This is an optimization exercise on Yosys and OpenROAD, whose aim is small area, a short achievable clock period and few clock cycles, not a production implementation. At most, simulation tests tie the RTL to the original design; equivalence was not proved. Some runs may be left out. An edit can pass the tests and still lose a function that they never use. Function not checked in run 2: the RTL went through the layout flow alone. Power is estimated from default activity; no workload was simulated.

### The metal 1 layer, run 1

Bar = 100 um.
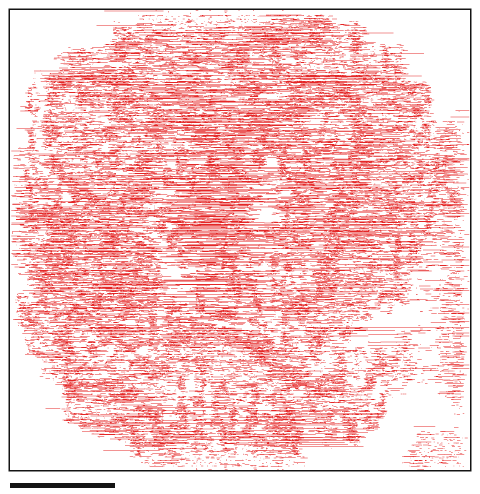
### Metal 2, run 1

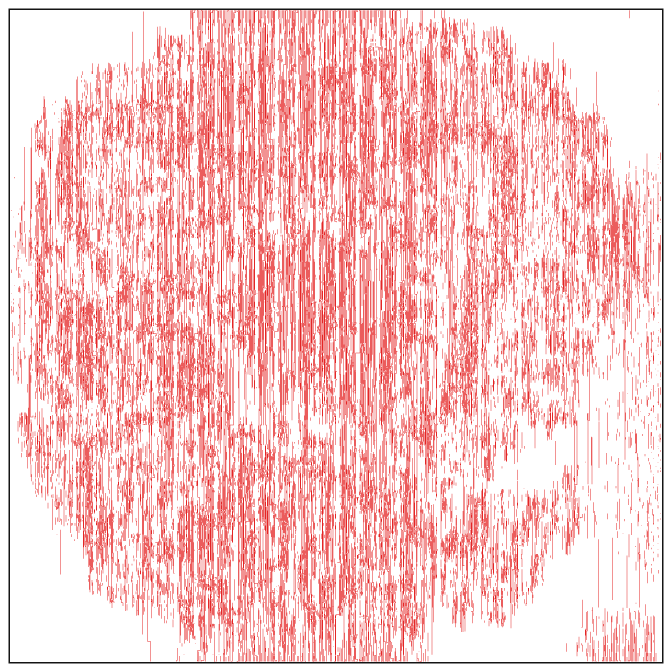
### The metal 3 layer, run 1

Cells faint in the background.
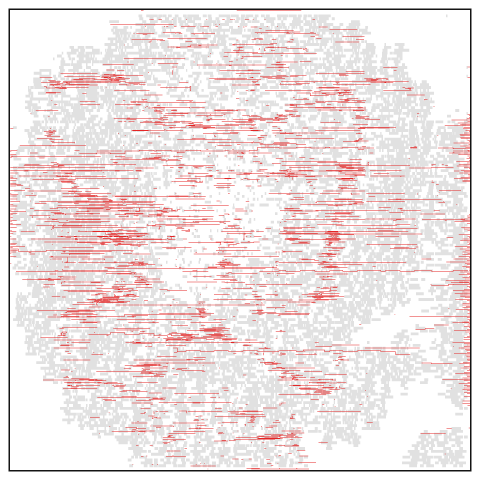
==> flow/design.v <==
module DPDDecode(i, o);
input [9:0] i;
output [11:0] o;
wire a,b,c,d,e,f,g,h,ii,j,k,m;
wire y,x,w,v,u,t,s,r,q,p;
assign {p,q,r,s,t,u,v,w,x,y} = i;
assign a = (v & w) & (~s | t | ~x);
assign b = p & (~v | ~w | (s & ~t & x));
assign c = q & (~v | ~w | (s & ~t & x));
assign d = r;
assign e = v & ((~w & x) | (~t & x) | (s & x));
assign f = (s & (~v | ~x)) | (p & ~s & t & v & w & x);
assign g = (t & (~v | ~x)) | (q & ~s & t & w);
assign h = u;
assign ii = v & ((~w & ~x) | (w & x & (s | t)));
assign j = (~v & w) | (s & v & ~w & x) | (p & w & (~x | (~s & ~t)));
assign k = (~v & x) | (t & ~w & x) | (q & v & w & (~x | (~s & ~t)));
assign m = y;
assign o = {a,b,c,d,e,f,g,h,ii,j,k,m};
endmodule
module DPDDecodeN(i, o);
parameter N=11;
input [N*10-1:0] i;
output [N*12-1:0] o;
genvar g;
generate begin : gDPD
	for (g = 0; g < N; g = g + 1)
		DPDDecode u1 (i[g*10+9:g*10], o[g*12+11:g*12]);
end
endgenerate
endmodule
module dfp_mul128(clk, ld, a, b, o, sign_exe, inf, overflow, underflow, done);
input clk;
input ld;
input [127:0] a;
input [127:0] b;
output [298:0] o;
output reg sign_exe;
output reg inf;
output reg overflow;
output reg underflow;
output reg done;
wire [135:0] ad, bd;
DPDDecodeN #(.N(11)) uda (a[109:0], ad[131:0]);
DPDDecodeN #(.N(11)) udb (b[109:0], bd[131:0]);
assign ad[135:132] = a[126:125]==2'b11 ? {3'b100,a[122]} : {1'b0,a[124:122]};
assign bd[135:132] = b[126:125]==2'b11 ? {3'b100,b[122]} : {1'b0,b[124:122]};
wire [13:0] aexp = {a[126:125]==2'b11 ? a[124:123] : a[126:125], a[121:110]};
wire [13:0] bexp = {b[126:125]==2'b11 ? b[124:123] : b[126:125], b[121:110]};
reg [15:0] sum_ex;
reg anan, bnan, ainf, binf, asig, bsig, az, bz, sa, sb;
always @(posedge clk) begin
	sum_ex <= {2'b0,aexp} + {2'b0,bexp} - 16'h17FF;
	anan <= a[126:122]==5'b11111;
	bnan <= b[126:122]==5'b11111;
	asig <= a[121];
	bsig <= b[121];
	ainf <= a[126:122]==5'b11110;
	binf <= b[126:122]==5'b11110;
	az <= aexp==14'd0 && ad==136'd0;
	bz <= bexp==14'd0 && bd==136'd0;
	sa <= a[127];
	sb <= b[127];
end
wire under = &sum_ex[15:14];
wire over = sum_ex > 16'h2FFF;
wire qnanout = (ainf & bz) | (binf & az);
wire nanany = anan | bnan | qnanout;
wire zsig = anan | bnan | ainf | binf | over | under;	 
function [2:0] hlf;	 
input [3:0] d;
	hlf = d >= 4'd5 ? d[2:0] + 3'd3 : d[2:0];
endfunction
function [3:0] five;	 
input odd;
input [2:0] h;
	five = odd ? {1'b0, h} + 4'd5 : {1'b0, h};
endfunction
wire [139:0] ib1 = {4'd0, bd[135:0]};
wire [139:0] ib2;
assign ib2[3:0] = {hlf(bd[3:0]), 4'd0 >= 4'd5};
assign ib2[7:4] = {hlf(bd[7:4]), bd[3:0] >= 4'd5};
assign ib2[11:8] = {hlf(bd[11:8]), bd[7:4] >= 4'd5};
assign ib2[15:12] = {hlf(bd[15:12]), bd[11:8] >= 4'd5};
assign ib2[19:16] = {hlf(bd[19:16]), bd[15:12] >= 4'd5};
assign ib2[23:20] = {hlf(bd[23:20]), bd[19:16] >= 4'd5};
assign ib2[27:24] = {hlf(bd[27:24]), bd[23:20] >= 4'd5};
assign ib2[31:28] = {hlf(bd[31:28]), bd[27:24] >= 4'd5};
assign ib2[35:32] = {hlf(bd[35:32]), bd[31:28] >= 4'd5};
assign ib2[39:36] = {hlf(bd[39:36]), bd[35:32] >= 4'd5};
assign ib2[43:40] = {hlf(bd[43:40]), bd[39:36] >= 4'd5};
assign ib2[47:44] = {hlf(bd[47:44]), bd[43:40] >= 4'd5};
assign ib2[51:48] = {hlf(bd[51:48]), bd[47:44] >= 4'd5};
assign ib2[55:52] = {hlf(bd[55:52]), bd[51:48] >= 4'd5};
assign ib2[59:56] = {hlf(bd[59:56]), bd[55:52] >= 4'd5};
assign ib2[63:60] = {hlf(bd[63:60]), bd[59:56] >= 4'd5};
assign ib2[67:64] = {hlf(bd[67:64]), bd[63:60] >= 4'd5};
assign ib2[71:68] = {hlf(bd[71:68]), bd[67:64] >= 4'd5};
assign ib2[75:72] = {hlf(bd[75:72]), bd[71:68] >= 4'd5};
assign ib2[79:76] = {hlf(bd[79:76]), bd[75:72] >= 4'd5};
assign ib2[83:80] = {hlf(bd[83:80]), bd[79:76] >= 4'd5};
assign ib2[87:84] = {hlf(bd[87:84]), bd[83:80] >= 4'd5};
assign ib2[91:88] = {hlf(bd[91:88]), bd[87:84] >= 4'd5};
assign ib2[95:92] = {hlf(bd[95:92]), bd[91:88] >= 4'd5};
assign ib2[99:96] = {hlf(bd[99:96]), bd[95:92] >= 4'd5};
assign ib2[103:100] = {hlf(bd[103:100]), bd[99:96] >= 4'd5};
assign ib2[107:104] = {hlf(bd[107:104]), bd[103:100] >= 4'd5};
assign ib2[111:108] = {hlf(bd[111:108]), bd[107:104] >= 4'd5};
assign ib2[115:112] = {hlf(bd[115:112]), bd[111:108] >= 4'd5};
assign ib2[119:116] = {hlf(bd[119:116]), bd[115:112] >= 4'd5};
assign ib2[123:120] = {hlf(bd[123:120]), bd[119:116] >= 4'd5};
assign ib2[127:124] = {hlf(bd[127:124]), bd[123:120] >= 4'd5};
assign ib2[131:128] = {hlf(bd[131:128]), bd[127:124] >= 4'd5};
assign ib2[135:132] = {hlf(bd[135:132]), bd[131:128] >= 4'd5};
assign ib2[139:136] = {hlf(4'd0), bd[135:132] >= 4'd5};
wire [139:0] ib4;
assign ib4[3:0] = {hlf(ib2[3:0]), 4'd0 >= 4'd5};
assign ib4[7:4] = {hlf(ib2[7:4]), ib2[3:0] >= 4'd5};
assign ib4[11:8] = {hlf(ib2[11:8]), ib2[7:4] >= 4'd5};
assign ib4[15:12] = {hlf(ib2[15:12]), ib2[11:8] >= 4'd5};
assign ib4[19:16] = {hlf(ib2[19:16]), ib2[15:12] >= 4'd5};
assign ib4[23:20] = {hlf(ib2[23:20]), ib2[19:16] >= 4'd5};
assign ib4[27:24] = {hlf(ib2[27:24]), ib2[23:20] >= 4'd5};
assign ib4[31:28] = {hlf(ib2[31:28]), ib2[27:24] >= 4'd5};
assign ib4[35:32] = {hlf(ib2[35:32]), ib2[31:28] >= 4'd5};
assign ib4[39:36] = {hlf(ib2[39:36]), ib2[35:32] >= 4'd5};
assign ib4[43:40] = {hlf(ib2[43:40]), ib2[39:36] >= 4'd5};
assign ib4[47:44] = {hlf(ib2[47:44]), ib2[43:40] >= 4'd5};
assign ib4[51:48] = {hlf(ib2[51:48]), ib2[47:44] >= 4'd5};
assign ib4[55:52] = {hlf(ib2[55:52]), ib2[51:48] >= 4'd5};
assign ib4[59:56] = {hlf(ib2[59:56]), ib2[55:52] >= 4'd5};
assign ib4[63:60] = {hlf(ib2[63:60]), ib2[59:56] >= 4'd5};
assign ib4[67:64] = {hlf(ib2[67:64]), ib2[63:60] >= 4'd5};
assign ib4[71:68] = {hlf(ib2[71:68]), ib2[67:64] >= 4'd5};
assign ib4[75:72] = {hlf(ib2[75:72]), ib2[71:68] >= 4'd5};
assign ib4[79:76] = {hlf(ib2[79:76]), ib2[75:72] >= 4'd5};
assign ib4[83:80] = {hlf(ib2[83:80]), ib2[79:76] >= 4'd5};
assign ib4[87:84] = {hlf(ib2[87:84]), ib2[83:80] >= 4'd5};
assign ib4[91:88] = {hlf(ib2[91:88]), ib2[87:84] >= 4'd5};
assign ib4[95:92] = {hlf(ib2[95:92]), ib2[91:88] >= 4'd5};
assign ib4[99:96] = {hlf(ib2[99:96]), ib2[95:92] >= 4'd5};
assign ib4[103:100] = {hlf(ib2[103:100]), ib2[99:96] >= 4'd5};
assign ib4[107:104] = {hlf(ib2[107:104]), ib2[103:100] >= 4'd5};
assign ib4[111:108] = {hlf(ib2[111:108]), ib2[107:104] >= 4'd5};
assign ib4[115:112] = {hlf(ib2[115:112]), ib2[111:108] >= 4'd5};
assign ib4[119:116] = {hlf(ib2[119:116]), ib2[115:112] >= 4'd5};
assign ib4[123:120] = {hlf(ib2[123:120]), ib2[119:116] >= 4'd5};
assign ib4[127:124] = {hlf(ib2[127:124]), ib2[123:120] >= 4'd5};
assign ib4[131:128] = {hlf(ib2[131:128]), ib2[127:124] >= 4'd5};
assign ib4[135:132] = {hlf(ib2[135:132]), ib2[131:128] >= 4'd5};
assign ib4[139:136] = {hlf(ib2[139:136]), ib2[135:132] >= 4'd5};
wire [139:0] ib5;
assign ib5[3:0] = five(bd[0], 3'd0);
assign ib5[7:4] = five(bd[4], bd[3:1]);
assign ib5[11:8] = five(bd[8], bd[7:5]);
assign ib5[15:12] = five(bd[12], bd[11:9]);
assign ib5[19:16] = five(bd[16], bd[15:13]);
assign ib5[23:20] = five(bd[20], bd[19:17]);
assign ib5[27:24] = five(bd[24], bd[23:21]);
assign ib5[31:28] = five(bd[28], bd[27:25]);
assign ib5[35:32] = five(bd[32], bd[31:29]);
assign ib5[39:36] = five(bd[36], bd[35:33]);
assign ib5[43:40] = five(bd[40], bd[39:37]);
assign ib5[47:44] = five(bd[44], bd[43:41]);
assign ib5[51:48] = five(bd[48], bd[47:45]);
assign ib5[55:52] = five(bd[52], bd[51:49]);
assign ib5[59:56] = five(bd[56], bd[55:53]);
assign ib5[63:60] = five(bd[60], bd[59:57]);
assign ib5[67:64] = five(bd[64], bd[63:61]);
assign ib5[71:68] = five(bd[68], bd[67:65]);
assign ib5[75:72] = five(bd[72], bd[71:69]);
assign ib5[79:76] = five(bd[76], bd[75:73]);
assign ib5[83:80] = five(bd[80], bd[79:77]);
assign ib5[87:84] = five(bd[84], bd[83:81]);
assign ib5[91:88] = five(bd[88], bd[87:85]);
assign ib5[95:92] = five(bd[92], bd[91:89]);
assign ib5[99:96] = five(bd[96], bd[95:93]);
assign ib5[103:100] = five(bd[100], bd[99:97]);
assign ib5[107:104] = five(bd[104], bd[103:101]);
assign ib5[111:108] = five(bd[108], bd[107:105]);
assign ib5[115:112] = five(bd[112], bd[111:109]);
assign ib5[119:116] = five(bd[116], bd[115:113]);
assign ib5[123:120] = five(bd[120], bd[119:117]);
assign ib5[127:124] = five(bd[124], bd[123:121]);
assign ib5[131:128] = five(bd[128], bd[127:125]);
assign ib5[135:132] = five(bd[132], bd[131:129]);
assign ib5[139:136] = five(1'b0, bd[135:133]);
reg [139:0] rb1;
always @(posedge clk) rb1 <= ib1;
reg [139:0] rb4;
always @(posedge clk) rb4 <= ib4;
wire [139:0] mb2;
assign mb2[3:0] = {hlf(rb1[3:0]), 4'd0 >= 4'd5};
assign mb2[7:4] = {hlf(rb1[7:4]), rb1[3:0] >= 4'd5};
assign mb2[11:8] = {hlf(rb1[11:8]), rb1[7:4] >= 4'd5};
assign mb2[15:12] = {hlf(rb1[15:12]), rb1[11:8] >= 4'd5};
assign mb2[19:16] = {hlf(rb1[19:16]), rb1[15:12] >= 4'd5};
assign mb2[23:20] = {hlf(rb1[23:20]), rb1[19:16] >= 4'd5};
assign mb2[27:24] = {hlf(rb1[27:24]), rb1[23:20] >= 4'd5};
assign mb2[31:28] = {hlf(rb1[31:28]), rb1[27:24] >= 4'd5};
assign mb2[35:32] = {hlf(rb1[35:32]), rb1[31:28] >= 4'd5};
assign mb2[39:36] = {hlf(rb1[39:36]), rb1[35:32] >= 4'd5};
assign mb2[43:40] = {hlf(rb1[43:40]), rb1[39:36] >= 4'd5};
assign mb2[47:44] = {hlf(rb1[47:44]), rb1[43:40] >= 4'd5};
assign mb2[51:48] = {hlf(rb1[51:48]), rb1[47:44] >= 4'd5};
assign mb2[55:52] = {hlf(rb1[55:52]), rb1[51:48] >= 4'd5};
assign mb2[59:56] = {hlf(rb1[59:56]), rb1[55:52] >= 4'd5};
assign mb2[63:60] = {hlf(rb1[63:60]), rb1[59:56] >= 4'd5};
assign mb2[67:64] = {hlf(rb1[67:64]), rb1[63:60] >= 4'd5};
assign mb2[71:68] = {hlf(rb1[71:68]), rb1[67:64] >= 4'd5};
assign mb2[75:72] = {hlf(rb1[75:72]), rb1[71:68] >= 4'd5};
assign mb2[79:76] = {hlf(rb1[79:76]), rb1[75:72] >= 4'd5};
assign mb2[83:80] = {hlf(rb1[83:80]), rb1[79:76] >= 4'd5};
assign mb2[87:84] = {hlf(rb1[87:84]), rb1[83:80] >= 4'd5};
assign mb2[91:88] = {hlf(rb1[91:88]), rb1[87:84] >= 4'd5};
assign mb2[95:92] = {hlf(rb1[95:92]), rb1[91:88] >= 4'd5};
assign mb2[99:96] = {hlf(rb1[99:96]), rb1[95:92] >= 4'd5};
assign mb2[103:100] = {hlf(rb1[103:100]), rb1[99:96] >= 4'd5};
assign mb2[107:104] = {hlf(rb1[107:104]), rb1[103:100] >= 4'd5};
assign mb2[111:108] = {hlf(rb1[111:108]), rb1[107:104] >= 4'd5};
assign mb2[115:112] = {hlf(rb1[115:112]), rb1[111:108] >= 4'd5};
assign mb2[119:116] = {hlf(rb1[119:116]), rb1[115:112] >= 4'd5};
assign mb2[123:120] = {hlf(rb1[123:120]), rb1[119:116] >= 4'd5};
assign mb2[127:124] = {hlf(rb1[127:124]), rb1[123:120] >= 4'd5};
assign mb2[131:128] = {hlf(rb1[131:128]), rb1[127:124] >= 4'd5};
assign mb2[135:132] = {hlf(rb1[135:132]), rb1[131:128] >= 4'd5};
assign mb2[139:136] = {hlf(4'd0), rb1[135:132] >= 4'd5};
wire [139:0] mb5;
assign mb5[3:0] = five(rb1[0], 3'd0);
assign mb5[7:4] = five(rb1[4], rb1[3:1]);
assign mb5[11:8] = five(rb1[8], rb1[7:5]);
assign mb5[15:12] = five(rb1[12], rb1[11:9]);
assign mb5[19:16] = five(rb1[16], rb1[15:13]);
assign mb5[23:20] = five(rb1[20], rb1[19:17]);
assign mb5[27:24] = five(rb1[24], rb1[23:21]);
assign mb5[31:28] = five(rb1[28], rb1[27:25]);
assign mb5[35:32] = five(rb1[32], rb1[31:29]);
assign mb5[39:36] = five(rb1[36], rb1[35:33]);
assign mb5[43:40] = five(rb1[40], rb1[39:37]);
assign mb5[47:44] = five(rb1[44], rb1[43:41]);
assign mb5[51:48] = five(rb1[48], rb1[47:45]);
assign mb5[55:52] = five(rb1[52], rb1[51:49]);
assign mb5[59:56] = five(rb1[56], rb1[55:53]);
assign mb5[63:60] = five(rb1[60], rb1[59:57]);
assign mb5[67:64] = five(rb1[64], rb1[63:61]);
assign mb5[71:68] = five(rb1[68], rb1[67:65]);
assign mb5[75:72] = five(rb1[72], rb1[71:69]);
assign mb5[79:76] = five(rb1[76], rb1[75:73]);
assign mb5[83:80] = five(rb1[80], rb1[79:77]);
assign mb5[87:84] = five(rb1[84], rb1[83:81]);
assign mb5[91:88] = five(rb1[88], rb1[87:85]);
assign mb5[95:92] = five(rb1[92], rb1[91:89]);
assign mb5[99:96] = five(rb1[96], rb1[95:93]);
assign mb5[103:100] = five(rb1[100], rb1[99:97]);
assign mb5[107:104] = five(rb1[104], rb1[103:101]);
assign mb5[111:108] = five(rb1[108], rb1[107:105]);
assign mb5[115:112] = five(rb1[112], rb1[111:109]);
assign mb5[119:116] = five(rb1[116], rb1[115:113]);
assign mb5[123:120] = five(rb1[120], rb1[119:117]);
assign mb5[127:124] = five(rb1[124], rb1[123:121]);
assign mb5[131:128] = five(rb1[128], rb1[127:125]);
assign mb5[135:132] = five(rb1[132], rb1[131:129]);
assign mb5[139:136] = five(1'b0, rb1[135:133]);
function [4:0] enc;
input [3:0] d;
	case (d)
	4'd1: enc = 5'b10000;
	4'd2: enc = 5'b00010;
	4'd3: enc = 5'b10010;
	4'd4: enc = 5'b01000;
	4'd5: enc = 5'b00100;
	4'd6: enc = 5'b01010;
	4'd7: enc = 5'b00110;
	4'd8: enc = 5'b01001;
	4'd9: enc = 5'b00101;
	default: enc = 5'b00000;
	endcase
endfunction
reg [5:0] cnt;		 
reg [9:0] grp;
always @*
	if (ld)
		grp = {enc(ad[7:4]), enc(ad[3:0])};
	else
		case (cnt)
		6'd0: grp = {enc(ad[15:12]), enc(ad[11:8])};
		6'd1: grp = {enc(ad[23:20]), enc(ad[19:16])};
		6'd2: grp = {enc(ad[31:28]), enc(ad[27:24])};
		6'd3: grp = {enc(ad[39:36]), enc(ad[35:32])};
		6'd4: grp = {enc(ad[47:44]), enc(ad[43:40])};
		6'd5: grp = {enc(ad[55:52]), enc(ad[51:48])};
		6'd6: grp = {enc(ad[63:60]), enc(ad[59:56])};
		6'd7: grp = {enc(ad[71:68]), enc(ad[67:64])};
		6'd8: grp = {enc(ad[79:76]), enc(ad[75:72])};
		6'd9: grp = {enc(ad[87:84]), enc(ad[83:80])};
		6'd10: grp = {enc(ad[95:92]), enc(ad[91:88])};
		6'd11: grp = {enc(ad[103:100]), enc(ad[99:96])};
		6'd12: grp = {enc(ad[111:108]), enc(ad[107:104])};
		6'd13: grp = {enc(ad[119:116]), enc(ad[115:112])};
		6'd14: grp = {enc(ad[127:124]), enc(ad[123:120])};
		6'd15: grp = {enc(ad[135:132]), enc(ad[131:128])};
		default: grp = 10'd0;
		endcase
reg [9:0] sel;	 
always @(posedge clk) begin
	cnt <= ld ? 6'd0 : (cnt == 6'd19) ? cnt : cnt + 6'd1;
	sel <= grp;
	done <= !ld && cnt == 6'd18;
end
function [6:0] dm10;	 
input [5:0] t;
reg [2:0] q;
reg [3:0] r;
begin
	q = t >= 6'd40 ? 3'd4 : t >= 6'd30 ? 3'd3 : t >= 6'd20 ? 3'd2 : t >= 6'd10 ? 3'd1 : 3'd0;
	r = t[3:0] - q * 4'd10;	 
	dm10 = {q, r};
end
endfunction
reg [203:0] R;	 
reg [11:0] stage;	 
reg [143:0] lo;	 
wire [6:0] d0 = dm10(R[5:0]);
wire [6:0] d1 = dm10(R[11:6]);
wire [6:0] d2 = dm10(R[17:12]);
wire [6:0] d3 = dm10(R[23:18]);
wire [6:0] d4 = dm10(R[29:24]);
wire [6:0] d5 = dm10(R[35:30]);
wire [6:0] d6 = dm10(R[41:36]);
wire [6:0] d7 = dm10(R[47:42]);
wire [6:0] d8 = dm10(R[53:48]);
wire [6:0] d9 = dm10(R[59:54]);
wire [6:0] d10 = dm10(R[65:60]);
wire [6:0] d11 = dm10(R[71:66]);
wire [6:0] d12 = dm10(R[77:72]);
wire [6:0] d13 = dm10(R[83:78]);
wire [6:0] d14 = dm10(R[89:84]);
wire [6:0] d15 = dm10(R[95:90]);
wire [6:0] d16 = dm10(R[101:96]);
wire [6:0] d17 = dm10(R[107:102]);
wire [6:0] d18 = dm10(R[113:108]);
wire [6:0] d19 = dm10(R[119:114]);
wire [6:0] d20 = dm10(R[125:120]);
wire [6:0] d21 = dm10(R[131:126]);
wire [6:0] d22 = dm10(R[137:132]);
wire [6:0] d23 = dm10(R[143:138]);
wire [6:0] d24 = dm10(R[149:144]);
wire [6:0] d25 = dm10(R[155:150]);
wire [6:0] d26 = dm10(R[161:156]);
wire [6:0] d27 = dm10(R[167:162]);
wire [6:0] d28 = dm10(R[173:168]);
wire [6:0] d29 = dm10(R[179:174]);
wire [6:0] d30 = dm10(R[185:180]);
wire [6:0] d31 = dm10(R[191:186]);
wire [6:0] d32 = dm10(R[197:192]);
wire [6:0] d33 = dm10(R[203:198]);
reg [2:0] cy;
wire [6:0] q0 = dm10(stage[5:0]);
wire [6:0] q1 = dm10(stage[11:6]);
wire [7:0] bdig;
wire [4:0] u0 = {1'b0, q0[3:0]} + {2'd0, cy};
wire bc0 = u0 >= 5'd10;
wire [4:0] uf0 = bc0 ? u0 - 5'd10 : u0;
assign bdig[3:0] = uf0[3:0];
wire [4:0] u1 = {1'b0, q1[3:0]} + {2'd0, q0[6:4]} + {4'd0, bc0};
wire bc1 = u1 >= 5'd10;
wire [4:0] uf1 = bc1 ? u1 - 5'd10 : u1;
assign bdig[7:4] = uf1[3:0];
wire [2:0] cy_n = (q1[6:4]) + {2'd0, bc1};
wire [3:0] c0_o0 = d0[3:0];
wire [3:0] c0_o1 = (({4{sel[4]}} & rb1[3:0]) | ({4{sel[3]}} & rb4[3:0]) | ({4{sel[2]}} & mb5[3:0]));
wire [3:0] c0_o2 = (({4{sel[1]}} & mb2[3:0]) | ({4{sel[0]}} & rb4[3:0]));
wire c0_s1 = c0_o0[0] ^ c0_o1[0];
wire c0_c1 = c0_o0[0] & c0_o1[0];
wire c0_s2 = c0_o0[1] ^ c0_o1[1] ^ c0_o2[1];
wire c0_c2 = (c0_o0[1] & c0_o1[1]) | (c0_o0[1] & c0_o2[1]) | (c0_o1[1] & c0_o2[1]);
wire c0_s3 = c0_o0[2] ^ c0_o1[2] ^ c0_o2[2];
wire c0_c3 = (c0_o0[2] & c0_o1[2]) | (c0_o0[2] & c0_o2[2]) | (c0_o1[2] & c0_o2[2]);
wire c0_s4 = c0_o0[3] ^ c0_o1[3] ^ c0_o2[3];
wire c0_c4 = (c0_o0[3] & c0_o1[3]) | (c0_o0[3] & c0_o2[3]) | (c0_o1[3] & c0_o2[3]);
wire [5:0] c0_a = {1'b0, c0_c4, c0_s4, c0_s3, c0_s2, c0_o2[0]};
wire [5:0] c0_b = {1'b0, 1'b0, c0_c3, c0_c2, c0_c1, c0_s1};
wire [5:0] t0 = c0_a + c0_b;
wire [3:0] c1_o0 = d1[3:0];
wire [2:0] c1_o1 = d0[6:4];
wire [3:0] c1_o2 = (({4{sel[4]}} & rb1[7:4]) | ({4{sel[3]}} & rb4[7:4]) | ({4{sel[2]}} & mb5[7:4]));
wire [3:0] c1_o3 = (({4{sel[1]}} & mb2[7:4]) | ({4{sel[0]}} & rb4[7:4]));
wire [3:0] c1_o4 = (({4{sel[9]}} & rb1[3:0]) | ({4{sel[8]}} & rb4[3:0]) | ({4{sel[7]}} & mb5[3:0]));
wire [3:0] c1_o5 = (({4{sel[6]}} & mb2[3:0]) | ({4{sel[5]}} & rb4[3:0]));
wire c1_s5 = c1_o0[0] ^ c1_o1[0] ^ c1_o2[0];
wire c1_c5 = (c1_o0[0] & c1_o1[0]) | (c1_o0[0] & c1_o2[0]) | (c1_o1[0] & c1_o2[0]);
wire c1_s6 = c1_o0[1] ^ c1_o1[1] ^ c1_o2[1];
wire c1_c6 = (c1_o0[1] & c1_o1[1]) | (c1_o0[1] & c1_o2[1]) | (c1_o1[1] & c1_o2[1]);
wire c1_s7 = c1_o3[1] ^ c1_o4[1];
wire c1_c7 = c1_o3[1] & c1_o4[1];
wire c1_s8 = c1_o0[2] ^ c1_o1[2] ^ c1_o2[2];
wire c1_c8 = (c1_o0[2] & c1_o1[2]) | (c1_o0[2] & c1_o2[2]) | (c1_o1[2] & c1_o2[2]);
wire c1_s9 = c1_o3[2] ^ c1_o4[2] ^ c1_o5[2];
wire c1_c9 = (c1_o3[2] & c1_o4[2]) | (c1_o3[2] & c1_o5[2]) | (c1_o4[2] & c1_o5[2]);
wire c1_s10 = c1_o0[3] ^ c1_o2[3] ^ c1_o3[3];
wire c1_c10 = (c1_o0[3] & c1_o2[3]) | (c1_o0[3] & c1_o3[3]) | (c1_o2[3] & c1_o3[3]);
wire c1_s11 = c1_o4[3] ^ c1_o5[3];
wire c1_c11 = c1_o4[3] & c1_o5[3];
wire c1_s12 = c1_o3[0] ^ c1_o4[0];
wire c1_c12 = c1_o3[0] & c1_o4[0];
wire c1_s13 = c1_o5[1] ^ c1_s6 ^ c1_s7;
wire c1_c13 = (c1_o5[1] & c1_s6) | (c1_o5[1] & c1_s7) | (c1_s6 & c1_s7);
wire c1_s14 = c1_s8 ^ c1_s9 ^ c1_c6;
wire c1_c14 = (c1_s8 & c1_s9) | (c1_s8 & c1_c6) | (c1_s9 & c1_c6);
wire c1_s15 = c1_s10 ^ c1_s11 ^ c1_c8;
wire c1_c15 = (c1_s10 & c1_s11) | (c1_s10 & c1_c8) | (c1_s11 & c1_c8);
wire c1_s16 = c1_o5[0] ^ c1_s5;
wire c1_c16 = c1_o5[0] & c1_s5;
wire c1_s17 = c1_c5 ^ c1_s13 ^ c1_c12;
wire c1_c17 = (c1_c5 & c1_s13) | (c1_c5 & c1_c12) | (c1_s13 & c1_c12);
wire c1_s18 = c1_c7 ^ c1_s14 ^ c1_c13;
wire c1_c18 = (c1_c7 & c1_s14) | (c1_c7 & c1_c13) | (c1_s14 & c1_c13);
wire c1_s19 = c1_c9 ^ c1_s15 ^ c1_c14;
wire c1_c19 = (c1_c9 & c1_s15) | (c1_c9 & c1_c14) | (c1_s15 & c1_c14);
wire c1_s20 = c1_c10 ^ c1_c11 ^ c1_c15;
wire c1_c20 = (c1_c10 & c1_c11) | (c1_c10 & c1_c15) | (c1_c11 & c1_c15);
wire [5:0] c1_a = {c1_c20, c1_s20, c1_s19, c1_s18, c1_s17, c1_s12};
wire [5:0] c1_b = {1'b0, c1_c19, c1_c18, c1_c17, c1_c16, c1_s16};
wire [5:0] t1 = c1_a + c1_b;
wire [3:0] c2_o0 = d2[3:0];
wire [2:0] c2_o1 = d1[6:4];
wire [3:0] c2_o2 = (({4{sel[4]}} & rb1[11:8]) | ({4{sel[3]}} & rb4[11:8]) | ({4{sel[2]}} & mb5[11:8]));
wire [3:0] c2_o3 = (({4{sel[1]}} & mb2[11:8]) | ({4{sel[0]}} & rb4[11:8]));
wire [3:0] c2_o4 = (({4{sel[9]}} & rb1[7:4]) | ({4{sel[8]}} & rb4[7:4]) | ({4{sel[7]}} & mb5[7:4]));
wire [3:0] c2_o5 = (({4{sel[6]}} & mb2[7:4]) | ({4{sel[5]}} & rb4[7:4]));
wire c2_s21 = c2_o0[0] ^ c2_o1[0] ^ c2_o2[0];
wire c2_c21 = (c2_o0[0] & c2_o1[0]) | (c2_o0[0] & c2_o2[0]) | (c2_o1[0] & c2_o2[0]);
wire c2_s22 = c2_o0[1] ^ c2_o1[1] ^ c2_o2[1];
wire c2_c22 = (c2_o0[1] & c2_o1[1]) | (c2_o0[1] & c2_o2[1]) | (c2_o1[1] & c2_o2[1]);
wire c2_s23 = c2_o3[1] ^ c2_o4[1];
wire c2_c23 = c2_o3[1] & c2_o4[1];
wire c2_s24 = c2_o0[2] ^ c2_o1[2] ^ c2_o2[2];
wire c2_c24 = (c2_o0[2] & c2_o1[2]) | (c2_o0[2] & c2_o2[2]) | (c2_o1[2] & c2_o2[2]);
wire c2_s25 = c2_o3[2] ^ c2_o4[2] ^ c2_o5[2];
wire c2_c25 = (c2_o3[2] & c2_o4[2]) | (c2_o3[2] & c2_o5[2]) | (c2_o4[2] & c2_o5[2]);
wire c2_s26 = c2_o0[3] ^ c2_o2[3] ^ c2_o3[3];
wire c2_c26 = (c2_o0[3] & c2_o2[3]) | (c2_o0[3] & c2_o3[3]) | (c2_o2[3] & c2_o3[3]);
wire c2_s27 = c2_o4[3] ^ c2_o5[3];
wire c2_c27 = c2_o4[3] & c2_o5[3];
wire c2_s28 = c2_o3[0] ^ c2_o4[0];
wire c2_c28 = c2_o3[0] & c2_o4[0];
wire c2_s29 = c2_o5[1] ^ c2_s22 ^ c2_s23;
wire c2_c29 = (c2_o5[1] & c2_s22) | (c2_o5[1] & c2_s23) | (c2_s22 & c2_s23);
wire c2_s30 = c2_s24 ^ c2_s25 ^ c2_c22;
wire c2_c30 = (c2_s24 & c2_s25) | (c2_s24 & c2_c22) | (c2_s25 & c2_c22);
wire c2_s31 = c2_s26 ^ c2_s27 ^ c2_c24;
wire c2_c31 = (c2_s26 & c2_s27) | (c2_s26 & c2_c24) | (c2_s27 & c2_c24);
wire c2_s32 = c2_o5[0] ^ c2_s21;
wire c2_c32 = c2_o5[0] & c2_s21;
wire c2_s33 = c2_c21 ^ c2_s29 ^ c2_c28;
wire c2_c33 = (c2_c21 & c2_s29) | (c2_c21 & c2_c28) | (c2_s29 & c2_c28);
wire c2_s34 = c2_c23 ^ c2_s30 ^ c2_c29;
wire c2_c34 = (c2_c23 & c2_s30) | (c2_c23 & c2_c29) | (c2_s30 & c2_c29);
wire c2_s35 = c2_c25 ^ c2_s31 ^ c2_c30;
wire c2_c35 = (c2_c25 & c2_s31) | (c2_c25 & c2_c30) | (c2_s31 & c2_c30);
wire c2_s36 = c2_c26 ^ c2_c27 ^ c2_c31;
wire c2_c36 = (c2_c26 & c2_c27) | (c2_c26 & c2_c31) | (c2_c27 & c2_c31);
wire [5:0] c2_a = {c2_c36, c2_s36, c2_s35, c2_s34, c2_s33, c2_s28};
wire [5:0] c2_b = {1'b0, c2_c35, c2_c34, c2_c33, c2_c32, c2_s32};
wire [5:0] t2 = c2_a + c2_b;
wire [3:0] c3_o0 = d3[3:0];
wire [2:0] c3_o1 = d2[6:4];
wire [3:0] c3_o2 = (({4{sel[4]}} & rb1[15:12]) | ({4{sel[3]}} & rb4[15:12]) | ({4{sel[2]}} & mb5[15:12]));
wire [3:0] c3_o3 = (({4{sel[1]}} & mb2[15:12]) | ({4{sel[0]}} & rb4[15:12]));
wire [3:0] c3_o4 = (({4{sel[9]}} & rb1[11:8]) | ({4{sel[8]}} & rb4[11:8]) | ({4{sel[7]}} & mb5[11:8]));
wire [3:0] c3_o5 = (({4{sel[6]}} & mb2[11:8]) | ({4{sel[5]}} & rb4[11:8]));
wire c3_s37 = c3_o0[0] ^ c3_o1[0] ^ c3_o2[0];
wire c3_c37 = (c3_o0[0] & c3_o1[0]) | (c3_o0[0] & c3_o2[0]) | (c3_o1[0] & c3_o2[0]);
wire c3_s38 = c3_o0[1] ^ c3_o1[1] ^ c3_o2[1];
wire c3_c38 = (c3_o0[1] & c3_o1[1]) | (c3_o0[1] & c3_o2[1]) | (c3_o1[1] & c3_o2[1]);
wire c3_s39 = c3_o3[1] ^ c3_o4[1];
wire c3_c39 = c3_o3[1] & c3_o4[1];
wire c3_s40 = c3_o0[2] ^ c3_o1[2] ^ c3_o2[2];
wire c3_c40 = (c3_o0[2] & c3_o1[2]) | (c3_o0[2] & c3_o2[2]) | (c3_o1[2] & c3_o2[2]);
wire c3_s41 = c3_o3[2] ^ c3_o4[2] ^ c3_o5[2];
wire c3_c41 = (c3_o3[2] & c3_o4[2]) | (c3_o3[2] & c3_o5[2]) | (c3_o4[2] & c3_o5[2]);
wire c3_s42 = c3_o0[3] ^ c3_o2[3] ^ c3_o3[3];
wire c3_c42 = (c3_o0[3] & c3_o2[3]) | (c3_o0[3] & c3_o3[3]) | (c3_o2[3] & c3_o3[3]);
wire c3_s43 = c3_o4[3] ^ c3_o5[3];
wire c3_c43 = c3_o4[3] & c3_o5[3];
wire c3_s44 = c3_o3[0] ^ c3_o4[0];
wire c3_c44 = c3_o3[0] & c3_o4[0];
wire c3_s45 = c3_o5[1] ^ c3_s38 ^ c3_s39;
wire c3_c45 = (c3_o5[1] & c3_s38) | (c3_o5[1] & c3_s39) | (c3_s38 & c3_s39);
wire c3_s46 = c3_s40 ^ c3_s41 ^ c3_c38;
wire c3_c46 = (c3_s40 & c3_s41) | (c3_s40 & c3_c38) | (c3_s41 & c3_c38);
wire c3_s47 = c3_s42 ^ c3_s43 ^ c3_c40;
wire c3_c47 = (c3_s42 & c3_s43) | (c3_s42 & c3_c40) | (c3_s43 & c3_c40);
wire c3_s48 = c3_o5[0] ^ c3_s37;
wire c3_c48 = c3_o5[0] & c3_s37;
wire c3_s49 = c3_c37 ^ c3_s45 ^ c3_c44;
wire c3_c49 = (c3_c37 & c3_s45) | (c3_c37 & c3_c44) | (c3_s45 & c3_c44);
wire c3_s50 = c3_c39 ^ c3_s46 ^ c3_c45;
wire c3_c50 = (c3_c39 & c3_s46) | (c3_c39 & c3_c45) | (c3_s46 & c3_c45);
wire c3_s51 = c3_c41 ^ c3_s47 ^ c3_c46;
wire c3_c51 = (c3_c41 & c3_s47) | (c3_c41 & c3_c46) | (c3_s47 & c3_c46);
wire c3_s52 = c3_c42 ^ c3_c43 ^ c3_c47;
wire c3_c52 = (c3_c42 & c3_c43) | (c3_c42 & c3_c47) | (c3_c43 & c3_c47);
wire [5:0] c3_a = {c3_c52, c3_s52, c3_s51, c3_s50, c3_s49, c3_s44};
wire [5:0] c3_b = {1'b0, c3_c51, c3_c50, c3_c49, c3_c48, c3_s48};
wire [5:0] t3 = c3_a + c3_b;
wire [3:0] c4_o0 = d4[3:0];
wire [2:0] c4_o1 = d3[6:4];
wire [3:0] c4_o2 = (({4{sel[4]}} & rb1[19:16]) | ({4{sel[3]}} & rb4[19:16]) | ({4{sel[2]}} & mb5[19:16]));
wire [3:0] c4_o3 = (({4{sel[1]}} & mb2[19:16]) | ({4{sel[0]}} & rb4[19:16]));
wire [3:0] c4_o4 = (({4{sel[9]}} & rb1[15:12]) | ({4{sel[8]}} & rb4[15:12]) | ({4{sel[7]}} & mb5[15:12]));
wire [3:0] c4_o5 = (({4{sel[6]}} & mb2[15:12]) | ({4{sel[5]}} & rb4[15:12]));
wire c4_s53 = c4_o0[0] ^ c4_o1[0] ^ c4_o2[0];
wire c4_c53 = (c4_o0[0] & c4_o1[0]) | (c4_o0[0] & c4_o2[0]) | (c4_o1[0] & c4_o2[0]);
wire c4_s54 = c4_o0[1] ^ c4_o1[1] ^ c4_o2[1];
wire c4_c54 = (c4_o0[1] & c4_o1[1]) | (c4_o0[1] & c4_o2[1]) | (c4_o1[1] & c4_o2[1]);
wire c4_s55 = c4_o3[1] ^ c4_o4[1];
wire c4_c55 = c4_o3[1] & c4_o4[1];
wire c4_s56 = c4_o0[2] ^ c4_o1[2] ^ c4_o2[2];
wire c4_c56 = (c4_o0[2] & c4_o1[2]) | (c4_o0[2] & c4_o2[2]) | (c4_o1[2] & c4_o2[2]);
wire c4_s57 = c4_o3[2] ^ c4_o4[2] ^ c4_o5[2];
wire c4_c57 = (c4_o3[2] & c4_o4[2]) | (c4_o3[2] & c4_o5[2]) | (c4_o4[2] & c4_o5[2]);
wire c4_s58 = c4_o0[3] ^ c4_o2[3] ^ c4_o3[3];
wire c4_c58 = (c4_o0[3] & c4_o2[3]) | (c4_o0[3] & c4_o3[3]) | (c4_o2[3] & c4_o3[3]);
wire c4_s59 = c4_o4[3] ^ c4_o5[3];
wire c4_c59 = c4_o4[3] & c4_o5[3];
wire c4_s60 = c4_o3[0] ^ c4_o4[0];
wire c4_c60 = c4_o3[0] & c4_o4[0];
wire c4_s61 = c4_o5[1] ^ c4_s54 ^ c4_s55;
wire c4_c61 = (c4_o5[1] & c4_s54) | (c4_o5[1] & c4_s55) | (c4_s54 & c4_s55);
wire c4_s62 = c4_s56 ^ c4_s57 ^ c4_c54;
wire c4_c62 = (c4_s56 & c4_s57) | (c4_s56 & c4_c54) | (c4_s57 & c4_c54);
wire c4_s63 = c4_s58 ^ c4_s59 ^ c4_c56;
wire c4_c63 = (c4_s58 & c4_s59) | (c4_s58 & c4_c56) | (c4_s59 & c4_c56);
wire c4_s64 = c4_o5[0] ^ c4_s53;
wire c4_c64 = c4_o5[0] & c4_s53;
wire c4_s65 = c4_c53 ^ c4_s61 ^ c4_c60;
wire c4_c65 = (c4_c53 & c4_s61) | (c4_c53 & c4_c60) | (c4_s61 & c4_c60);
wire c4_s66 = c4_c55 ^ c4_s62 ^ c4_c61;
wire c4_c66 = (c4_c55 & c4_s62) | (c4_c55 & c4_c61) | (c4_s62 & c4_c61);
wire c4_s67 = c4_c57 ^ c4_s63 ^ c4_c62;
wire c4_c67 = (c4_c57 & c4_s63) | (c4_c57 & c4_c62) | (c4_s63 & c4_c62);
wire c4_s68 = c4_c58 ^ c4_c59 ^ c4_c63;
wire c4_c68 = (c4_c58 & c4_c59) | (c4_c58 & c4_c63) | (c4_c59 & c4_c63);
wire [5:0] c4_a = {c4_c68, c4_s68, c4_s67, c4_s66, c4_s65, c4_s60};
wire [5:0] c4_b = {1'b0, c4_c67, c4_c66, c4_c65, c4_c64, c4_s64};
wire [5:0] t4 = c4_a + c4_b;
wire [3:0] c5_o0 = d5[3:0];
wire [2:0] c5_o1 = d4[6:4];
wire [3:0] c5_o2 = (({4{sel[4]}} & rb1[23:20]) | ({4{sel[3]}} & rb4[23:20]) | ({4{sel[2]}} & mb5[23:20]));
wire [3:0] c5_o3 = (({4{sel[1]}} & mb2[23:20]) | ({4{sel[0]}} & rb4[23:20]));
wire [3:0] c5_o4 = (({4{sel[9]}} & rb1[19:16]) | ({4{sel[8]}} & rb4[19:16]) | ({4{sel[7]}} & mb5[19:16]));
wire [3:0] c5_o5 = (({4{sel[6]}} & mb2[19:16]) | ({4{sel[5]}} & rb4[19:16]));
wire c5_s69 = c5_o0[0] ^ c5_o1[0] ^ c5_o2[0];
wire c5_c69 = (c5_o0[0] & c5_o1[0]) | (c5_o0[0] & c5_o2[0]) | (c5_o1[0] & c5_o2[0]);
wire c5_s70 = c5_o0[1] ^ c5_o1[1] ^ c5_o2[1];
wire c5_c70 = (c5_o0[1] & c5_o1[1]) | (c5_o0[1] & c5_o2[1]) | (c5_o1[1] & c5_o2[1]);
wire c5_s71 = c5_o3[1] ^ c5_o4[1];
wire c5_c71 = c5_o3[1] & c5_o4[1];
wire c5_s72 = c5_o0[2] ^ c5_o1[2] ^ c5_o2[2];
wire c5_c72 = (c5_o0[2] & c5_o1[2]) | (c5_o0[2] & c5_o2[2]) | (c5_o1[2] & c5_o2[2]);
wire c5_s73 = c5_o3[2] ^ c5_o4[2] ^ c5_o5[2];
wire c5_c73 = (c5_o3[2] & c5_o4[2]) | (c5_o3[2] & c5_o5[2]) | (c5_o4[2] & c5_o5[2]);
wire c5_s74 = c5_o0[3] ^ c5_o2[3] ^ c5_o3[3];
wire c5_c74 = (c5_o0[3] & c5_o2[3]) | (c5_o0[3] & c5_o3[3]) | (c5_o2[3] & c5_o3[3]);
wire c5_s75 = c5_o4[3] ^ c5_o5[3];
wire c5_c75 = c5_o4[3] & c5_o5[3];
wire c5_s76 = c5_o3[0] ^ c5_o4[0];
wire c5_c76 = c5_o3[0] & c5_o4[0];
wire c5_s77 = c5_o5[1] ^ c5_s70 ^ c5_s71;
wire c5_c77 = (c5_o5[1] & c5_s70) | (c5_o5[1] & c5_s71) | (c5_s70 & c5_s71);
wire c5_s78 = c5_s72 ^ c5_s73 ^ c5_c70;
wire c5_c78 = (c5_s72 & c5_s73) | (c5_s72 & c5_c70) | (c5_s73 & c5_c70);
wire c5_s79 = c5_s74 ^ c5_s75 ^ c5_c72;
wire c5_c79 = (c5_s74 & c5_s75) | (c5_s74 & c5_c72) | (c5_s75 & c5_c72);
wire c5_s80 = c5_o5[0] ^ c5_s69;
wire c5_c80 = c5_o5[0] & c5_s69;
wire c5_s81 = c5_c69 ^ c5_s77 ^ c5_c76;
wire c5_c81 = (c5_c69 & c5_s77) | (c5_c69 & c5_c76) | (c5_s77 & c5_c76);
wire c5_s82 = c5_c71 ^ c5_s78 ^ c5_c77;
wire c5_c82 = (c5_c71 & c5_s78) | (c5_c71 & c5_c77) | (c5_s78 & c5_c77);
wire c5_s83 = c5_c73 ^ c5_s79 ^ c5_c78;
wire c5_c83 = (c5_c73 & c5_s79) | (c5_c73 & c5_c78) | (c5_s79 & c5_c78);
wire c5_s84 = c5_c74 ^ c5_c75 ^ c5_c79;
wire c5_c84 = (c5_c74 & c5_c75) | (c5_c74 & c5_c79) | (c5_c75 & c5_c79);
wire [5:0] c5_a = {c5_c84, c5_s84, c5_s83, c5_s82, c5_s81, c5_s76};
wire [5:0] c5_b = {1'b0, c5_c83, c5_c82, c5_c81, c5_c80, c5_s80};
wire [5:0] t5 = c5_a + c5_b;
wire [3:0] c6_o0 = d6[3:0];
wire [2:0] c6_o1 = d5[6:4];
wire [3:0] c6_o2 = (({4{sel[4]}} & rb1[27:24]) | ({4{sel[3]}} & rb4[27:24]) | ({4{sel[2]}} & mb5[27:24]));
wire [3:0] c6_o3 = (({4{sel[1]}} & mb2[27:24]) | ({4{sel[0]}} & rb4[27:24]));
wire [3:0] c6_o4 = (({4{sel[9]}} & rb1[23:20]) | ({4{sel[8]}} & rb4[23:20]) | ({4{sel[7]}} & mb5[23:20]));
wire [3:0] c6_o5 = (({4{sel[6]}} & mb2[23:20]) | ({4{sel[5]}} & rb4[23:20]));
wire c6_s85 = c6_o0[0] ^ c6_o1[0] ^ c6_o2[0];
wire c6_c85 = (c6_o0[0] & c6_o1[0]) | (c6_o0[0] & c6_o2[0]) | (c6_o1[0] & c6_o2[0]);
wire c6_s86 = c6_o0[1] ^ c6_o1[1] ^ c6_o2[1];
wire c6_c86 = (c6_o0[1] & c6_o1[1]) | (c6_o0[1] & c6_o2[1]) | (c6_o1[1] & c6_o2[1]);
wire c6_s87 = c6_o3[1] ^ c6_o4[1];
wire c6_c87 = c6_o3[1] & c6_o4[1];
wire c6_s88 = c6_o0[2] ^ c6_o1[2] ^ c6_o2[2];
wire c6_c88 = (c6_o0[2] & c6_o1[2]) | (c6_o0[2] & c6_o2[2]) | (c6_o1[2] & c6_o2[2]);
wire c6_s89 = c6_o3[2] ^ c6_o4[2] ^ c6_o5[2];
wire c6_c89 = (c6_o3[2] & c6_o4[2]) | (c6_o3[2] & c6_o5[2]) | (c6_o4[2] & c6_o5[2]);
wire c6_s90 = c6_o0[3] ^ c6_o2[3] ^ c6_o3[3];
wire c6_c90 = (c6_o0[3] & c6_o2[3]) | (c6_o0[3] & c6_o3[3]) | (c6_o2[3] & c6_o3[3]);
wire c6_s91 = c6_o4[3] ^ c6_o5[3];
wire c6_c91 = c6_o4[3] & c6_o5[3];
wire c6_s92 = c6_o3[0] ^ c6_o4[0];
wire c6_c92 = c6_o3[0] & c6_o4[0];
wire c6_s93 = c6_o5[1] ^ c6_s86 ^ c6_s87;
wire c6_c93 = (c6_o5[1] & c6_s86) | (c6_o5[1] & c6_s87) | (c6_s86 & c6_s87);
wire c6_s94 = c6_s88 ^ c6_s89 ^ c6_c86;
wire c6_c94 = (c6_s88 & c6_s89) | (c6_s88 & c6_c86) | (c6_s89 & c6_c86);
wire c6_s95 = c6_s90 ^ c6_s91 ^ c6_c88;
wire c6_c95 = (c6_s90 & c6_s91) | (c6_s90 & c6_c88) | (c6_s91 & c6_c88);
wire c6_s96 = c6_o5[0] ^ c6_s85;
wire c6_c96 = c6_o5[0] & c6_s85;
wire c6_s97 = c6_c85 ^ c6_s93 ^ c6_c92;
wire c6_c97 = (c6_c85 & c6_s93) | (c6_c85 & c6_c92) | (c6_s93 & c6_c92);
wire c6_s98 = c6_c87 ^ c6_s94 ^ c6_c93;
wire c6_c98 = (c6_c87 & c6_s94) | (c6_c87 & c6_c93) | (c6_s94 & c6_c93);
wire c6_s99 = c6_c89 ^ c6_s95 ^ c6_c94;
wire c6_c99 = (c6_c89 & c6_s95) | (c6_c89 & c6_c94) | (c6_s95 & c6_c94);
wire c6_s100 = c6_c90 ^ c6_c91 ^ c6_c95;
wire c6_c100 = (c6_c90 & c6_c91) | (c6_c90 & c6_c95) | (c6_c91 & c6_c95);
wire [5:0] c6_a = {c6_c100, c6_s100, c6_s99, c6_s98, c6_s97, c6_s92};
wire [5:0] c6_b = {1'b0, c6_c99, c6_c98, c6_c97, c6_c96, c6_s96};
wire [5:0] t6 = c6_a + c6_b;
wire [3:0] c7_o0 = d7[3:0];
wire [2:0] c7_o1 = d6[6:4];
wire [3:0] c7_o2 = (({4{sel[4]}} & rb1[31:28]) | ({4{sel[3]}} & rb4[31:28]) | ({4{sel[2]}} & mb5[31:28]));
wire [3:0] c7_o3 = (({4{sel[1]}} & mb2[31:28]) | ({4{sel[0]}} & rb4[31:28]));
wire [3:0] c7_o4 = (({4{sel[9]}} & rb1[27:24]) | ({4{sel[8]}} & rb4[27:24]) | ({4{sel[7]}} & mb5[27:24]));
wire [3:0] c7_o5 = (({4{sel[6]}} & mb2[27:24]) | ({4{sel[5]}} & rb4[27:24]));
wire c7_s101 = c7_o0[0] ^ c7_o1[0] ^ c7_o2[0];
wire c7_c101 = (c7_o0[0] & c7_o1[0]) | (c7_o0[0] & c7_o2[0]) | (c7_o1[0] & c7_o2[0]);
wire c7_s102 = c7_o0[1] ^ c7_o1[1] ^ c7_o2[1];
wire c7_c102 = (c7_o0[1] & c7_o1[1]) | (c7_o0[1] & c7_o2[1]) | (c7_o1[1] & c7_o2[1]);
wire c7_s103 = c7_o3[1] ^ c7_o4[1];
wire c7_c103 = c7_o3[1] & c7_o4[1];
wire c7_s104 = c7_o0[2] ^ c7_o1[2] ^ c7_o2[2];
wire c7_c104 = (c7_o0[2] & c7_o1[2]) | (c7_o0[2] & c7_o2[2]) | (c7_o1[2] & c7_o2[2]);
wire c7_s105 = c7_o3[2] ^ c7_o4[2] ^ c7_o5[2];
wire c7_c105 = (c7_o3[2] & c7_o4[2]) | (c7_o3[2] & c7_o5[2]) | (c7_o4[2] & c7_o5[2]);
wire c7_s106 = c7_o0[3] ^ c7_o2[3] ^ c7_o3[3];
wire c7_c106 = (c7_o0[3] & c7_o2[3]) | (c7_o0[3] & c7_o3[3]) | (c7_o2[3] & c7_o3[3]);
wire c7_s107 = c7_o4[3] ^ c7_o5[3];
wire c7_c107 = c7_o4[3] & c7_o5[3];
wire c7_s108 = c7_o3[0] ^ c7_o4[0];
wire c7_c108 = c7_o3[0] & c7_o4[0];
wire c7_s109 = c7_o5[1] ^ c7_s102 ^ c7_s103;
wire c7_c109 = (c7_o5[1] & c7_s102) | (c7_o5[1] & c7_s103) | (c7_s102 & c7_s103);
wire c7_s110 = c7_s104 ^ c7_s105 ^ c7_c102;
wire c7_c110 = (c7_s104 & c7_s105) | (c7_s104 & c7_c102) | (c7_s105 & c7_c102);
wire c7_s111 = c7_s106 ^ c7_s107 ^ c7_c104;
wire c7_c111 = (c7_s106 & c7_s107) | (c7_s106 & c7_c104) | (c7_s107 & c7_c104);
wire c7_s112 = c7_o5[0] ^ c7_s101;
wire c7_c112 = c7_o5[0] & c7_s101;
wire c7_s113 = c7_c101 ^ c7_s109 ^ c7_c108;
wire c7_c113 = (c7_c101 & c7_s109) | (c7_c101 & c7_c108) | (c7_s109 & c7_c108);
wire c7_s114 = c7_c103 ^ c7_s110 ^ c7_c109;
wire c7_c114 = (c7_c103 & c7_s110) | (c7_c103 & c7_c109) | (c7_s110 & c7_c109);
wire c7_s115 = c7_c105 ^ c7_s111 ^ c7_c110;
wire c7_c115 = (c7_c105 & c7_s111) | (c7_c105 & c7_c110) | (c7_s111 & c7_c110);
wire c7_s116 = c7_c106 ^ c7_c107 ^ c7_c111;
wire c7_c116 = (c7_c106 & c7_c107) | (c7_c106 & c7_c111) | (c7_c107 & c7_c111);
wire [5:0] c7_a = {c7_c116, c7_s116, c7_s115, c7_s114, c7_s113, c7_s108};
wire [5:0] c7_b = {1'b0, c7_c115, c7_c114, c7_c113, c7_c112, c7_s112};
wire [5:0] t7 = c7_a + c7_b;
wire [3:0] c8_o0 = d8[3:0];
wire [2:0] c8_o1 = d7[6:4];
wire [3:0] c8_o2 = (({4{sel[4]}} & rb1[35:32]) | ({4{sel[3]}} & rb4[35:32]) | ({4{sel[2]}} & mb5[35:32]));
wire [3:0] c8_o3 = (({4{sel[1]}} & mb2[35:32]) | ({4{sel[0]}} & rb4[35:32]));
wire [3:0] c8_o4 = (({4{sel[9]}} & rb1[31:28]) | ({4{sel[8]}} & rb4[31:28]) | ({4{sel[7]}} & mb5[31:28]));
wire [3:0] c8_o5 = (({4{sel[6]}} & mb2[31:28]) | ({4{sel[5]}} & rb4[31:28]));
wire c8_s117 = c8_o0[0] ^ c8_o1[0] ^ c8_o2[0];
wire c8_c117 = (c8_o0[0] & c8_o1[0]) | (c8_o0[0] & c8_o2[0]) | (c8_o1[0] & c8_o2[0]);
wire c8_s118 = c8_o0[1] ^ c8_o1[1] ^ c8_o2[1];
wire c8_c118 = (c8_o0[1] & c8_o1[1]) | (c8_o0[1] & c8_o2[1]) | (c8_o1[1] & c8_o2[1]);
wire c8_s119 = c8_o3[1] ^ c8_o4[1];
wire c8_c119 = c8_o3[1] & c8_o4[1];
wire c8_s120 = c8_o0[2] ^ c8_o1[2] ^ c8_o2[2];
wire c8_c120 = (c8_o0[2] & c8_o1[2]) | (c8_o0[2] & c8_o2[2]) | (c8_o1[2] & c8_o2[2]);
wire c8_s121 = c8_o3[2] ^ c8_o4[2] ^ c8_o5[2];
wire c8_c121 = (c8_o3[2] & c8_o4[2]) | (c8_o3[2] & c8_o5[2]) | (c8_o4[2] & c8_o5[2]);
wire c8_s122 = c8_o0[3] ^ c8_o2[3] ^ c8_o3[3];
wire c8_c122 = (c8_o0[3] & c8_o2[3]) | (c8_o0[3] & c8_o3[3]) | (c8_o2[3] & c8_o3[3]);
wire c8_s123 = c8_o4[3] ^ c8_o5[3];
wire c8_c123 = c8_o4[3] & c8_o5[3];
wire c8_s124 = c8_o3[0] ^ c8_o4[0];
wire c8_c124 = c8_o3[0] & c8_o4[0];
wire c8_s125 = c8_o5[1] ^ c8_s118 ^ c8_s119;
wire c8_c125 = (c8_o5[1] & c8_s118) | (c8_o5[1] & c8_s119) | (c8_s118 & c8_s119);
wire c8_s126 = c8_s120 ^ c8_s121 ^ c8_c118;
wire c8_c126 = (c8_s120 & c8_s121) | (c8_s120 & c8_c118) | (c8_s121 & c8_c118);
wire c8_s127 = c8_s122 ^ c8_s123 ^ c8_c120;
wire c8_c127 = (c8_s122 & c8_s123) | (c8_s122 & c8_c120) | (c8_s123 & c8_c120);
wire c8_s128 = c8_o5[0] ^ c8_s117;
wire c8_c128 = c8_o5[0] & c8_s117;
wire c8_s129 = c8_c117 ^ c8_s125 ^ c8_c124;
wire c8_c129 = (c8_c117 & c8_s125) | (c8_c117 & c8_c124) | (c8_s125 & c8_c124);
wire c8_s130 = c8_c119 ^ c8_s126 ^ c8_c125;
wire c8_c130 = (c8_c119 & c8_s126) | (c8_c119 & c8_c125) | (c8_s126 & c8_c125);
wire c8_s131 = c8_c121 ^ c8_s127 ^ c8_c126;
wire c8_c131 = (c8_c121 & c8_s127) | (c8_c121 & c8_c126) | (c8_s127 & c8_c126);
wire c8_s132 = c8_c122 ^ c8_c123 ^ c8_c127;
wire c8_c132 = (c8_c122 & c8_c123) | (c8_c122 & c8_c127) | (c8_c123 & c8_c127);
wire [5:0] c8_a = {c8_c132, c8_s132, c8_s131, c8_s130, c8_s129, c8_s124};
wire [5:0] c8_b = {1'b0, c8_c131, c8_c130, c8_c129, c8_c128, c8_s128};
wire [5:0] t8 = c8_a + c8_b;
wire [3:0] c9_o0 = d9[3:0];
wire [2:0] c9_o1 = d8[6:4];
wire [3:0] c9_o2 = (({4{sel[4]}} & rb1[39:36]) | ({4{sel[3]}} & rb4[39:36]) | ({4{sel[2]}} & mb5[39:36]));
wire [3:0] c9_o3 = (({4{sel[1]}} & mb2[39:36]) | ({4{sel[0]}} & rb4[39:36]));
wire [3:0] c9_o4 = (({4{sel[9]}} & rb1[35:32]) | ({4{sel[8]}} & rb4[35:32]) | ({4{sel[7]}} & mb5[35:32]));
wire [3:0] c9_o5 = (({4{sel[6]}} & mb2[35:32]) | ({4{sel[5]}} & rb4[35:32]));
wire c9_s133 = c9_o0[0] ^ c9_o1[0] ^ c9_o2[0];
wire c9_c133 = (c9_o0[0] & c9_o1[0]) | (c9_o0[0] & c9_o2[0]) | (c9_o1[0] & c9_o2[0]);
wire c9_s134 = c9_o0[1] ^ c9_o1[1] ^ c9_o2[1];
wire c9_c134 = (c9_o0[1] & c9_o1[1]) | (c9_o0[1] & c9_o2[1]) | (c9_o1[1] & c9_o2[1]);
wire c9_s135 = c9_o3[1] ^ c9_o4[1];
wire c9_c135 = c9_o3[1] & c9_o4[1];
wire c9_s136 = c9_o0[2] ^ c9_o1[2] ^ c9_o2[2];
wire c9_c136 = (c9_o0[2] & c9_o1[2]) | (c9_o0[2] & c9_o2[2]) | (c9_o1[2] & c9_o2[2]);
wire c9_s137 = c9_o3[2] ^ c9_o4[2] ^ c9_o5[2];
wire c9_c137 = (c9_o3[2] & c9_o4[2]) | (c9_o3[2] & c9_o5[2]) | (c9_o4[2] & c9_o5[2]);
wire c9_s138 = c9_o0[3] ^ c9_o2[3] ^ c9_o3[3];
wire c9_c138 = (c9_o0[3] & c9_o2[3]) | (c9_o0[3] & c9_o3[3]) | (c9_o2[3] & c9_o3[3]);
wire c9_s139 = c9_o4[3] ^ c9_o5[3];
wire c9_c139 = c9_o4[3] & c9_o5[3];
wire c9_s140 = c9_o3[0] ^ c9_o4[0];
wire c9_c140 = c9_o3[0] & c9_o4[0];
wire c9_s141 = c9_o5[1] ^ c9_s134 ^ c9_s135;
wire c9_c141 = (c9_o5[1] & c9_s134) | (c9_o5[1] & c9_s135) | (c9_s134 & c9_s135);
wire c9_s142 = c9_s136 ^ c9_s137 ^ c9_c134;
wire c9_c142 = (c9_s136 & c9_s137) | (c9_s136 & c9_c134) | (c9_s137 & c9_c134);
wire c9_s143 = c9_s138 ^ c9_s139 ^ c9_c136;
wire c9_c143 = (c9_s138 & c9_s139) | (c9_s138 & c9_c136) | (c9_s139 & c9_c136);
wire c9_s144 = c9_o5[0] ^ c9_s133;
wire c9_c144 = c9_o5[0] & c9_s133;
wire c9_s145 = c9_c133 ^ c9_s141 ^ c9_c140;
wire c9_c145 = (c9_c133 & c9_s141) | (c9_c133 & c9_c140) | (c9_s141 & c9_c140);
wire c9_s146 = c9_c135 ^ c9_s142 ^ c9_c141;
wire c9_c146 = (c9_c135 & c9_s142) | (c9_c135 & c9_c141) | (c9_s142 & c9_c141);
wire c9_s147 = c9_c137 ^ c9_s143 ^ c9_c142;
wire c9_c147 = (c9_c137 & c9_s143) | (c9_c137 & c9_c142) | (c9_s143 & c9_c142);
wire c9_s148 = c9_c138 ^ c9_c139 ^ c9_c143;
wire c9_c148 = (c9_c138 & c9_c139) | (c9_c138 & c9_c143) | (c9_c139 & c9_c143);
wire [5:0] c9_a = {c9_c148, c9_s148, c9_s147, c9_s146, c9_s145, c9_s140};
wire [5:0] c9_b = {1'b0, c9_c147, c9_c146, c9_c145, c9_c144, c9_s144};
wire [5:0] t9 = c9_a + c9_b;
wire [3:0] c10_o0 = d10[3:0];
wire [2:0] c10_o1 = d9[6:4];
wire [3:0] c10_o2 = (({4{sel[4]}} & rb1[43:40]) | ({4{sel[3]}} & rb4[43:40]) | ({4{sel[2]}} & mb5[43:40]));
wire [3:0] c10_o3 = (({4{sel[1]}} & mb2[43:40]) | ({4{sel[0]}} & rb4[43:40]));
wire [3:0] c10_o4 = (({4{sel[9]}} & rb1[39:36]) | ({4{sel[8]}} & rb4[39:36]) | ({4{sel[7]}} & mb5[39:36]));
wire [3:0] c10_o5 = (({4{sel[6]}} & mb2[39:36]) | ({4{sel[5]}} & rb4[39:36]));
wire c10_s149 = c10_o0[0] ^ c10_o1[0] ^ c10_o2[0];
wire c10_c149 = (c10_o0[0] & c10_o1[0]) | (c10_o0[0] & c10_o2[0]) | (c10_o1[0] & c10_o2[0]);
wire c10_s150 = c10_o0[1] ^ c10_o1[1] ^ c10_o2[1];
wire c10_c150 = (c10_o0[1] & c10_o1[1]) | (c10_o0[1] & c10_o2[1]) | (c10_o1[1] & c10_o2[1]);
wire c10_s151 = c10_o3[1] ^ c10_o4[1];
wire c10_c151 = c10_o3[1] & c10_o4[1];
wire c10_s152 = c10_o0[2] ^ c10_o1[2] ^ c10_o2[2];
wire c10_c152 = (c10_o0[2] & c10_o1[2]) | (c10_o0[2] & c10_o2[2]) | (c10_o1[2] & c10_o2[2]);
wire c10_s153 = c10_o3[2] ^ c10_o4[2] ^ c10_o5[2];
wire c10_c153 = (c10_o3[2] & c10_o4[2]) | (c10_o3[2] & c10_o5[2]) | (c10_o4[2] & c10_o5[2]);
wire c10_s154 = c10_o0[3] ^ c10_o2[3] ^ c10_o3[3];
wire c10_c154 = (c10_o0[3] & c10_o2[3]) | (c10_o0[3] & c10_o3[3]) | (c10_o2[3] & c10_o3[3]);
wire c10_s155 = c10_o4[3] ^ c10_o5[3];
wire c10_c155 = c10_o4[3] & c10_o5[3];
wire c10_s156 = c10_o3[0] ^ c10_o4[0];
wire c10_c156 = c10_o3[0] & c10_o4[0];
wire c10_s157 = c10_o5[1] ^ c10_s150 ^ c10_s151;
wire c10_c157 = (c10_o5[1] & c10_s150) | (c10_o5[1] & c10_s151) | (c10_s150 & c10_s151);
wire c10_s158 = c10_s152 ^ c10_s153 ^ c10_c150;
wire c10_c158 = (c10_s152 & c10_s153) | (c10_s152 & c10_c150) | (c10_s153 & c10_c150);
wire c10_s159 = c10_s154 ^ c10_s155 ^ c10_c152;
wire c10_c159 = (c10_s154 & c10_s155) | (c10_s154 & c10_c152) | (c10_s155 & c10_c152);
wire c10_s160 = c10_o5[0] ^ c10_s149;
wire c10_c160 = c10_o5[0] & c10_s149;
wire c10_s161 = c10_c149 ^ c10_s157 ^ c10_c156;
wire c10_c161 = (c10_c149 & c10_s157) | (c10_c149 & c10_c156) | (c10_s157 & c10_c156);
wire c10_s162 = c10_c151 ^ c10_s158 ^ c10_c157;
wire c10_c162 = (c10_c151 & c10_s158) | (c10_c151 & c10_c157) | (c10_s158 & c10_c157);
wire c10_s163 = c10_c153 ^ c10_s159 ^ c10_c158;
wire c10_c163 = (c10_c153 & c10_s159) | (c10_c153 & c10_c158) | (c10_s159 & c10_c158);
wire c10_s164 = c10_c154 ^ c10_c155 ^ c10_c159;
wire c10_c164 = (c10_c154 & c10_c155) | (c10_c154 & c10_c159) | (c10_c155 & c10_c159);
wire [5:0] c10_a = {c10_c164, c10_s164, c10_s163, c10_s162, c10_s161, c10_s156};
wire [5:0] c10_b = {1'b0, c10_c163, c10_c162, c10_c161, c10_c160, c10_s160};
wire [5:0] t10 = c10_a + c10_b;
wire [3:0] c11_o0 = d11[3:0];
wire [2:0] c11_o1 = d10[6:4];
wire [3:0] c11_o2 = (({4{sel[4]}} & rb1[47:44]) | ({4{sel[3]}} & rb4[47:44]) | ({4{sel[2]}} & mb5[47:44]));
wire [3:0] c11_o3 = (({4{sel[1]}} & mb2[47:44]) | ({4{sel[0]}} & rb4[47:44]));
wire [3:0] c11_o4 = (({4{sel[9]}} & rb1[43:40]) | ({4{sel[8]}} & rb4[43:40]) | ({4{sel[7]}} & mb5[43:40]));
wire [3:0] c11_o5 = (({4{sel[6]}} & mb2[43:40]) | ({4{sel[5]}} & rb4[43:40]));
wire c11_s165 = c11_o0[0] ^ c11_o1[0] ^ c11_o2[0];
wire c11_c165 = (c11_o0[0] & c11_o1[0]) | (c11_o0[0] & c11_o2[0]) | (c11_o1[0] & c11_o2[0]);
wire c11_s166 = c11_o0[1] ^ c11_o1[1] ^ c11_o2[1];
wire c11_c166 = (c11_o0[1] & c11_o1[1]) | (c11_o0[1] & c11_o2[1]) | (c11_o1[1] & c11_o2[1]);
wire c11_s167 = c11_o3[1] ^ c11_o4[1];
wire c11_c167 = c11_o3[1] & c11_o4[1];
wire c11_s168 = c11_o0[2] ^ c11_o1[2] ^ c11_o2[2];
wire c11_c168 = (c11_o0[2] & c11_o1[2]) | (c11_o0[2] & c11_o2[2]) | (c11_o1[2] & c11_o2[2]);
wire c11_s169 = c11_o3[2] ^ c11_o4[2] ^ c11_o5[2];
wire c11_c169 = (c11_o3[2] & c11_o4[2]) | (c11_o3[2] & c11_o5[2]) | (c11_o4[2] & c11_o5[2]);
wire c11_s170 = c11_o0[3] ^ c11_o2[3] ^ c11_o3[3];
wire c11_c170 = (c11_o0[3] & c11_o2[3]) | (c11_o0[3] & c11_o3[3]) | (c11_o2[3] & c11_o3[3]);
wire c11_s171 = c11_o4[3] ^ c11_o5[3];
wire c11_c171 = c11_o4[3] & c11_o5[3];
wire c11_s172 = c11_o3[0] ^ c11_o4[0];
wire c11_c172 = c11_o3[0] & c11_o4[0];
wire c11_s173 = c11_o5[1] ^ c11_s166 ^ c11_s167;
wire c11_c173 = (c11_o5[1] & c11_s166) | (c11_o5[1] & c11_s167) | (c11_s166 & c11_s167);
wire c11_s174 = c11_s168 ^ c11_s169 ^ c11_c166;
wire c11_c174 = (c11_s168 & c11_s169) | (c11_s168 & c11_c166) | (c11_s169 & c11_c166);
wire c11_s175 = c11_s170 ^ c11_s171 ^ c11_c168;
wire c11_c175 = (c11_s170 & c11_s171) | (c11_s170 & c11_c168) | (c11_s171 & c11_c168);
wire c11_s176 = c11_o5[0] ^ c11_s165;
wire c11_c176 = c11_o5[0] & c11_s165;
wire c11_s177 = c11_c165 ^ c11_s173 ^ c11_c172;
wire c11_c177 = (c11_c165 & c11_s173) | (c11_c165 & c11_c172) | (c11_s173 & c11_c172);
wire c11_s178 = c11_c167 ^ c11_s174 ^ c11_c173;
wire c11_c178 = (c11_c167 & c11_s174) | (c11_c167 & c11_c173) | (c11_s174 & c11_c173);
wire c11_s179 = c11_c169 ^ c11_s175 ^ c11_c174;
wire c11_c179 = (c11_c169 & c11_s175) | (c11_c169 & c11_c174) | (c11_s175 & c11_c174);
wire c11_s180 = c11_c170 ^ c11_c171 ^ c11_c175;
wire c11_c180 = (c11_c170 & c11_c171) | (c11_c170 & c11_c175) | (c11_c171 & c11_c175);
wire [5:0] c11_a = {c11_c180, c11_s180, c11_s179, c11_s178, c11_s177, c11_s172};
wire [5:0] c11_b = {1'b0, c11_c179, c11_c178, c11_c177, c11_c176, c11_s176};
wire [5:0] t11 = c11_a + c11_b;
wire [3:0] c12_o0 = d12[3:0];
wire [2:0] c12_o1 = d11[6:4];
wire [3:0] c12_o2 = (({4{sel[4]}} & rb1[51:48]) | ({4{sel[3]}} & rb4[51:48]) | ({4{sel[2]}} & mb5[51:48]));
wire [3:0] c12_o3 = (({4{sel[1]}} & mb2[51:48]) | ({4{sel[0]}} & rb4[51:48]));
wire [3:0] c12_o4 = (({4{sel[9]}} & rb1[47:44]) | ({4{sel[8]}} & rb4[47:44]) | ({4{sel[7]}} & mb5[47:44]));
wire [3:0] c12_o5 = (({4{sel[6]}} & mb2[47:44]) | ({4{sel[5]}} & rb4[47:44]));
wire c12_s181 = c12_o0[0] ^ c12_o1[0] ^ c12_o2[0];
wire c12_c181 = (c12_o0[0] & c12_o1[0]) | (c12_o0[0] & c12_o2[0]) | (c12_o1[0] & c12_o2[0]);
wire c12_s182 = c12_o0[1] ^ c12_o1[1] ^ c12_o2[1];
wire c12_c182 = (c12_o0[1] & c12_o1[1]) | (c12_o0[1] & c12_o2[1]) | (c12_o1[1] & c12_o2[1]);
wire c12_s183 = c12_o3[1] ^ c12_o4[1];
wire c12_c183 = c12_o3[1] & c12_o4[1];
wire c12_s184 = c12_o0[2] ^ c12_o1[2] ^ c12_o2[2];
wire c12_c184 = (c12_o0[2] & c12_o1[2]) | (c12_o0[2] & c12_o2[2]) | (c12_o1[2] & c12_o2[2]);
wire c12_s185 = c12_o3[2] ^ c12_o4[2] ^ c12_o5[2];
wire c12_c185 = (c12_o3[2] & c12_o4[2]) | (c12_o3[2] & c12_o5[2]) | (c12_o4[2] & c12_o5[2]);
wire c12_s186 = c12_o0[3] ^ c12_o2[3] ^ c12_o3[3];
wire c12_c186 = (c12_o0[3] & c12_o2[3]) | (c12_o0[3] & c12_o3[3]) | (c12_o2[3] & c12_o3[3]);
wire c12_s187 = c12_o4[3] ^ c12_o5[3];
wire c12_c187 = c12_o4[3] & c12_o5[3];
wire c12_s188 = c12_o3[0] ^ c12_o4[0];
wire c12_c188 = c12_o3[0] & c12_o4[0];
wire c12_s189 = c12_o5[1] ^ c12_s182 ^ c12_s183;
wire c12_c189 = (c12_o5[1] & c12_s182) | (c12_o5[1] & c12_s183) | (c12_s182 & c12_s183);
wire c12_s190 = c12_s184 ^ c12_s185 ^ c12_c182;
wire c12_c190 = (c12_s184 & c12_s185) | (c12_s184 & c12_c182) | (c12_s185 & c12_c182);
wire c12_s191 = c12_s186 ^ c12_s187 ^ c12_c184;
wire c12_c191 = (c12_s186 & c12_s187) | (c12_s186 & c12_c184) | (c12_s187 & c12_c184);
wire c12_s192 = c12_o5[0] ^ c12_s181;
wire c12_c192 = c12_o5[0] & c12_s181;
wire c12_s193 = c12_c181 ^ c12_s189 ^ c12_c188;
wire c12_c193 = (c12_c181 & c12_s189) | (c12_c181 & c12_c188) | (c12_s189 & c12_c188);
wire c12_s194 = c12_c183 ^ c12_s190 ^ c12_c189;
wire c12_c194 = (c12_c183 & c12_s190) | (c12_c183 & c12_c189) | (c12_s190 & c12_c189);
wire c12_s195 = c12_c185 ^ c12_s191 ^ c12_c190;
wire c12_c195 = (c12_c185 & c12_s191) | (c12_c185 & c12_c190) | (c12_s191 & c12_c190);
wire c12_s196 = c12_c186 ^ c12_c187 ^ c12_c191;
wire c12_c196 = (c12_c186 & c12_c187) | (c12_c186 & c12_c191) | (c12_c187 & c12_c191);
wire [5:0] c12_a = {c12_c196, c12_s196, c12_s195, c12_s194, c12_s193, c12_s188};
wire [5:0] c12_b = {1'b0, c12_c195, c12_c194, c12_c193, c12_c192, c12_s192};
wire [5:0] t12 = c12_a + c12_b;
wire [3:0] c13_o0 = d13[3:0];
wire [2:0] c13_o1 = d12[6:4];
wire [3:0] c13_o2 = (({4{sel[4]}} & rb1[55:52]) | ({4{sel[3]}} & rb4[55:52]) | ({4{sel[2]}} & mb5[55:52]));
wire [3:0] c13_o3 = (({4{sel[1]}} & mb2[55:52]) | ({4{sel[0]}} & rb4[55:52]));
wire [3:0] c13_o4 = (({4{sel[9]}} & rb1[51:48]) | ({4{sel[8]}} & rb4[51:48]) | ({4{sel[7]}} & mb5[51:48]));
wire [3:0] c13_o5 = (({4{sel[6]}} & mb2[51:48]) | ({4{sel[5]}} & rb4[51:48]));
wire c13_s197 = c13_o0[0] ^ c13_o1[0] ^ c13_o2[0];
wire c13_c197 = (c13_o0[0] & c13_o1[0]) | (c13_o0[0] & c13_o2[0]) | (c13_o1[0] & c13_o2[0]);
wire c13_s198 = c13_o0[1] ^ c13_o1[1] ^ c13_o2[1];
wire c13_c198 = (c13_o0[1] & c13_o1[1]) | (c13_o0[1] & c13_o2[1]) | (c13_o1[1] & c13_o2[1]);
wire c13_s199 = c13_o3[1] ^ c13_o4[1];
wire c13_c199 = c13_o3[1] & c13_o4[1];
wire c13_s200 = c13_o0[2] ^ c13_o1[2] ^ c13_o2[2];
wire c13_c200 = (c13_o0[2] & c13_o1[2]) | (c13_o0[2] & c13_o2[2]) | (c13_o1[2] & c13_o2[2]);
wire c13_s201 = c13_o3[2] ^ c13_o4[2] ^ c13_o5[2];
wire c13_c201 = (c13_o3[2] & c13_o4[2]) | (c13_o3[2] & c13_o5[2]) | (c13_o4[2] & c13_o5[2]);
wire c13_s202 = c13_o0[3] ^ c13_o2[3] ^ c13_o3[3];
wire c13_c202 = (c13_o0[3] & c13_o2[3]) | (c13_o0[3] & c13_o3[3]) | (c13_o2[3] & c13_o3[3]);
wire c13_s203 = c13_o4[3] ^ c13_o5[3];
wire c13_c203 = c13_o4[3] & c13_o5[3];
wire c13_s204 = c13_o3[0] ^ c13_o4[0];
wire c13_c204 = c13_o3[0] & c13_o4[0];
wire c13_s205 = c13_o5[1] ^ c13_s198 ^ c13_s199;
wire c13_c205 = (c13_o5[1] & c13_s198) | (c13_o5[1] & c13_s199) | (c13_s198 & c13_s199);
wire c13_s206 = c13_s200 ^ c13_s201 ^ c13_c198;
wire c13_c206 = (c13_s200 & c13_s201) | (c13_s200 & c13_c198) | (c13_s201 & c13_c198);
wire c13_s207 = c13_s202 ^ c13_s203 ^ c13_c200;
wire c13_c207 = (c13_s202 & c13_s203) | (c13_s202 & c13_c200) | (c13_s203 & c13_c200);
wire c13_s208 = c13_o5[0] ^ c13_s197;
wire c13_c208 = c13_o5[0] & c13_s197;
wire c13_s209 = c13_c197 ^ c13_s205 ^ c13_c204;
wire c13_c209 = (c13_c197 & c13_s205) | (c13_c197 & c13_c204) | (c13_s205 & c13_c204);
wire c13_s210 = c13_c199 ^ c13_s206 ^ c13_c205;
wire c13_c210 = (c13_c199 & c13_s206) | (c13_c199 & c13_c205) | (c13_s206 & c13_c205);
wire c13_s211 = c13_c201 ^ c13_s207 ^ c13_c206;
wire c13_c211 = (c13_c201 & c13_s207) | (c13_c201 & c13_c206) | (c13_s207 & c13_c206);
wire c13_s212 = c13_c202 ^ c13_c203 ^ c13_c207;
wire c13_c212 = (c13_c202 & c13_c203) | (c13_c202 & c13_c207) | (c13_c203 & c13_c207);
wire [5:0] c13_a = {c13_c212, c13_s212, c13_s211, c13_s210, c13_s209, c13_s204};
wire [5:0] c13_b = {1'b0, c13_c211, c13_c210, c13_c209, c13_c208, c13_s208};
wire [5:0] t13 = c13_a + c13_b;
wire [3:0] c14_o0 = d14[3:0];
wire [2:0] c14_o1 = d13[6:4];
wire [3:0] c14_o2 = (({4{sel[4]}} & rb1[59:56]) | ({4{sel[3]}} & rb4[59:56]) | ({4{sel[2]}} & mb5[59:56]));
wire [3:0] c14_o3 = (({4{sel[1]}} & mb2[59:56]) | ({4{sel[0]}} & rb4[59:56]));
wire [3:0] c14_o4 = (({4{sel[9]}} & rb1[55:52]) | ({4{sel[8]}} & rb4[55:52]) | ({4{sel[7]}} & mb5[55:52]));
wire [3:0] c14_o5 = (({4{sel[6]}} & mb2[55:52]) | ({4{sel[5]}} & rb4[55:52]));
wire c14_s213 = c14_o0[0] ^ c14_o1[0] ^ c14_o2[0];
wire c14_c213 = (c14_o0[0] & c14_o1[0]) | (c14_o0[0] & c14_o2[0]) | (c14_o1[0] & c14_o2[0]);
wire c14_s214 = c14_o0[1] ^ c14_o1[1] ^ c14_o2[1];
wire c14_c214 = (c14_o0[1] & c14_o1[1]) | (c14_o0[1] & c14_o2[1]) | (c14_o1[1] & c14_o2[1]);
wire c14_s215 = c14_o3[1] ^ c14_o4[1];
wire c14_c215 = c14_o3[1] & c14_o4[1];
wire c14_s216 = c14_o0[2] ^ c14_o1[2] ^ c14_o2[2];
wire c14_c216 = (c14_o0[2] & c14_o1[2]) | (c14_o0[2] & c14_o2[2]) | (c14_o1[2] & c14_o2[2]);
wire c14_s217 = c14_o3[2] ^ c14_o4[2] ^ c14_o5[2];
wire c14_c217 = (c14_o3[2] & c14_o4[2]) | (c14_o3[2] & c14_o5[2]) | (c14_o4[2] & c14_o5[2]);
wire c14_s218 = c14_o0[3] ^ c14_o2[3] ^ c14_o3[3];
wire c14_c218 = (c14_o0[3] & c14_o2[3]) | (c14_o0[3] & c14_o3[3]) | (c14_o2[3] & c14_o3[3]);
wire c14_s219 = c14_o4[3] ^ c14_o5[3];
wire c14_c219 = c14_o4[3] & c14_o5[3];
wire c14_s220 = c14_o3[0] ^ c14_o4[0];
wire c14_c220 = c14_o3[0] & c14_o4[0];
wire c14_s221 = c14_o5[1] ^ c14_s214 ^ c14_s215;
wire c14_c221 = (c14_o5[1] & c14_s214) | (c14_o5[1] & c14_s215) | (c14_s214 & c14_s215);
wire c14_s222 = c14_s216 ^ c14_s217 ^ c14_c214;
wire c14_c222 = (c14_s216 & c14_s217) | (c14_s216 & c14_c214) | (c14_s217 & c14_c214);
wire c14_s223 = c14_s218 ^ c14_s219 ^ c14_c216;
wire c14_c223 = (c14_s218 & c14_s219) | (c14_s218 & c14_c216) | (c14_s219 & c14_c216);
wire c14_s224 = c14_o5[0] ^ c14_s213;
wire c14_c224 = c14_o5[0] & c14_s213;
wire c14_s225 = c14_c213 ^ c14_s221 ^ c14_c220;
wire c14_c225 = (c14_c213 & c14_s221) | (c14_c213 & c14_c220) | (c14_s221 & c14_c220);
wire c14_s226 = c14_c215 ^ c14_s222 ^ c14_c221;
wire c14_c226 = (c14_c215 & c14_s222) | (c14_c215 & c14_c221) | (c14_s222 & c14_c221);
wire c14_s227 = c14_c217 ^ c14_s223 ^ c14_c222;
wire c14_c227 = (c14_c217 & c14_s223) | (c14_c217 & c14_c222) | (c14_s223 & c14_c222);
wire c14_s228 = c14_c218 ^ c14_c219 ^ c14_c223;
wire c14_c228 = (c14_c218 & c14_c219) | (c14_c218 & c14_c223) | (c14_c219 & c14_c223);
wire [5:0] c14_a = {c14_c228, c14_s228, c14_s227, c14_s226, c14_s225, c14_s220};
wire [5:0] c14_b = {1'b0, c14_c227, c14_c226, c14_c225, c14_c224, c14_s224};
wire [5:0] t14 = c14_a + c14_b;
wire [3:0] c15_o0 = d15[3:0];
wire [2:0] c15_o1 = d14[6:4];
wire [3:0] c15_o2 = (({4{sel[4]}} & rb1[63:60]) | ({4{sel[3]}} & rb4[63:60]) | ({4{sel[2]}} & mb5[63:60]));
wire [3:0] c15_o3 = (({4{sel[1]}} & mb2[63:60]) | ({4{sel[0]}} & rb4[63:60]));
wire [3:0] c15_o4 = (({4{sel[9]}} & rb1[59:56]) | ({4{sel[8]}} & rb4[59:56]) | ({4{sel[7]}} & mb5[59:56]));
wire [3:0] c15_o5 = (({4{sel[6]}} & mb2[59:56]) | ({4{sel[5]}} & rb4[59:56]));
wire c15_s229 = c15_o0[0] ^ c15_o1[0] ^ c15_o2[0];
wire c15_c229 = (c15_o0[0] & c15_o1[0]) | (c15_o0[0] & c15_o2[0]) | (c15_o1[0] & c15_o2[0]);
wire c15_s230 = c15_o0[1] ^ c15_o1[1] ^ c15_o2[1];
wire c15_c230 = (c15_o0[1] & c15_o1[1]) | (c15_o0[1] & c15_o2[1]) | (c15_o1[1] & c15_o2[1]);
wire c15_s231 = c15_o3[1] ^ c15_o4[1];
wire c15_c231 = c15_o3[1] & c15_o4[1];
wire c15_s232 = c15_o0[2] ^ c15_o1[2] ^ c15_o2[2];
wire c15_c232 = (c15_o0[2] & c15_o1[2]) | (c15_o0[2] & c15_o2[2]) | (c15_o1[2] & c15_o2[2]);
wire c15_s233 = c15_o3[2] ^ c15_o4[2] ^ c15_o5[2];
wire c15_c233 = (c15_o3[2] & c15_o4[2]) | (c15_o3[2] & c15_o5[2]) | (c15_o4[2] & c15_o5[2]);
wire c15_s234 = c15_o0[3] ^ c15_o2[3] ^ c15_o3[3];
wire c15_c234 = (c15_o0[3] & c15_o2[3]) | (c15_o0[3] & c15_o3[3]) | (c15_o2[3] & c15_o3[3]);
wire c15_s235 = c15_o4[3] ^ c15_o5[3];
wire c15_c235 = c15_o4[3] & c15_o5[3];
wire c15_s236 = c15_o3[0] ^ c15_o4[0];
wire c15_c236 = c15_o3[0] & c15_o4[0];
wire c15_s237 = c15_o5[1] ^ c15_s230 ^ c15_s231;
wire c15_c237 = (c15_o5[1] & c15_s230) | (c15_o5[1] & c15_s231) | (c15_s230 & c15_s231);
wire c15_s238 = c15_s232 ^ c15_s233 ^ c15_c230;
wire c15_c238 = (c15_s232 & c15_s233) | (c15_s232 & c15_c230) | (c15_s233 & c15_c230);
wire c15_s239 = c15_s234 ^ c15_s235 ^ c15_c232;
wire c15_c239 = (c15_s234 & c15_s235) | (c15_s234 & c15_c232) | (c15_s235 & c15_c232);
wire c15_s240 = c15_o5[0] ^ c15_s229;
wire c15_c240 = c15_o5[0] & c15_s229;
wire c15_s241 = c15_c229 ^ c15_s237 ^ c15_c236;
wire c15_c241 = (c15_c229 & c15_s237) | (c15_c229 & c15_c236) | (c15_s237 & c15_c236);
wire c15_s242 = c15_c231 ^ c15_s238 ^ c15_c237;
wire c15_c242 = (c15_c231 & c15_s238) | (c15_c231 & c15_c237) | (c15_s238 & c15_c237);
wire c15_s243 = c15_c233 ^ c15_s239 ^ c15_c238;
wire c15_c243 = (c15_c233 & c15_s239) | (c15_c233 & c15_c238) | (c15_s239 & c15_c238);
wire c15_s244 = c15_c234 ^ c15_c235 ^ c15_c239;
wire c15_c244 = (c15_c234 & c15_c235) | (c15_c234 & c15_c239) | (c15_c235 & c15_c239);
wire [5:0] c15_a = {c15_c244, c15_s244, c15_s243, c15_s242, c15_s241, c15_s236};
wire [5:0] c15_b = {1'b0, c15_c243, c15_c242, c15_c241, c15_c240, c15_s240};
wire [5:0] t15 = c15_a + c15_b;
wire [3:0] c16_o0 = d16[3:0];
wire [2:0] c16_o1 = d15[6:4];
wire [3:0] c16_o2 = (({4{sel[4]}} & rb1[67:64]) | ({4{sel[3]}} & rb4[67:64]) | ({4{sel[2]}} & mb5[67:64]));
wire [3:0] c16_o3 = (({4{sel[1]}} & mb2[67:64]) | ({4{sel[0]}} & rb4[67:64]));
wire [3:0] c16_o4 = (({4{sel[9]}} & rb1[63:60]) | ({4{sel[8]}} & rb4[63:60]) | ({4{sel[7]}} & mb5[63:60]));
wire [3:0] c16_o5 = (({4{sel[6]}} & mb2[63:60]) | ({4{sel[5]}} & rb4[63:60]));
wire c16_s245 = c16_o0[0] ^ c16_o1[0] ^ c16_o2[0];
wire c16_c245 = (c16_o0[0] & c16_o1[0]) | (c16_o0[0] & c16_o2[0]) | (c16_o1[0] & c16_o2[0]);
wire c16_s246 = c16_o0[1] ^ c16_o1[1] ^ c16_o2[1];
wire c16_c246 = (c16_o0[1] & c16_o1[1]) | (c16_o0[1] & c16_o2[1]) | (c16_o1[1] & c16_o2[1]);
wire c16_s247 = c16_o3[1] ^ c16_o4[1];
wire c16_c247 = c16_o3[1] & c16_o4[1];
wire c16_s248 = c16_o0[2] ^ c16_o1[2] ^ c16_o2[2];
wire c16_c248 = (c16_o0[2] & c16_o1[2]) | (c16_o0[2] & c16_o2[2]) | (c16_o1[2] & c16_o2[2]);
wire c16_s249 = c16_o3[2] ^ c16_o4[2] ^ c16_o5[2];
wire c16_c249 = (c16_o3[2] & c16_o4[2]) | (c16_o3[2] & c16_o5[2]) | (c16_o4[2] & c16_o5[2]);
wire c16_s250 = c16_o0[3] ^ c16_o2[3] ^ c16_o3[3];
wire c16_c250 = (c16_o0[3] & c16_o2[3]) | (c16_o0[3] & c16_o3[3]) | (c16_o2[3] & c16_o3[3]);
wire c16_s251 = c16_o4[3] ^ c16_o5[3];
wire c16_c251 = c16_o4[3] & c16_o5[3];
wire c16_s252 = c16_o3[0] ^ c16_o4[0];
wire c16_c252 = c16_o3[0] & c16_o4[0];
wire c16_s253 = c16_o5[1] ^ c16_s246 ^ c16_s247;
wire c16_c253 = (c16_o5[1] & c16_s246) | (c16_o5[1] & c16_s247) | (c16_s246 & c16_s247);
wire c16_s254 = c16_s248 ^ c16_s249 ^ c16_c246;
wire c16_c254 = (c16_s248 & c16_s249) | (c16_s248 & c16_c246) | (c16_s249 & c16_c246);
wire c16_s255 = c16_s250 ^ c16_s251 ^ c16_c248;
wire c16_c255 = (c16_s250 & c16_s251) | (c16_s250 & c16_c248) | (c16_s251 & c16_c248);
wire c16_s256 = c16_o5[0] ^ c16_s245;
wire c16_c256 = c16_o5[0] & c16_s245;
wire c16_s257 = c16_c245 ^ c16_s253 ^ c16_c252;
wire c16_c257 = (c16_c245 & c16_s253) | (c16_c245 & c16_c252) | (c16_s253 & c16_c252);
wire c16_s258 = c16_c247 ^ c16_s254 ^ c16_c253;
wire c16_c258 = (c16_c247 & c16_s254) | (c16_c247 & c16_c253) | (c16_s254 & c16_c253);
wire c16_s259 = c16_c249 ^ c16_s255 ^ c16_c254;
wire c16_c259 = (c16_c249 & c16_s255) | (c16_c249 & c16_c254) | (c16_s255 & c16_c254);
wire c16_s260 = c16_c250 ^ c16_c251 ^ c16_c255;
wire c16_c260 = (c16_c250 & c16_c251) | (c16_c250 & c16_c255) | (c16_c251 & c16_c255);
wire [5:0] c16_a = {c16_c260, c16_s260, c16_s259, c16_s258, c16_s257, c16_s252};
wire [5:0] c16_b = {1'b0, c16_c259, c16_c258, c16_c257, c16_c256, c16_s256};
wire [5:0] t16 = c16_a + c16_b;
wire [3:0] c17_o0 = d17[3:0];
wire [2:0] c17_o1 = d16[6:4];
wire [3:0] c17_o2 = (({4{sel[4]}} & rb1[71:68]) | ({4{sel[3]}} & rb4[71:68]) | ({4{sel[2]}} & mb5[71:68]));
wire [3:0] c17_o3 = (({4{sel[1]}} & mb2[71:68]) | ({4{sel[0]}} & rb4[71:68]));
wire [3:0] c17_o4 = (({4{sel[9]}} & rb1[67:64]) | ({4{sel[8]}} & rb4[67:64]) | ({4{sel[7]}} & mb5[67:64]));
wire [3:0] c17_o5 = (({4{sel[6]}} & mb2[67:64]) | ({4{sel[5]}} & rb4[67:64]));
wire c17_s261 = c17_o0[0] ^ c17_o1[0] ^ c17_o2[0];
wire c17_c261 = (c17_o0[0] & c17_o1[0]) | (c17_o0[0] & c17_o2[0]) | (c17_o1[0] & c17_o2[0]);
wire c17_s262 = c17_o0[1] ^ c17_o1[1] ^ c17_o2[1];
wire c17_c262 = (c17_o0[1] & c17_o1[1]) | (c17_o0[1] & c17_o2[1]) | (c17_o1[1] & c17_o2[1]);
wire c17_s263 = c17_o3[1] ^ c17_o4[1];
wire c17_c263 = c17_o3[1] & c17_o4[1];
wire c17_s264 = c17_o0[2] ^ c17_o1[2] ^ c17_o2[2];
wire c17_c264 = (c17_o0[2] & c17_o1[2]) | (c17_o0[2] & c17_o2[2]) | (c17_o1[2] & c17_o2[2]);
wire c17_s265 = c17_o3[2] ^ c17_o4[2] ^ c17_o5[2];
wire c17_c265 = (c17_o3[2] & c17_o4[2]) | (c17_o3[2] & c17_o5[2]) | (c17_o4[2] & c17_o5[2]);
wire c17_s266 = c17_o0[3] ^ c17_o2[3] ^ c17_o3[3];
wire c17_c266 = (c17_o0[3] & c17_o2[3]) | (c17_o0[3] & c17_o3[3]) | (c17_o2[3] & c17_o3[3]);
wire c17_s267 = c17_o4[3] ^ c17_o5[3];
wire c17_c267 = c17_o4[3] & c17_o5[3];
wire c17_s268 = c17_o3[0] ^ c17_o4[0];
wire c17_c268 = c17_o3[0] & c17_o4[0];
wire c17_s269 = c17_o5[1] ^ c17_s262 ^ c17_s263;
wire c17_c269 = (c17_o5[1] & c17_s262) | (c17_o5[1] & c17_s263) | (c17_s262 & c17_s263);
wire c17_s270 = c17_s264 ^ c17_s265 ^ c17_c262;
wire c17_c270 = (c17_s264 & c17_s265) | (c17_s264 & c17_c262) | (c17_s265 & c17_c262);
wire c17_s271 = c17_s266 ^ c17_s267 ^ c17_c264;
wire c17_c271 = (c17_s266 & c17_s267) | (c17_s266 & c17_c264) | (c17_s267 & c17_c264);
wire c17_s272 = c17_o5[0] ^ c17_s261;
wire c17_c272 = c17_o5[0] & c17_s261;
wire c17_s273 = c17_c261 ^ c17_s269 ^ c17_c268;
wire c17_c273 = (c17_c261 & c17_s269) | (c17_c261 & c17_c268) | (c17_s269 & c17_c268);
wire c17_s274 = c17_c263 ^ c17_s270 ^ c17_c269;
wire c17_c274 = (c17_c263 & c17_s270) | (c17_c263 & c17_c269) | (c17_s270 & c17_c269);
wire c17_s275 = c17_c265 ^ c17_s271 ^ c17_c270;
wire c17_c275 = (c17_c265 & c17_s271) | (c17_c265 & c17_c270) | (c17_s271 & c17_c270);
wire c17_s276 = c17_c266 ^ c17_c267 ^ c17_c271;
wire c17_c276 = (c17_c266 & c17_c267) | (c17_c266 & c17_c271) | (c17_c267 & c17_c271);
wire [5:0] c17_a = {c17_c276, c17_s276, c17_s275, c17_s274, c17_s273, c17_s268};
wire [5:0] c17_b = {1'b0, c17_c275, c17_c274, c17_c273, c17_c272, c17_s272};
wire [5:0] t17 = c17_a + c17_b;
wire [3:0] c18_o0 = d18[3:0];
wire [2:0] c18_o1 = d17[6:4];
wire [3:0] c18_o2 = (({4{sel[4]}} & rb1[75:72]) | ({4{sel[3]}} & rb4[75:72]) | ({4{sel[2]}} & mb5[75:72]));
wire [3:0] c18_o3 = (({4{sel[1]}} & mb2[75:72]) | ({4{sel[0]}} & rb4[75:72]));
wire [3:0] c18_o4 = (({4{sel[9]}} & rb1[71:68]) | ({4{sel[8]}} & rb4[71:68]) | ({4{sel[7]}} & mb5[71:68]));
wire [3:0] c18_o5 = (({4{sel[6]}} & mb2[71:68]) | ({4{sel[5]}} & rb4[71:68]));
wire c18_s277 = c18_o0[0] ^ c18_o1[0] ^ c18_o2[0];
wire c18_c277 = (c18_o0[0] & c18_o1[0]) | (c18_o0[0] & c18_o2[0]) | (c18_o1[0] & c18_o2[0]);
wire c18_s278 = c18_o0[1] ^ c18_o1[1] ^ c18_o2[1];
wire c18_c278 = (c18_o0[1] & c18_o1[1]) | (c18_o0[1] & c18_o2[1]) | (c18_o1[1] & c18_o2[1]);
wire c18_s279 = c18_o3[1] ^ c18_o4[1];
wire c18_c279 = c18_o3[1] & c18_o4[1];
wire c18_s280 = c18_o0[2] ^ c18_o1[2] ^ c18_o2[2];
wire c18_c280 = (c18_o0[2] & c18_o1[2]) | (c18_o0[2] & c18_o2[2]) | (c18_o1[2] & c18_o2[2]);
wire c18_s281 = c18_o3[2] ^ c18_o4[2] ^ c18_o5[2];
wire c18_c281 = (c18_o3[2] & c18_o4[2]) | (c18_o3[2] & c18_o5[2]) | (c18_o4[2] & c18_o5[2]);
wire c18_s282 = c18_o0[3] ^ c18_o2[3] ^ c18_o3[3];
wire c18_c282 = (c18_o0[3] & c18_o2[3]) | (c18_o0[3] & c18_o3[3]) | (c18_o2[3] & c18_o3[3]);
wire c18_s283 = c18_o4[3] ^ c18_o5[3];
wire c18_c283 = c18_o4[3] & c18_o5[3];
wire c18_s284 = c18_o3[0] ^ c18_o4[0];
wire c18_c284 = c18_o3[0] & c18_o4[0];
wire c18_s285 = c18_o5[1] ^ c18_s278 ^ c18_s279;
wire c18_c285 = (c18_o5[1] & c18_s278) | (c18_o5[1] & c18_s279) | (c18_s278 & c18_s279);
wire c18_s286 = c18_s280 ^ c18_s281 ^ c18_c278;
wire c18_c286 = (c18_s280 & c18_s281) | (c18_s280 & c18_c278) | (c18_s281 & c18_c278);
wire c18_s287 = c18_s282 ^ c18_s283 ^ c18_c280;
wire c18_c287 = (c18_s282 & c18_s283) | (c18_s282 & c18_c280) | (c18_s283 & c18_c280);
wire c18_s288 = c18_o5[0] ^ c18_s277;
wire c18_c288 = c18_o5[0] & c18_s277;
wire c18_s289 = c18_c277 ^ c18_s285 ^ c18_c284;
wire c18_c289 = (c18_c277 & c18_s285) | (c18_c277 & c18_c284) | (c18_s285 & c18_c284);
wire c18_s290 = c18_c279 ^ c18_s286 ^ c18_c285;
wire c18_c290 = (c18_c279 & c18_s286) | (c18_c279 & c18_c285) | (c18_s286 & c18_c285);
wire c18_s291 = c18_c281 ^ c18_s287 ^ c18_c286;
wire c18_c291 = (c18_c281 & c18_s287) | (c18_c281 & c18_c286) | (c18_s287 & c18_c286);
wire c18_s292 = c18_c282 ^ c18_c283 ^ c18_c287;
wire c18_c292 = (c18_c282 & c18_c283) | (c18_c282 & c18_c287) | (c18_c283 & c18_c287);
wire [5:0] c18_a = {c18_c292, c18_s292, c18_s291, c18_s290, c18_s289, c18_s284};
wire [5:0] c18_b = {1'b0, c18_c291, c18_c290, c18_c289, c18_c288, c18_s288};
wire [5:0] t18 = c18_a + c18_b;
wire [3:0] c19_o0 = d19[3:0];
wire [2:0] c19_o1 = d18[6:4];
wire [3:0] c19_o2 = (({4{sel[4]}} & rb1[79:76]) | ({4{sel[3]}} & rb4[79:76]) | ({4{sel[2]}} & mb5[79:76]));
wire [3:0] c19_o3 = (({4{sel[1]}} & mb2[79:76]) | ({4{sel[0]}} & rb4[79:76]));
wire [3:0] c19_o4 = (({4{sel[9]}} & rb1[75:72]) | ({4{sel[8]}} & rb4[75:72]) | ({4{sel[7]}} & mb5[75:72]));
wire [3:0] c19_o5 = (({4{sel[6]}} & mb2[75:72]) | ({4{sel[5]}} & rb4[75:72]));
wire c19_s293 = c19_o0[0] ^ c19_o1[0] ^ c19_o2[0];
wire c19_c293 = (c19_o0[0] & c19_o1[0]) | (c19_o0[0] & c19_o2[0]) | (c19_o1[0] & c19_o2[0]);
wire c19_s294 = c19_o0[1] ^ c19_o1[1] ^ c19_o2[1];
wire c19_c294 = (c19_o0[1] & c19_o1[1]) | (c19_o0[1] & c19_o2[1]) | (c19_o1[1] & c19_o2[1]);
wire c19_s295 = c19_o3[1] ^ c19_o4[1];
wire c19_c295 = c19_o3[1] & c19_o4[1];
wire c19_s296 = c19_o0[2] ^ c19_o1[2] ^ c19_o2[2];
wire c19_c296 = (c19_o0[2] & c19_o1[2]) | (c19_o0[2] & c19_o2[2]) | (c19_o1[2] & c19_o2[2]);
wire c19_s297 = c19_o3[2] ^ c19_o4[2] ^ c19_o5[2];
wire c19_c297 = (c19_o3[2] & c19_o4[2]) | (c19_o3[2] & c19_o5[2]) | (c19_o4[2] & c19_o5[2]);
wire c19_s298 = c19_o0[3] ^ c19_o2[3] ^ c19_o3[3];
wire c19_c298 = (c19_o0[3] & c19_o2[3]) | (c19_o0[3] & c19_o3[3]) | (c19_o2[3] & c19_o3[3]);
wire c19_s299 = c19_o4[3] ^ c19_o5[3];
wire c19_c299 = c19_o4[3] & c19_o5[3];
wire c19_s300 = c19_o3[0] ^ c19_o4[0];
wire c19_c300 = c19_o3[0] & c19_o4[0];
wire c19_s301 = c19_o5[1] ^ c19_s294 ^ c19_s295;
wire c19_c301 = (c19_o5[1] & c19_s294) | (c19_o5[1] & c19_s295) | (c19_s294 & c19_s295);
wire c19_s302 = c19_s296 ^ c19_s297 ^ c19_c294;
wire c19_c302 = (c19_s296 & c19_s297) | (c19_s296 & c19_c294) | (c19_s297 & c19_c294);
wire c19_s303 = c19_s298 ^ c19_s299 ^ c19_c296;
wire c19_c303 = (c19_s298 & c19_s299) | (c19_s298 & c19_c296) | (c19_s299 & c19_c296);
wire c19_s304 = c19_o5[0] ^ c19_s293;
wire c19_c304 = c19_o5[0] & c19_s293;
wire c19_s305 = c19_c293 ^ c19_s301 ^ c19_c300;
wire c19_c305 = (c19_c293 & c19_s301) | (c19_c293 & c19_c300) | (c19_s301 & c19_c300);
wire c19_s306 = c19_c295 ^ c19_s302 ^ c19_c301;
wire c19_c306 = (c19_c295 & c19_s302) | (c19_c295 & c19_c301) | (c19_s302 & c19_c301);
wire c19_s307 = c19_c297 ^ c19_s303 ^ c19_c302;
wire c19_c307 = (c19_c297 & c19_s303) | (c19_c297 & c19_c302) | (c19_s303 & c19_c302);
wire c19_s308 = c19_c298 ^ c19_c299 ^ c19_c303;
wire c19_c308 = (c19_c298 & c19_c299) | (c19_c298 & c19_c303) | (c19_c299 & c19_c303);
wire [5:0] c19_a = {c19_c308, c19_s308, c19_s307, c19_s306, c19_s305, c19_s300};
wire [5:0] c19_b = {1'b0, c19_c307, c19_c306, c19_c305, c19_c304, c19_s304};
wire [5:0] t19 = c19_a + c19_b;
wire [3:0] c20_o0 = d20[3:0];
wire [2:0] c20_o1 = d19[6:4];
wire [3:0] c20_o2 = (({4{sel[4]}} & rb1[83:80]) | ({4{sel[3]}} & rb4[83:80]) | ({4{sel[2]}} & mb5[83:80]));
wire [3:0] c20_o3 = (({4{sel[1]}} & mb2[83:80]) | ({4{sel[0]}} & rb4[83:80]));
wire [3:0] c20_o4 = (({4{sel[9]}} & rb1[79:76]) | ({4{sel[8]}} & rb4[79:76]) | ({4{sel[7]}} & mb5[79:76]));
wire [3:0] c20_o5 = (({4{sel[6]}} & mb2[79:76]) | ({4{sel[5]}} & rb4[79:76]));
wire c20_s309 = c20_o0[0] ^ c20_o1[0] ^ c20_o2[0];
wire c20_c309 = (c20_o0[0] & c20_o1[0]) | (c20_o0[0] & c20_o2[0]) | (c20_o1[0] & c20_o2[0]);
wire c20_s310 = c20_o0[1] ^ c20_o1[1] ^ c20_o2[1];
wire c20_c310 = (c20_o0[1] & c20_o1[1]) | (c20_o0[1] & c20_o2[1]) | (c20_o1[1] & c20_o2[1]);
wire c20_s311 = c20_o3[1] ^ c20_o4[1];
wire c20_c311 = c20_o3[1] & c20_o4[1];
wire c20_s312 = c20_o0[2] ^ c20_o1[2] ^ c20_o2[2];
wire c20_c312 = (c20_o0[2] & c20_o1[2]) | (c20_o0[2] & c20_o2[2]) | (c20_o1[2] & c20_o2[2]);
wire c20_s313 = c20_o3[2] ^ c20_o4[2] ^ c20_o5[2];
wire c20_c313 = (c20_o3[2] & c20_o4[2]) | (c20_o3[2] & c20_o5[2]) | (c20_o4[2] & c20_o5[2]);
wire c20_s314 = c20_o0[3] ^ c20_o2[3] ^ c20_o3[3];
wire c20_c314 = (c20_o0[3] & c20_o2[3]) | (c20_o0[3] & c20_o3[3]) | (c20_o2[3] & c20_o3[3]);
wire c20_s315 = c20_o4[3] ^ c20_o5[3];
wire c20_c315 = c20_o4[3] & c20_o5[3];
wire c20_s316 = c20_o3[0] ^ c20_o4[0];
wire c20_c316 = c20_o3[0] & c20_o4[0];
wire c20_s317 = c20_o5[1] ^ c20_s310 ^ c20_s311;
wire c20_c317 = (c20_o5[1] & c20_s310) | (c20_o5[1] & c20_s311) | (c20_s310 & c20_s311);
wire c20_s318 = c20_s312 ^ c20_s313 ^ c20_c310;
wire c20_c318 = (c20_s312 & c20_s313) | (c20_s312 & c20_c310) | (c20_s313 & c20_c310);
wire c20_s319 = c20_s314 ^ c20_s315 ^ c20_c312;
wire c20_c319 = (c20_s314 & c20_s315) | (c20_s314 & c20_c312) | (c20_s315 & c20_c312);
wire c20_s320 = c20_o5[0] ^ c20_s309;
wire c20_c320 = c20_o5[0] & c20_s309;
wire c20_s321 = c20_c309 ^ c20_s317 ^ c20_c316;
wire c20_c321 = (c20_c309 & c20_s317) | (c20_c309 & c20_c316) | (c20_s317 & c20_c316);
wire c20_s322 = c20_c311 ^ c20_s318 ^ c20_c317;
wire c20_c322 = (c20_c311 & c20_s318) | (c20_c311 & c20_c317) | (c20_s318 & c20_c317);
wire c20_s323 = c20_c313 ^ c20_s319 ^ c20_c318;
wire c20_c323 = (c20_c313 & c20_s319) | (c20_c313 & c20_c318) | (c20_s319 & c20_c318);
wire c20_s324 = c20_c314 ^ c20_c315 ^ c20_c319;
wire c20_c324 = (c20_c314 & c20_c315) | (c20_c314 & c20_c319) | (c20_c315 & c20_c319);
wire [5:0] c20_a = {c20_c324, c20_s324, c20_s323, c20_s322, c20_s321, c20_s316};
wire [5:0] c20_b = {1'b0, c20_c323, c20_c322, c20_c321, c20_c320, c20_s320};
wire [5:0] t20 = c20_a + c20_b;
wire [3:0] c21_o0 = d21[3:0];
wire [2:0] c21_o1 = d20[6:4];
wire [3:0] c21_o2 = (({4{sel[4]}} & rb1[87:84]) | ({4{sel[3]}} & rb4[87:84]) | ({4{sel[2]}} & mb5[87:84]));
wire [3:0] c21_o3 = (({4{sel[1]}} & mb2[87:84]) | ({4{sel[0]}} & rb4[87:84]));
wire [3:0] c21_o4 = (({4{sel[9]}} & rb1[83:80]) | ({4{sel[8]}} & rb4[83:80]) | ({4{sel[7]}} & mb5[83:80]));
wire [3:0] c21_o5 = (({4{sel[6]}} & mb2[83:80]) | ({4{sel[5]}} & rb4[83:80]));
wire c21_s325 = c21_o0[0] ^ c21_o1[0] ^ c21_o2[0];
wire c21_c325 = (c21_o0[0] & c21_o1[0]) | (c21_o0[0] & c21_o2[0]) | (c21_o1[0] & c21_o2[0]);
wire c21_s326 = c21_o0[1] ^ c21_o1[1] ^ c21_o2[1];
wire c21_c326 = (c21_o0[1] & c21_o1[1]) | (c21_o0[1] & c21_o2[1]) | (c21_o1[1] & c21_o2[1]);
wire c21_s327 = c21_o3[1] ^ c21_o4[1];
wire c21_c327 = c21_o3[1] & c21_o4[1];
wire c21_s328 = c21_o0[2] ^ c21_o1[2] ^ c21_o2[2];
wire c21_c328 = (c21_o0[2] & c21_o1[2]) | (c21_o0[2] & c21_o2[2]) | (c21_o1[2] & c21_o2[2]);
wire c21_s329 = c21_o3[2] ^ c21_o4[2] ^ c21_o5[2];
wire c21_c329 = (c21_o3[2] & c21_o4[2]) | (c21_o3[2] & c21_o5[2]) | (c21_o4[2] & c21_o5[2]);
wire c21_s330 = c21_o0[3] ^ c21_o2[3] ^ c21_o3[3];
wire c21_c330 = (c21_o0[3] & c21_o2[3]) | (c21_o0[3] & c21_o3[3]) | (c21_o2[3] & c21_o3[3]);
wire c21_s331 = c21_o4[3] ^ c21_o5[3];
wire c21_c331 = c21_o4[3] & c21_o5[3];
wire c21_s332 = c21_o3[0] ^ c21_o4[0];
wire c21_c332 = c21_o3[0] & c21_o4[0];
wire c21_s333 = c21_o5[1] ^ c21_s326 ^ c21_s327;
wire c21_c333 = (c21_o5[1] & c21_s326) | (c21_o5[1] & c21_s327) | (c21_s326 & c21_s327);
wire c21_s334 = c21_s328 ^ c21_s329 ^ c21_c326;
wire c21_c334 = (c21_s328 & c21_s329) | (c21_s328 & c21_c326) | (c21_s329 & c21_c326);
wire c21_s335 = c21_s330 ^ c21_s331 ^ c21_c328;
wire c21_c335 = (c21_s330 & c21_s331) | (c21_s330 & c21_c328) | (c21_s331 & c21_c328);
wire c21_s336 = c21_o5[0] ^ c21_s325;
wire c21_c336 = c21_o5[0] & c21_s325;
wire c21_s337 = c21_c325 ^ c21_s333 ^ c21_c332;
wire c21_c337 = (c21_c325 & c21_s333) | (c21_c325 & c21_c332) | (c21_s333 & c21_c332);
wire c21_s338 = c21_c327 ^ c21_s334 ^ c21_c333;
wire c21_c338 = (c21_c327 & c21_s334) | (c21_c327 & c21_c333) | (c21_s334 & c21_c333);
wire c21_s339 = c21_c329 ^ c21_s335 ^ c21_c334;
wire c21_c339 = (c21_c329 & c21_s335) | (c21_c329 & c21_c334) | (c21_s335 & c21_c334);
wire c21_s340 = c21_c330 ^ c21_c331 ^ c21_c335;
wire c21_c340 = (c21_c330 & c21_c331) | (c21_c330 & c21_c335) | (c21_c331 & c21_c335);
wire [5:0] c21_a = {c21_c340, c21_s340, c21_s339, c21_s338, c21_s337, c21_s332};
wire [5:0] c21_b = {1'b0, c21_c339, c21_c338, c21_c337, c21_c336, c21_s336};
wire [5:0] t21 = c21_a + c21_b;
wire [3:0] c22_o0 = d22[3:0];
wire [2:0] c22_o1 = d21[6:4];
wire [3:0] c22_o2 = (({4{sel[4]}} & rb1[91:88]) | ({4{sel[3]}} & rb4[91:88]) | ({4{sel[2]}} & mb5[91:88]));
wire [3:0] c22_o3 = (({4{sel[1]}} & mb2[91:88]) | ({4{sel[0]}} & rb4[91:88]));
wire [3:0] c22_o4 = (({4{sel[9]}} & rb1[87:84]) | ({4{sel[8]}} & rb4[87:84]) | ({4{sel[7]}} & mb5[87:84]));
wire [3:0] c22_o5 = (({4{sel[6]}} & mb2[87:84]) | ({4{sel[5]}} & rb4[87:84]));
wire c22_s341 = c22_o0[0] ^ c22_o1[0] ^ c22_o2[0];
wire c22_c341 = (c22_o0[0] & c22_o1[0]) | (c22_o0[0] & c22_o2[0]) | (c22_o1[0] & c22_o2[0]);
wire c22_s342 = c22_o0[1] ^ c22_o1[1] ^ c22_o2[1];
wire c22_c342 = (c22_o0[1] & c22_o1[1]) | (c22_o0[1] & c22_o2[1]) | (c22_o1[1] & c22_o2[1]);
wire c22_s343 = c22_o3[1] ^ c22_o4[1];
wire c22_c343 = c22_o3[1] & c22_o4[1];
wire c22_s344 = c22_o0[2] ^ c22_o1[2] ^ c22_o2[2];
wire c22_c344 = (c22_o0[2] & c22_o1[2]) | (c22_o0[2] & c22_o2[2]) | (c22_o1[2] & c22_o2[2]);
wire c22_s345 = c22_o3[2] ^ c22_o4[2] ^ c22_o5[2];
wire c22_c345 = (c22_o3[2] & c22_o4[2]) | (c22_o3[2] & c22_o5[2]) | (c22_o4[2] & c22_o5[2]);
wire c22_s346 = c22_o0[3] ^ c22_o2[3] ^ c22_o3[3];
wire c22_c346 = (c22_o0[3] & c22_o2[3]) | (c22_o0[3] & c22_o3[3]) | (c22_o2[3] & c22_o3[3]);
wire c22_s347 = c22_o4[3] ^ c22_o5[3];
wire c22_c347 = c22_o4[3] & c22_o5[3];
wire c22_s348 = c22_o3[0] ^ c22_o4[0];
wire c22_c348 = c22_o3[0] & c22_o4[0];
wire c22_s349 = c22_o5[1] ^ c22_s342 ^ c22_s343;
wire c22_c349 = (c22_o5[1] & c22_s342) | (c22_o5[1] & c22_s343) | (c22_s342 & c22_s343);
wire c22_s350 = c22_s344 ^ c22_s345 ^ c22_c342;
wire c22_c350 = (c22_s344 & c22_s345) | (c22_s344 & c22_c342) | (c22_s345 & c22_c342);
wire c22_s351 = c22_s346 ^ c22_s347 ^ c22_c344;
wire c22_c351 = (c22_s346 & c22_s347) | (c22_s346 & c22_c344) | (c22_s347 & c22_c344);
wire c22_s352 = c22_o5[0] ^ c22_s341;
wire c22_c352 = c22_o5[0] & c22_s341;
wire c22_s353 = c22_c341 ^ c22_s349 ^ c22_c348;
wire c22_c353 = (c22_c341 & c22_s349) | (c22_c341 & c22_c348) | (c22_s349 & c22_c348);
wire c22_s354 = c22_c343 ^ c22_s350 ^ c22_c349;
wire c22_c354 = (c22_c343 & c22_s350) | (c22_c343 & c22_c349) | (c22_s350 & c22_c349);
wire c22_s355 = c22_c345 ^ c22_s351 ^ c22_c350;
wire c22_c355 = (c22_c345 & c22_s351) | (c22_c345 & c22_c350) | (c22_s351 & c22_c350);
wire c22_s356 = c22_c346 ^ c22_c347 ^ c22_c351;
wire c22_c356 = (c22_c346 & c22_c347) | (c22_c346 & c22_c351) | (c22_c347 & c22_c351);
wire [5:0] c22_a = {c22_c356, c22_s356, c22_s355, c22_s354, c22_s353, c22_s348};
wire [5:0] c22_b = {1'b0, c22_c355, c22_c354, c22_c353, c22_c352, c22_s352};
wire [5:0] t22 = c22_a + c22_b;
wire [3:0] c23_o0 = d23[3:0];
wire [2:0] c23_o1 = d22[6:4];
wire [3:0] c23_o2 = (({4{sel[4]}} & rb1[95:92]) | ({4{sel[3]}} & rb4[95:92]) | ({4{sel[2]}} & mb5[95:92]));
wire [3:0] c23_o3 = (({4{sel[1]}} & mb2[95:92]) | ({4{sel[0]}} & rb4[95:92]));
wire [3:0] c23_o4 = (({4{sel[9]}} & rb1[91:88]) | ({4{sel[8]}} & rb4[91:88]) | ({4{sel[7]}} & mb5[91:88]));
wire [3:0] c23_o5 = (({4{sel[6]}} & mb2[91:88]) | ({4{sel[5]}} & rb4[91:88]));
wire c23_s357 = c23_o0[0] ^ c23_o1[0] ^ c23_o2[0];
wire c23_c357 = (c23_o0[0] & c23_o1[0]) | (c23_o0[0] & c23_o2[0]) | (c23_o1[0] & c23_o2[0]);
wire c23_s358 = c23_o0[1] ^ c23_o1[1] ^ c23_o2[1];
wire c23_c358 = (c23_o0[1] & c23_o1[1]) | (c23_o0[1] & c23_o2[1]) | (c23_o1[1] & c23_o2[1]);
wire c23_s359 = c23_o3[1] ^ c23_o4[1];
wire c23_c359 = c23_o3[1] & c23_o4[1];
wire c23_s360 = c23_o0[2] ^ c23_o1[2] ^ c23_o2[2];
wire c23_c360 = (c23_o0[2] & c23_o1[2]) | (c23_o0[2] & c23_o2[2]) | (c23_o1[2] & c23_o2[2]);
wire c23_s361 = c23_o3[2] ^ c23_o4[2] ^ c23_o5[2];
wire c23_c361 = (c23_o3[2] & c23_o4[2]) | (c23_o3[2] & c23_o5[2]) | (c23_o4[2] & c23_o5[2]);
wire c23_s362 = c23_o0[3] ^ c23_o2[3] ^ c23_o3[3];
wire c23_c362 = (c23_o0[3] & c23_o2[3]) | (c23_o0[3] & c23_o3[3]) | (c23_o2[3] & c23_o3[3]);
wire c23_s363 = c23_o4[3] ^ c23_o5[3];
wire c23_c363 = c23_o4[3] & c23_o5[3];
wire c23_s364 = c23_o3[0] ^ c23_o4[0];
wire c23_c364 = c23_o3[0] & c23_o4[0];
wire c23_s365 = c23_o5[1] ^ c23_s358 ^ c23_s359;
wire c23_c365 = (c23_o5[1] & c23_s358) | (c23_o5[1] & c23_s359) | (c23_s358 & c23_s359);
wire c23_s366 = c23_s360 ^ c23_s361 ^ c23_c358;
wire c23_c366 = (c23_s360 & c23_s361) | (c23_s360 & c23_c358) | (c23_s361 & c23_c358);
wire c23_s367 = c23_s362 ^ c23_s363 ^ c23_c360;
wire c23_c367 = (c23_s362 & c23_s363) | (c23_s362 & c23_c360) | (c23_s363 & c23_c360);
wire c23_s368 = c23_o5[0] ^ c23_s357;
wire c23_c368 = c23_o5[0] & c23_s357;
wire c23_s369 = c23_c357 ^ c23_s365 ^ c23_c364;
wire c23_c369 = (c23_c357 & c23_s365) | (c23_c357 & c23_c364) | (c23_s365 & c23_c364);
wire c23_s370 = c23_c359 ^ c23_s366 ^ c23_c365;
wire c23_c370 = (c23_c359 & c23_s366) | (c23_c359 & c23_c365) | (c23_s366 & c23_c365);
wire c23_s371 = c23_c361 ^ c23_s367 ^ c23_c366;
wire c23_c371 = (c23_c361 & c23_s367) | (c23_c361 & c23_c366) | (c23_s367 & c23_c366);
wire c23_s372 = c23_c362 ^ c23_c363 ^ c23_c367;
wire c23_c372 = (c23_c362 & c23_c363) | (c23_c362 & c23_c367) | (c23_c363 & c23_c367);
wire [5:0] c23_a = {c23_c372, c23_s372, c23_s371, c23_s370, c23_s369, c23_s364};
wire [5:0] c23_b = {1'b0, c23_c371, c23_c370, c23_c369, c23_c368, c23_s368};
wire [5:0] t23 = c23_a + c23_b;
wire [3:0] c24_o0 = d24[3:0];
wire [2:0] c24_o1 = d23[6:4];
wire [3:0] c24_o2 = (({4{sel[4]}} & rb1[99:96]) | ({4{sel[3]}} & rb4[99:96]) | ({4{sel[2]}} & mb5[99:96]));
wire [3:0] c24_o3 = (({4{sel[1]}} & mb2[99:96]) | ({4{sel[0]}} & rb4[99:96]));
wire [3:0] c24_o4 = (({4{sel[9]}} & rb1[95:92]) | ({4{sel[8]}} & rb4[95:92]) | ({4{sel[7]}} & mb5[95:92]));
wire [3:0] c24_o5 = (({4{sel[6]}} & mb2[95:92]) | ({4{sel[5]}} & rb4[95:92]));
wire c24_s373 = c24_o0[0] ^ c24_o1[0] ^ c24_o2[0];
wire c24_c373 = (c24_o0[0] & c24_o1[0]) | (c24_o0[0] & c24_o2[0]) | (c24_o1[0] & c24_o2[0]);
wire c24_s374 = c24_o0[1] ^ c24_o1[1] ^ c24_o2[1];
wire c24_c374 = (c24_o0[1] & c24_o1[1]) | (c24_o0[1] & c24_o2[1]) | (c24_o1[1] & c24_o2[1]);
wire c24_s375 = c24_o3[1] ^ c24_o4[1];
wire c24_c375 = c24_o3[1] & c24_o4[1];
wire c24_s376 = c24_o0[2] ^ c24_o1[2] ^ c24_o2[2];
wire c24_c376 = (c24_o0[2] & c24_o1[2]) | (c24_o0[2] & c24_o2[2]) | (c24_o1[2] & c24_o2[2]);
wire c24_s377 = c24_o3[2] ^ c24_o4[2] ^ c24_o5[2];
wire c24_c377 = (c24_o3[2] & c24_o4[2]) | (c24_o3[2] & c24_o5[2]) | (c24_o4[2] & c24_o5[2]);
wire c24_s378 = c24_o0[3] ^ c24_o2[3] ^ c24_o3[3];
wire c24_c378 = (c24_o0[3] & c24_o2[3]) | (c24_o0[3] & c24_o3[3]) | (c24_o2[3] & c24_o3[3]);
wire c24_s379 = c24_o4[3] ^ c24_o5[3];
wire c24_c379 = c24_o4[3] & c24_o5[3];
wire c24_s380 = c24_o3[0] ^ c24_o4[0];
wire c24_c380 = c24_o3[0] & c24_o4[0];
wire c24_s381 = c24_o5[1] ^ c24_s374 ^ c24_s375;
wire c24_c381 = (c24_o5[1] & c24_s374) | (c24_o5[1] & c24_s375) | (c24_s374 & c24_s375);
wire c24_s382 = c24_s376 ^ c24_s377 ^ c24_c374;
wire c24_c382 = (c24_s376 & c24_s377) | (c24_s376 & c24_c374) | (c24_s377 & c24_c374);
wire c24_s383 = c24_s378 ^ c24_s379 ^ c24_c376;
wire c24_c383 = (c24_s378 & c24_s379) | (c24_s378 & c24_c376) | (c24_s379 & c24_c376);
wire c24_s384 = c24_o5[0] ^ c24_s373;
wire c24_c384 = c24_o5[0] & c24_s373;
wire c24_s385 = c24_c373 ^ c24_s381 ^ c24_c380;
wire c24_c385 = (c24_c373 & c24_s381) | (c24_c373 & c24_c380) | (c24_s381 & c24_c380);
wire c24_s386 = c24_c375 ^ c24_s382 ^ c24_c381;
wire c24_c386 = (c24_c375 & c24_s382) | (c24_c375 & c24_c381) | (c24_s382 & c24_c381);
wire c24_s387 = c24_c377 ^ c24_s383 ^ c24_c382;
wire c24_c387 = (c24_c377 & c24_s383) | (c24_c377 & c24_c382) | (c24_s383 & c24_c382);
wire c24_s388 = c24_c378 ^ c24_c379 ^ c24_c383;
wire c24_c388 = (c24_c378 & c24_c379) | (c24_c378 & c24_c383) | (c24_c379 & c24_c383);
wire [5:0] c24_a = {c24_c388, c24_s388, c24_s387, c24_s386, c24_s385, c24_s380};
wire [5:0] c24_b = {1'b0, c24_c387, c24_c386, c24_c385, c24_c384, c24_s384};
wire [5:0] t24 = c24_a + c24_b;
wire [3:0] c25_o0 = d25[3:0];
wire [2:0] c25_o1 = d24[6:4];
wire [3:0] c25_o2 = (({4{sel[4]}} & rb1[103:100]) | ({4{sel[3]}} & rb4[103:100]) | ({4{sel[2]}} & mb5[103:100]));
wire [3:0] c25_o3 = (({4{sel[1]}} & mb2[103:100]) | ({4{sel[0]}} & rb4[103:100]));
wire [3:0] c25_o4 = (({4{sel[9]}} & rb1[99:96]) | ({4{sel[8]}} & rb4[99:96]) | ({4{sel[7]}} & mb5[99:96]));
wire [3:0] c25_o5 = (({4{sel[6]}} & mb2[99:96]) | ({4{sel[5]}} & rb4[99:96]));
wire c25_s389 = c25_o0[0] ^ c25_o1[0] ^ c25_o2[0];
wire c25_c389 = (c25_o0[0] & c25_o1[0]) | (c25_o0[0] & c25_o2[0]) | (c25_o1[0] & c25_o2[0]);
wire c25_s390 = c25_o0[1] ^ c25_o1[1] ^ c25_o2[1];
wire c25_c390 = (c25_o0[1] & c25_o1[1]) | (c25_o0[1] & c25_o2[1]) | (c25_o1[1] & c25_o2[1]);
wire c25_s391 = c25_o3[1] ^ c25_o4[1];
wire c25_c391 = c25_o3[1] & c25_o4[1];
wire c25_s392 = c25_o0[2] ^ c25_o1[2] ^ c25_o2[2];
wire c25_c392 = (c25_o0[2] & c25_o1[2]) | (c25_o0[2] & c25_o2[2]) | (c25_o1[2] & c25_o2[2]);
wire c25_s393 = c25_o3[2] ^ c25_o4[2] ^ c25_o5[2];
wire c25_c393 = (c25_o3[2] & c25_o4[2]) | (c25_o3[2] & c25_o5[2]) | (c25_o4[2] & c25_o5[2]);
wire c25_s394 = c25_o0[3] ^ c25_o2[3] ^ c25_o3[3];
wire c25_c394 = (c25_o0[3] & c25_o2[3]) | (c25_o0[3] & c25_o3[3]) | (c25_o2[3] & c25_o3[3]);
wire c25_s395 = c25_o4[3] ^ c25_o5[3];
wire c25_c395 = c25_o4[3] & c25_o5[3];
wire c25_s396 = c25_o3[0] ^ c25_o4[0];
wire c25_c396 = c25_o3[0] & c25_o4[0];
wire c25_s397 = c25_o5[1] ^ c25_s390 ^ c25_s391;
wire c25_c397 = (c25_o5[1] & c25_s390) | (c25_o5[1] & c25_s391) | (c25_s390 & c25_s391);
wire c25_s398 = c25_s392 ^ c25_s393 ^ c25_c390;
wire c25_c398 = (c25_s392 & c25_s393) | (c25_s392 & c25_c390) | (c25_s393 & c25_c390);
wire c25_s399 = c25_s394 ^ c25_s395 ^ c25_c392;
wire c25_c399 = (c25_s394 & c25_s395) | (c25_s394 & c25_c392) | (c25_s395 & c25_c392);
wire c25_s400 = c25_o5[0] ^ c25_s389;
wire c25_c400 = c25_o5[0] & c25_s389;
wire c25_s401 = c25_c389 ^ c25_s397 ^ c25_c396;
wire c25_c401 = (c25_c389 & c25_s397) | (c25_c389 & c25_c396) | (c25_s397 & c25_c396);
wire c25_s402 = c25_c391 ^ c25_s398 ^ c25_c397;
wire c25_c402 = (c25_c391 & c25_s398) | (c25_c391 & c25_c397) | (c25_s398 & c25_c397);
wire c25_s403 = c25_c393 ^ c25_s399 ^ c25_c398;
wire c25_c403 = (c25_c393 & c25_s399) | (c25_c393 & c25_c398) | (c25_s399 & c25_c398);
wire c25_s404 = c25_c394 ^ c25_c395 ^ c25_c399;
wire c25_c404 = (c25_c394 & c25_c395) | (c25_c394 & c25_c399) | (c25_c395 & c25_c399);
wire [5:0] c25_a = {c25_c404, c25_s404, c25_s403, c25_s402, c25_s401, c25_s396};
wire [5:0] c25_b = {1'b0, c25_c403, c25_c402, c25_c401, c25_c400, c25_s400};
wire [5:0] t25 = c25_a + c25_b;
wire [3:0] c26_o0 = d26[3:0];
wire [2:0] c26_o1 = d25[6:4];
wire [3:0] c26_o2 = (({4{sel[4]}} & rb1[107:104]) | ({4{sel[3]}} & rb4[107:104]) | ({4{sel[2]}} & mb5[107:104]));
wire [3:0] c26_o3 = (({4{sel[1]}} & mb2[107:104]) | ({4{sel[0]}} & rb4[107:104]));
wire [3:0] c26_o4 = (({4{sel[9]}} & rb1[103:100]) | ({4{sel[8]}} & rb4[103:100]) | ({4{sel[7]}} & mb5[103:100]));
wire [3:0] c26_o5 = (({4{sel[6]}} & mb2[103:100]) | ({4{sel[5]}} & rb4[103:100]));
wire c26_s405 = c26_o0[0] ^ c26_o1[0] ^ c26_o2[0];
wire c26_c405 = (c26_o0[0] & c26_o1[0]) | (c26_o0[0] & c26_o2[0]) | (c26_o1[0] & c26_o2[0]);
wire c26_s406 = c26_o0[1] ^ c26_o1[1] ^ c26_o2[1];
wire c26_c406 = (c26_o0[1] & c26_o1[1]) | (c26_o0[1] & c26_o2[1]) | (c26_o1[1] & c26_o2[1]);
wire c26_s407 = c26_o3[1] ^ c26_o4[1];
wire c26_c407 = c26_o3[1] & c26_o4[1];
wire c26_s408 = c26_o0[2] ^ c26_o1[2] ^ c26_o2[2];
wire c26_c408 = (c26_o0[2] & c26_o1[2]) | (c26_o0[2] & c26_o2[2]) | (c26_o1[2] & c26_o2[2]);
wire c26_s409 = c26_o3[2] ^ c26_o4[2] ^ c26_o5[2];
wire c26_c409 = (c26_o3[2] & c26_o4[2]) | (c26_o3[2] & c26_o5[2]) | (c26_o4[2] & c26_o5[2]);
wire c26_s410 = c26_o0[3] ^ c26_o2[3] ^ c26_o3[3];
wire c26_c410 = (c26_o0[3] & c26_o2[3]) | (c26_o0[3] & c26_o3[3]) | (c26_o2[3] & c26_o3[3]);
wire c26_s411 = c26_o4[3] ^ c26_o5[3];
wire c26_c411 = c26_o4[3] & c26_o5[3];
wire c26_s412 = c26_o3[0] ^ c26_o4[0];
wire c26_c412 = c26_o3[0] & c26_o4[0];
wire c26_s413 = c26_o5[1] ^ c26_s406 ^ c26_s407;
wire c26_c413 = (c26_o5[1] & c26_s406) | (c26_o5[1] & c26_s407) | (c26_s406 & c26_s407);
wire c26_s414 = c26_s408 ^ c26_s409 ^ c26_c406;
wire c26_c414 = (c26_s408 & c26_s409) | (c26_s408 & c26_c406) | (c26_s409 & c26_c406);
wire c26_s415 = c26_s410 ^ c26_s411 ^ c26_c408;
wire c26_c415 = (c26_s410 & c26_s411) | (c26_s410 & c26_c408) | (c26_s411 & c26_c408);
wire c26_s416 = c26_o5[0] ^ c26_s405;
wire c26_c416 = c26_o5[0] & c26_s405;
wire c26_s417 = c26_c405 ^ c26_s413 ^ c26_c412;
wire c26_c417 = (c26_c405 & c26_s413) | (c26_c405 & c26_c412) | (c26_s413 & c26_c412);
wire c26_s418 = c26_c407 ^ c26_s414 ^ c26_c413;
wire c26_c418 = (c26_c407 & c26_s414) | (c26_c407 & c26_c413) | (c26_s414 & c26_c413);
wire c26_s419 = c26_c409 ^ c26_s415 ^ c26_c414;
wire c26_c419 = (c26_c409 & c26_s415) | (c26_c409 & c26_c414) | (c26_s415 & c26_c414);
wire c26_s420 = c26_c410 ^ c26_c411 ^ c26_c415;
wire c26_c420 = (c26_c410 & c26_c411) | (c26_c410 & c26_c415) | (c26_c411 & c26_c415);
wire [5:0] c26_a = {c26_c420, c26_s420, c26_s419, c26_s418, c26_s417, c26_s412};
wire [5:0] c26_b = {1'b0, c26_c419, c26_c418, c26_c417, c26_c416, c26_s416};
wire [5:0] t26 = c26_a + c26_b;
wire [3:0] c27_o0 = d27[3:0];
wire [2:0] c27_o1 = d26[6:4];
wire [3:0] c27_o2 = (({4{sel[4]}} & rb1[111:108]) | ({4{sel[3]}} & rb4[111:108]) | ({4{sel[2]}} & mb5[111:108]));
wire [3:0] c27_o3 = (({4{sel[1]}} & mb2[111:108]) | ({4{sel[0]}} & rb4[111:108]));
wire [3:0] c27_o4 = (({4{sel[9]}} & rb1[107:104]) | ({4{sel[8]}} & rb4[107:104]) | ({4{sel[7]}} & mb5[107:104]));
wire [3:0] c27_o5 = (({4{sel[6]}} & mb2[107:104]) | ({4{sel[5]}} & rb4[107:104]));
wire c27_s421 = c27_o0[0] ^ c27_o1[0] ^ c27_o2[0];
wire c27_c421 = (c27_o0[0] & c27_o1[0]) | (c27_o0[0] & c27_o2[0]) | (c27_o1[0] & c27_o2[0]);
wire c27_s422 = c27_o0[1] ^ c27_o1[1] ^ c27_o2[1];
wire c27_c422 = (c27_o0[1] & c27_o1[1]) | (c27_o0[1] & c27_o2[1]) | (c27_o1[1] & c27_o2[1]);
wire c27_s423 = c27_o3[1] ^ c27_o4[1];
wire c27_c423 = c27_o3[1] & c27_o4[1];
wire c27_s424 = c27_o0[2] ^ c27_o1[2] ^ c27_o2[2];
wire c27_c424 = (c27_o0[2] & c27_o1[2]) | (c27_o0[2] & c27_o2[2]) | (c27_o1[2] & c27_o2[2]);
wire c27_s425 = c27_o3[2] ^ c27_o4[2] ^ c27_o5[2];
wire c27_c425 = (c27_o3[2] & c27_o4[2]) | (c27_o3[2] & c27_o5[2]) | (c27_o4[2] & c27_o5[2]);
wire c27_s426 = c27_o0[3] ^ c27_o2[3] ^ c27_o3[3];
wire c27_c426 = (c27_o0[3] & c27_o2[3]) | (c27_o0[3] & c27_o3[3]) | (c27_o2[3] & c27_o3[3]);
wire c27_s427 = c27_o4[3] ^ c27_o5[3];
wire c27_c427 = c27_o4[3] & c27_o5[3];
wire c27_s428 = c27_o3[0] ^ c27_o4[0];
wire c27_c428 = c27_o3[0] & c27_o4[0];
wire c27_s429 = c27_o5[1] ^ c27_s422 ^ c27_s423;
wire c27_c429 = (c27_o5[1] & c27_s422) | (c27_o5[1] & c27_s423) | (c27_s422 & c27_s423);
wire c27_s430 = c27_s424 ^ c27_s425 ^ c27_c422;
wire c27_c430 = (c27_s424 & c27_s425) | (c27_s424 & c27_c422) | (c27_s425 & c27_c422);
wire c27_s431 = c27_s426 ^ c27_s427 ^ c27_c424;
wire c27_c431 = (c27_s426 & c27_s427) | (c27_s426 & c27_c424) | (c27_s427 & c27_c424);
wire c27_s432 = c27_o5[0] ^ c27_s421;
wire c27_c432 = c27_o5[0] & c27_s421;
wire c27_s433 = c27_c421 ^ c27_s429 ^ c27_c428;
wire c27_c433 = (c27_c421 & c27_s429) | (c27_c421 & c27_c428) | (c27_s429 & c27_c428);
wire c27_s434 = c27_c423 ^ c27_s430 ^ c27_c429;
wire c27_c434 = (c27_c423 & c27_s430) | (c27_c423 & c27_c429) | (c27_s430 & c27_c429);
wire c27_s435 = c27_c425 ^ c27_s431 ^ c27_c430;
wire c27_c435 = (c27_c425 & c27_s431) | (c27_c425 & c27_c430) | (c27_s431 & c27_c430);
wire c27_s436 = c27_c426 ^ c27_c427 ^ c27_c431;
wire c27_c436 = (c27_c426 & c27_c427) | (c27_c426 & c27_c431) | (c27_c427 & c27_c431);
wire [5:0] c27_a = {c27_c436, c27_s436, c27_s435, c27_s434, c27_s433, c27_s428};
wire [5:0] c27_b = {1'b0, c27_c435, c27_c434, c27_c433, c27_c432, c27_s432};
wire [5:0] t27 = c27_a + c27_b;
wire [3:0] c28_o0 = d28[3:0];
wire [2:0] c28_o1 = d27[6:4];
wire [3:0] c28_o2 = (({4{sel[4]}} & rb1[115:112]) | ({4{sel[3]}} & rb4[115:112]) | ({4{sel[2]}} & mb5[115:112]));
wire [3:0] c28_o3 = (({4{sel[1]}} & mb2[115:112]) | ({4{sel[0]}} & rb4[115:112]));
wire [3:0] c28_o4 = (({4{sel[9]}} & rb1[111:108]) | ({4{sel[8]}} & rb4[111:108]) | ({4{sel[7]}} & mb5[111:108]));
wire [3:0] c28_o5 = (({4{sel[6]}} & mb2[111:108]) | ({4{sel[5]}} & rb4[111:108]));
wire c28_s437 = c28_o0[0] ^ c28_o1[0] ^ c28_o2[0];
wire c28_c437 = (c28_o0[0] & c28_o1[0]) | (c28_o0[0] & c28_o2[0]) | (c28_o1[0] & c28_o2[0]);
wire c28_s438 = c28_o0[1] ^ c28_o1[1] ^ c28_o2[1];
wire c28_c438 = (c28_o0[1] & c28_o1[1]) | (c28_o0[1] & c28_o2[1]) | (c28_o1[1] & c28_o2[1]);
wire c28_s439 = c28_o3[1] ^ c28_o4[1];
wire c28_c439 = c28_o3[1] & c28_o4[1];
wire c28_s440 = c28_o0[2] ^ c28_o1[2] ^ c28_o2[2];
wire c28_c440 = (c28_o0[2] & c28_o1[2]) | (c28_o0[2] & c28_o2[2]) | (c28_o1[2] & c28_o2[2]);
wire c28_s441 = c28_o3[2] ^ c28_o4[2] ^ c28_o5[2];
wire c28_c441 = (c28_o3[2] & c28_o4[2]) | (c28_o3[2] & c28_o5[2]) | (c28_o4[2] & c28_o5[2]);
wire c28_s442 = c28_o0[3] ^ c28_o2[3] ^ c28_o3[3];
wire c28_c442 = (c28_o0[3] & c28_o2[3]) | (c28_o0[3] & c28_o3[3]) | (c28_o2[3] & c28_o3[3]);
wire c28_s443 = c28_o4[3] ^ c28_o5[3];
wire c28_c443 = c28_o4[3] & c28_o5[3];
wire c28_s444 = c28_o3[0] ^ c28_o4[0];
wire c28_c444 = c28_o3[0] & c28_o4[0];
wire c28_s445 = c28_o5[1] ^ c28_s438 ^ c28_s439;
wire c28_c445 = (c28_o5[1] & c28_s438) | (c28_o5[1] & c28_s439) | (c28_s438 & c28_s439);
wire c28_s446 = c28_s440 ^ c28_s441 ^ c28_c438;
wire c28_c446 = (c28_s440 & c28_s441) | (c28_s440 & c28_c438) | (c28_s441 & c28_c438);
wire c28_s447 = c28_s442 ^ c28_s443 ^ c28_c440;
wire c28_c447 = (c28_s442 & c28_s443) | (c28_s442 & c28_c440) | (c28_s443 & c28_c440);
wire c28_s448 = c28_o5[0] ^ c28_s437;
wire c28_c448 = c28_o5[0] & c28_s437;
wire c28_s449 = c28_c437 ^ c28_s445 ^ c28_c444;
wire c28_c449 = (c28_c437 & c28_s445) | (c28_c437 & c28_c444) | (c28_s445 & c28_c444);
wire c28_s450 = c28_c439 ^ c28_s446 ^ c28_c445;
wire c28_c450 = (c28_c439 & c28_s446) | (c28_c439 & c28_c445) | (c28_s446 & c28_c445);
wire c28_s451 = c28_c441 ^ c28_s447 ^ c28_c446;
wire c28_c451 = (c28_c441 & c28_s447) | (c28_c441 & c28_c446) | (c28_s447 & c28_c446);
wire c28_s452 = c28_c442 ^ c28_c443 ^ c28_c447;
wire c28_c452 = (c28_c442 & c28_c443) | (c28_c442 & c28_c447) | (c28_c443 & c28_c447);
wire [5:0] c28_a = {c28_c452, c28_s452, c28_s451, c28_s450, c28_s449, c28_s444};
wire [5:0] c28_b = {1'b0, c28_c451, c28_c450, c28_c449, c28_c448, c28_s448};
wire [5:0] t28 = c28_a + c28_b;
wire [3:0] c29_o0 = d29[3:0];
wire [2:0] c29_o1 = d28[6:4];
wire [3:0] c29_o2 = (({4{sel[4]}} & rb1[119:116]) | ({4{sel[3]}} & rb4[119:116]) | ({4{sel[2]}} & mb5[119:116]));
wire [3:0] c29_o3 = (({4{sel[1]}} & mb2[119:116]) | ({4{sel[0]}} & rb4[119:116]));
wire [3:0] c29_o4 = (({4{sel[9]}} & rb1[115:112]) | ({4{sel[8]}} & rb4[115:112]) | ({4{sel[7]}} & mb5[115:112]));
wire [3:0] c29_o5 = (({4{sel[6]}} & mb2[115:112]) | ({4{sel[5]}} & rb4[115:112]));
wire c29_s453 = c29_o0[0] ^ c29_o1[0] ^ c29_o2[0];
wire c29_c453 = (c29_o0[0] & c29_o1[0]) | (c29_o0[0] & c29_o2[0]) | (c29_o1[0] & c29_o2[0]);
wire c29_s454 = c29_o0[1] ^ c29_o1[1] ^ c29_o2[1];
wire c29_c454 = (c29_o0[1] & c29_o1[1]) | (c29_o0[1] & c29_o2[1]) | (c29_o1[1] & c29_o2[1]);
wire c29_s455 = c29_o3[1] ^ c29_o4[1];
wire c29_c455 = c29_o3[1] & c29_o4[1];
wire c29_s456 = c29_o0[2] ^ c29_o1[2] ^ c29_o2[2];
wire c29_c456 = (c29_o0[2] & c29_o1[2]) | (c29_o0[2] & c29_o2[2]) | (c29_o1[2] & c29_o2[2]);
wire c29_s457 = c29_o3[2] ^ c29_o4[2] ^ c29_o5[2];
wire c29_c457 = (c29_o3[2] & c29_o4[2]) | (c29_o3[2] & c29_o5[2]) | (c29_o4[2] & c29_o5[2]);
wire c29_s458 = c29_o0[3] ^ c29_o2[3] ^ c29_o3[3];
wire c29_c458 = (c29_o0[3] & c29_o2[3]) | (c29_o0[3] & c29_o3[3]) | (c29_o2[3] & c29_o3[3]);
wire c29_s459 = c29_o4[3] ^ c29_o5[3];
wire c29_c459 = c29_o4[3] & c29_o5[3];
wire c29_s460 = c29_o3[0] ^ c29_o4[0];
wire c29_c460 = c29_o3[0] & c29_o4[0];
wire c29_s461 = c29_o5[1] ^ c29_s454 ^ c29_s455;
wire c29_c461 = (c29_o5[1] & c29_s454) | (c29_o5[1] & c29_s455) | (c29_s454 & c29_s455);
wire c29_s462 = c29_s456 ^ c29_s457 ^ c29_c454;
wire c29_c462 = (c29_s456 & c29_s457) | (c29_s456 & c29_c454) | (c29_s457 & c29_c454);
wire c29_s463 = c29_s458 ^ c29_s459 ^ c29_c456;
wire c29_c463 = (c29_s458 & c29_s459) | (c29_s458 & c29_c456) | (c29_s459 & c29_c456);
wire c29_s464 = c29_o5[0] ^ c29_s453;
wire c29_c464 = c29_o5[0] & c29_s453;
wire c29_s465 = c29_c453 ^ c29_s461 ^ c29_c460;
wire c29_c465 = (c29_c453 & c29_s461) | (c29_c453 & c29_c460) | (c29_s461 & c29_c460);
wire c29_s466 = c29_c455 ^ c29_s462 ^ c29_c461;
wire c29_c466 = (c29_c455 & c29_s462) | (c29_c455 & c29_c461) | (c29_s462 & c29_c461);
wire c29_s467 = c29_c457 ^ c29_s463 ^ c29_c462;
wire c29_c467 = (c29_c457 & c29_s463) | (c29_c457 & c29_c462) | (c29_s463 & c29_c462);
wire c29_s468 = c29_c458 ^ c29_c459 ^ c29_c463;
wire c29_c468 = (c29_c458 & c29_c459) | (c29_c458 & c29_c463) | (c29_c459 & c29_c463);
wire [5:0] c29_a = {c29_c468, c29_s468, c29_s467, c29_s466, c29_s465, c29_s460};
wire [5:0] c29_b = {1'b0, c29_c467, c29_c466, c29_c465, c29_c464, c29_s464};
wire [5:0] t29 = c29_a + c29_b;
wire [3:0] c30_o0 = d30[3:0];
wire [2:0] c30_o1 = d29[6:4];
wire [3:0] c30_o2 = (({4{sel[4]}} & rb1[123:120]) | ({4{sel[3]}} & rb4[123:120]) | ({4{sel[2]}} & mb5[123:120]));
wire [3:0] c30_o3 = (({4{sel[1]}} & mb2[123:120]) | ({4{sel[0]}} & rb4[123:120]));
wire [3:0] c30_o4 = (({4{sel[9]}} & rb1[119:116]) | ({4{sel[8]}} & rb4[119:116]) | ({4{sel[7]}} & mb5[119:116]));
wire [3:0] c30_o5 = (({4{sel[6]}} & mb2[119:116]) | ({4{sel[5]}} & rb4[119:116]));
wire c30_s469 = c30_o0[0] ^ c30_o1[0] ^ c30_o2[0];
wire c30_c469 = (c30_o0[0] & c30_o1[0]) | (c30_o0[0] & c30_o2[0]) | (c30_o1[0] & c30_o2[0]);
wire c30_s470 = c30_o0[1] ^ c30_o1[1] ^ c30_o2[1];
wire c30_c470 = (c30_o0[1] & c30_o1[1]) | (c30_o0[1] & c30_o2[1]) | (c30_o1[1] & c30_o2[1]);
wire c30_s471 = c30_o3[1] ^ c30_o4[1];
wire c30_c471 = c30_o3[1] & c30_o4[1];
wire c30_s472 = c30_o0[2] ^ c30_o1[2] ^ c30_o2[2];
wire c30_c472 = (c30_o0[2] & c30_o1[2]) | (c30_o0[2] & c30_o2[2]) | (c30_o1[2] & c30_o2[2]);
wire c30_s473 = c30_o3[2] ^ c30_o4[2] ^ c30_o5[2];
wire c30_c473 = (c30_o3[2] & c30_o4[2]) | (c30_o3[2] & c30_o5[2]) | (c30_o4[2] & c30_o5[2]);
wire c30_s474 = c30_o0[3] ^ c30_o2[3] ^ c30_o3[3];
wire c30_c474 = (c30_o0[3] & c30_o2[3]) | (c30_o0[3] & c30_o3[3]) | (c30_o2[3] & c30_o3[3]);
wire c30_s475 = c30_o4[3] ^ c30_o5[3];
wire c30_c475 = c30_o4[3] & c30_o5[3];
wire c30_s476 = c30_o3[0] ^ c30_o4[0];
wire c30_c476 = c30_o3[0] & c30_o4[0];
wire c30_s477 = c30_o5[1] ^ c30_s470 ^ c30_s471;
wire c30_c477 = (c30_o5[1] & c30_s470) | (c30_o5[1] & c30_s471) | (c30_s470 & c30_s471);
wire c30_s478 = c30_s472 ^ c30_s473 ^ c30_c470;
wire c30_c478 = (c30_s472 & c30_s473) | (c30_s472 & c30_c470) | (c30_s473 & c30_c470);
wire c30_s479 = c30_s474 ^ c30_s475 ^ c30_c472;
wire c30_c479 = (c30_s474 & c30_s475) | (c30_s474 & c30_c472) | (c30_s475 & c30_c472);
wire c30_s480 = c30_o5[0] ^ c30_s469;
wire c30_c480 = c30_o5[0] & c30_s469;
wire c30_s481 = c30_c469 ^ c30_s477 ^ c30_c476;
wire c30_c481 = (c30_c469 & c30_s477) | (c30_c469 & c30_c476) | (c30_s477 & c30_c476);
wire c30_s482 = c30_c471 ^ c30_s478 ^ c30_c477;
wire c30_c482 = (c30_c471 & c30_s478) | (c30_c471 & c30_c477) | (c30_s478 & c30_c477);
wire c30_s483 = c30_c473 ^ c30_s479 ^ c30_c478;
wire c30_c483 = (c30_c473 & c30_s479) | (c30_c473 & c30_c478) | (c30_s479 & c30_c478);
wire c30_s484 = c30_c474 ^ c30_c475 ^ c30_c479;
wire c30_c484 = (c30_c474 & c30_c475) | (c30_c474 & c30_c479) | (c30_c475 & c30_c479);
wire [5:0] c30_a = {c30_c484, c30_s484, c30_s483, c30_s482, c30_s481, c30_s476};
wire [5:0] c30_b = {1'b0, c30_c483, c30_c482, c30_c481, c30_c480, c30_s480};
wire [5:0] t30 = c30_a + c30_b;
wire [3:0] c31_o0 = d31[3:0];
wire [2:0] c31_o1 = d30[6:4];
wire [3:0] c31_o2 = (({4{sel[4]}} & rb1[127:124]) | ({4{sel[3]}} & rb4[127:124]) | ({4{sel[2]}} & mb5[127:124]));
wire [3:0] c31_o3 = (({4{sel[1]}} & mb2[127:124]) | ({4{sel[0]}} & rb4[127:124]));
wire [3:0] c31_o4 = (({4{sel[9]}} & rb1[123:120]) | ({4{sel[8]}} & rb4[123:120]) | ({4{sel[7]}} & mb5[123:120]));
wire [3:0] c31_o5 = (({4{sel[6]}} & mb2[123:120]) | ({4{sel[5]}} & rb4[123:120]));
wire c31_s485 = c31_o0[0] ^ c31_o1[0] ^ c31_o2[0];
wire c31_c485 = (c31_o0[0] & c31_o1[0]) | (c31_o0[0] & c31_o2[0]) | (c31_o1[0] & c31_o2[0]);
wire c31_s486 = c31_o0[1] ^ c31_o1[1] ^ c31_o2[1];
wire c31_c486 = (c31_o0[1] & c31_o1[1]) | (c31_o0[1] & c31_o2[1]) | (c31_o1[1] & c31_o2[1]);
wire c31_s487 = c31_o3[1] ^ c31_o4[1];
wire c31_c487 = c31_o3[1] & c31_o4[1];
wire c31_s488 = c31_o0[2] ^ c31_o1[2] ^ c31_o2[2];
wire c31_c488 = (c31_o0[2] & c31_o1[2]) | (c31_o0[2] & c31_o2[2]) | (c31_o1[2] & c31_o2[2]);
wire c31_s489 = c31_o3[2] ^ c31_o4[2] ^ c31_o5[2];
wire c31_c489 = (c31_o3[2] & c31_o4[2]) | (c31_o3[2] & c31_o5[2]) | (c31_o4[2] & c31_o5[2]);
wire c31_s490 = c31_o0[3] ^ c31_o2[3] ^ c31_o3[3];
wire c31_c490 = (c31_o0[3] & c31_o2[3]) | (c31_o0[3] & c31_o3[3]) | (c31_o2[3] & c31_o3[3]);
wire c31_s491 = c31_o4[3] ^ c31_o5[3];
wire c31_c491 = c31_o4[3] & c31_o5[3];
wire c31_s492 = c31_o3[0] ^ c31_o4[0];
wire c31_c492 = c31_o3[0] & c31_o4[0];
wire c31_s493 = c31_o5[1] ^ c31_s486 ^ c31_s487;
wire c31_c493 = (c31_o5[1] & c31_s486) | (c31_o5[1] & c31_s487) | (c31_s486 & c31_s487);
wire c31_s494 = c31_s488 ^ c31_s489 ^ c31_c486;
wire c31_c494 = (c31_s488 & c31_s489) | (c31_s488 & c31_c486) | (c31_s489 & c31_c486);
wire c31_s495 = c31_s490 ^ c31_s491 ^ c31_c488;
wire c31_c495 = (c31_s490 & c31_s491) | (c31_s490 & c31_c488) | (c31_s491 & c31_c488);
wire c31_s496 = c31_o5[0] ^ c31_s485;
wire c31_c496 = c31_o5[0] & c31_s485;
wire c31_s497 = c31_c485 ^ c31_s493 ^ c31_c492;
wire c31_c497 = (c31_c485 & c31_s493) | (c31_c485 & c31_c492) | (c31_s493 & c31_c492);
wire c31_s498 = c31_c487 ^ c31_s494 ^ c31_c493;
wire c31_c498 = (c31_c487 & c31_s494) | (c31_c487 & c31_c493) | (c31_s494 & c31_c493);
wire c31_s499 = c31_c489 ^ c31_s495 ^ c31_c494;
wire c31_c499 = (c31_c489 & c31_s495) | (c31_c489 & c31_c494) | (c31_s495 & c31_c494);
wire c31_s500 = c31_c490 ^ c31_c491 ^ c31_c495;
wire c31_c500 = (c31_c490 & c31_c491) | (c31_c490 & c31_c495) | (c31_c491 & c31_c495);
wire [5:0] c31_a = {c31_c500, c31_s500, c31_s499, c31_s498, c31_s497, c31_s492};
wire [5:0] c31_b = {1'b0, c31_c499, c31_c498, c31_c497, c31_c496, c31_s496};
wire [5:0] t31 = c31_a + c31_b;
wire [3:0] c32_o0 = d32[3:0];
wire [2:0] c32_o1 = d31[6:4];
wire [3:0] c32_o2 = (({4{sel[4]}} & rb1[131:128]) | ({4{sel[3]}} & rb4[131:128]) | ({4{sel[2]}} & mb5[131:128]));
wire [3:0] c32_o3 = (({4{sel[1]}} & mb2[131:128]) | ({4{sel[0]}} & rb4[131:128]));
wire [3:0] c32_o4 = (({4{sel[9]}} & rb1[127:124]) | ({4{sel[8]}} & rb4[127:124]) | ({4{sel[7]}} & mb5[127:124]));
wire [3:0] c32_o5 = (({4{sel[6]}} & mb2[127:124]) | ({4{sel[5]}} & rb4[127:124]));
wire c32_s501 = c32_o0[0] ^ c32_o1[0] ^ c32_o2[0];
wire c32_c501 = (c32_o0[0] & c32_o1[0]) | (c32_o0[0] & c32_o2[0]) | (c32_o1[0] & c32_o2[0]);
wire c32_s502 = c32_o0[1] ^ c32_o1[1] ^ c32_o2[1];
wire c32_c502 = (c32_o0[1] & c32_o1[1]) | (c32_o0[1] & c32_o2[1]) | (c32_o1[1] & c32_o2[1]);
wire c32_s503 = c32_o3[1] ^ c32_o4[1];
wire c32_c503 = c32_o3[1] & c32_o4[1];
wire c32_s504 = c32_o0[2] ^ c32_o1[2] ^ c32_o2[2];
wire c32_c504 = (c32_o0[2] & c32_o1[2]) | (c32_o0[2] & c32_o2[2]) | (c32_o1[2] & c32_o2[2]);
wire c32_s505 = c32_o3[2] ^ c32_o4[2] ^ c32_o5[2];
wire c32_c505 = (c32_o3[2] & c32_o4[2]) | (c32_o3[2] & c32_o5[2]) | (c32_o4[2] & c32_o5[2]);
wire c32_s506 = c32_o0[3] ^ c32_o2[3] ^ c32_o3[3];
wire c32_c506 = (c32_o0[3] & c32_o2[3]) | (c32_o0[3] & c32_o3[3]) | (c32_o2[3] & c32_o3[3]);
wire c32_s507 = c32_o4[3] ^ c32_o5[3];
wire c32_c507 = c32_o4[3] & c32_o5[3];
wire c32_s508 = c32_o3[0] ^ c32_o4[0];
wire c32_c508 = c32_o3[0] & c32_o4[0];
wire c32_s509 = c32_o5[1] ^ c32_s502 ^ c32_s503;
wire c32_c509 = (c32_o5[1] & c32_s502) | (c32_o5[1] & c32_s503) | (c32_s502 & c32_s503);
wire c32_s510 = c32_s504 ^ c32_s505 ^ c32_c502;
wire c32_c510 = (c32_s504 & c32_s505) | (c32_s504 & c32_c502) | (c32_s505 & c32_c502);
wire c32_s511 = c32_s506 ^ c32_s507 ^ c32_c504;
wire c32_c511 = (c32_s506 & c32_s507) | (c32_s506 & c32_c504) | (c32_s507 & c32_c504);
wire c32_s512 = c32_o5[0] ^ c32_s501;
wire c32_c512 = c32_o5[0] & c32_s501;
wire c32_s513 = c32_c501 ^ c32_s509 ^ c32_c508;
wire c32_c513 = (c32_c501 & c32_s509) | (c32_c501 & c32_c508) | (c32_s509 & c32_c508);
wire c32_s514 = c32_c503 ^ c32_s510 ^ c32_c509;
wire c32_c514 = (c32_c503 & c32_s510) | (c32_c503 & c32_c509) | (c32_s510 & c32_c509);
wire c32_s515 = c32_c505 ^ c32_s511 ^ c32_c510;
wire c32_c515 = (c32_c505 & c32_s511) | (c32_c505 & c32_c510) | (c32_s511 & c32_c510);
wire c32_s516 = c32_c506 ^ c32_c507 ^ c32_c511;
wire c32_c516 = (c32_c506 & c32_c507) | (c32_c506 & c32_c511) | (c32_c507 & c32_c511);
wire [5:0] c32_a = {c32_c516, c32_s516, c32_s515, c32_s514, c32_s513, c32_s508};
wire [5:0] c32_b = {1'b0, c32_c515, c32_c514, c32_c513, c32_c512, c32_s512};
wire [5:0] t32 = c32_a + c32_b;
wire [3:0] c33_o0 = d33[3:0];
wire [2:0] c33_o1 = d32[6:4];
wire [3:0] c33_o2 = (({4{sel[4]}} & rb1[135:132]) | ({4{sel[3]}} & rb4[135:132]) | ({4{sel[2]}} & mb5[135:132]));
wire [3:0] c33_o3 = (({4{sel[1]}} & mb2[135:132]) | ({4{sel[0]}} & rb4[135:132]));
wire [3:0] c33_o4 = (({4{sel[9]}} & rb1[131:128]) | ({4{sel[8]}} & rb4[131:128]) | ({4{sel[7]}} & mb5[131:128]));
wire [3:0] c33_o5 = (({4{sel[6]}} & mb2[131:128]) | ({4{sel[5]}} & rb4[131:128]));
wire c33_s517 = c33_o0[0] ^ c33_o1[0] ^ c33_o2[0];
wire c33_c517 = (c33_o0[0] & c33_o1[0]) | (c33_o0[0] & c33_o2[0]) | (c33_o1[0] & c33_o2[0]);
wire c33_s518 = c33_o0[1] ^ c33_o1[1] ^ c33_o2[1];
wire c33_c518 = (c33_o0[1] & c33_o1[1]) | (c33_o0[1] & c33_o2[1]) | (c33_o1[1] & c33_o2[1]);
wire c33_s519 = c33_o3[1] ^ c33_o4[1];
wire c33_c519 = c33_o3[1] & c33_o4[1];
wire c33_s520 = c33_o0[2] ^ c33_o1[2] ^ c33_o2[2];
wire c33_c520 = (c33_o0[2] & c33_o1[2]) | (c33_o0[2] & c33_o2[2]) | (c33_o1[2] & c33_o2[2]);
wire c33_s521 = c33_o3[2] ^ c33_o4[2] ^ c33_o5[2];
wire c33_c521 = (c33_o3[2] & c33_o4[2]) | (c33_o3[2] & c33_o5[2]) | (c33_o4[2] & c33_o5[2]);
wire c33_s522 = c33_o0[3] ^ c33_o2[3] ^ c33_o3[3];
wire c33_c522 = (c33_o0[3] & c33_o2[3]) | (c33_o0[3] & c33_o3[3]) | (c33_o2[3] & c33_o3[3]);
wire c33_s523 = c33_o4[3] ^ c33_o5[3];
wire c33_c523 = c33_o4[3] & c33_o5[3];
wire c33_s524 = c33_o3[0] ^ c33_o4[0];
wire c33_c524 = c33_o3[0] & c33_o4[0];
wire c33_s525 = c33_o5[1] ^ c33_s518 ^ c33_s519;
wire c33_c525 = (c33_o5[1] & c33_s518) | (c33_o5[1] & c33_s519) | (c33_s518 & c33_s519);
wire c33_s526 = c33_s520 ^ c33_s521 ^ c33_c518;
wire c33_c526 = (c33_s520 & c33_s521) | (c33_s520 & c33_c518) | (c33_s521 & c33_c518);
wire c33_s527 = c33_s522 ^ c33_s523 ^ c33_c520;
wire c33_c527 = (c33_s522 & c33_s523) | (c33_s522 & c33_c520) | (c33_s523 & c33_c520);
wire c33_s528 = c33_o5[0] ^ c33_s517;
wire c33_c528 = c33_o5[0] & c33_s517;
wire c33_s529 = c33_c517 ^ c33_s525 ^ c33_c524;
wire c33_c529 = (c33_c517 & c33_s525) | (c33_c517 & c33_c524) | (c33_s525 & c33_c524);
wire c33_s530 = c33_c519 ^ c33_s526 ^ c33_c525;
wire c33_c530 = (c33_c519 & c33_s526) | (c33_c519 & c33_c525) | (c33_s526 & c33_c525);
wire c33_s531 = c33_c521 ^ c33_s527 ^ c33_c526;
wire c33_c531 = (c33_c521 & c33_s527) | (c33_c521 & c33_c526) | (c33_s527 & c33_c526);
wire c33_s532 = c33_c522 ^ c33_c523 ^ c33_c527;
wire c33_c532 = (c33_c522 & c33_c523) | (c33_c522 & c33_c527) | (c33_c523 & c33_c527);
wire [5:0] c33_a = {c33_c532, c33_s532, c33_s531, c33_s530, c33_s529, c33_s524};
wire [5:0] c33_b = {1'b0, c33_c531, c33_c530, c33_c529, c33_c528, c33_s528};
wire [5:0] t33 = c33_a + c33_b;
wire [2:0] c34_o0 = d33[6:4];
wire [3:0] c34_o1 = (({4{sel[4]}} & rb1[139:136]) | ({4{sel[3]}} & rb4[139:136]) | ({4{sel[2]}} & mb5[139:136]));
wire [3:0] c34_o2 = (({4{sel[1]}} & mb2[139:136]) | ({4{sel[0]}} & rb4[139:136]));
wire [3:0] c34_o3 = (({4{sel[9]}} & rb1[135:132]) | ({4{sel[8]}} & rb4[135:132]) | ({4{sel[7]}} & mb5[135:132]));
wire [3:0] c34_o4 = (({4{sel[6]}} & mb2[135:132]) | ({4{sel[5]}} & rb4[135:132]));
wire c34_s533 = c34_o0[0] ^ c34_o1[0];
wire c34_c533 = c34_o0[0] & c34_o1[0];
wire c34_s534 = c34_o0[1] ^ c34_o1[1] ^ c34_o2[1];
wire c34_c534 = (c34_o0[1] & c34_o1[1]) | (c34_o0[1] & c34_o2[1]) | (c34_o1[1] & c34_o2[1]);
wire c34_s535 = c34_o0[2] ^ c34_o1[2] ^ c34_o2[2];
wire c34_c535 = (c34_o0[2] & c34_o1[2]) | (c34_o0[2] & c34_o2[2]) | (c34_o1[2] & c34_o2[2]);
wire c34_s536 = c34_o1[3] ^ c34_o2[3];
wire c34_c536 = c34_o1[3] & c34_o2[3];
wire c34_s537 = c34_o2[0] ^ c34_o3[0];
wire c34_c537 = c34_o2[0] & c34_o3[0];
wire c34_s538 = c34_o3[1] ^ c34_o4[1] ^ c34_s534;
wire c34_c538 = (c34_o3[1] & c34_o4[1]) | (c34_o3[1] & c34_s534) | (c34_o4[1] & c34_s534);
wire c34_s539 = c34_o3[2] ^ c34_o4[2] ^ c34_s535;
wire c34_c539 = (c34_o3[2] & c34_o4[2]) | (c34_o3[2] & c34_s535) | (c34_o4[2] & c34_s535);
wire c34_s540 = c34_o3[3] ^ c34_o4[3] ^ c34_s536;
wire c34_c540 = (c34_o3[3] & c34_o4[3]) | (c34_o3[3] & c34_s536) | (c34_o4[3] & c34_s536);
wire c34_s541 = c34_o4[0] ^ c34_s533;
wire c34_c541 = c34_o4[0] & c34_s533;
wire c34_s542 = c34_c533 ^ c34_s538 ^ c34_c537;
wire c34_c542 = (c34_c533 & c34_s538) | (c34_c533 & c34_c537) | (c34_s538 & c34_c537);
wire c34_s543 = c34_c534 ^ c34_s539 ^ c34_c538;
wire c34_c543 = (c34_c534 & c34_s539) | (c34_c534 & c34_c538) | (c34_s539 & c34_c538);
wire c34_s544 = c34_c535 ^ c34_s540 ^ c34_c539;
wire c34_c544 = (c34_c535 & c34_s540) | (c34_c535 & c34_c539) | (c34_s540 & c34_c539);
wire c34_s545 = c34_c536 ^ c34_c540;
wire c34_c545 = c34_c536 & c34_c540;
wire [5:0] c34_a = {c34_c545, c34_s545, c34_s544, c34_s543, c34_s542, c34_s537};
wire [5:0] c34_b = {1'b0, c34_c544, c34_c543, c34_c542, c34_c541, c34_s541};
wire [5:0] t34 = c34_a + c34_b;
wire [3:0] c35_o0 = (({4{sel[9]}} & rb1[139:136]) | ({4{sel[8]}} & rb4[139:136]) | ({4{sel[7]}} & mb5[139:136]));
wire [3:0] c35_o1 = (({4{sel[6]}} & mb2[139:136]) | ({4{sel[5]}} & rb4[139:136]));
wire [5:0] c35_a = {1'b0, 1'b0, c35_o0[3], c35_o0[2], c35_o0[1], c35_o0[0]};
wire [5:0] c35_b = {1'b0, 1'b0, c35_o1[3], c35_o1[2], c35_o1[1], c35_o1[0]};
wire [5:0] t35 = c35_a + c35_b;
always @(posedge clk) begin
	R <= ld ? 204'd0 : {t35, t34, t33, t32, t31, t30, t29, t28, t27, t26, t25, t24, t23, t22, t21, t20, t19, t18, t17, t16, t15, t14, t13, t12, t11, t10, t9, t8, t7, t6, t5, t4, t3, t2};
	stage <= ld ? 12'd0 : {t1, t0};
	lo <= {zsig ? 8'd0 : bdig, lo[143:8]};
	cy <= ld ? 3'd0 : cy_n;
end
wire [5:0] v0s = stage[5:0] + {3'd0, cy};
wire [203:0] v = {R[191:0], stage[11:6], v0s};
reg [33:0] g0, p0, gg, pp;
reg [135:0] hi_sum;
reg [5:0] vi, v0, v1;
integer i, dd;
always @* begin
	for (i = 0; i < 34; i = i + 1) begin
		vi = v[i*6 +: 6];
		g0[i] = vi >= 6'd10;
		p0[i] = vi == 6'd9;
	end
	gg = g0;
	pp = p0;
	for (dd = 1; dd < 34; dd = dd * 2) begin
		gg = gg | (pp & (gg << dd));
		pp = pp & (pp << dd);
	end
	for (i = 0; i < 34; i = i + 1) begin
		vi = v[i*6 +: 6];
		v0 = vi >= 6'd10 ? vi - 6'd10 : vi;
		v1 = vi >= 6'd9 ? vi - 6'd9 : vi + 6'd1;
		hi_sum[i*4 +: 4] = (i > 0 && gg[i > 0 ? i-1 : 0]) ? v1[3:0] : v0[3:0];
	end
end
reg [135:0] hi;
reg f_nan, f_qnan, f_snan, f_inf, f_sign;
reg [13:0] f_exp;
always @(posedge clk) begin
	hi <= anan ? {8'h10, a} : bnan ? {8'h10, b} : qnanout ? ((136'd1 << 104) | 136'd4) :
		zsig ? 136'd0 : hi_sum;
	f_nan <= nanany;
	f_qnan <= qnanout | (anan & ~asig) | (bnan & ~bsig);
	f_snan <= qnanout ? 1'b0 : (anan & asig) | (bnan & bsig);
	f_inf <= ainf | binf | over;
	f_sign <= sa ^ sb;
	f_exp <= (nanany | ainf | binf | over) ? 14'h2FFF : sum_ex[13:0];
	sign_exe <= sa & sb;
	inf <= over;
	overflow <= over;
	underflow <= under;
end
assign o = {f_nan, f_qnan, f_snan, f_inf, f_sign, f_exp, hi, lo[135:0], 8'h00};
endmodule
==> flow/run.sh <==
#!/bin/bash
# synth_recipe.tcl (not shown) runs the flow's synth.tcl, then flattens the netlist and writes it again
# the make line also repeats each setting of config.mk as NAME=value (left out here)
make -C /OpenROAD-flow-scripts/flow DESIGN_CONFIG=/design/flow/config.mk WORK_HOME=/design/flow/orfs CLKGATE_MAP_FILE= SYNTH_SCRIPT=/design/flow/synth_recipe.tcl finish
==> flow/config.mk <==
export PLATFORM = sky130hd
export DESIGN_NAME = dfp_mul128
export DESIGN_NICKNAME = dfp_mul128
export VERILOG_FILES = /design/flow/design.v
export SDC_FILE = /design/flow/constraint.sdc
export NUM_CORES = 4
export LEC_CHECK = 0
export ABC_CLOCK_PERIOD_IN_PS = 4000
export CAP_MARGIN = 20
export CORE_MARGIN = 2
export CORE_UTILIZATION = 40
export SETUP_SLACK_MARGIN = 1.0
export SLEW_MARGIN = 20
==> flow/constraint.sdc <==
create_clock -name core_clock -period 5.0 [get_ports {clk}]
set_input_delay 1.0000 -clock core_clock [delete_from_list [all_inputs] [get_ports {clk}]]
set_output_delay 1.0000 -clock core_clock [all_outputs]
set_load 0.01 [all_outputs]
==> impl_metrics.ini, run 1 <==
[logic_synthesis]
yosys_warnings = 1
synth_mux_area_share_pct = 1.645
synthCells = 8737
synth_cell_types = 88
async_flop_share_pct = 0
synth_compound_area_share_pct = 20.20
synthAdderAreaFrac_pct = 27.73
syn_area_um2 = 74900
ys_top_cells_by_area = dfxtp_1, ha_1, fa_1
post-synth-top-count-cell = inv_1

[clocking]
hold_buffers = 0
worstSkewPairLatency_ns = 0.82
cts_sinks = 835
cts_max_level = 3
cts_root_buf = clkbuf_16

[worst_setup_path]
critPathCaptureType = flop
rrSetupSlack_ns = 0.28
worstPathCellList = inv_4, ha_4, nand2b_4, a21boi_2, nor2_1, a21oi_2, o21a_1, ha_2, inv_2, fa_2, inv_1, fa_1, fa_1, inv_1, fa_1, ha_4, a21o_1, a21o_1, a21oi_2, xor2_1, nor2_1
crit_required_ns = 5.63
crit_end = R[113]$_SDFF_PP0_

[sta]
min_period_ns = 4.723
fin_skew_ns = 0.06002
fmax_ghz = 0.2117
layout_setup_ws_ns = 0.2772
whs_ns = 0.3268
setup_viol = 0

[finish]
clock_area_share_pct = 4.076
seqCellArea_um2 = 17140
fillCellCount = 17110
multi_input_area_share_pct = 57.30
top_register = R
nClkBuffers = 139
layout_commonest_cell = inv_1
antenna_cells = 32
seq_area_share_pct = 17.87
drive_gt1_share_pct = 18.96

[die]
start_util_pct = 40.31
die_w_um = 436.7
tapCellCount = 2480

[power_and_ir_drop]
power.total_mw = 82.79
power.density_nw_per_um2 = 863.4
pwr-share-seq_pct = 13.7
vdd_drop_max_mv = 0.5851

[grt]
grt_first_pass_wirelength_mm = 448.9
busiest_layer = met2

[hold_path]
hold_start = lo[141]$_SDFF_PP0_
worstHoldEndpoint = lo[133]$_DFF_P_

[drt]
wl_met2_mm = 137.9
wl_met1_mm = 117.5
top_layer_used = met5

[run_status]
outcome = complete, no violations
Testbench counts for the RTL of run 1, summed over its fixed seeds: cycles 5,120.
Back to the opening pictures, 'The metal 1 layer':
- longest straight run: 122 um
- share of all routed wire: 38%
met1 usage: 37.02%
final wirelength: 308.4 mm
vias: 70,060

Back to the opening pictures, 'Metal 2':
- wire length on this layer: 138 mm
- nets with wire on the layer: 9,571
- longest straight run: 147 um
- main direction: vertical
- share of all routed wire: 45%

Back to the opening pictures, 'The metal 3 layer':
- longest straight run: 150 um
- nets with wire on the layer: 1,214
- share of all routed wire: 7.9%
grt met3 use: 6.199%

### The clock network, run 1

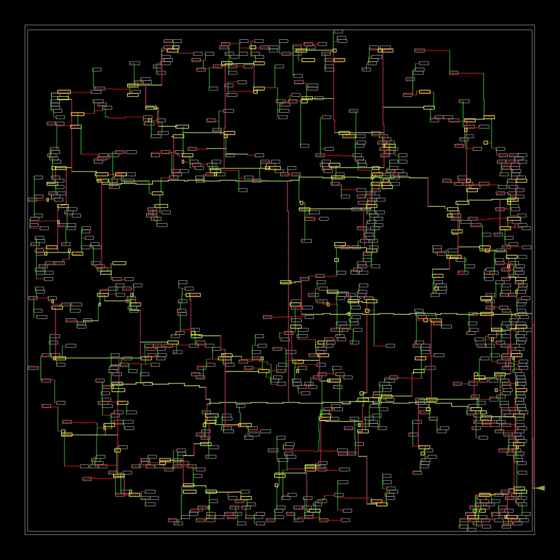

==> run 2: too many edits to list; what changed since run 1 <==
flow/design.v: 1825 -> 1752 lines; modules unchanged: 2
  dfp_mul128: edited, 1794 -> 1721 lines
--- a/flow/config.mk
+++ b/flow/config.mk
@@ -6,8 +6,6 @@
 export NUM_CORES = 4
 export LEC_CHECK = 0
-export ABC_CLOCK_PERIOD_IN_PS = 4000
 export CAP_MARGIN = 20
 export CORE_MARGIN = 2
 export CORE_UTILIZATION = 40
-export SETUP_SLACK_MARGIN = 1.0
 export SLEW_MARGIN = 20
### The clock network, run 2

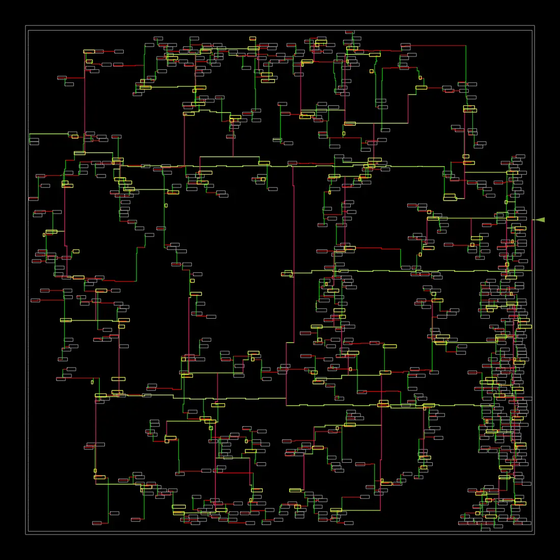
clk latency of the worst-skew pair: 0.80 ns
clkbuf count: 115
# clock sinks: 695
Clock Power: 7.04 mW
seq_cells: 695

### The metal 3 layer, run 2

Cells faint in the background.
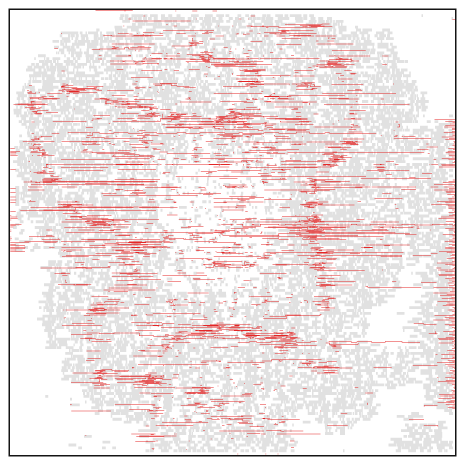
- share of all routed wire: 7.9%
- main direction: horizontal
- longest straight run: 180 um
- wire length on this layer: 23.1 mm
- nets with wire on the layer: 1,236

### Met4 routing, run 2

Bar = 100 um. Cells faint in the background.
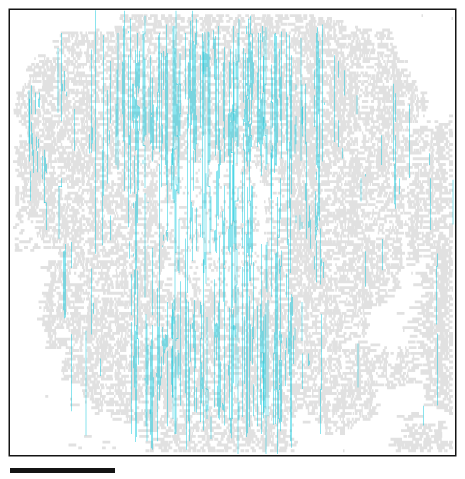
- share of all routed wire: 8.9%
- longest straight run: 244 um
- main direction: vertical

==> run 2 against run 1 <==
The layout now fails its checks (negative setup slack). Via count shrank 2.0%. Final cell count shrank 1.8%. Flip-flop and latch count shrank 140. Count of clock-buffer cells in the layout shrank 24. Routed wire length shrank 4.9%. Critical endpoint is now R[124]$_SDFF_PP0_.
==> impl_metrics.ini, run 2 <==
[run_status]
outcome = complete, but fails checks
violations = negative setup slack

[logic_synthesis]
synth_cell_types = 108
async_flop_share_pct = 0
synth_compound_area_share_pct = 21.55
yosys_warnings = 1
ys_top_cells_by_area = dfxtp_1, ha_1, fa_1
synthCells = 8315
syn_area_um2 = 70190
post-synth-top-count-cell = inv_1
ys_ff_latch = 695
synth_xor_area_share_pct = 5.141
synth_mux_area_share_pct = 0.8057
synthAdderAreaFrac_pct = 29.22

[power_and_ir_drop]
power.density_nw_per_um2 = 785.9
pwr-share-seq_pct = 12.2
vdd_drop_max_mv = 0.4900
power.total_mw = 73.25
p_comb_mw = 57.2
p_comb_share_pct = 78.2

[finish]
final_cells = 12050
antenna_cells = 34
n_all_buffers = 1771
drive_gt1_share_pct = 23.65
layout_commonest_cell = buf_4
seqCellArea_um2 = 14120
final_cell_mix = buf_4, inv_1, ha_1
clock_area_share_pct = 3.407
final_area_um2 = 93210
top_register = R
areaGrowthSynthToFinish_pct = 32.79
largest_register_ffs = 202
multi_input_area_share_pct = 57.61
fillCellCount = 15950
seq_area_share_pct = 15.15
buffer_area_share_pct = 16.29

[sta]
fmax_ghz = 0.1924
setup_viol = 27
fin_skew_ns = 0.09654
whs_ns = 0.3257
tightest_slew_ns = 1.120
slew_headroom_pct = 24.82
layout_setup_ws_ns = -0.1963
setup_tns_ns = -1.586
min_period_ns = 5.196

[grt]
grt_use_met3_pct = 6.052
use_met1_pct = 37.74
grt_first_pass_wirelength_mm = 422.6
busiest_layer = met2

[clocking]
path_clk_slew_ns = 0.07
clk_path_buf_depth = 3
cts_max_level = 3
cts_tree = done
cts_root_buf = clkbuf_16
hold_buffers = 0

[worst_setup_path]
crit_end = R[124]$_SDFF_PP0_
crit_top_cell = inv_2
path_buf_inv = 6
rr_endpoint = R[124]$_SDFF_PP0_
worstPathCellList = inv_2, ha_4, nand2b_4, a21o_1, inv_2, xnor2_4, inv_2, ha_4, nand2b_4, a21o_4, xnor2_2, a222oi_1, buf_4, fa_1, fa_1, fa_1, inv_2, buf_4, fa_2, a21o_1, a21oi_2, xor2_1, nor2_1
rrSetupSlack_ns = -0.20
critPathCaptureType = flop
crit_required_ns = 5.64

[drt]
route.detailed.drc = 0
wl_met2_mm = 131.6
viasPerCell = 5.695
top_layer_used = met5
dr_total_vias = 68620
wl_met3_mm = 23.05
wl_mm = 293.3
wl_met1_mm = 112.3

[die]
tapCellCount = 2325
start_util_pct = 40.29
die_w_um = 422.9

[hold_path]
worstHoldEndpoint = lo[134]$_DFF_P_
hold_start = lo[142]$_SDFF_PP0_

[flow_run]
drv_cap = 0

[placement]
gp_congestion = 1.064

-- static timing again, ports no longer ideal --
How much do the figures lean on ideal ports? The routed layouts below were timed once more, with nothing changed but the port constraints.
Step 1, drivers: a clkbuf_16 drives clk and a buf_2 each remaining input, both assumed.
Step 2, shift: input delay + t, output delay - t, t = (earliest + latest rising clock arrival at the registers) / 2. This alone moves slack from input paths to output paths.
Three values: no drivers, after step 1, after step 2; two values: the first two.
run | t, ns | setup WS [ns] | cell pins on the clock port's net
run 1 | 0.875 | 0.277 / 0.277 / 0.137 | 1
run 2 | 0.823 | -0.196 / -0.196 / -0.196 | 1
The setup slack of run 1, which loses most, moves by 0.000 ns with the drivers and by -0.140 ns with both steps.
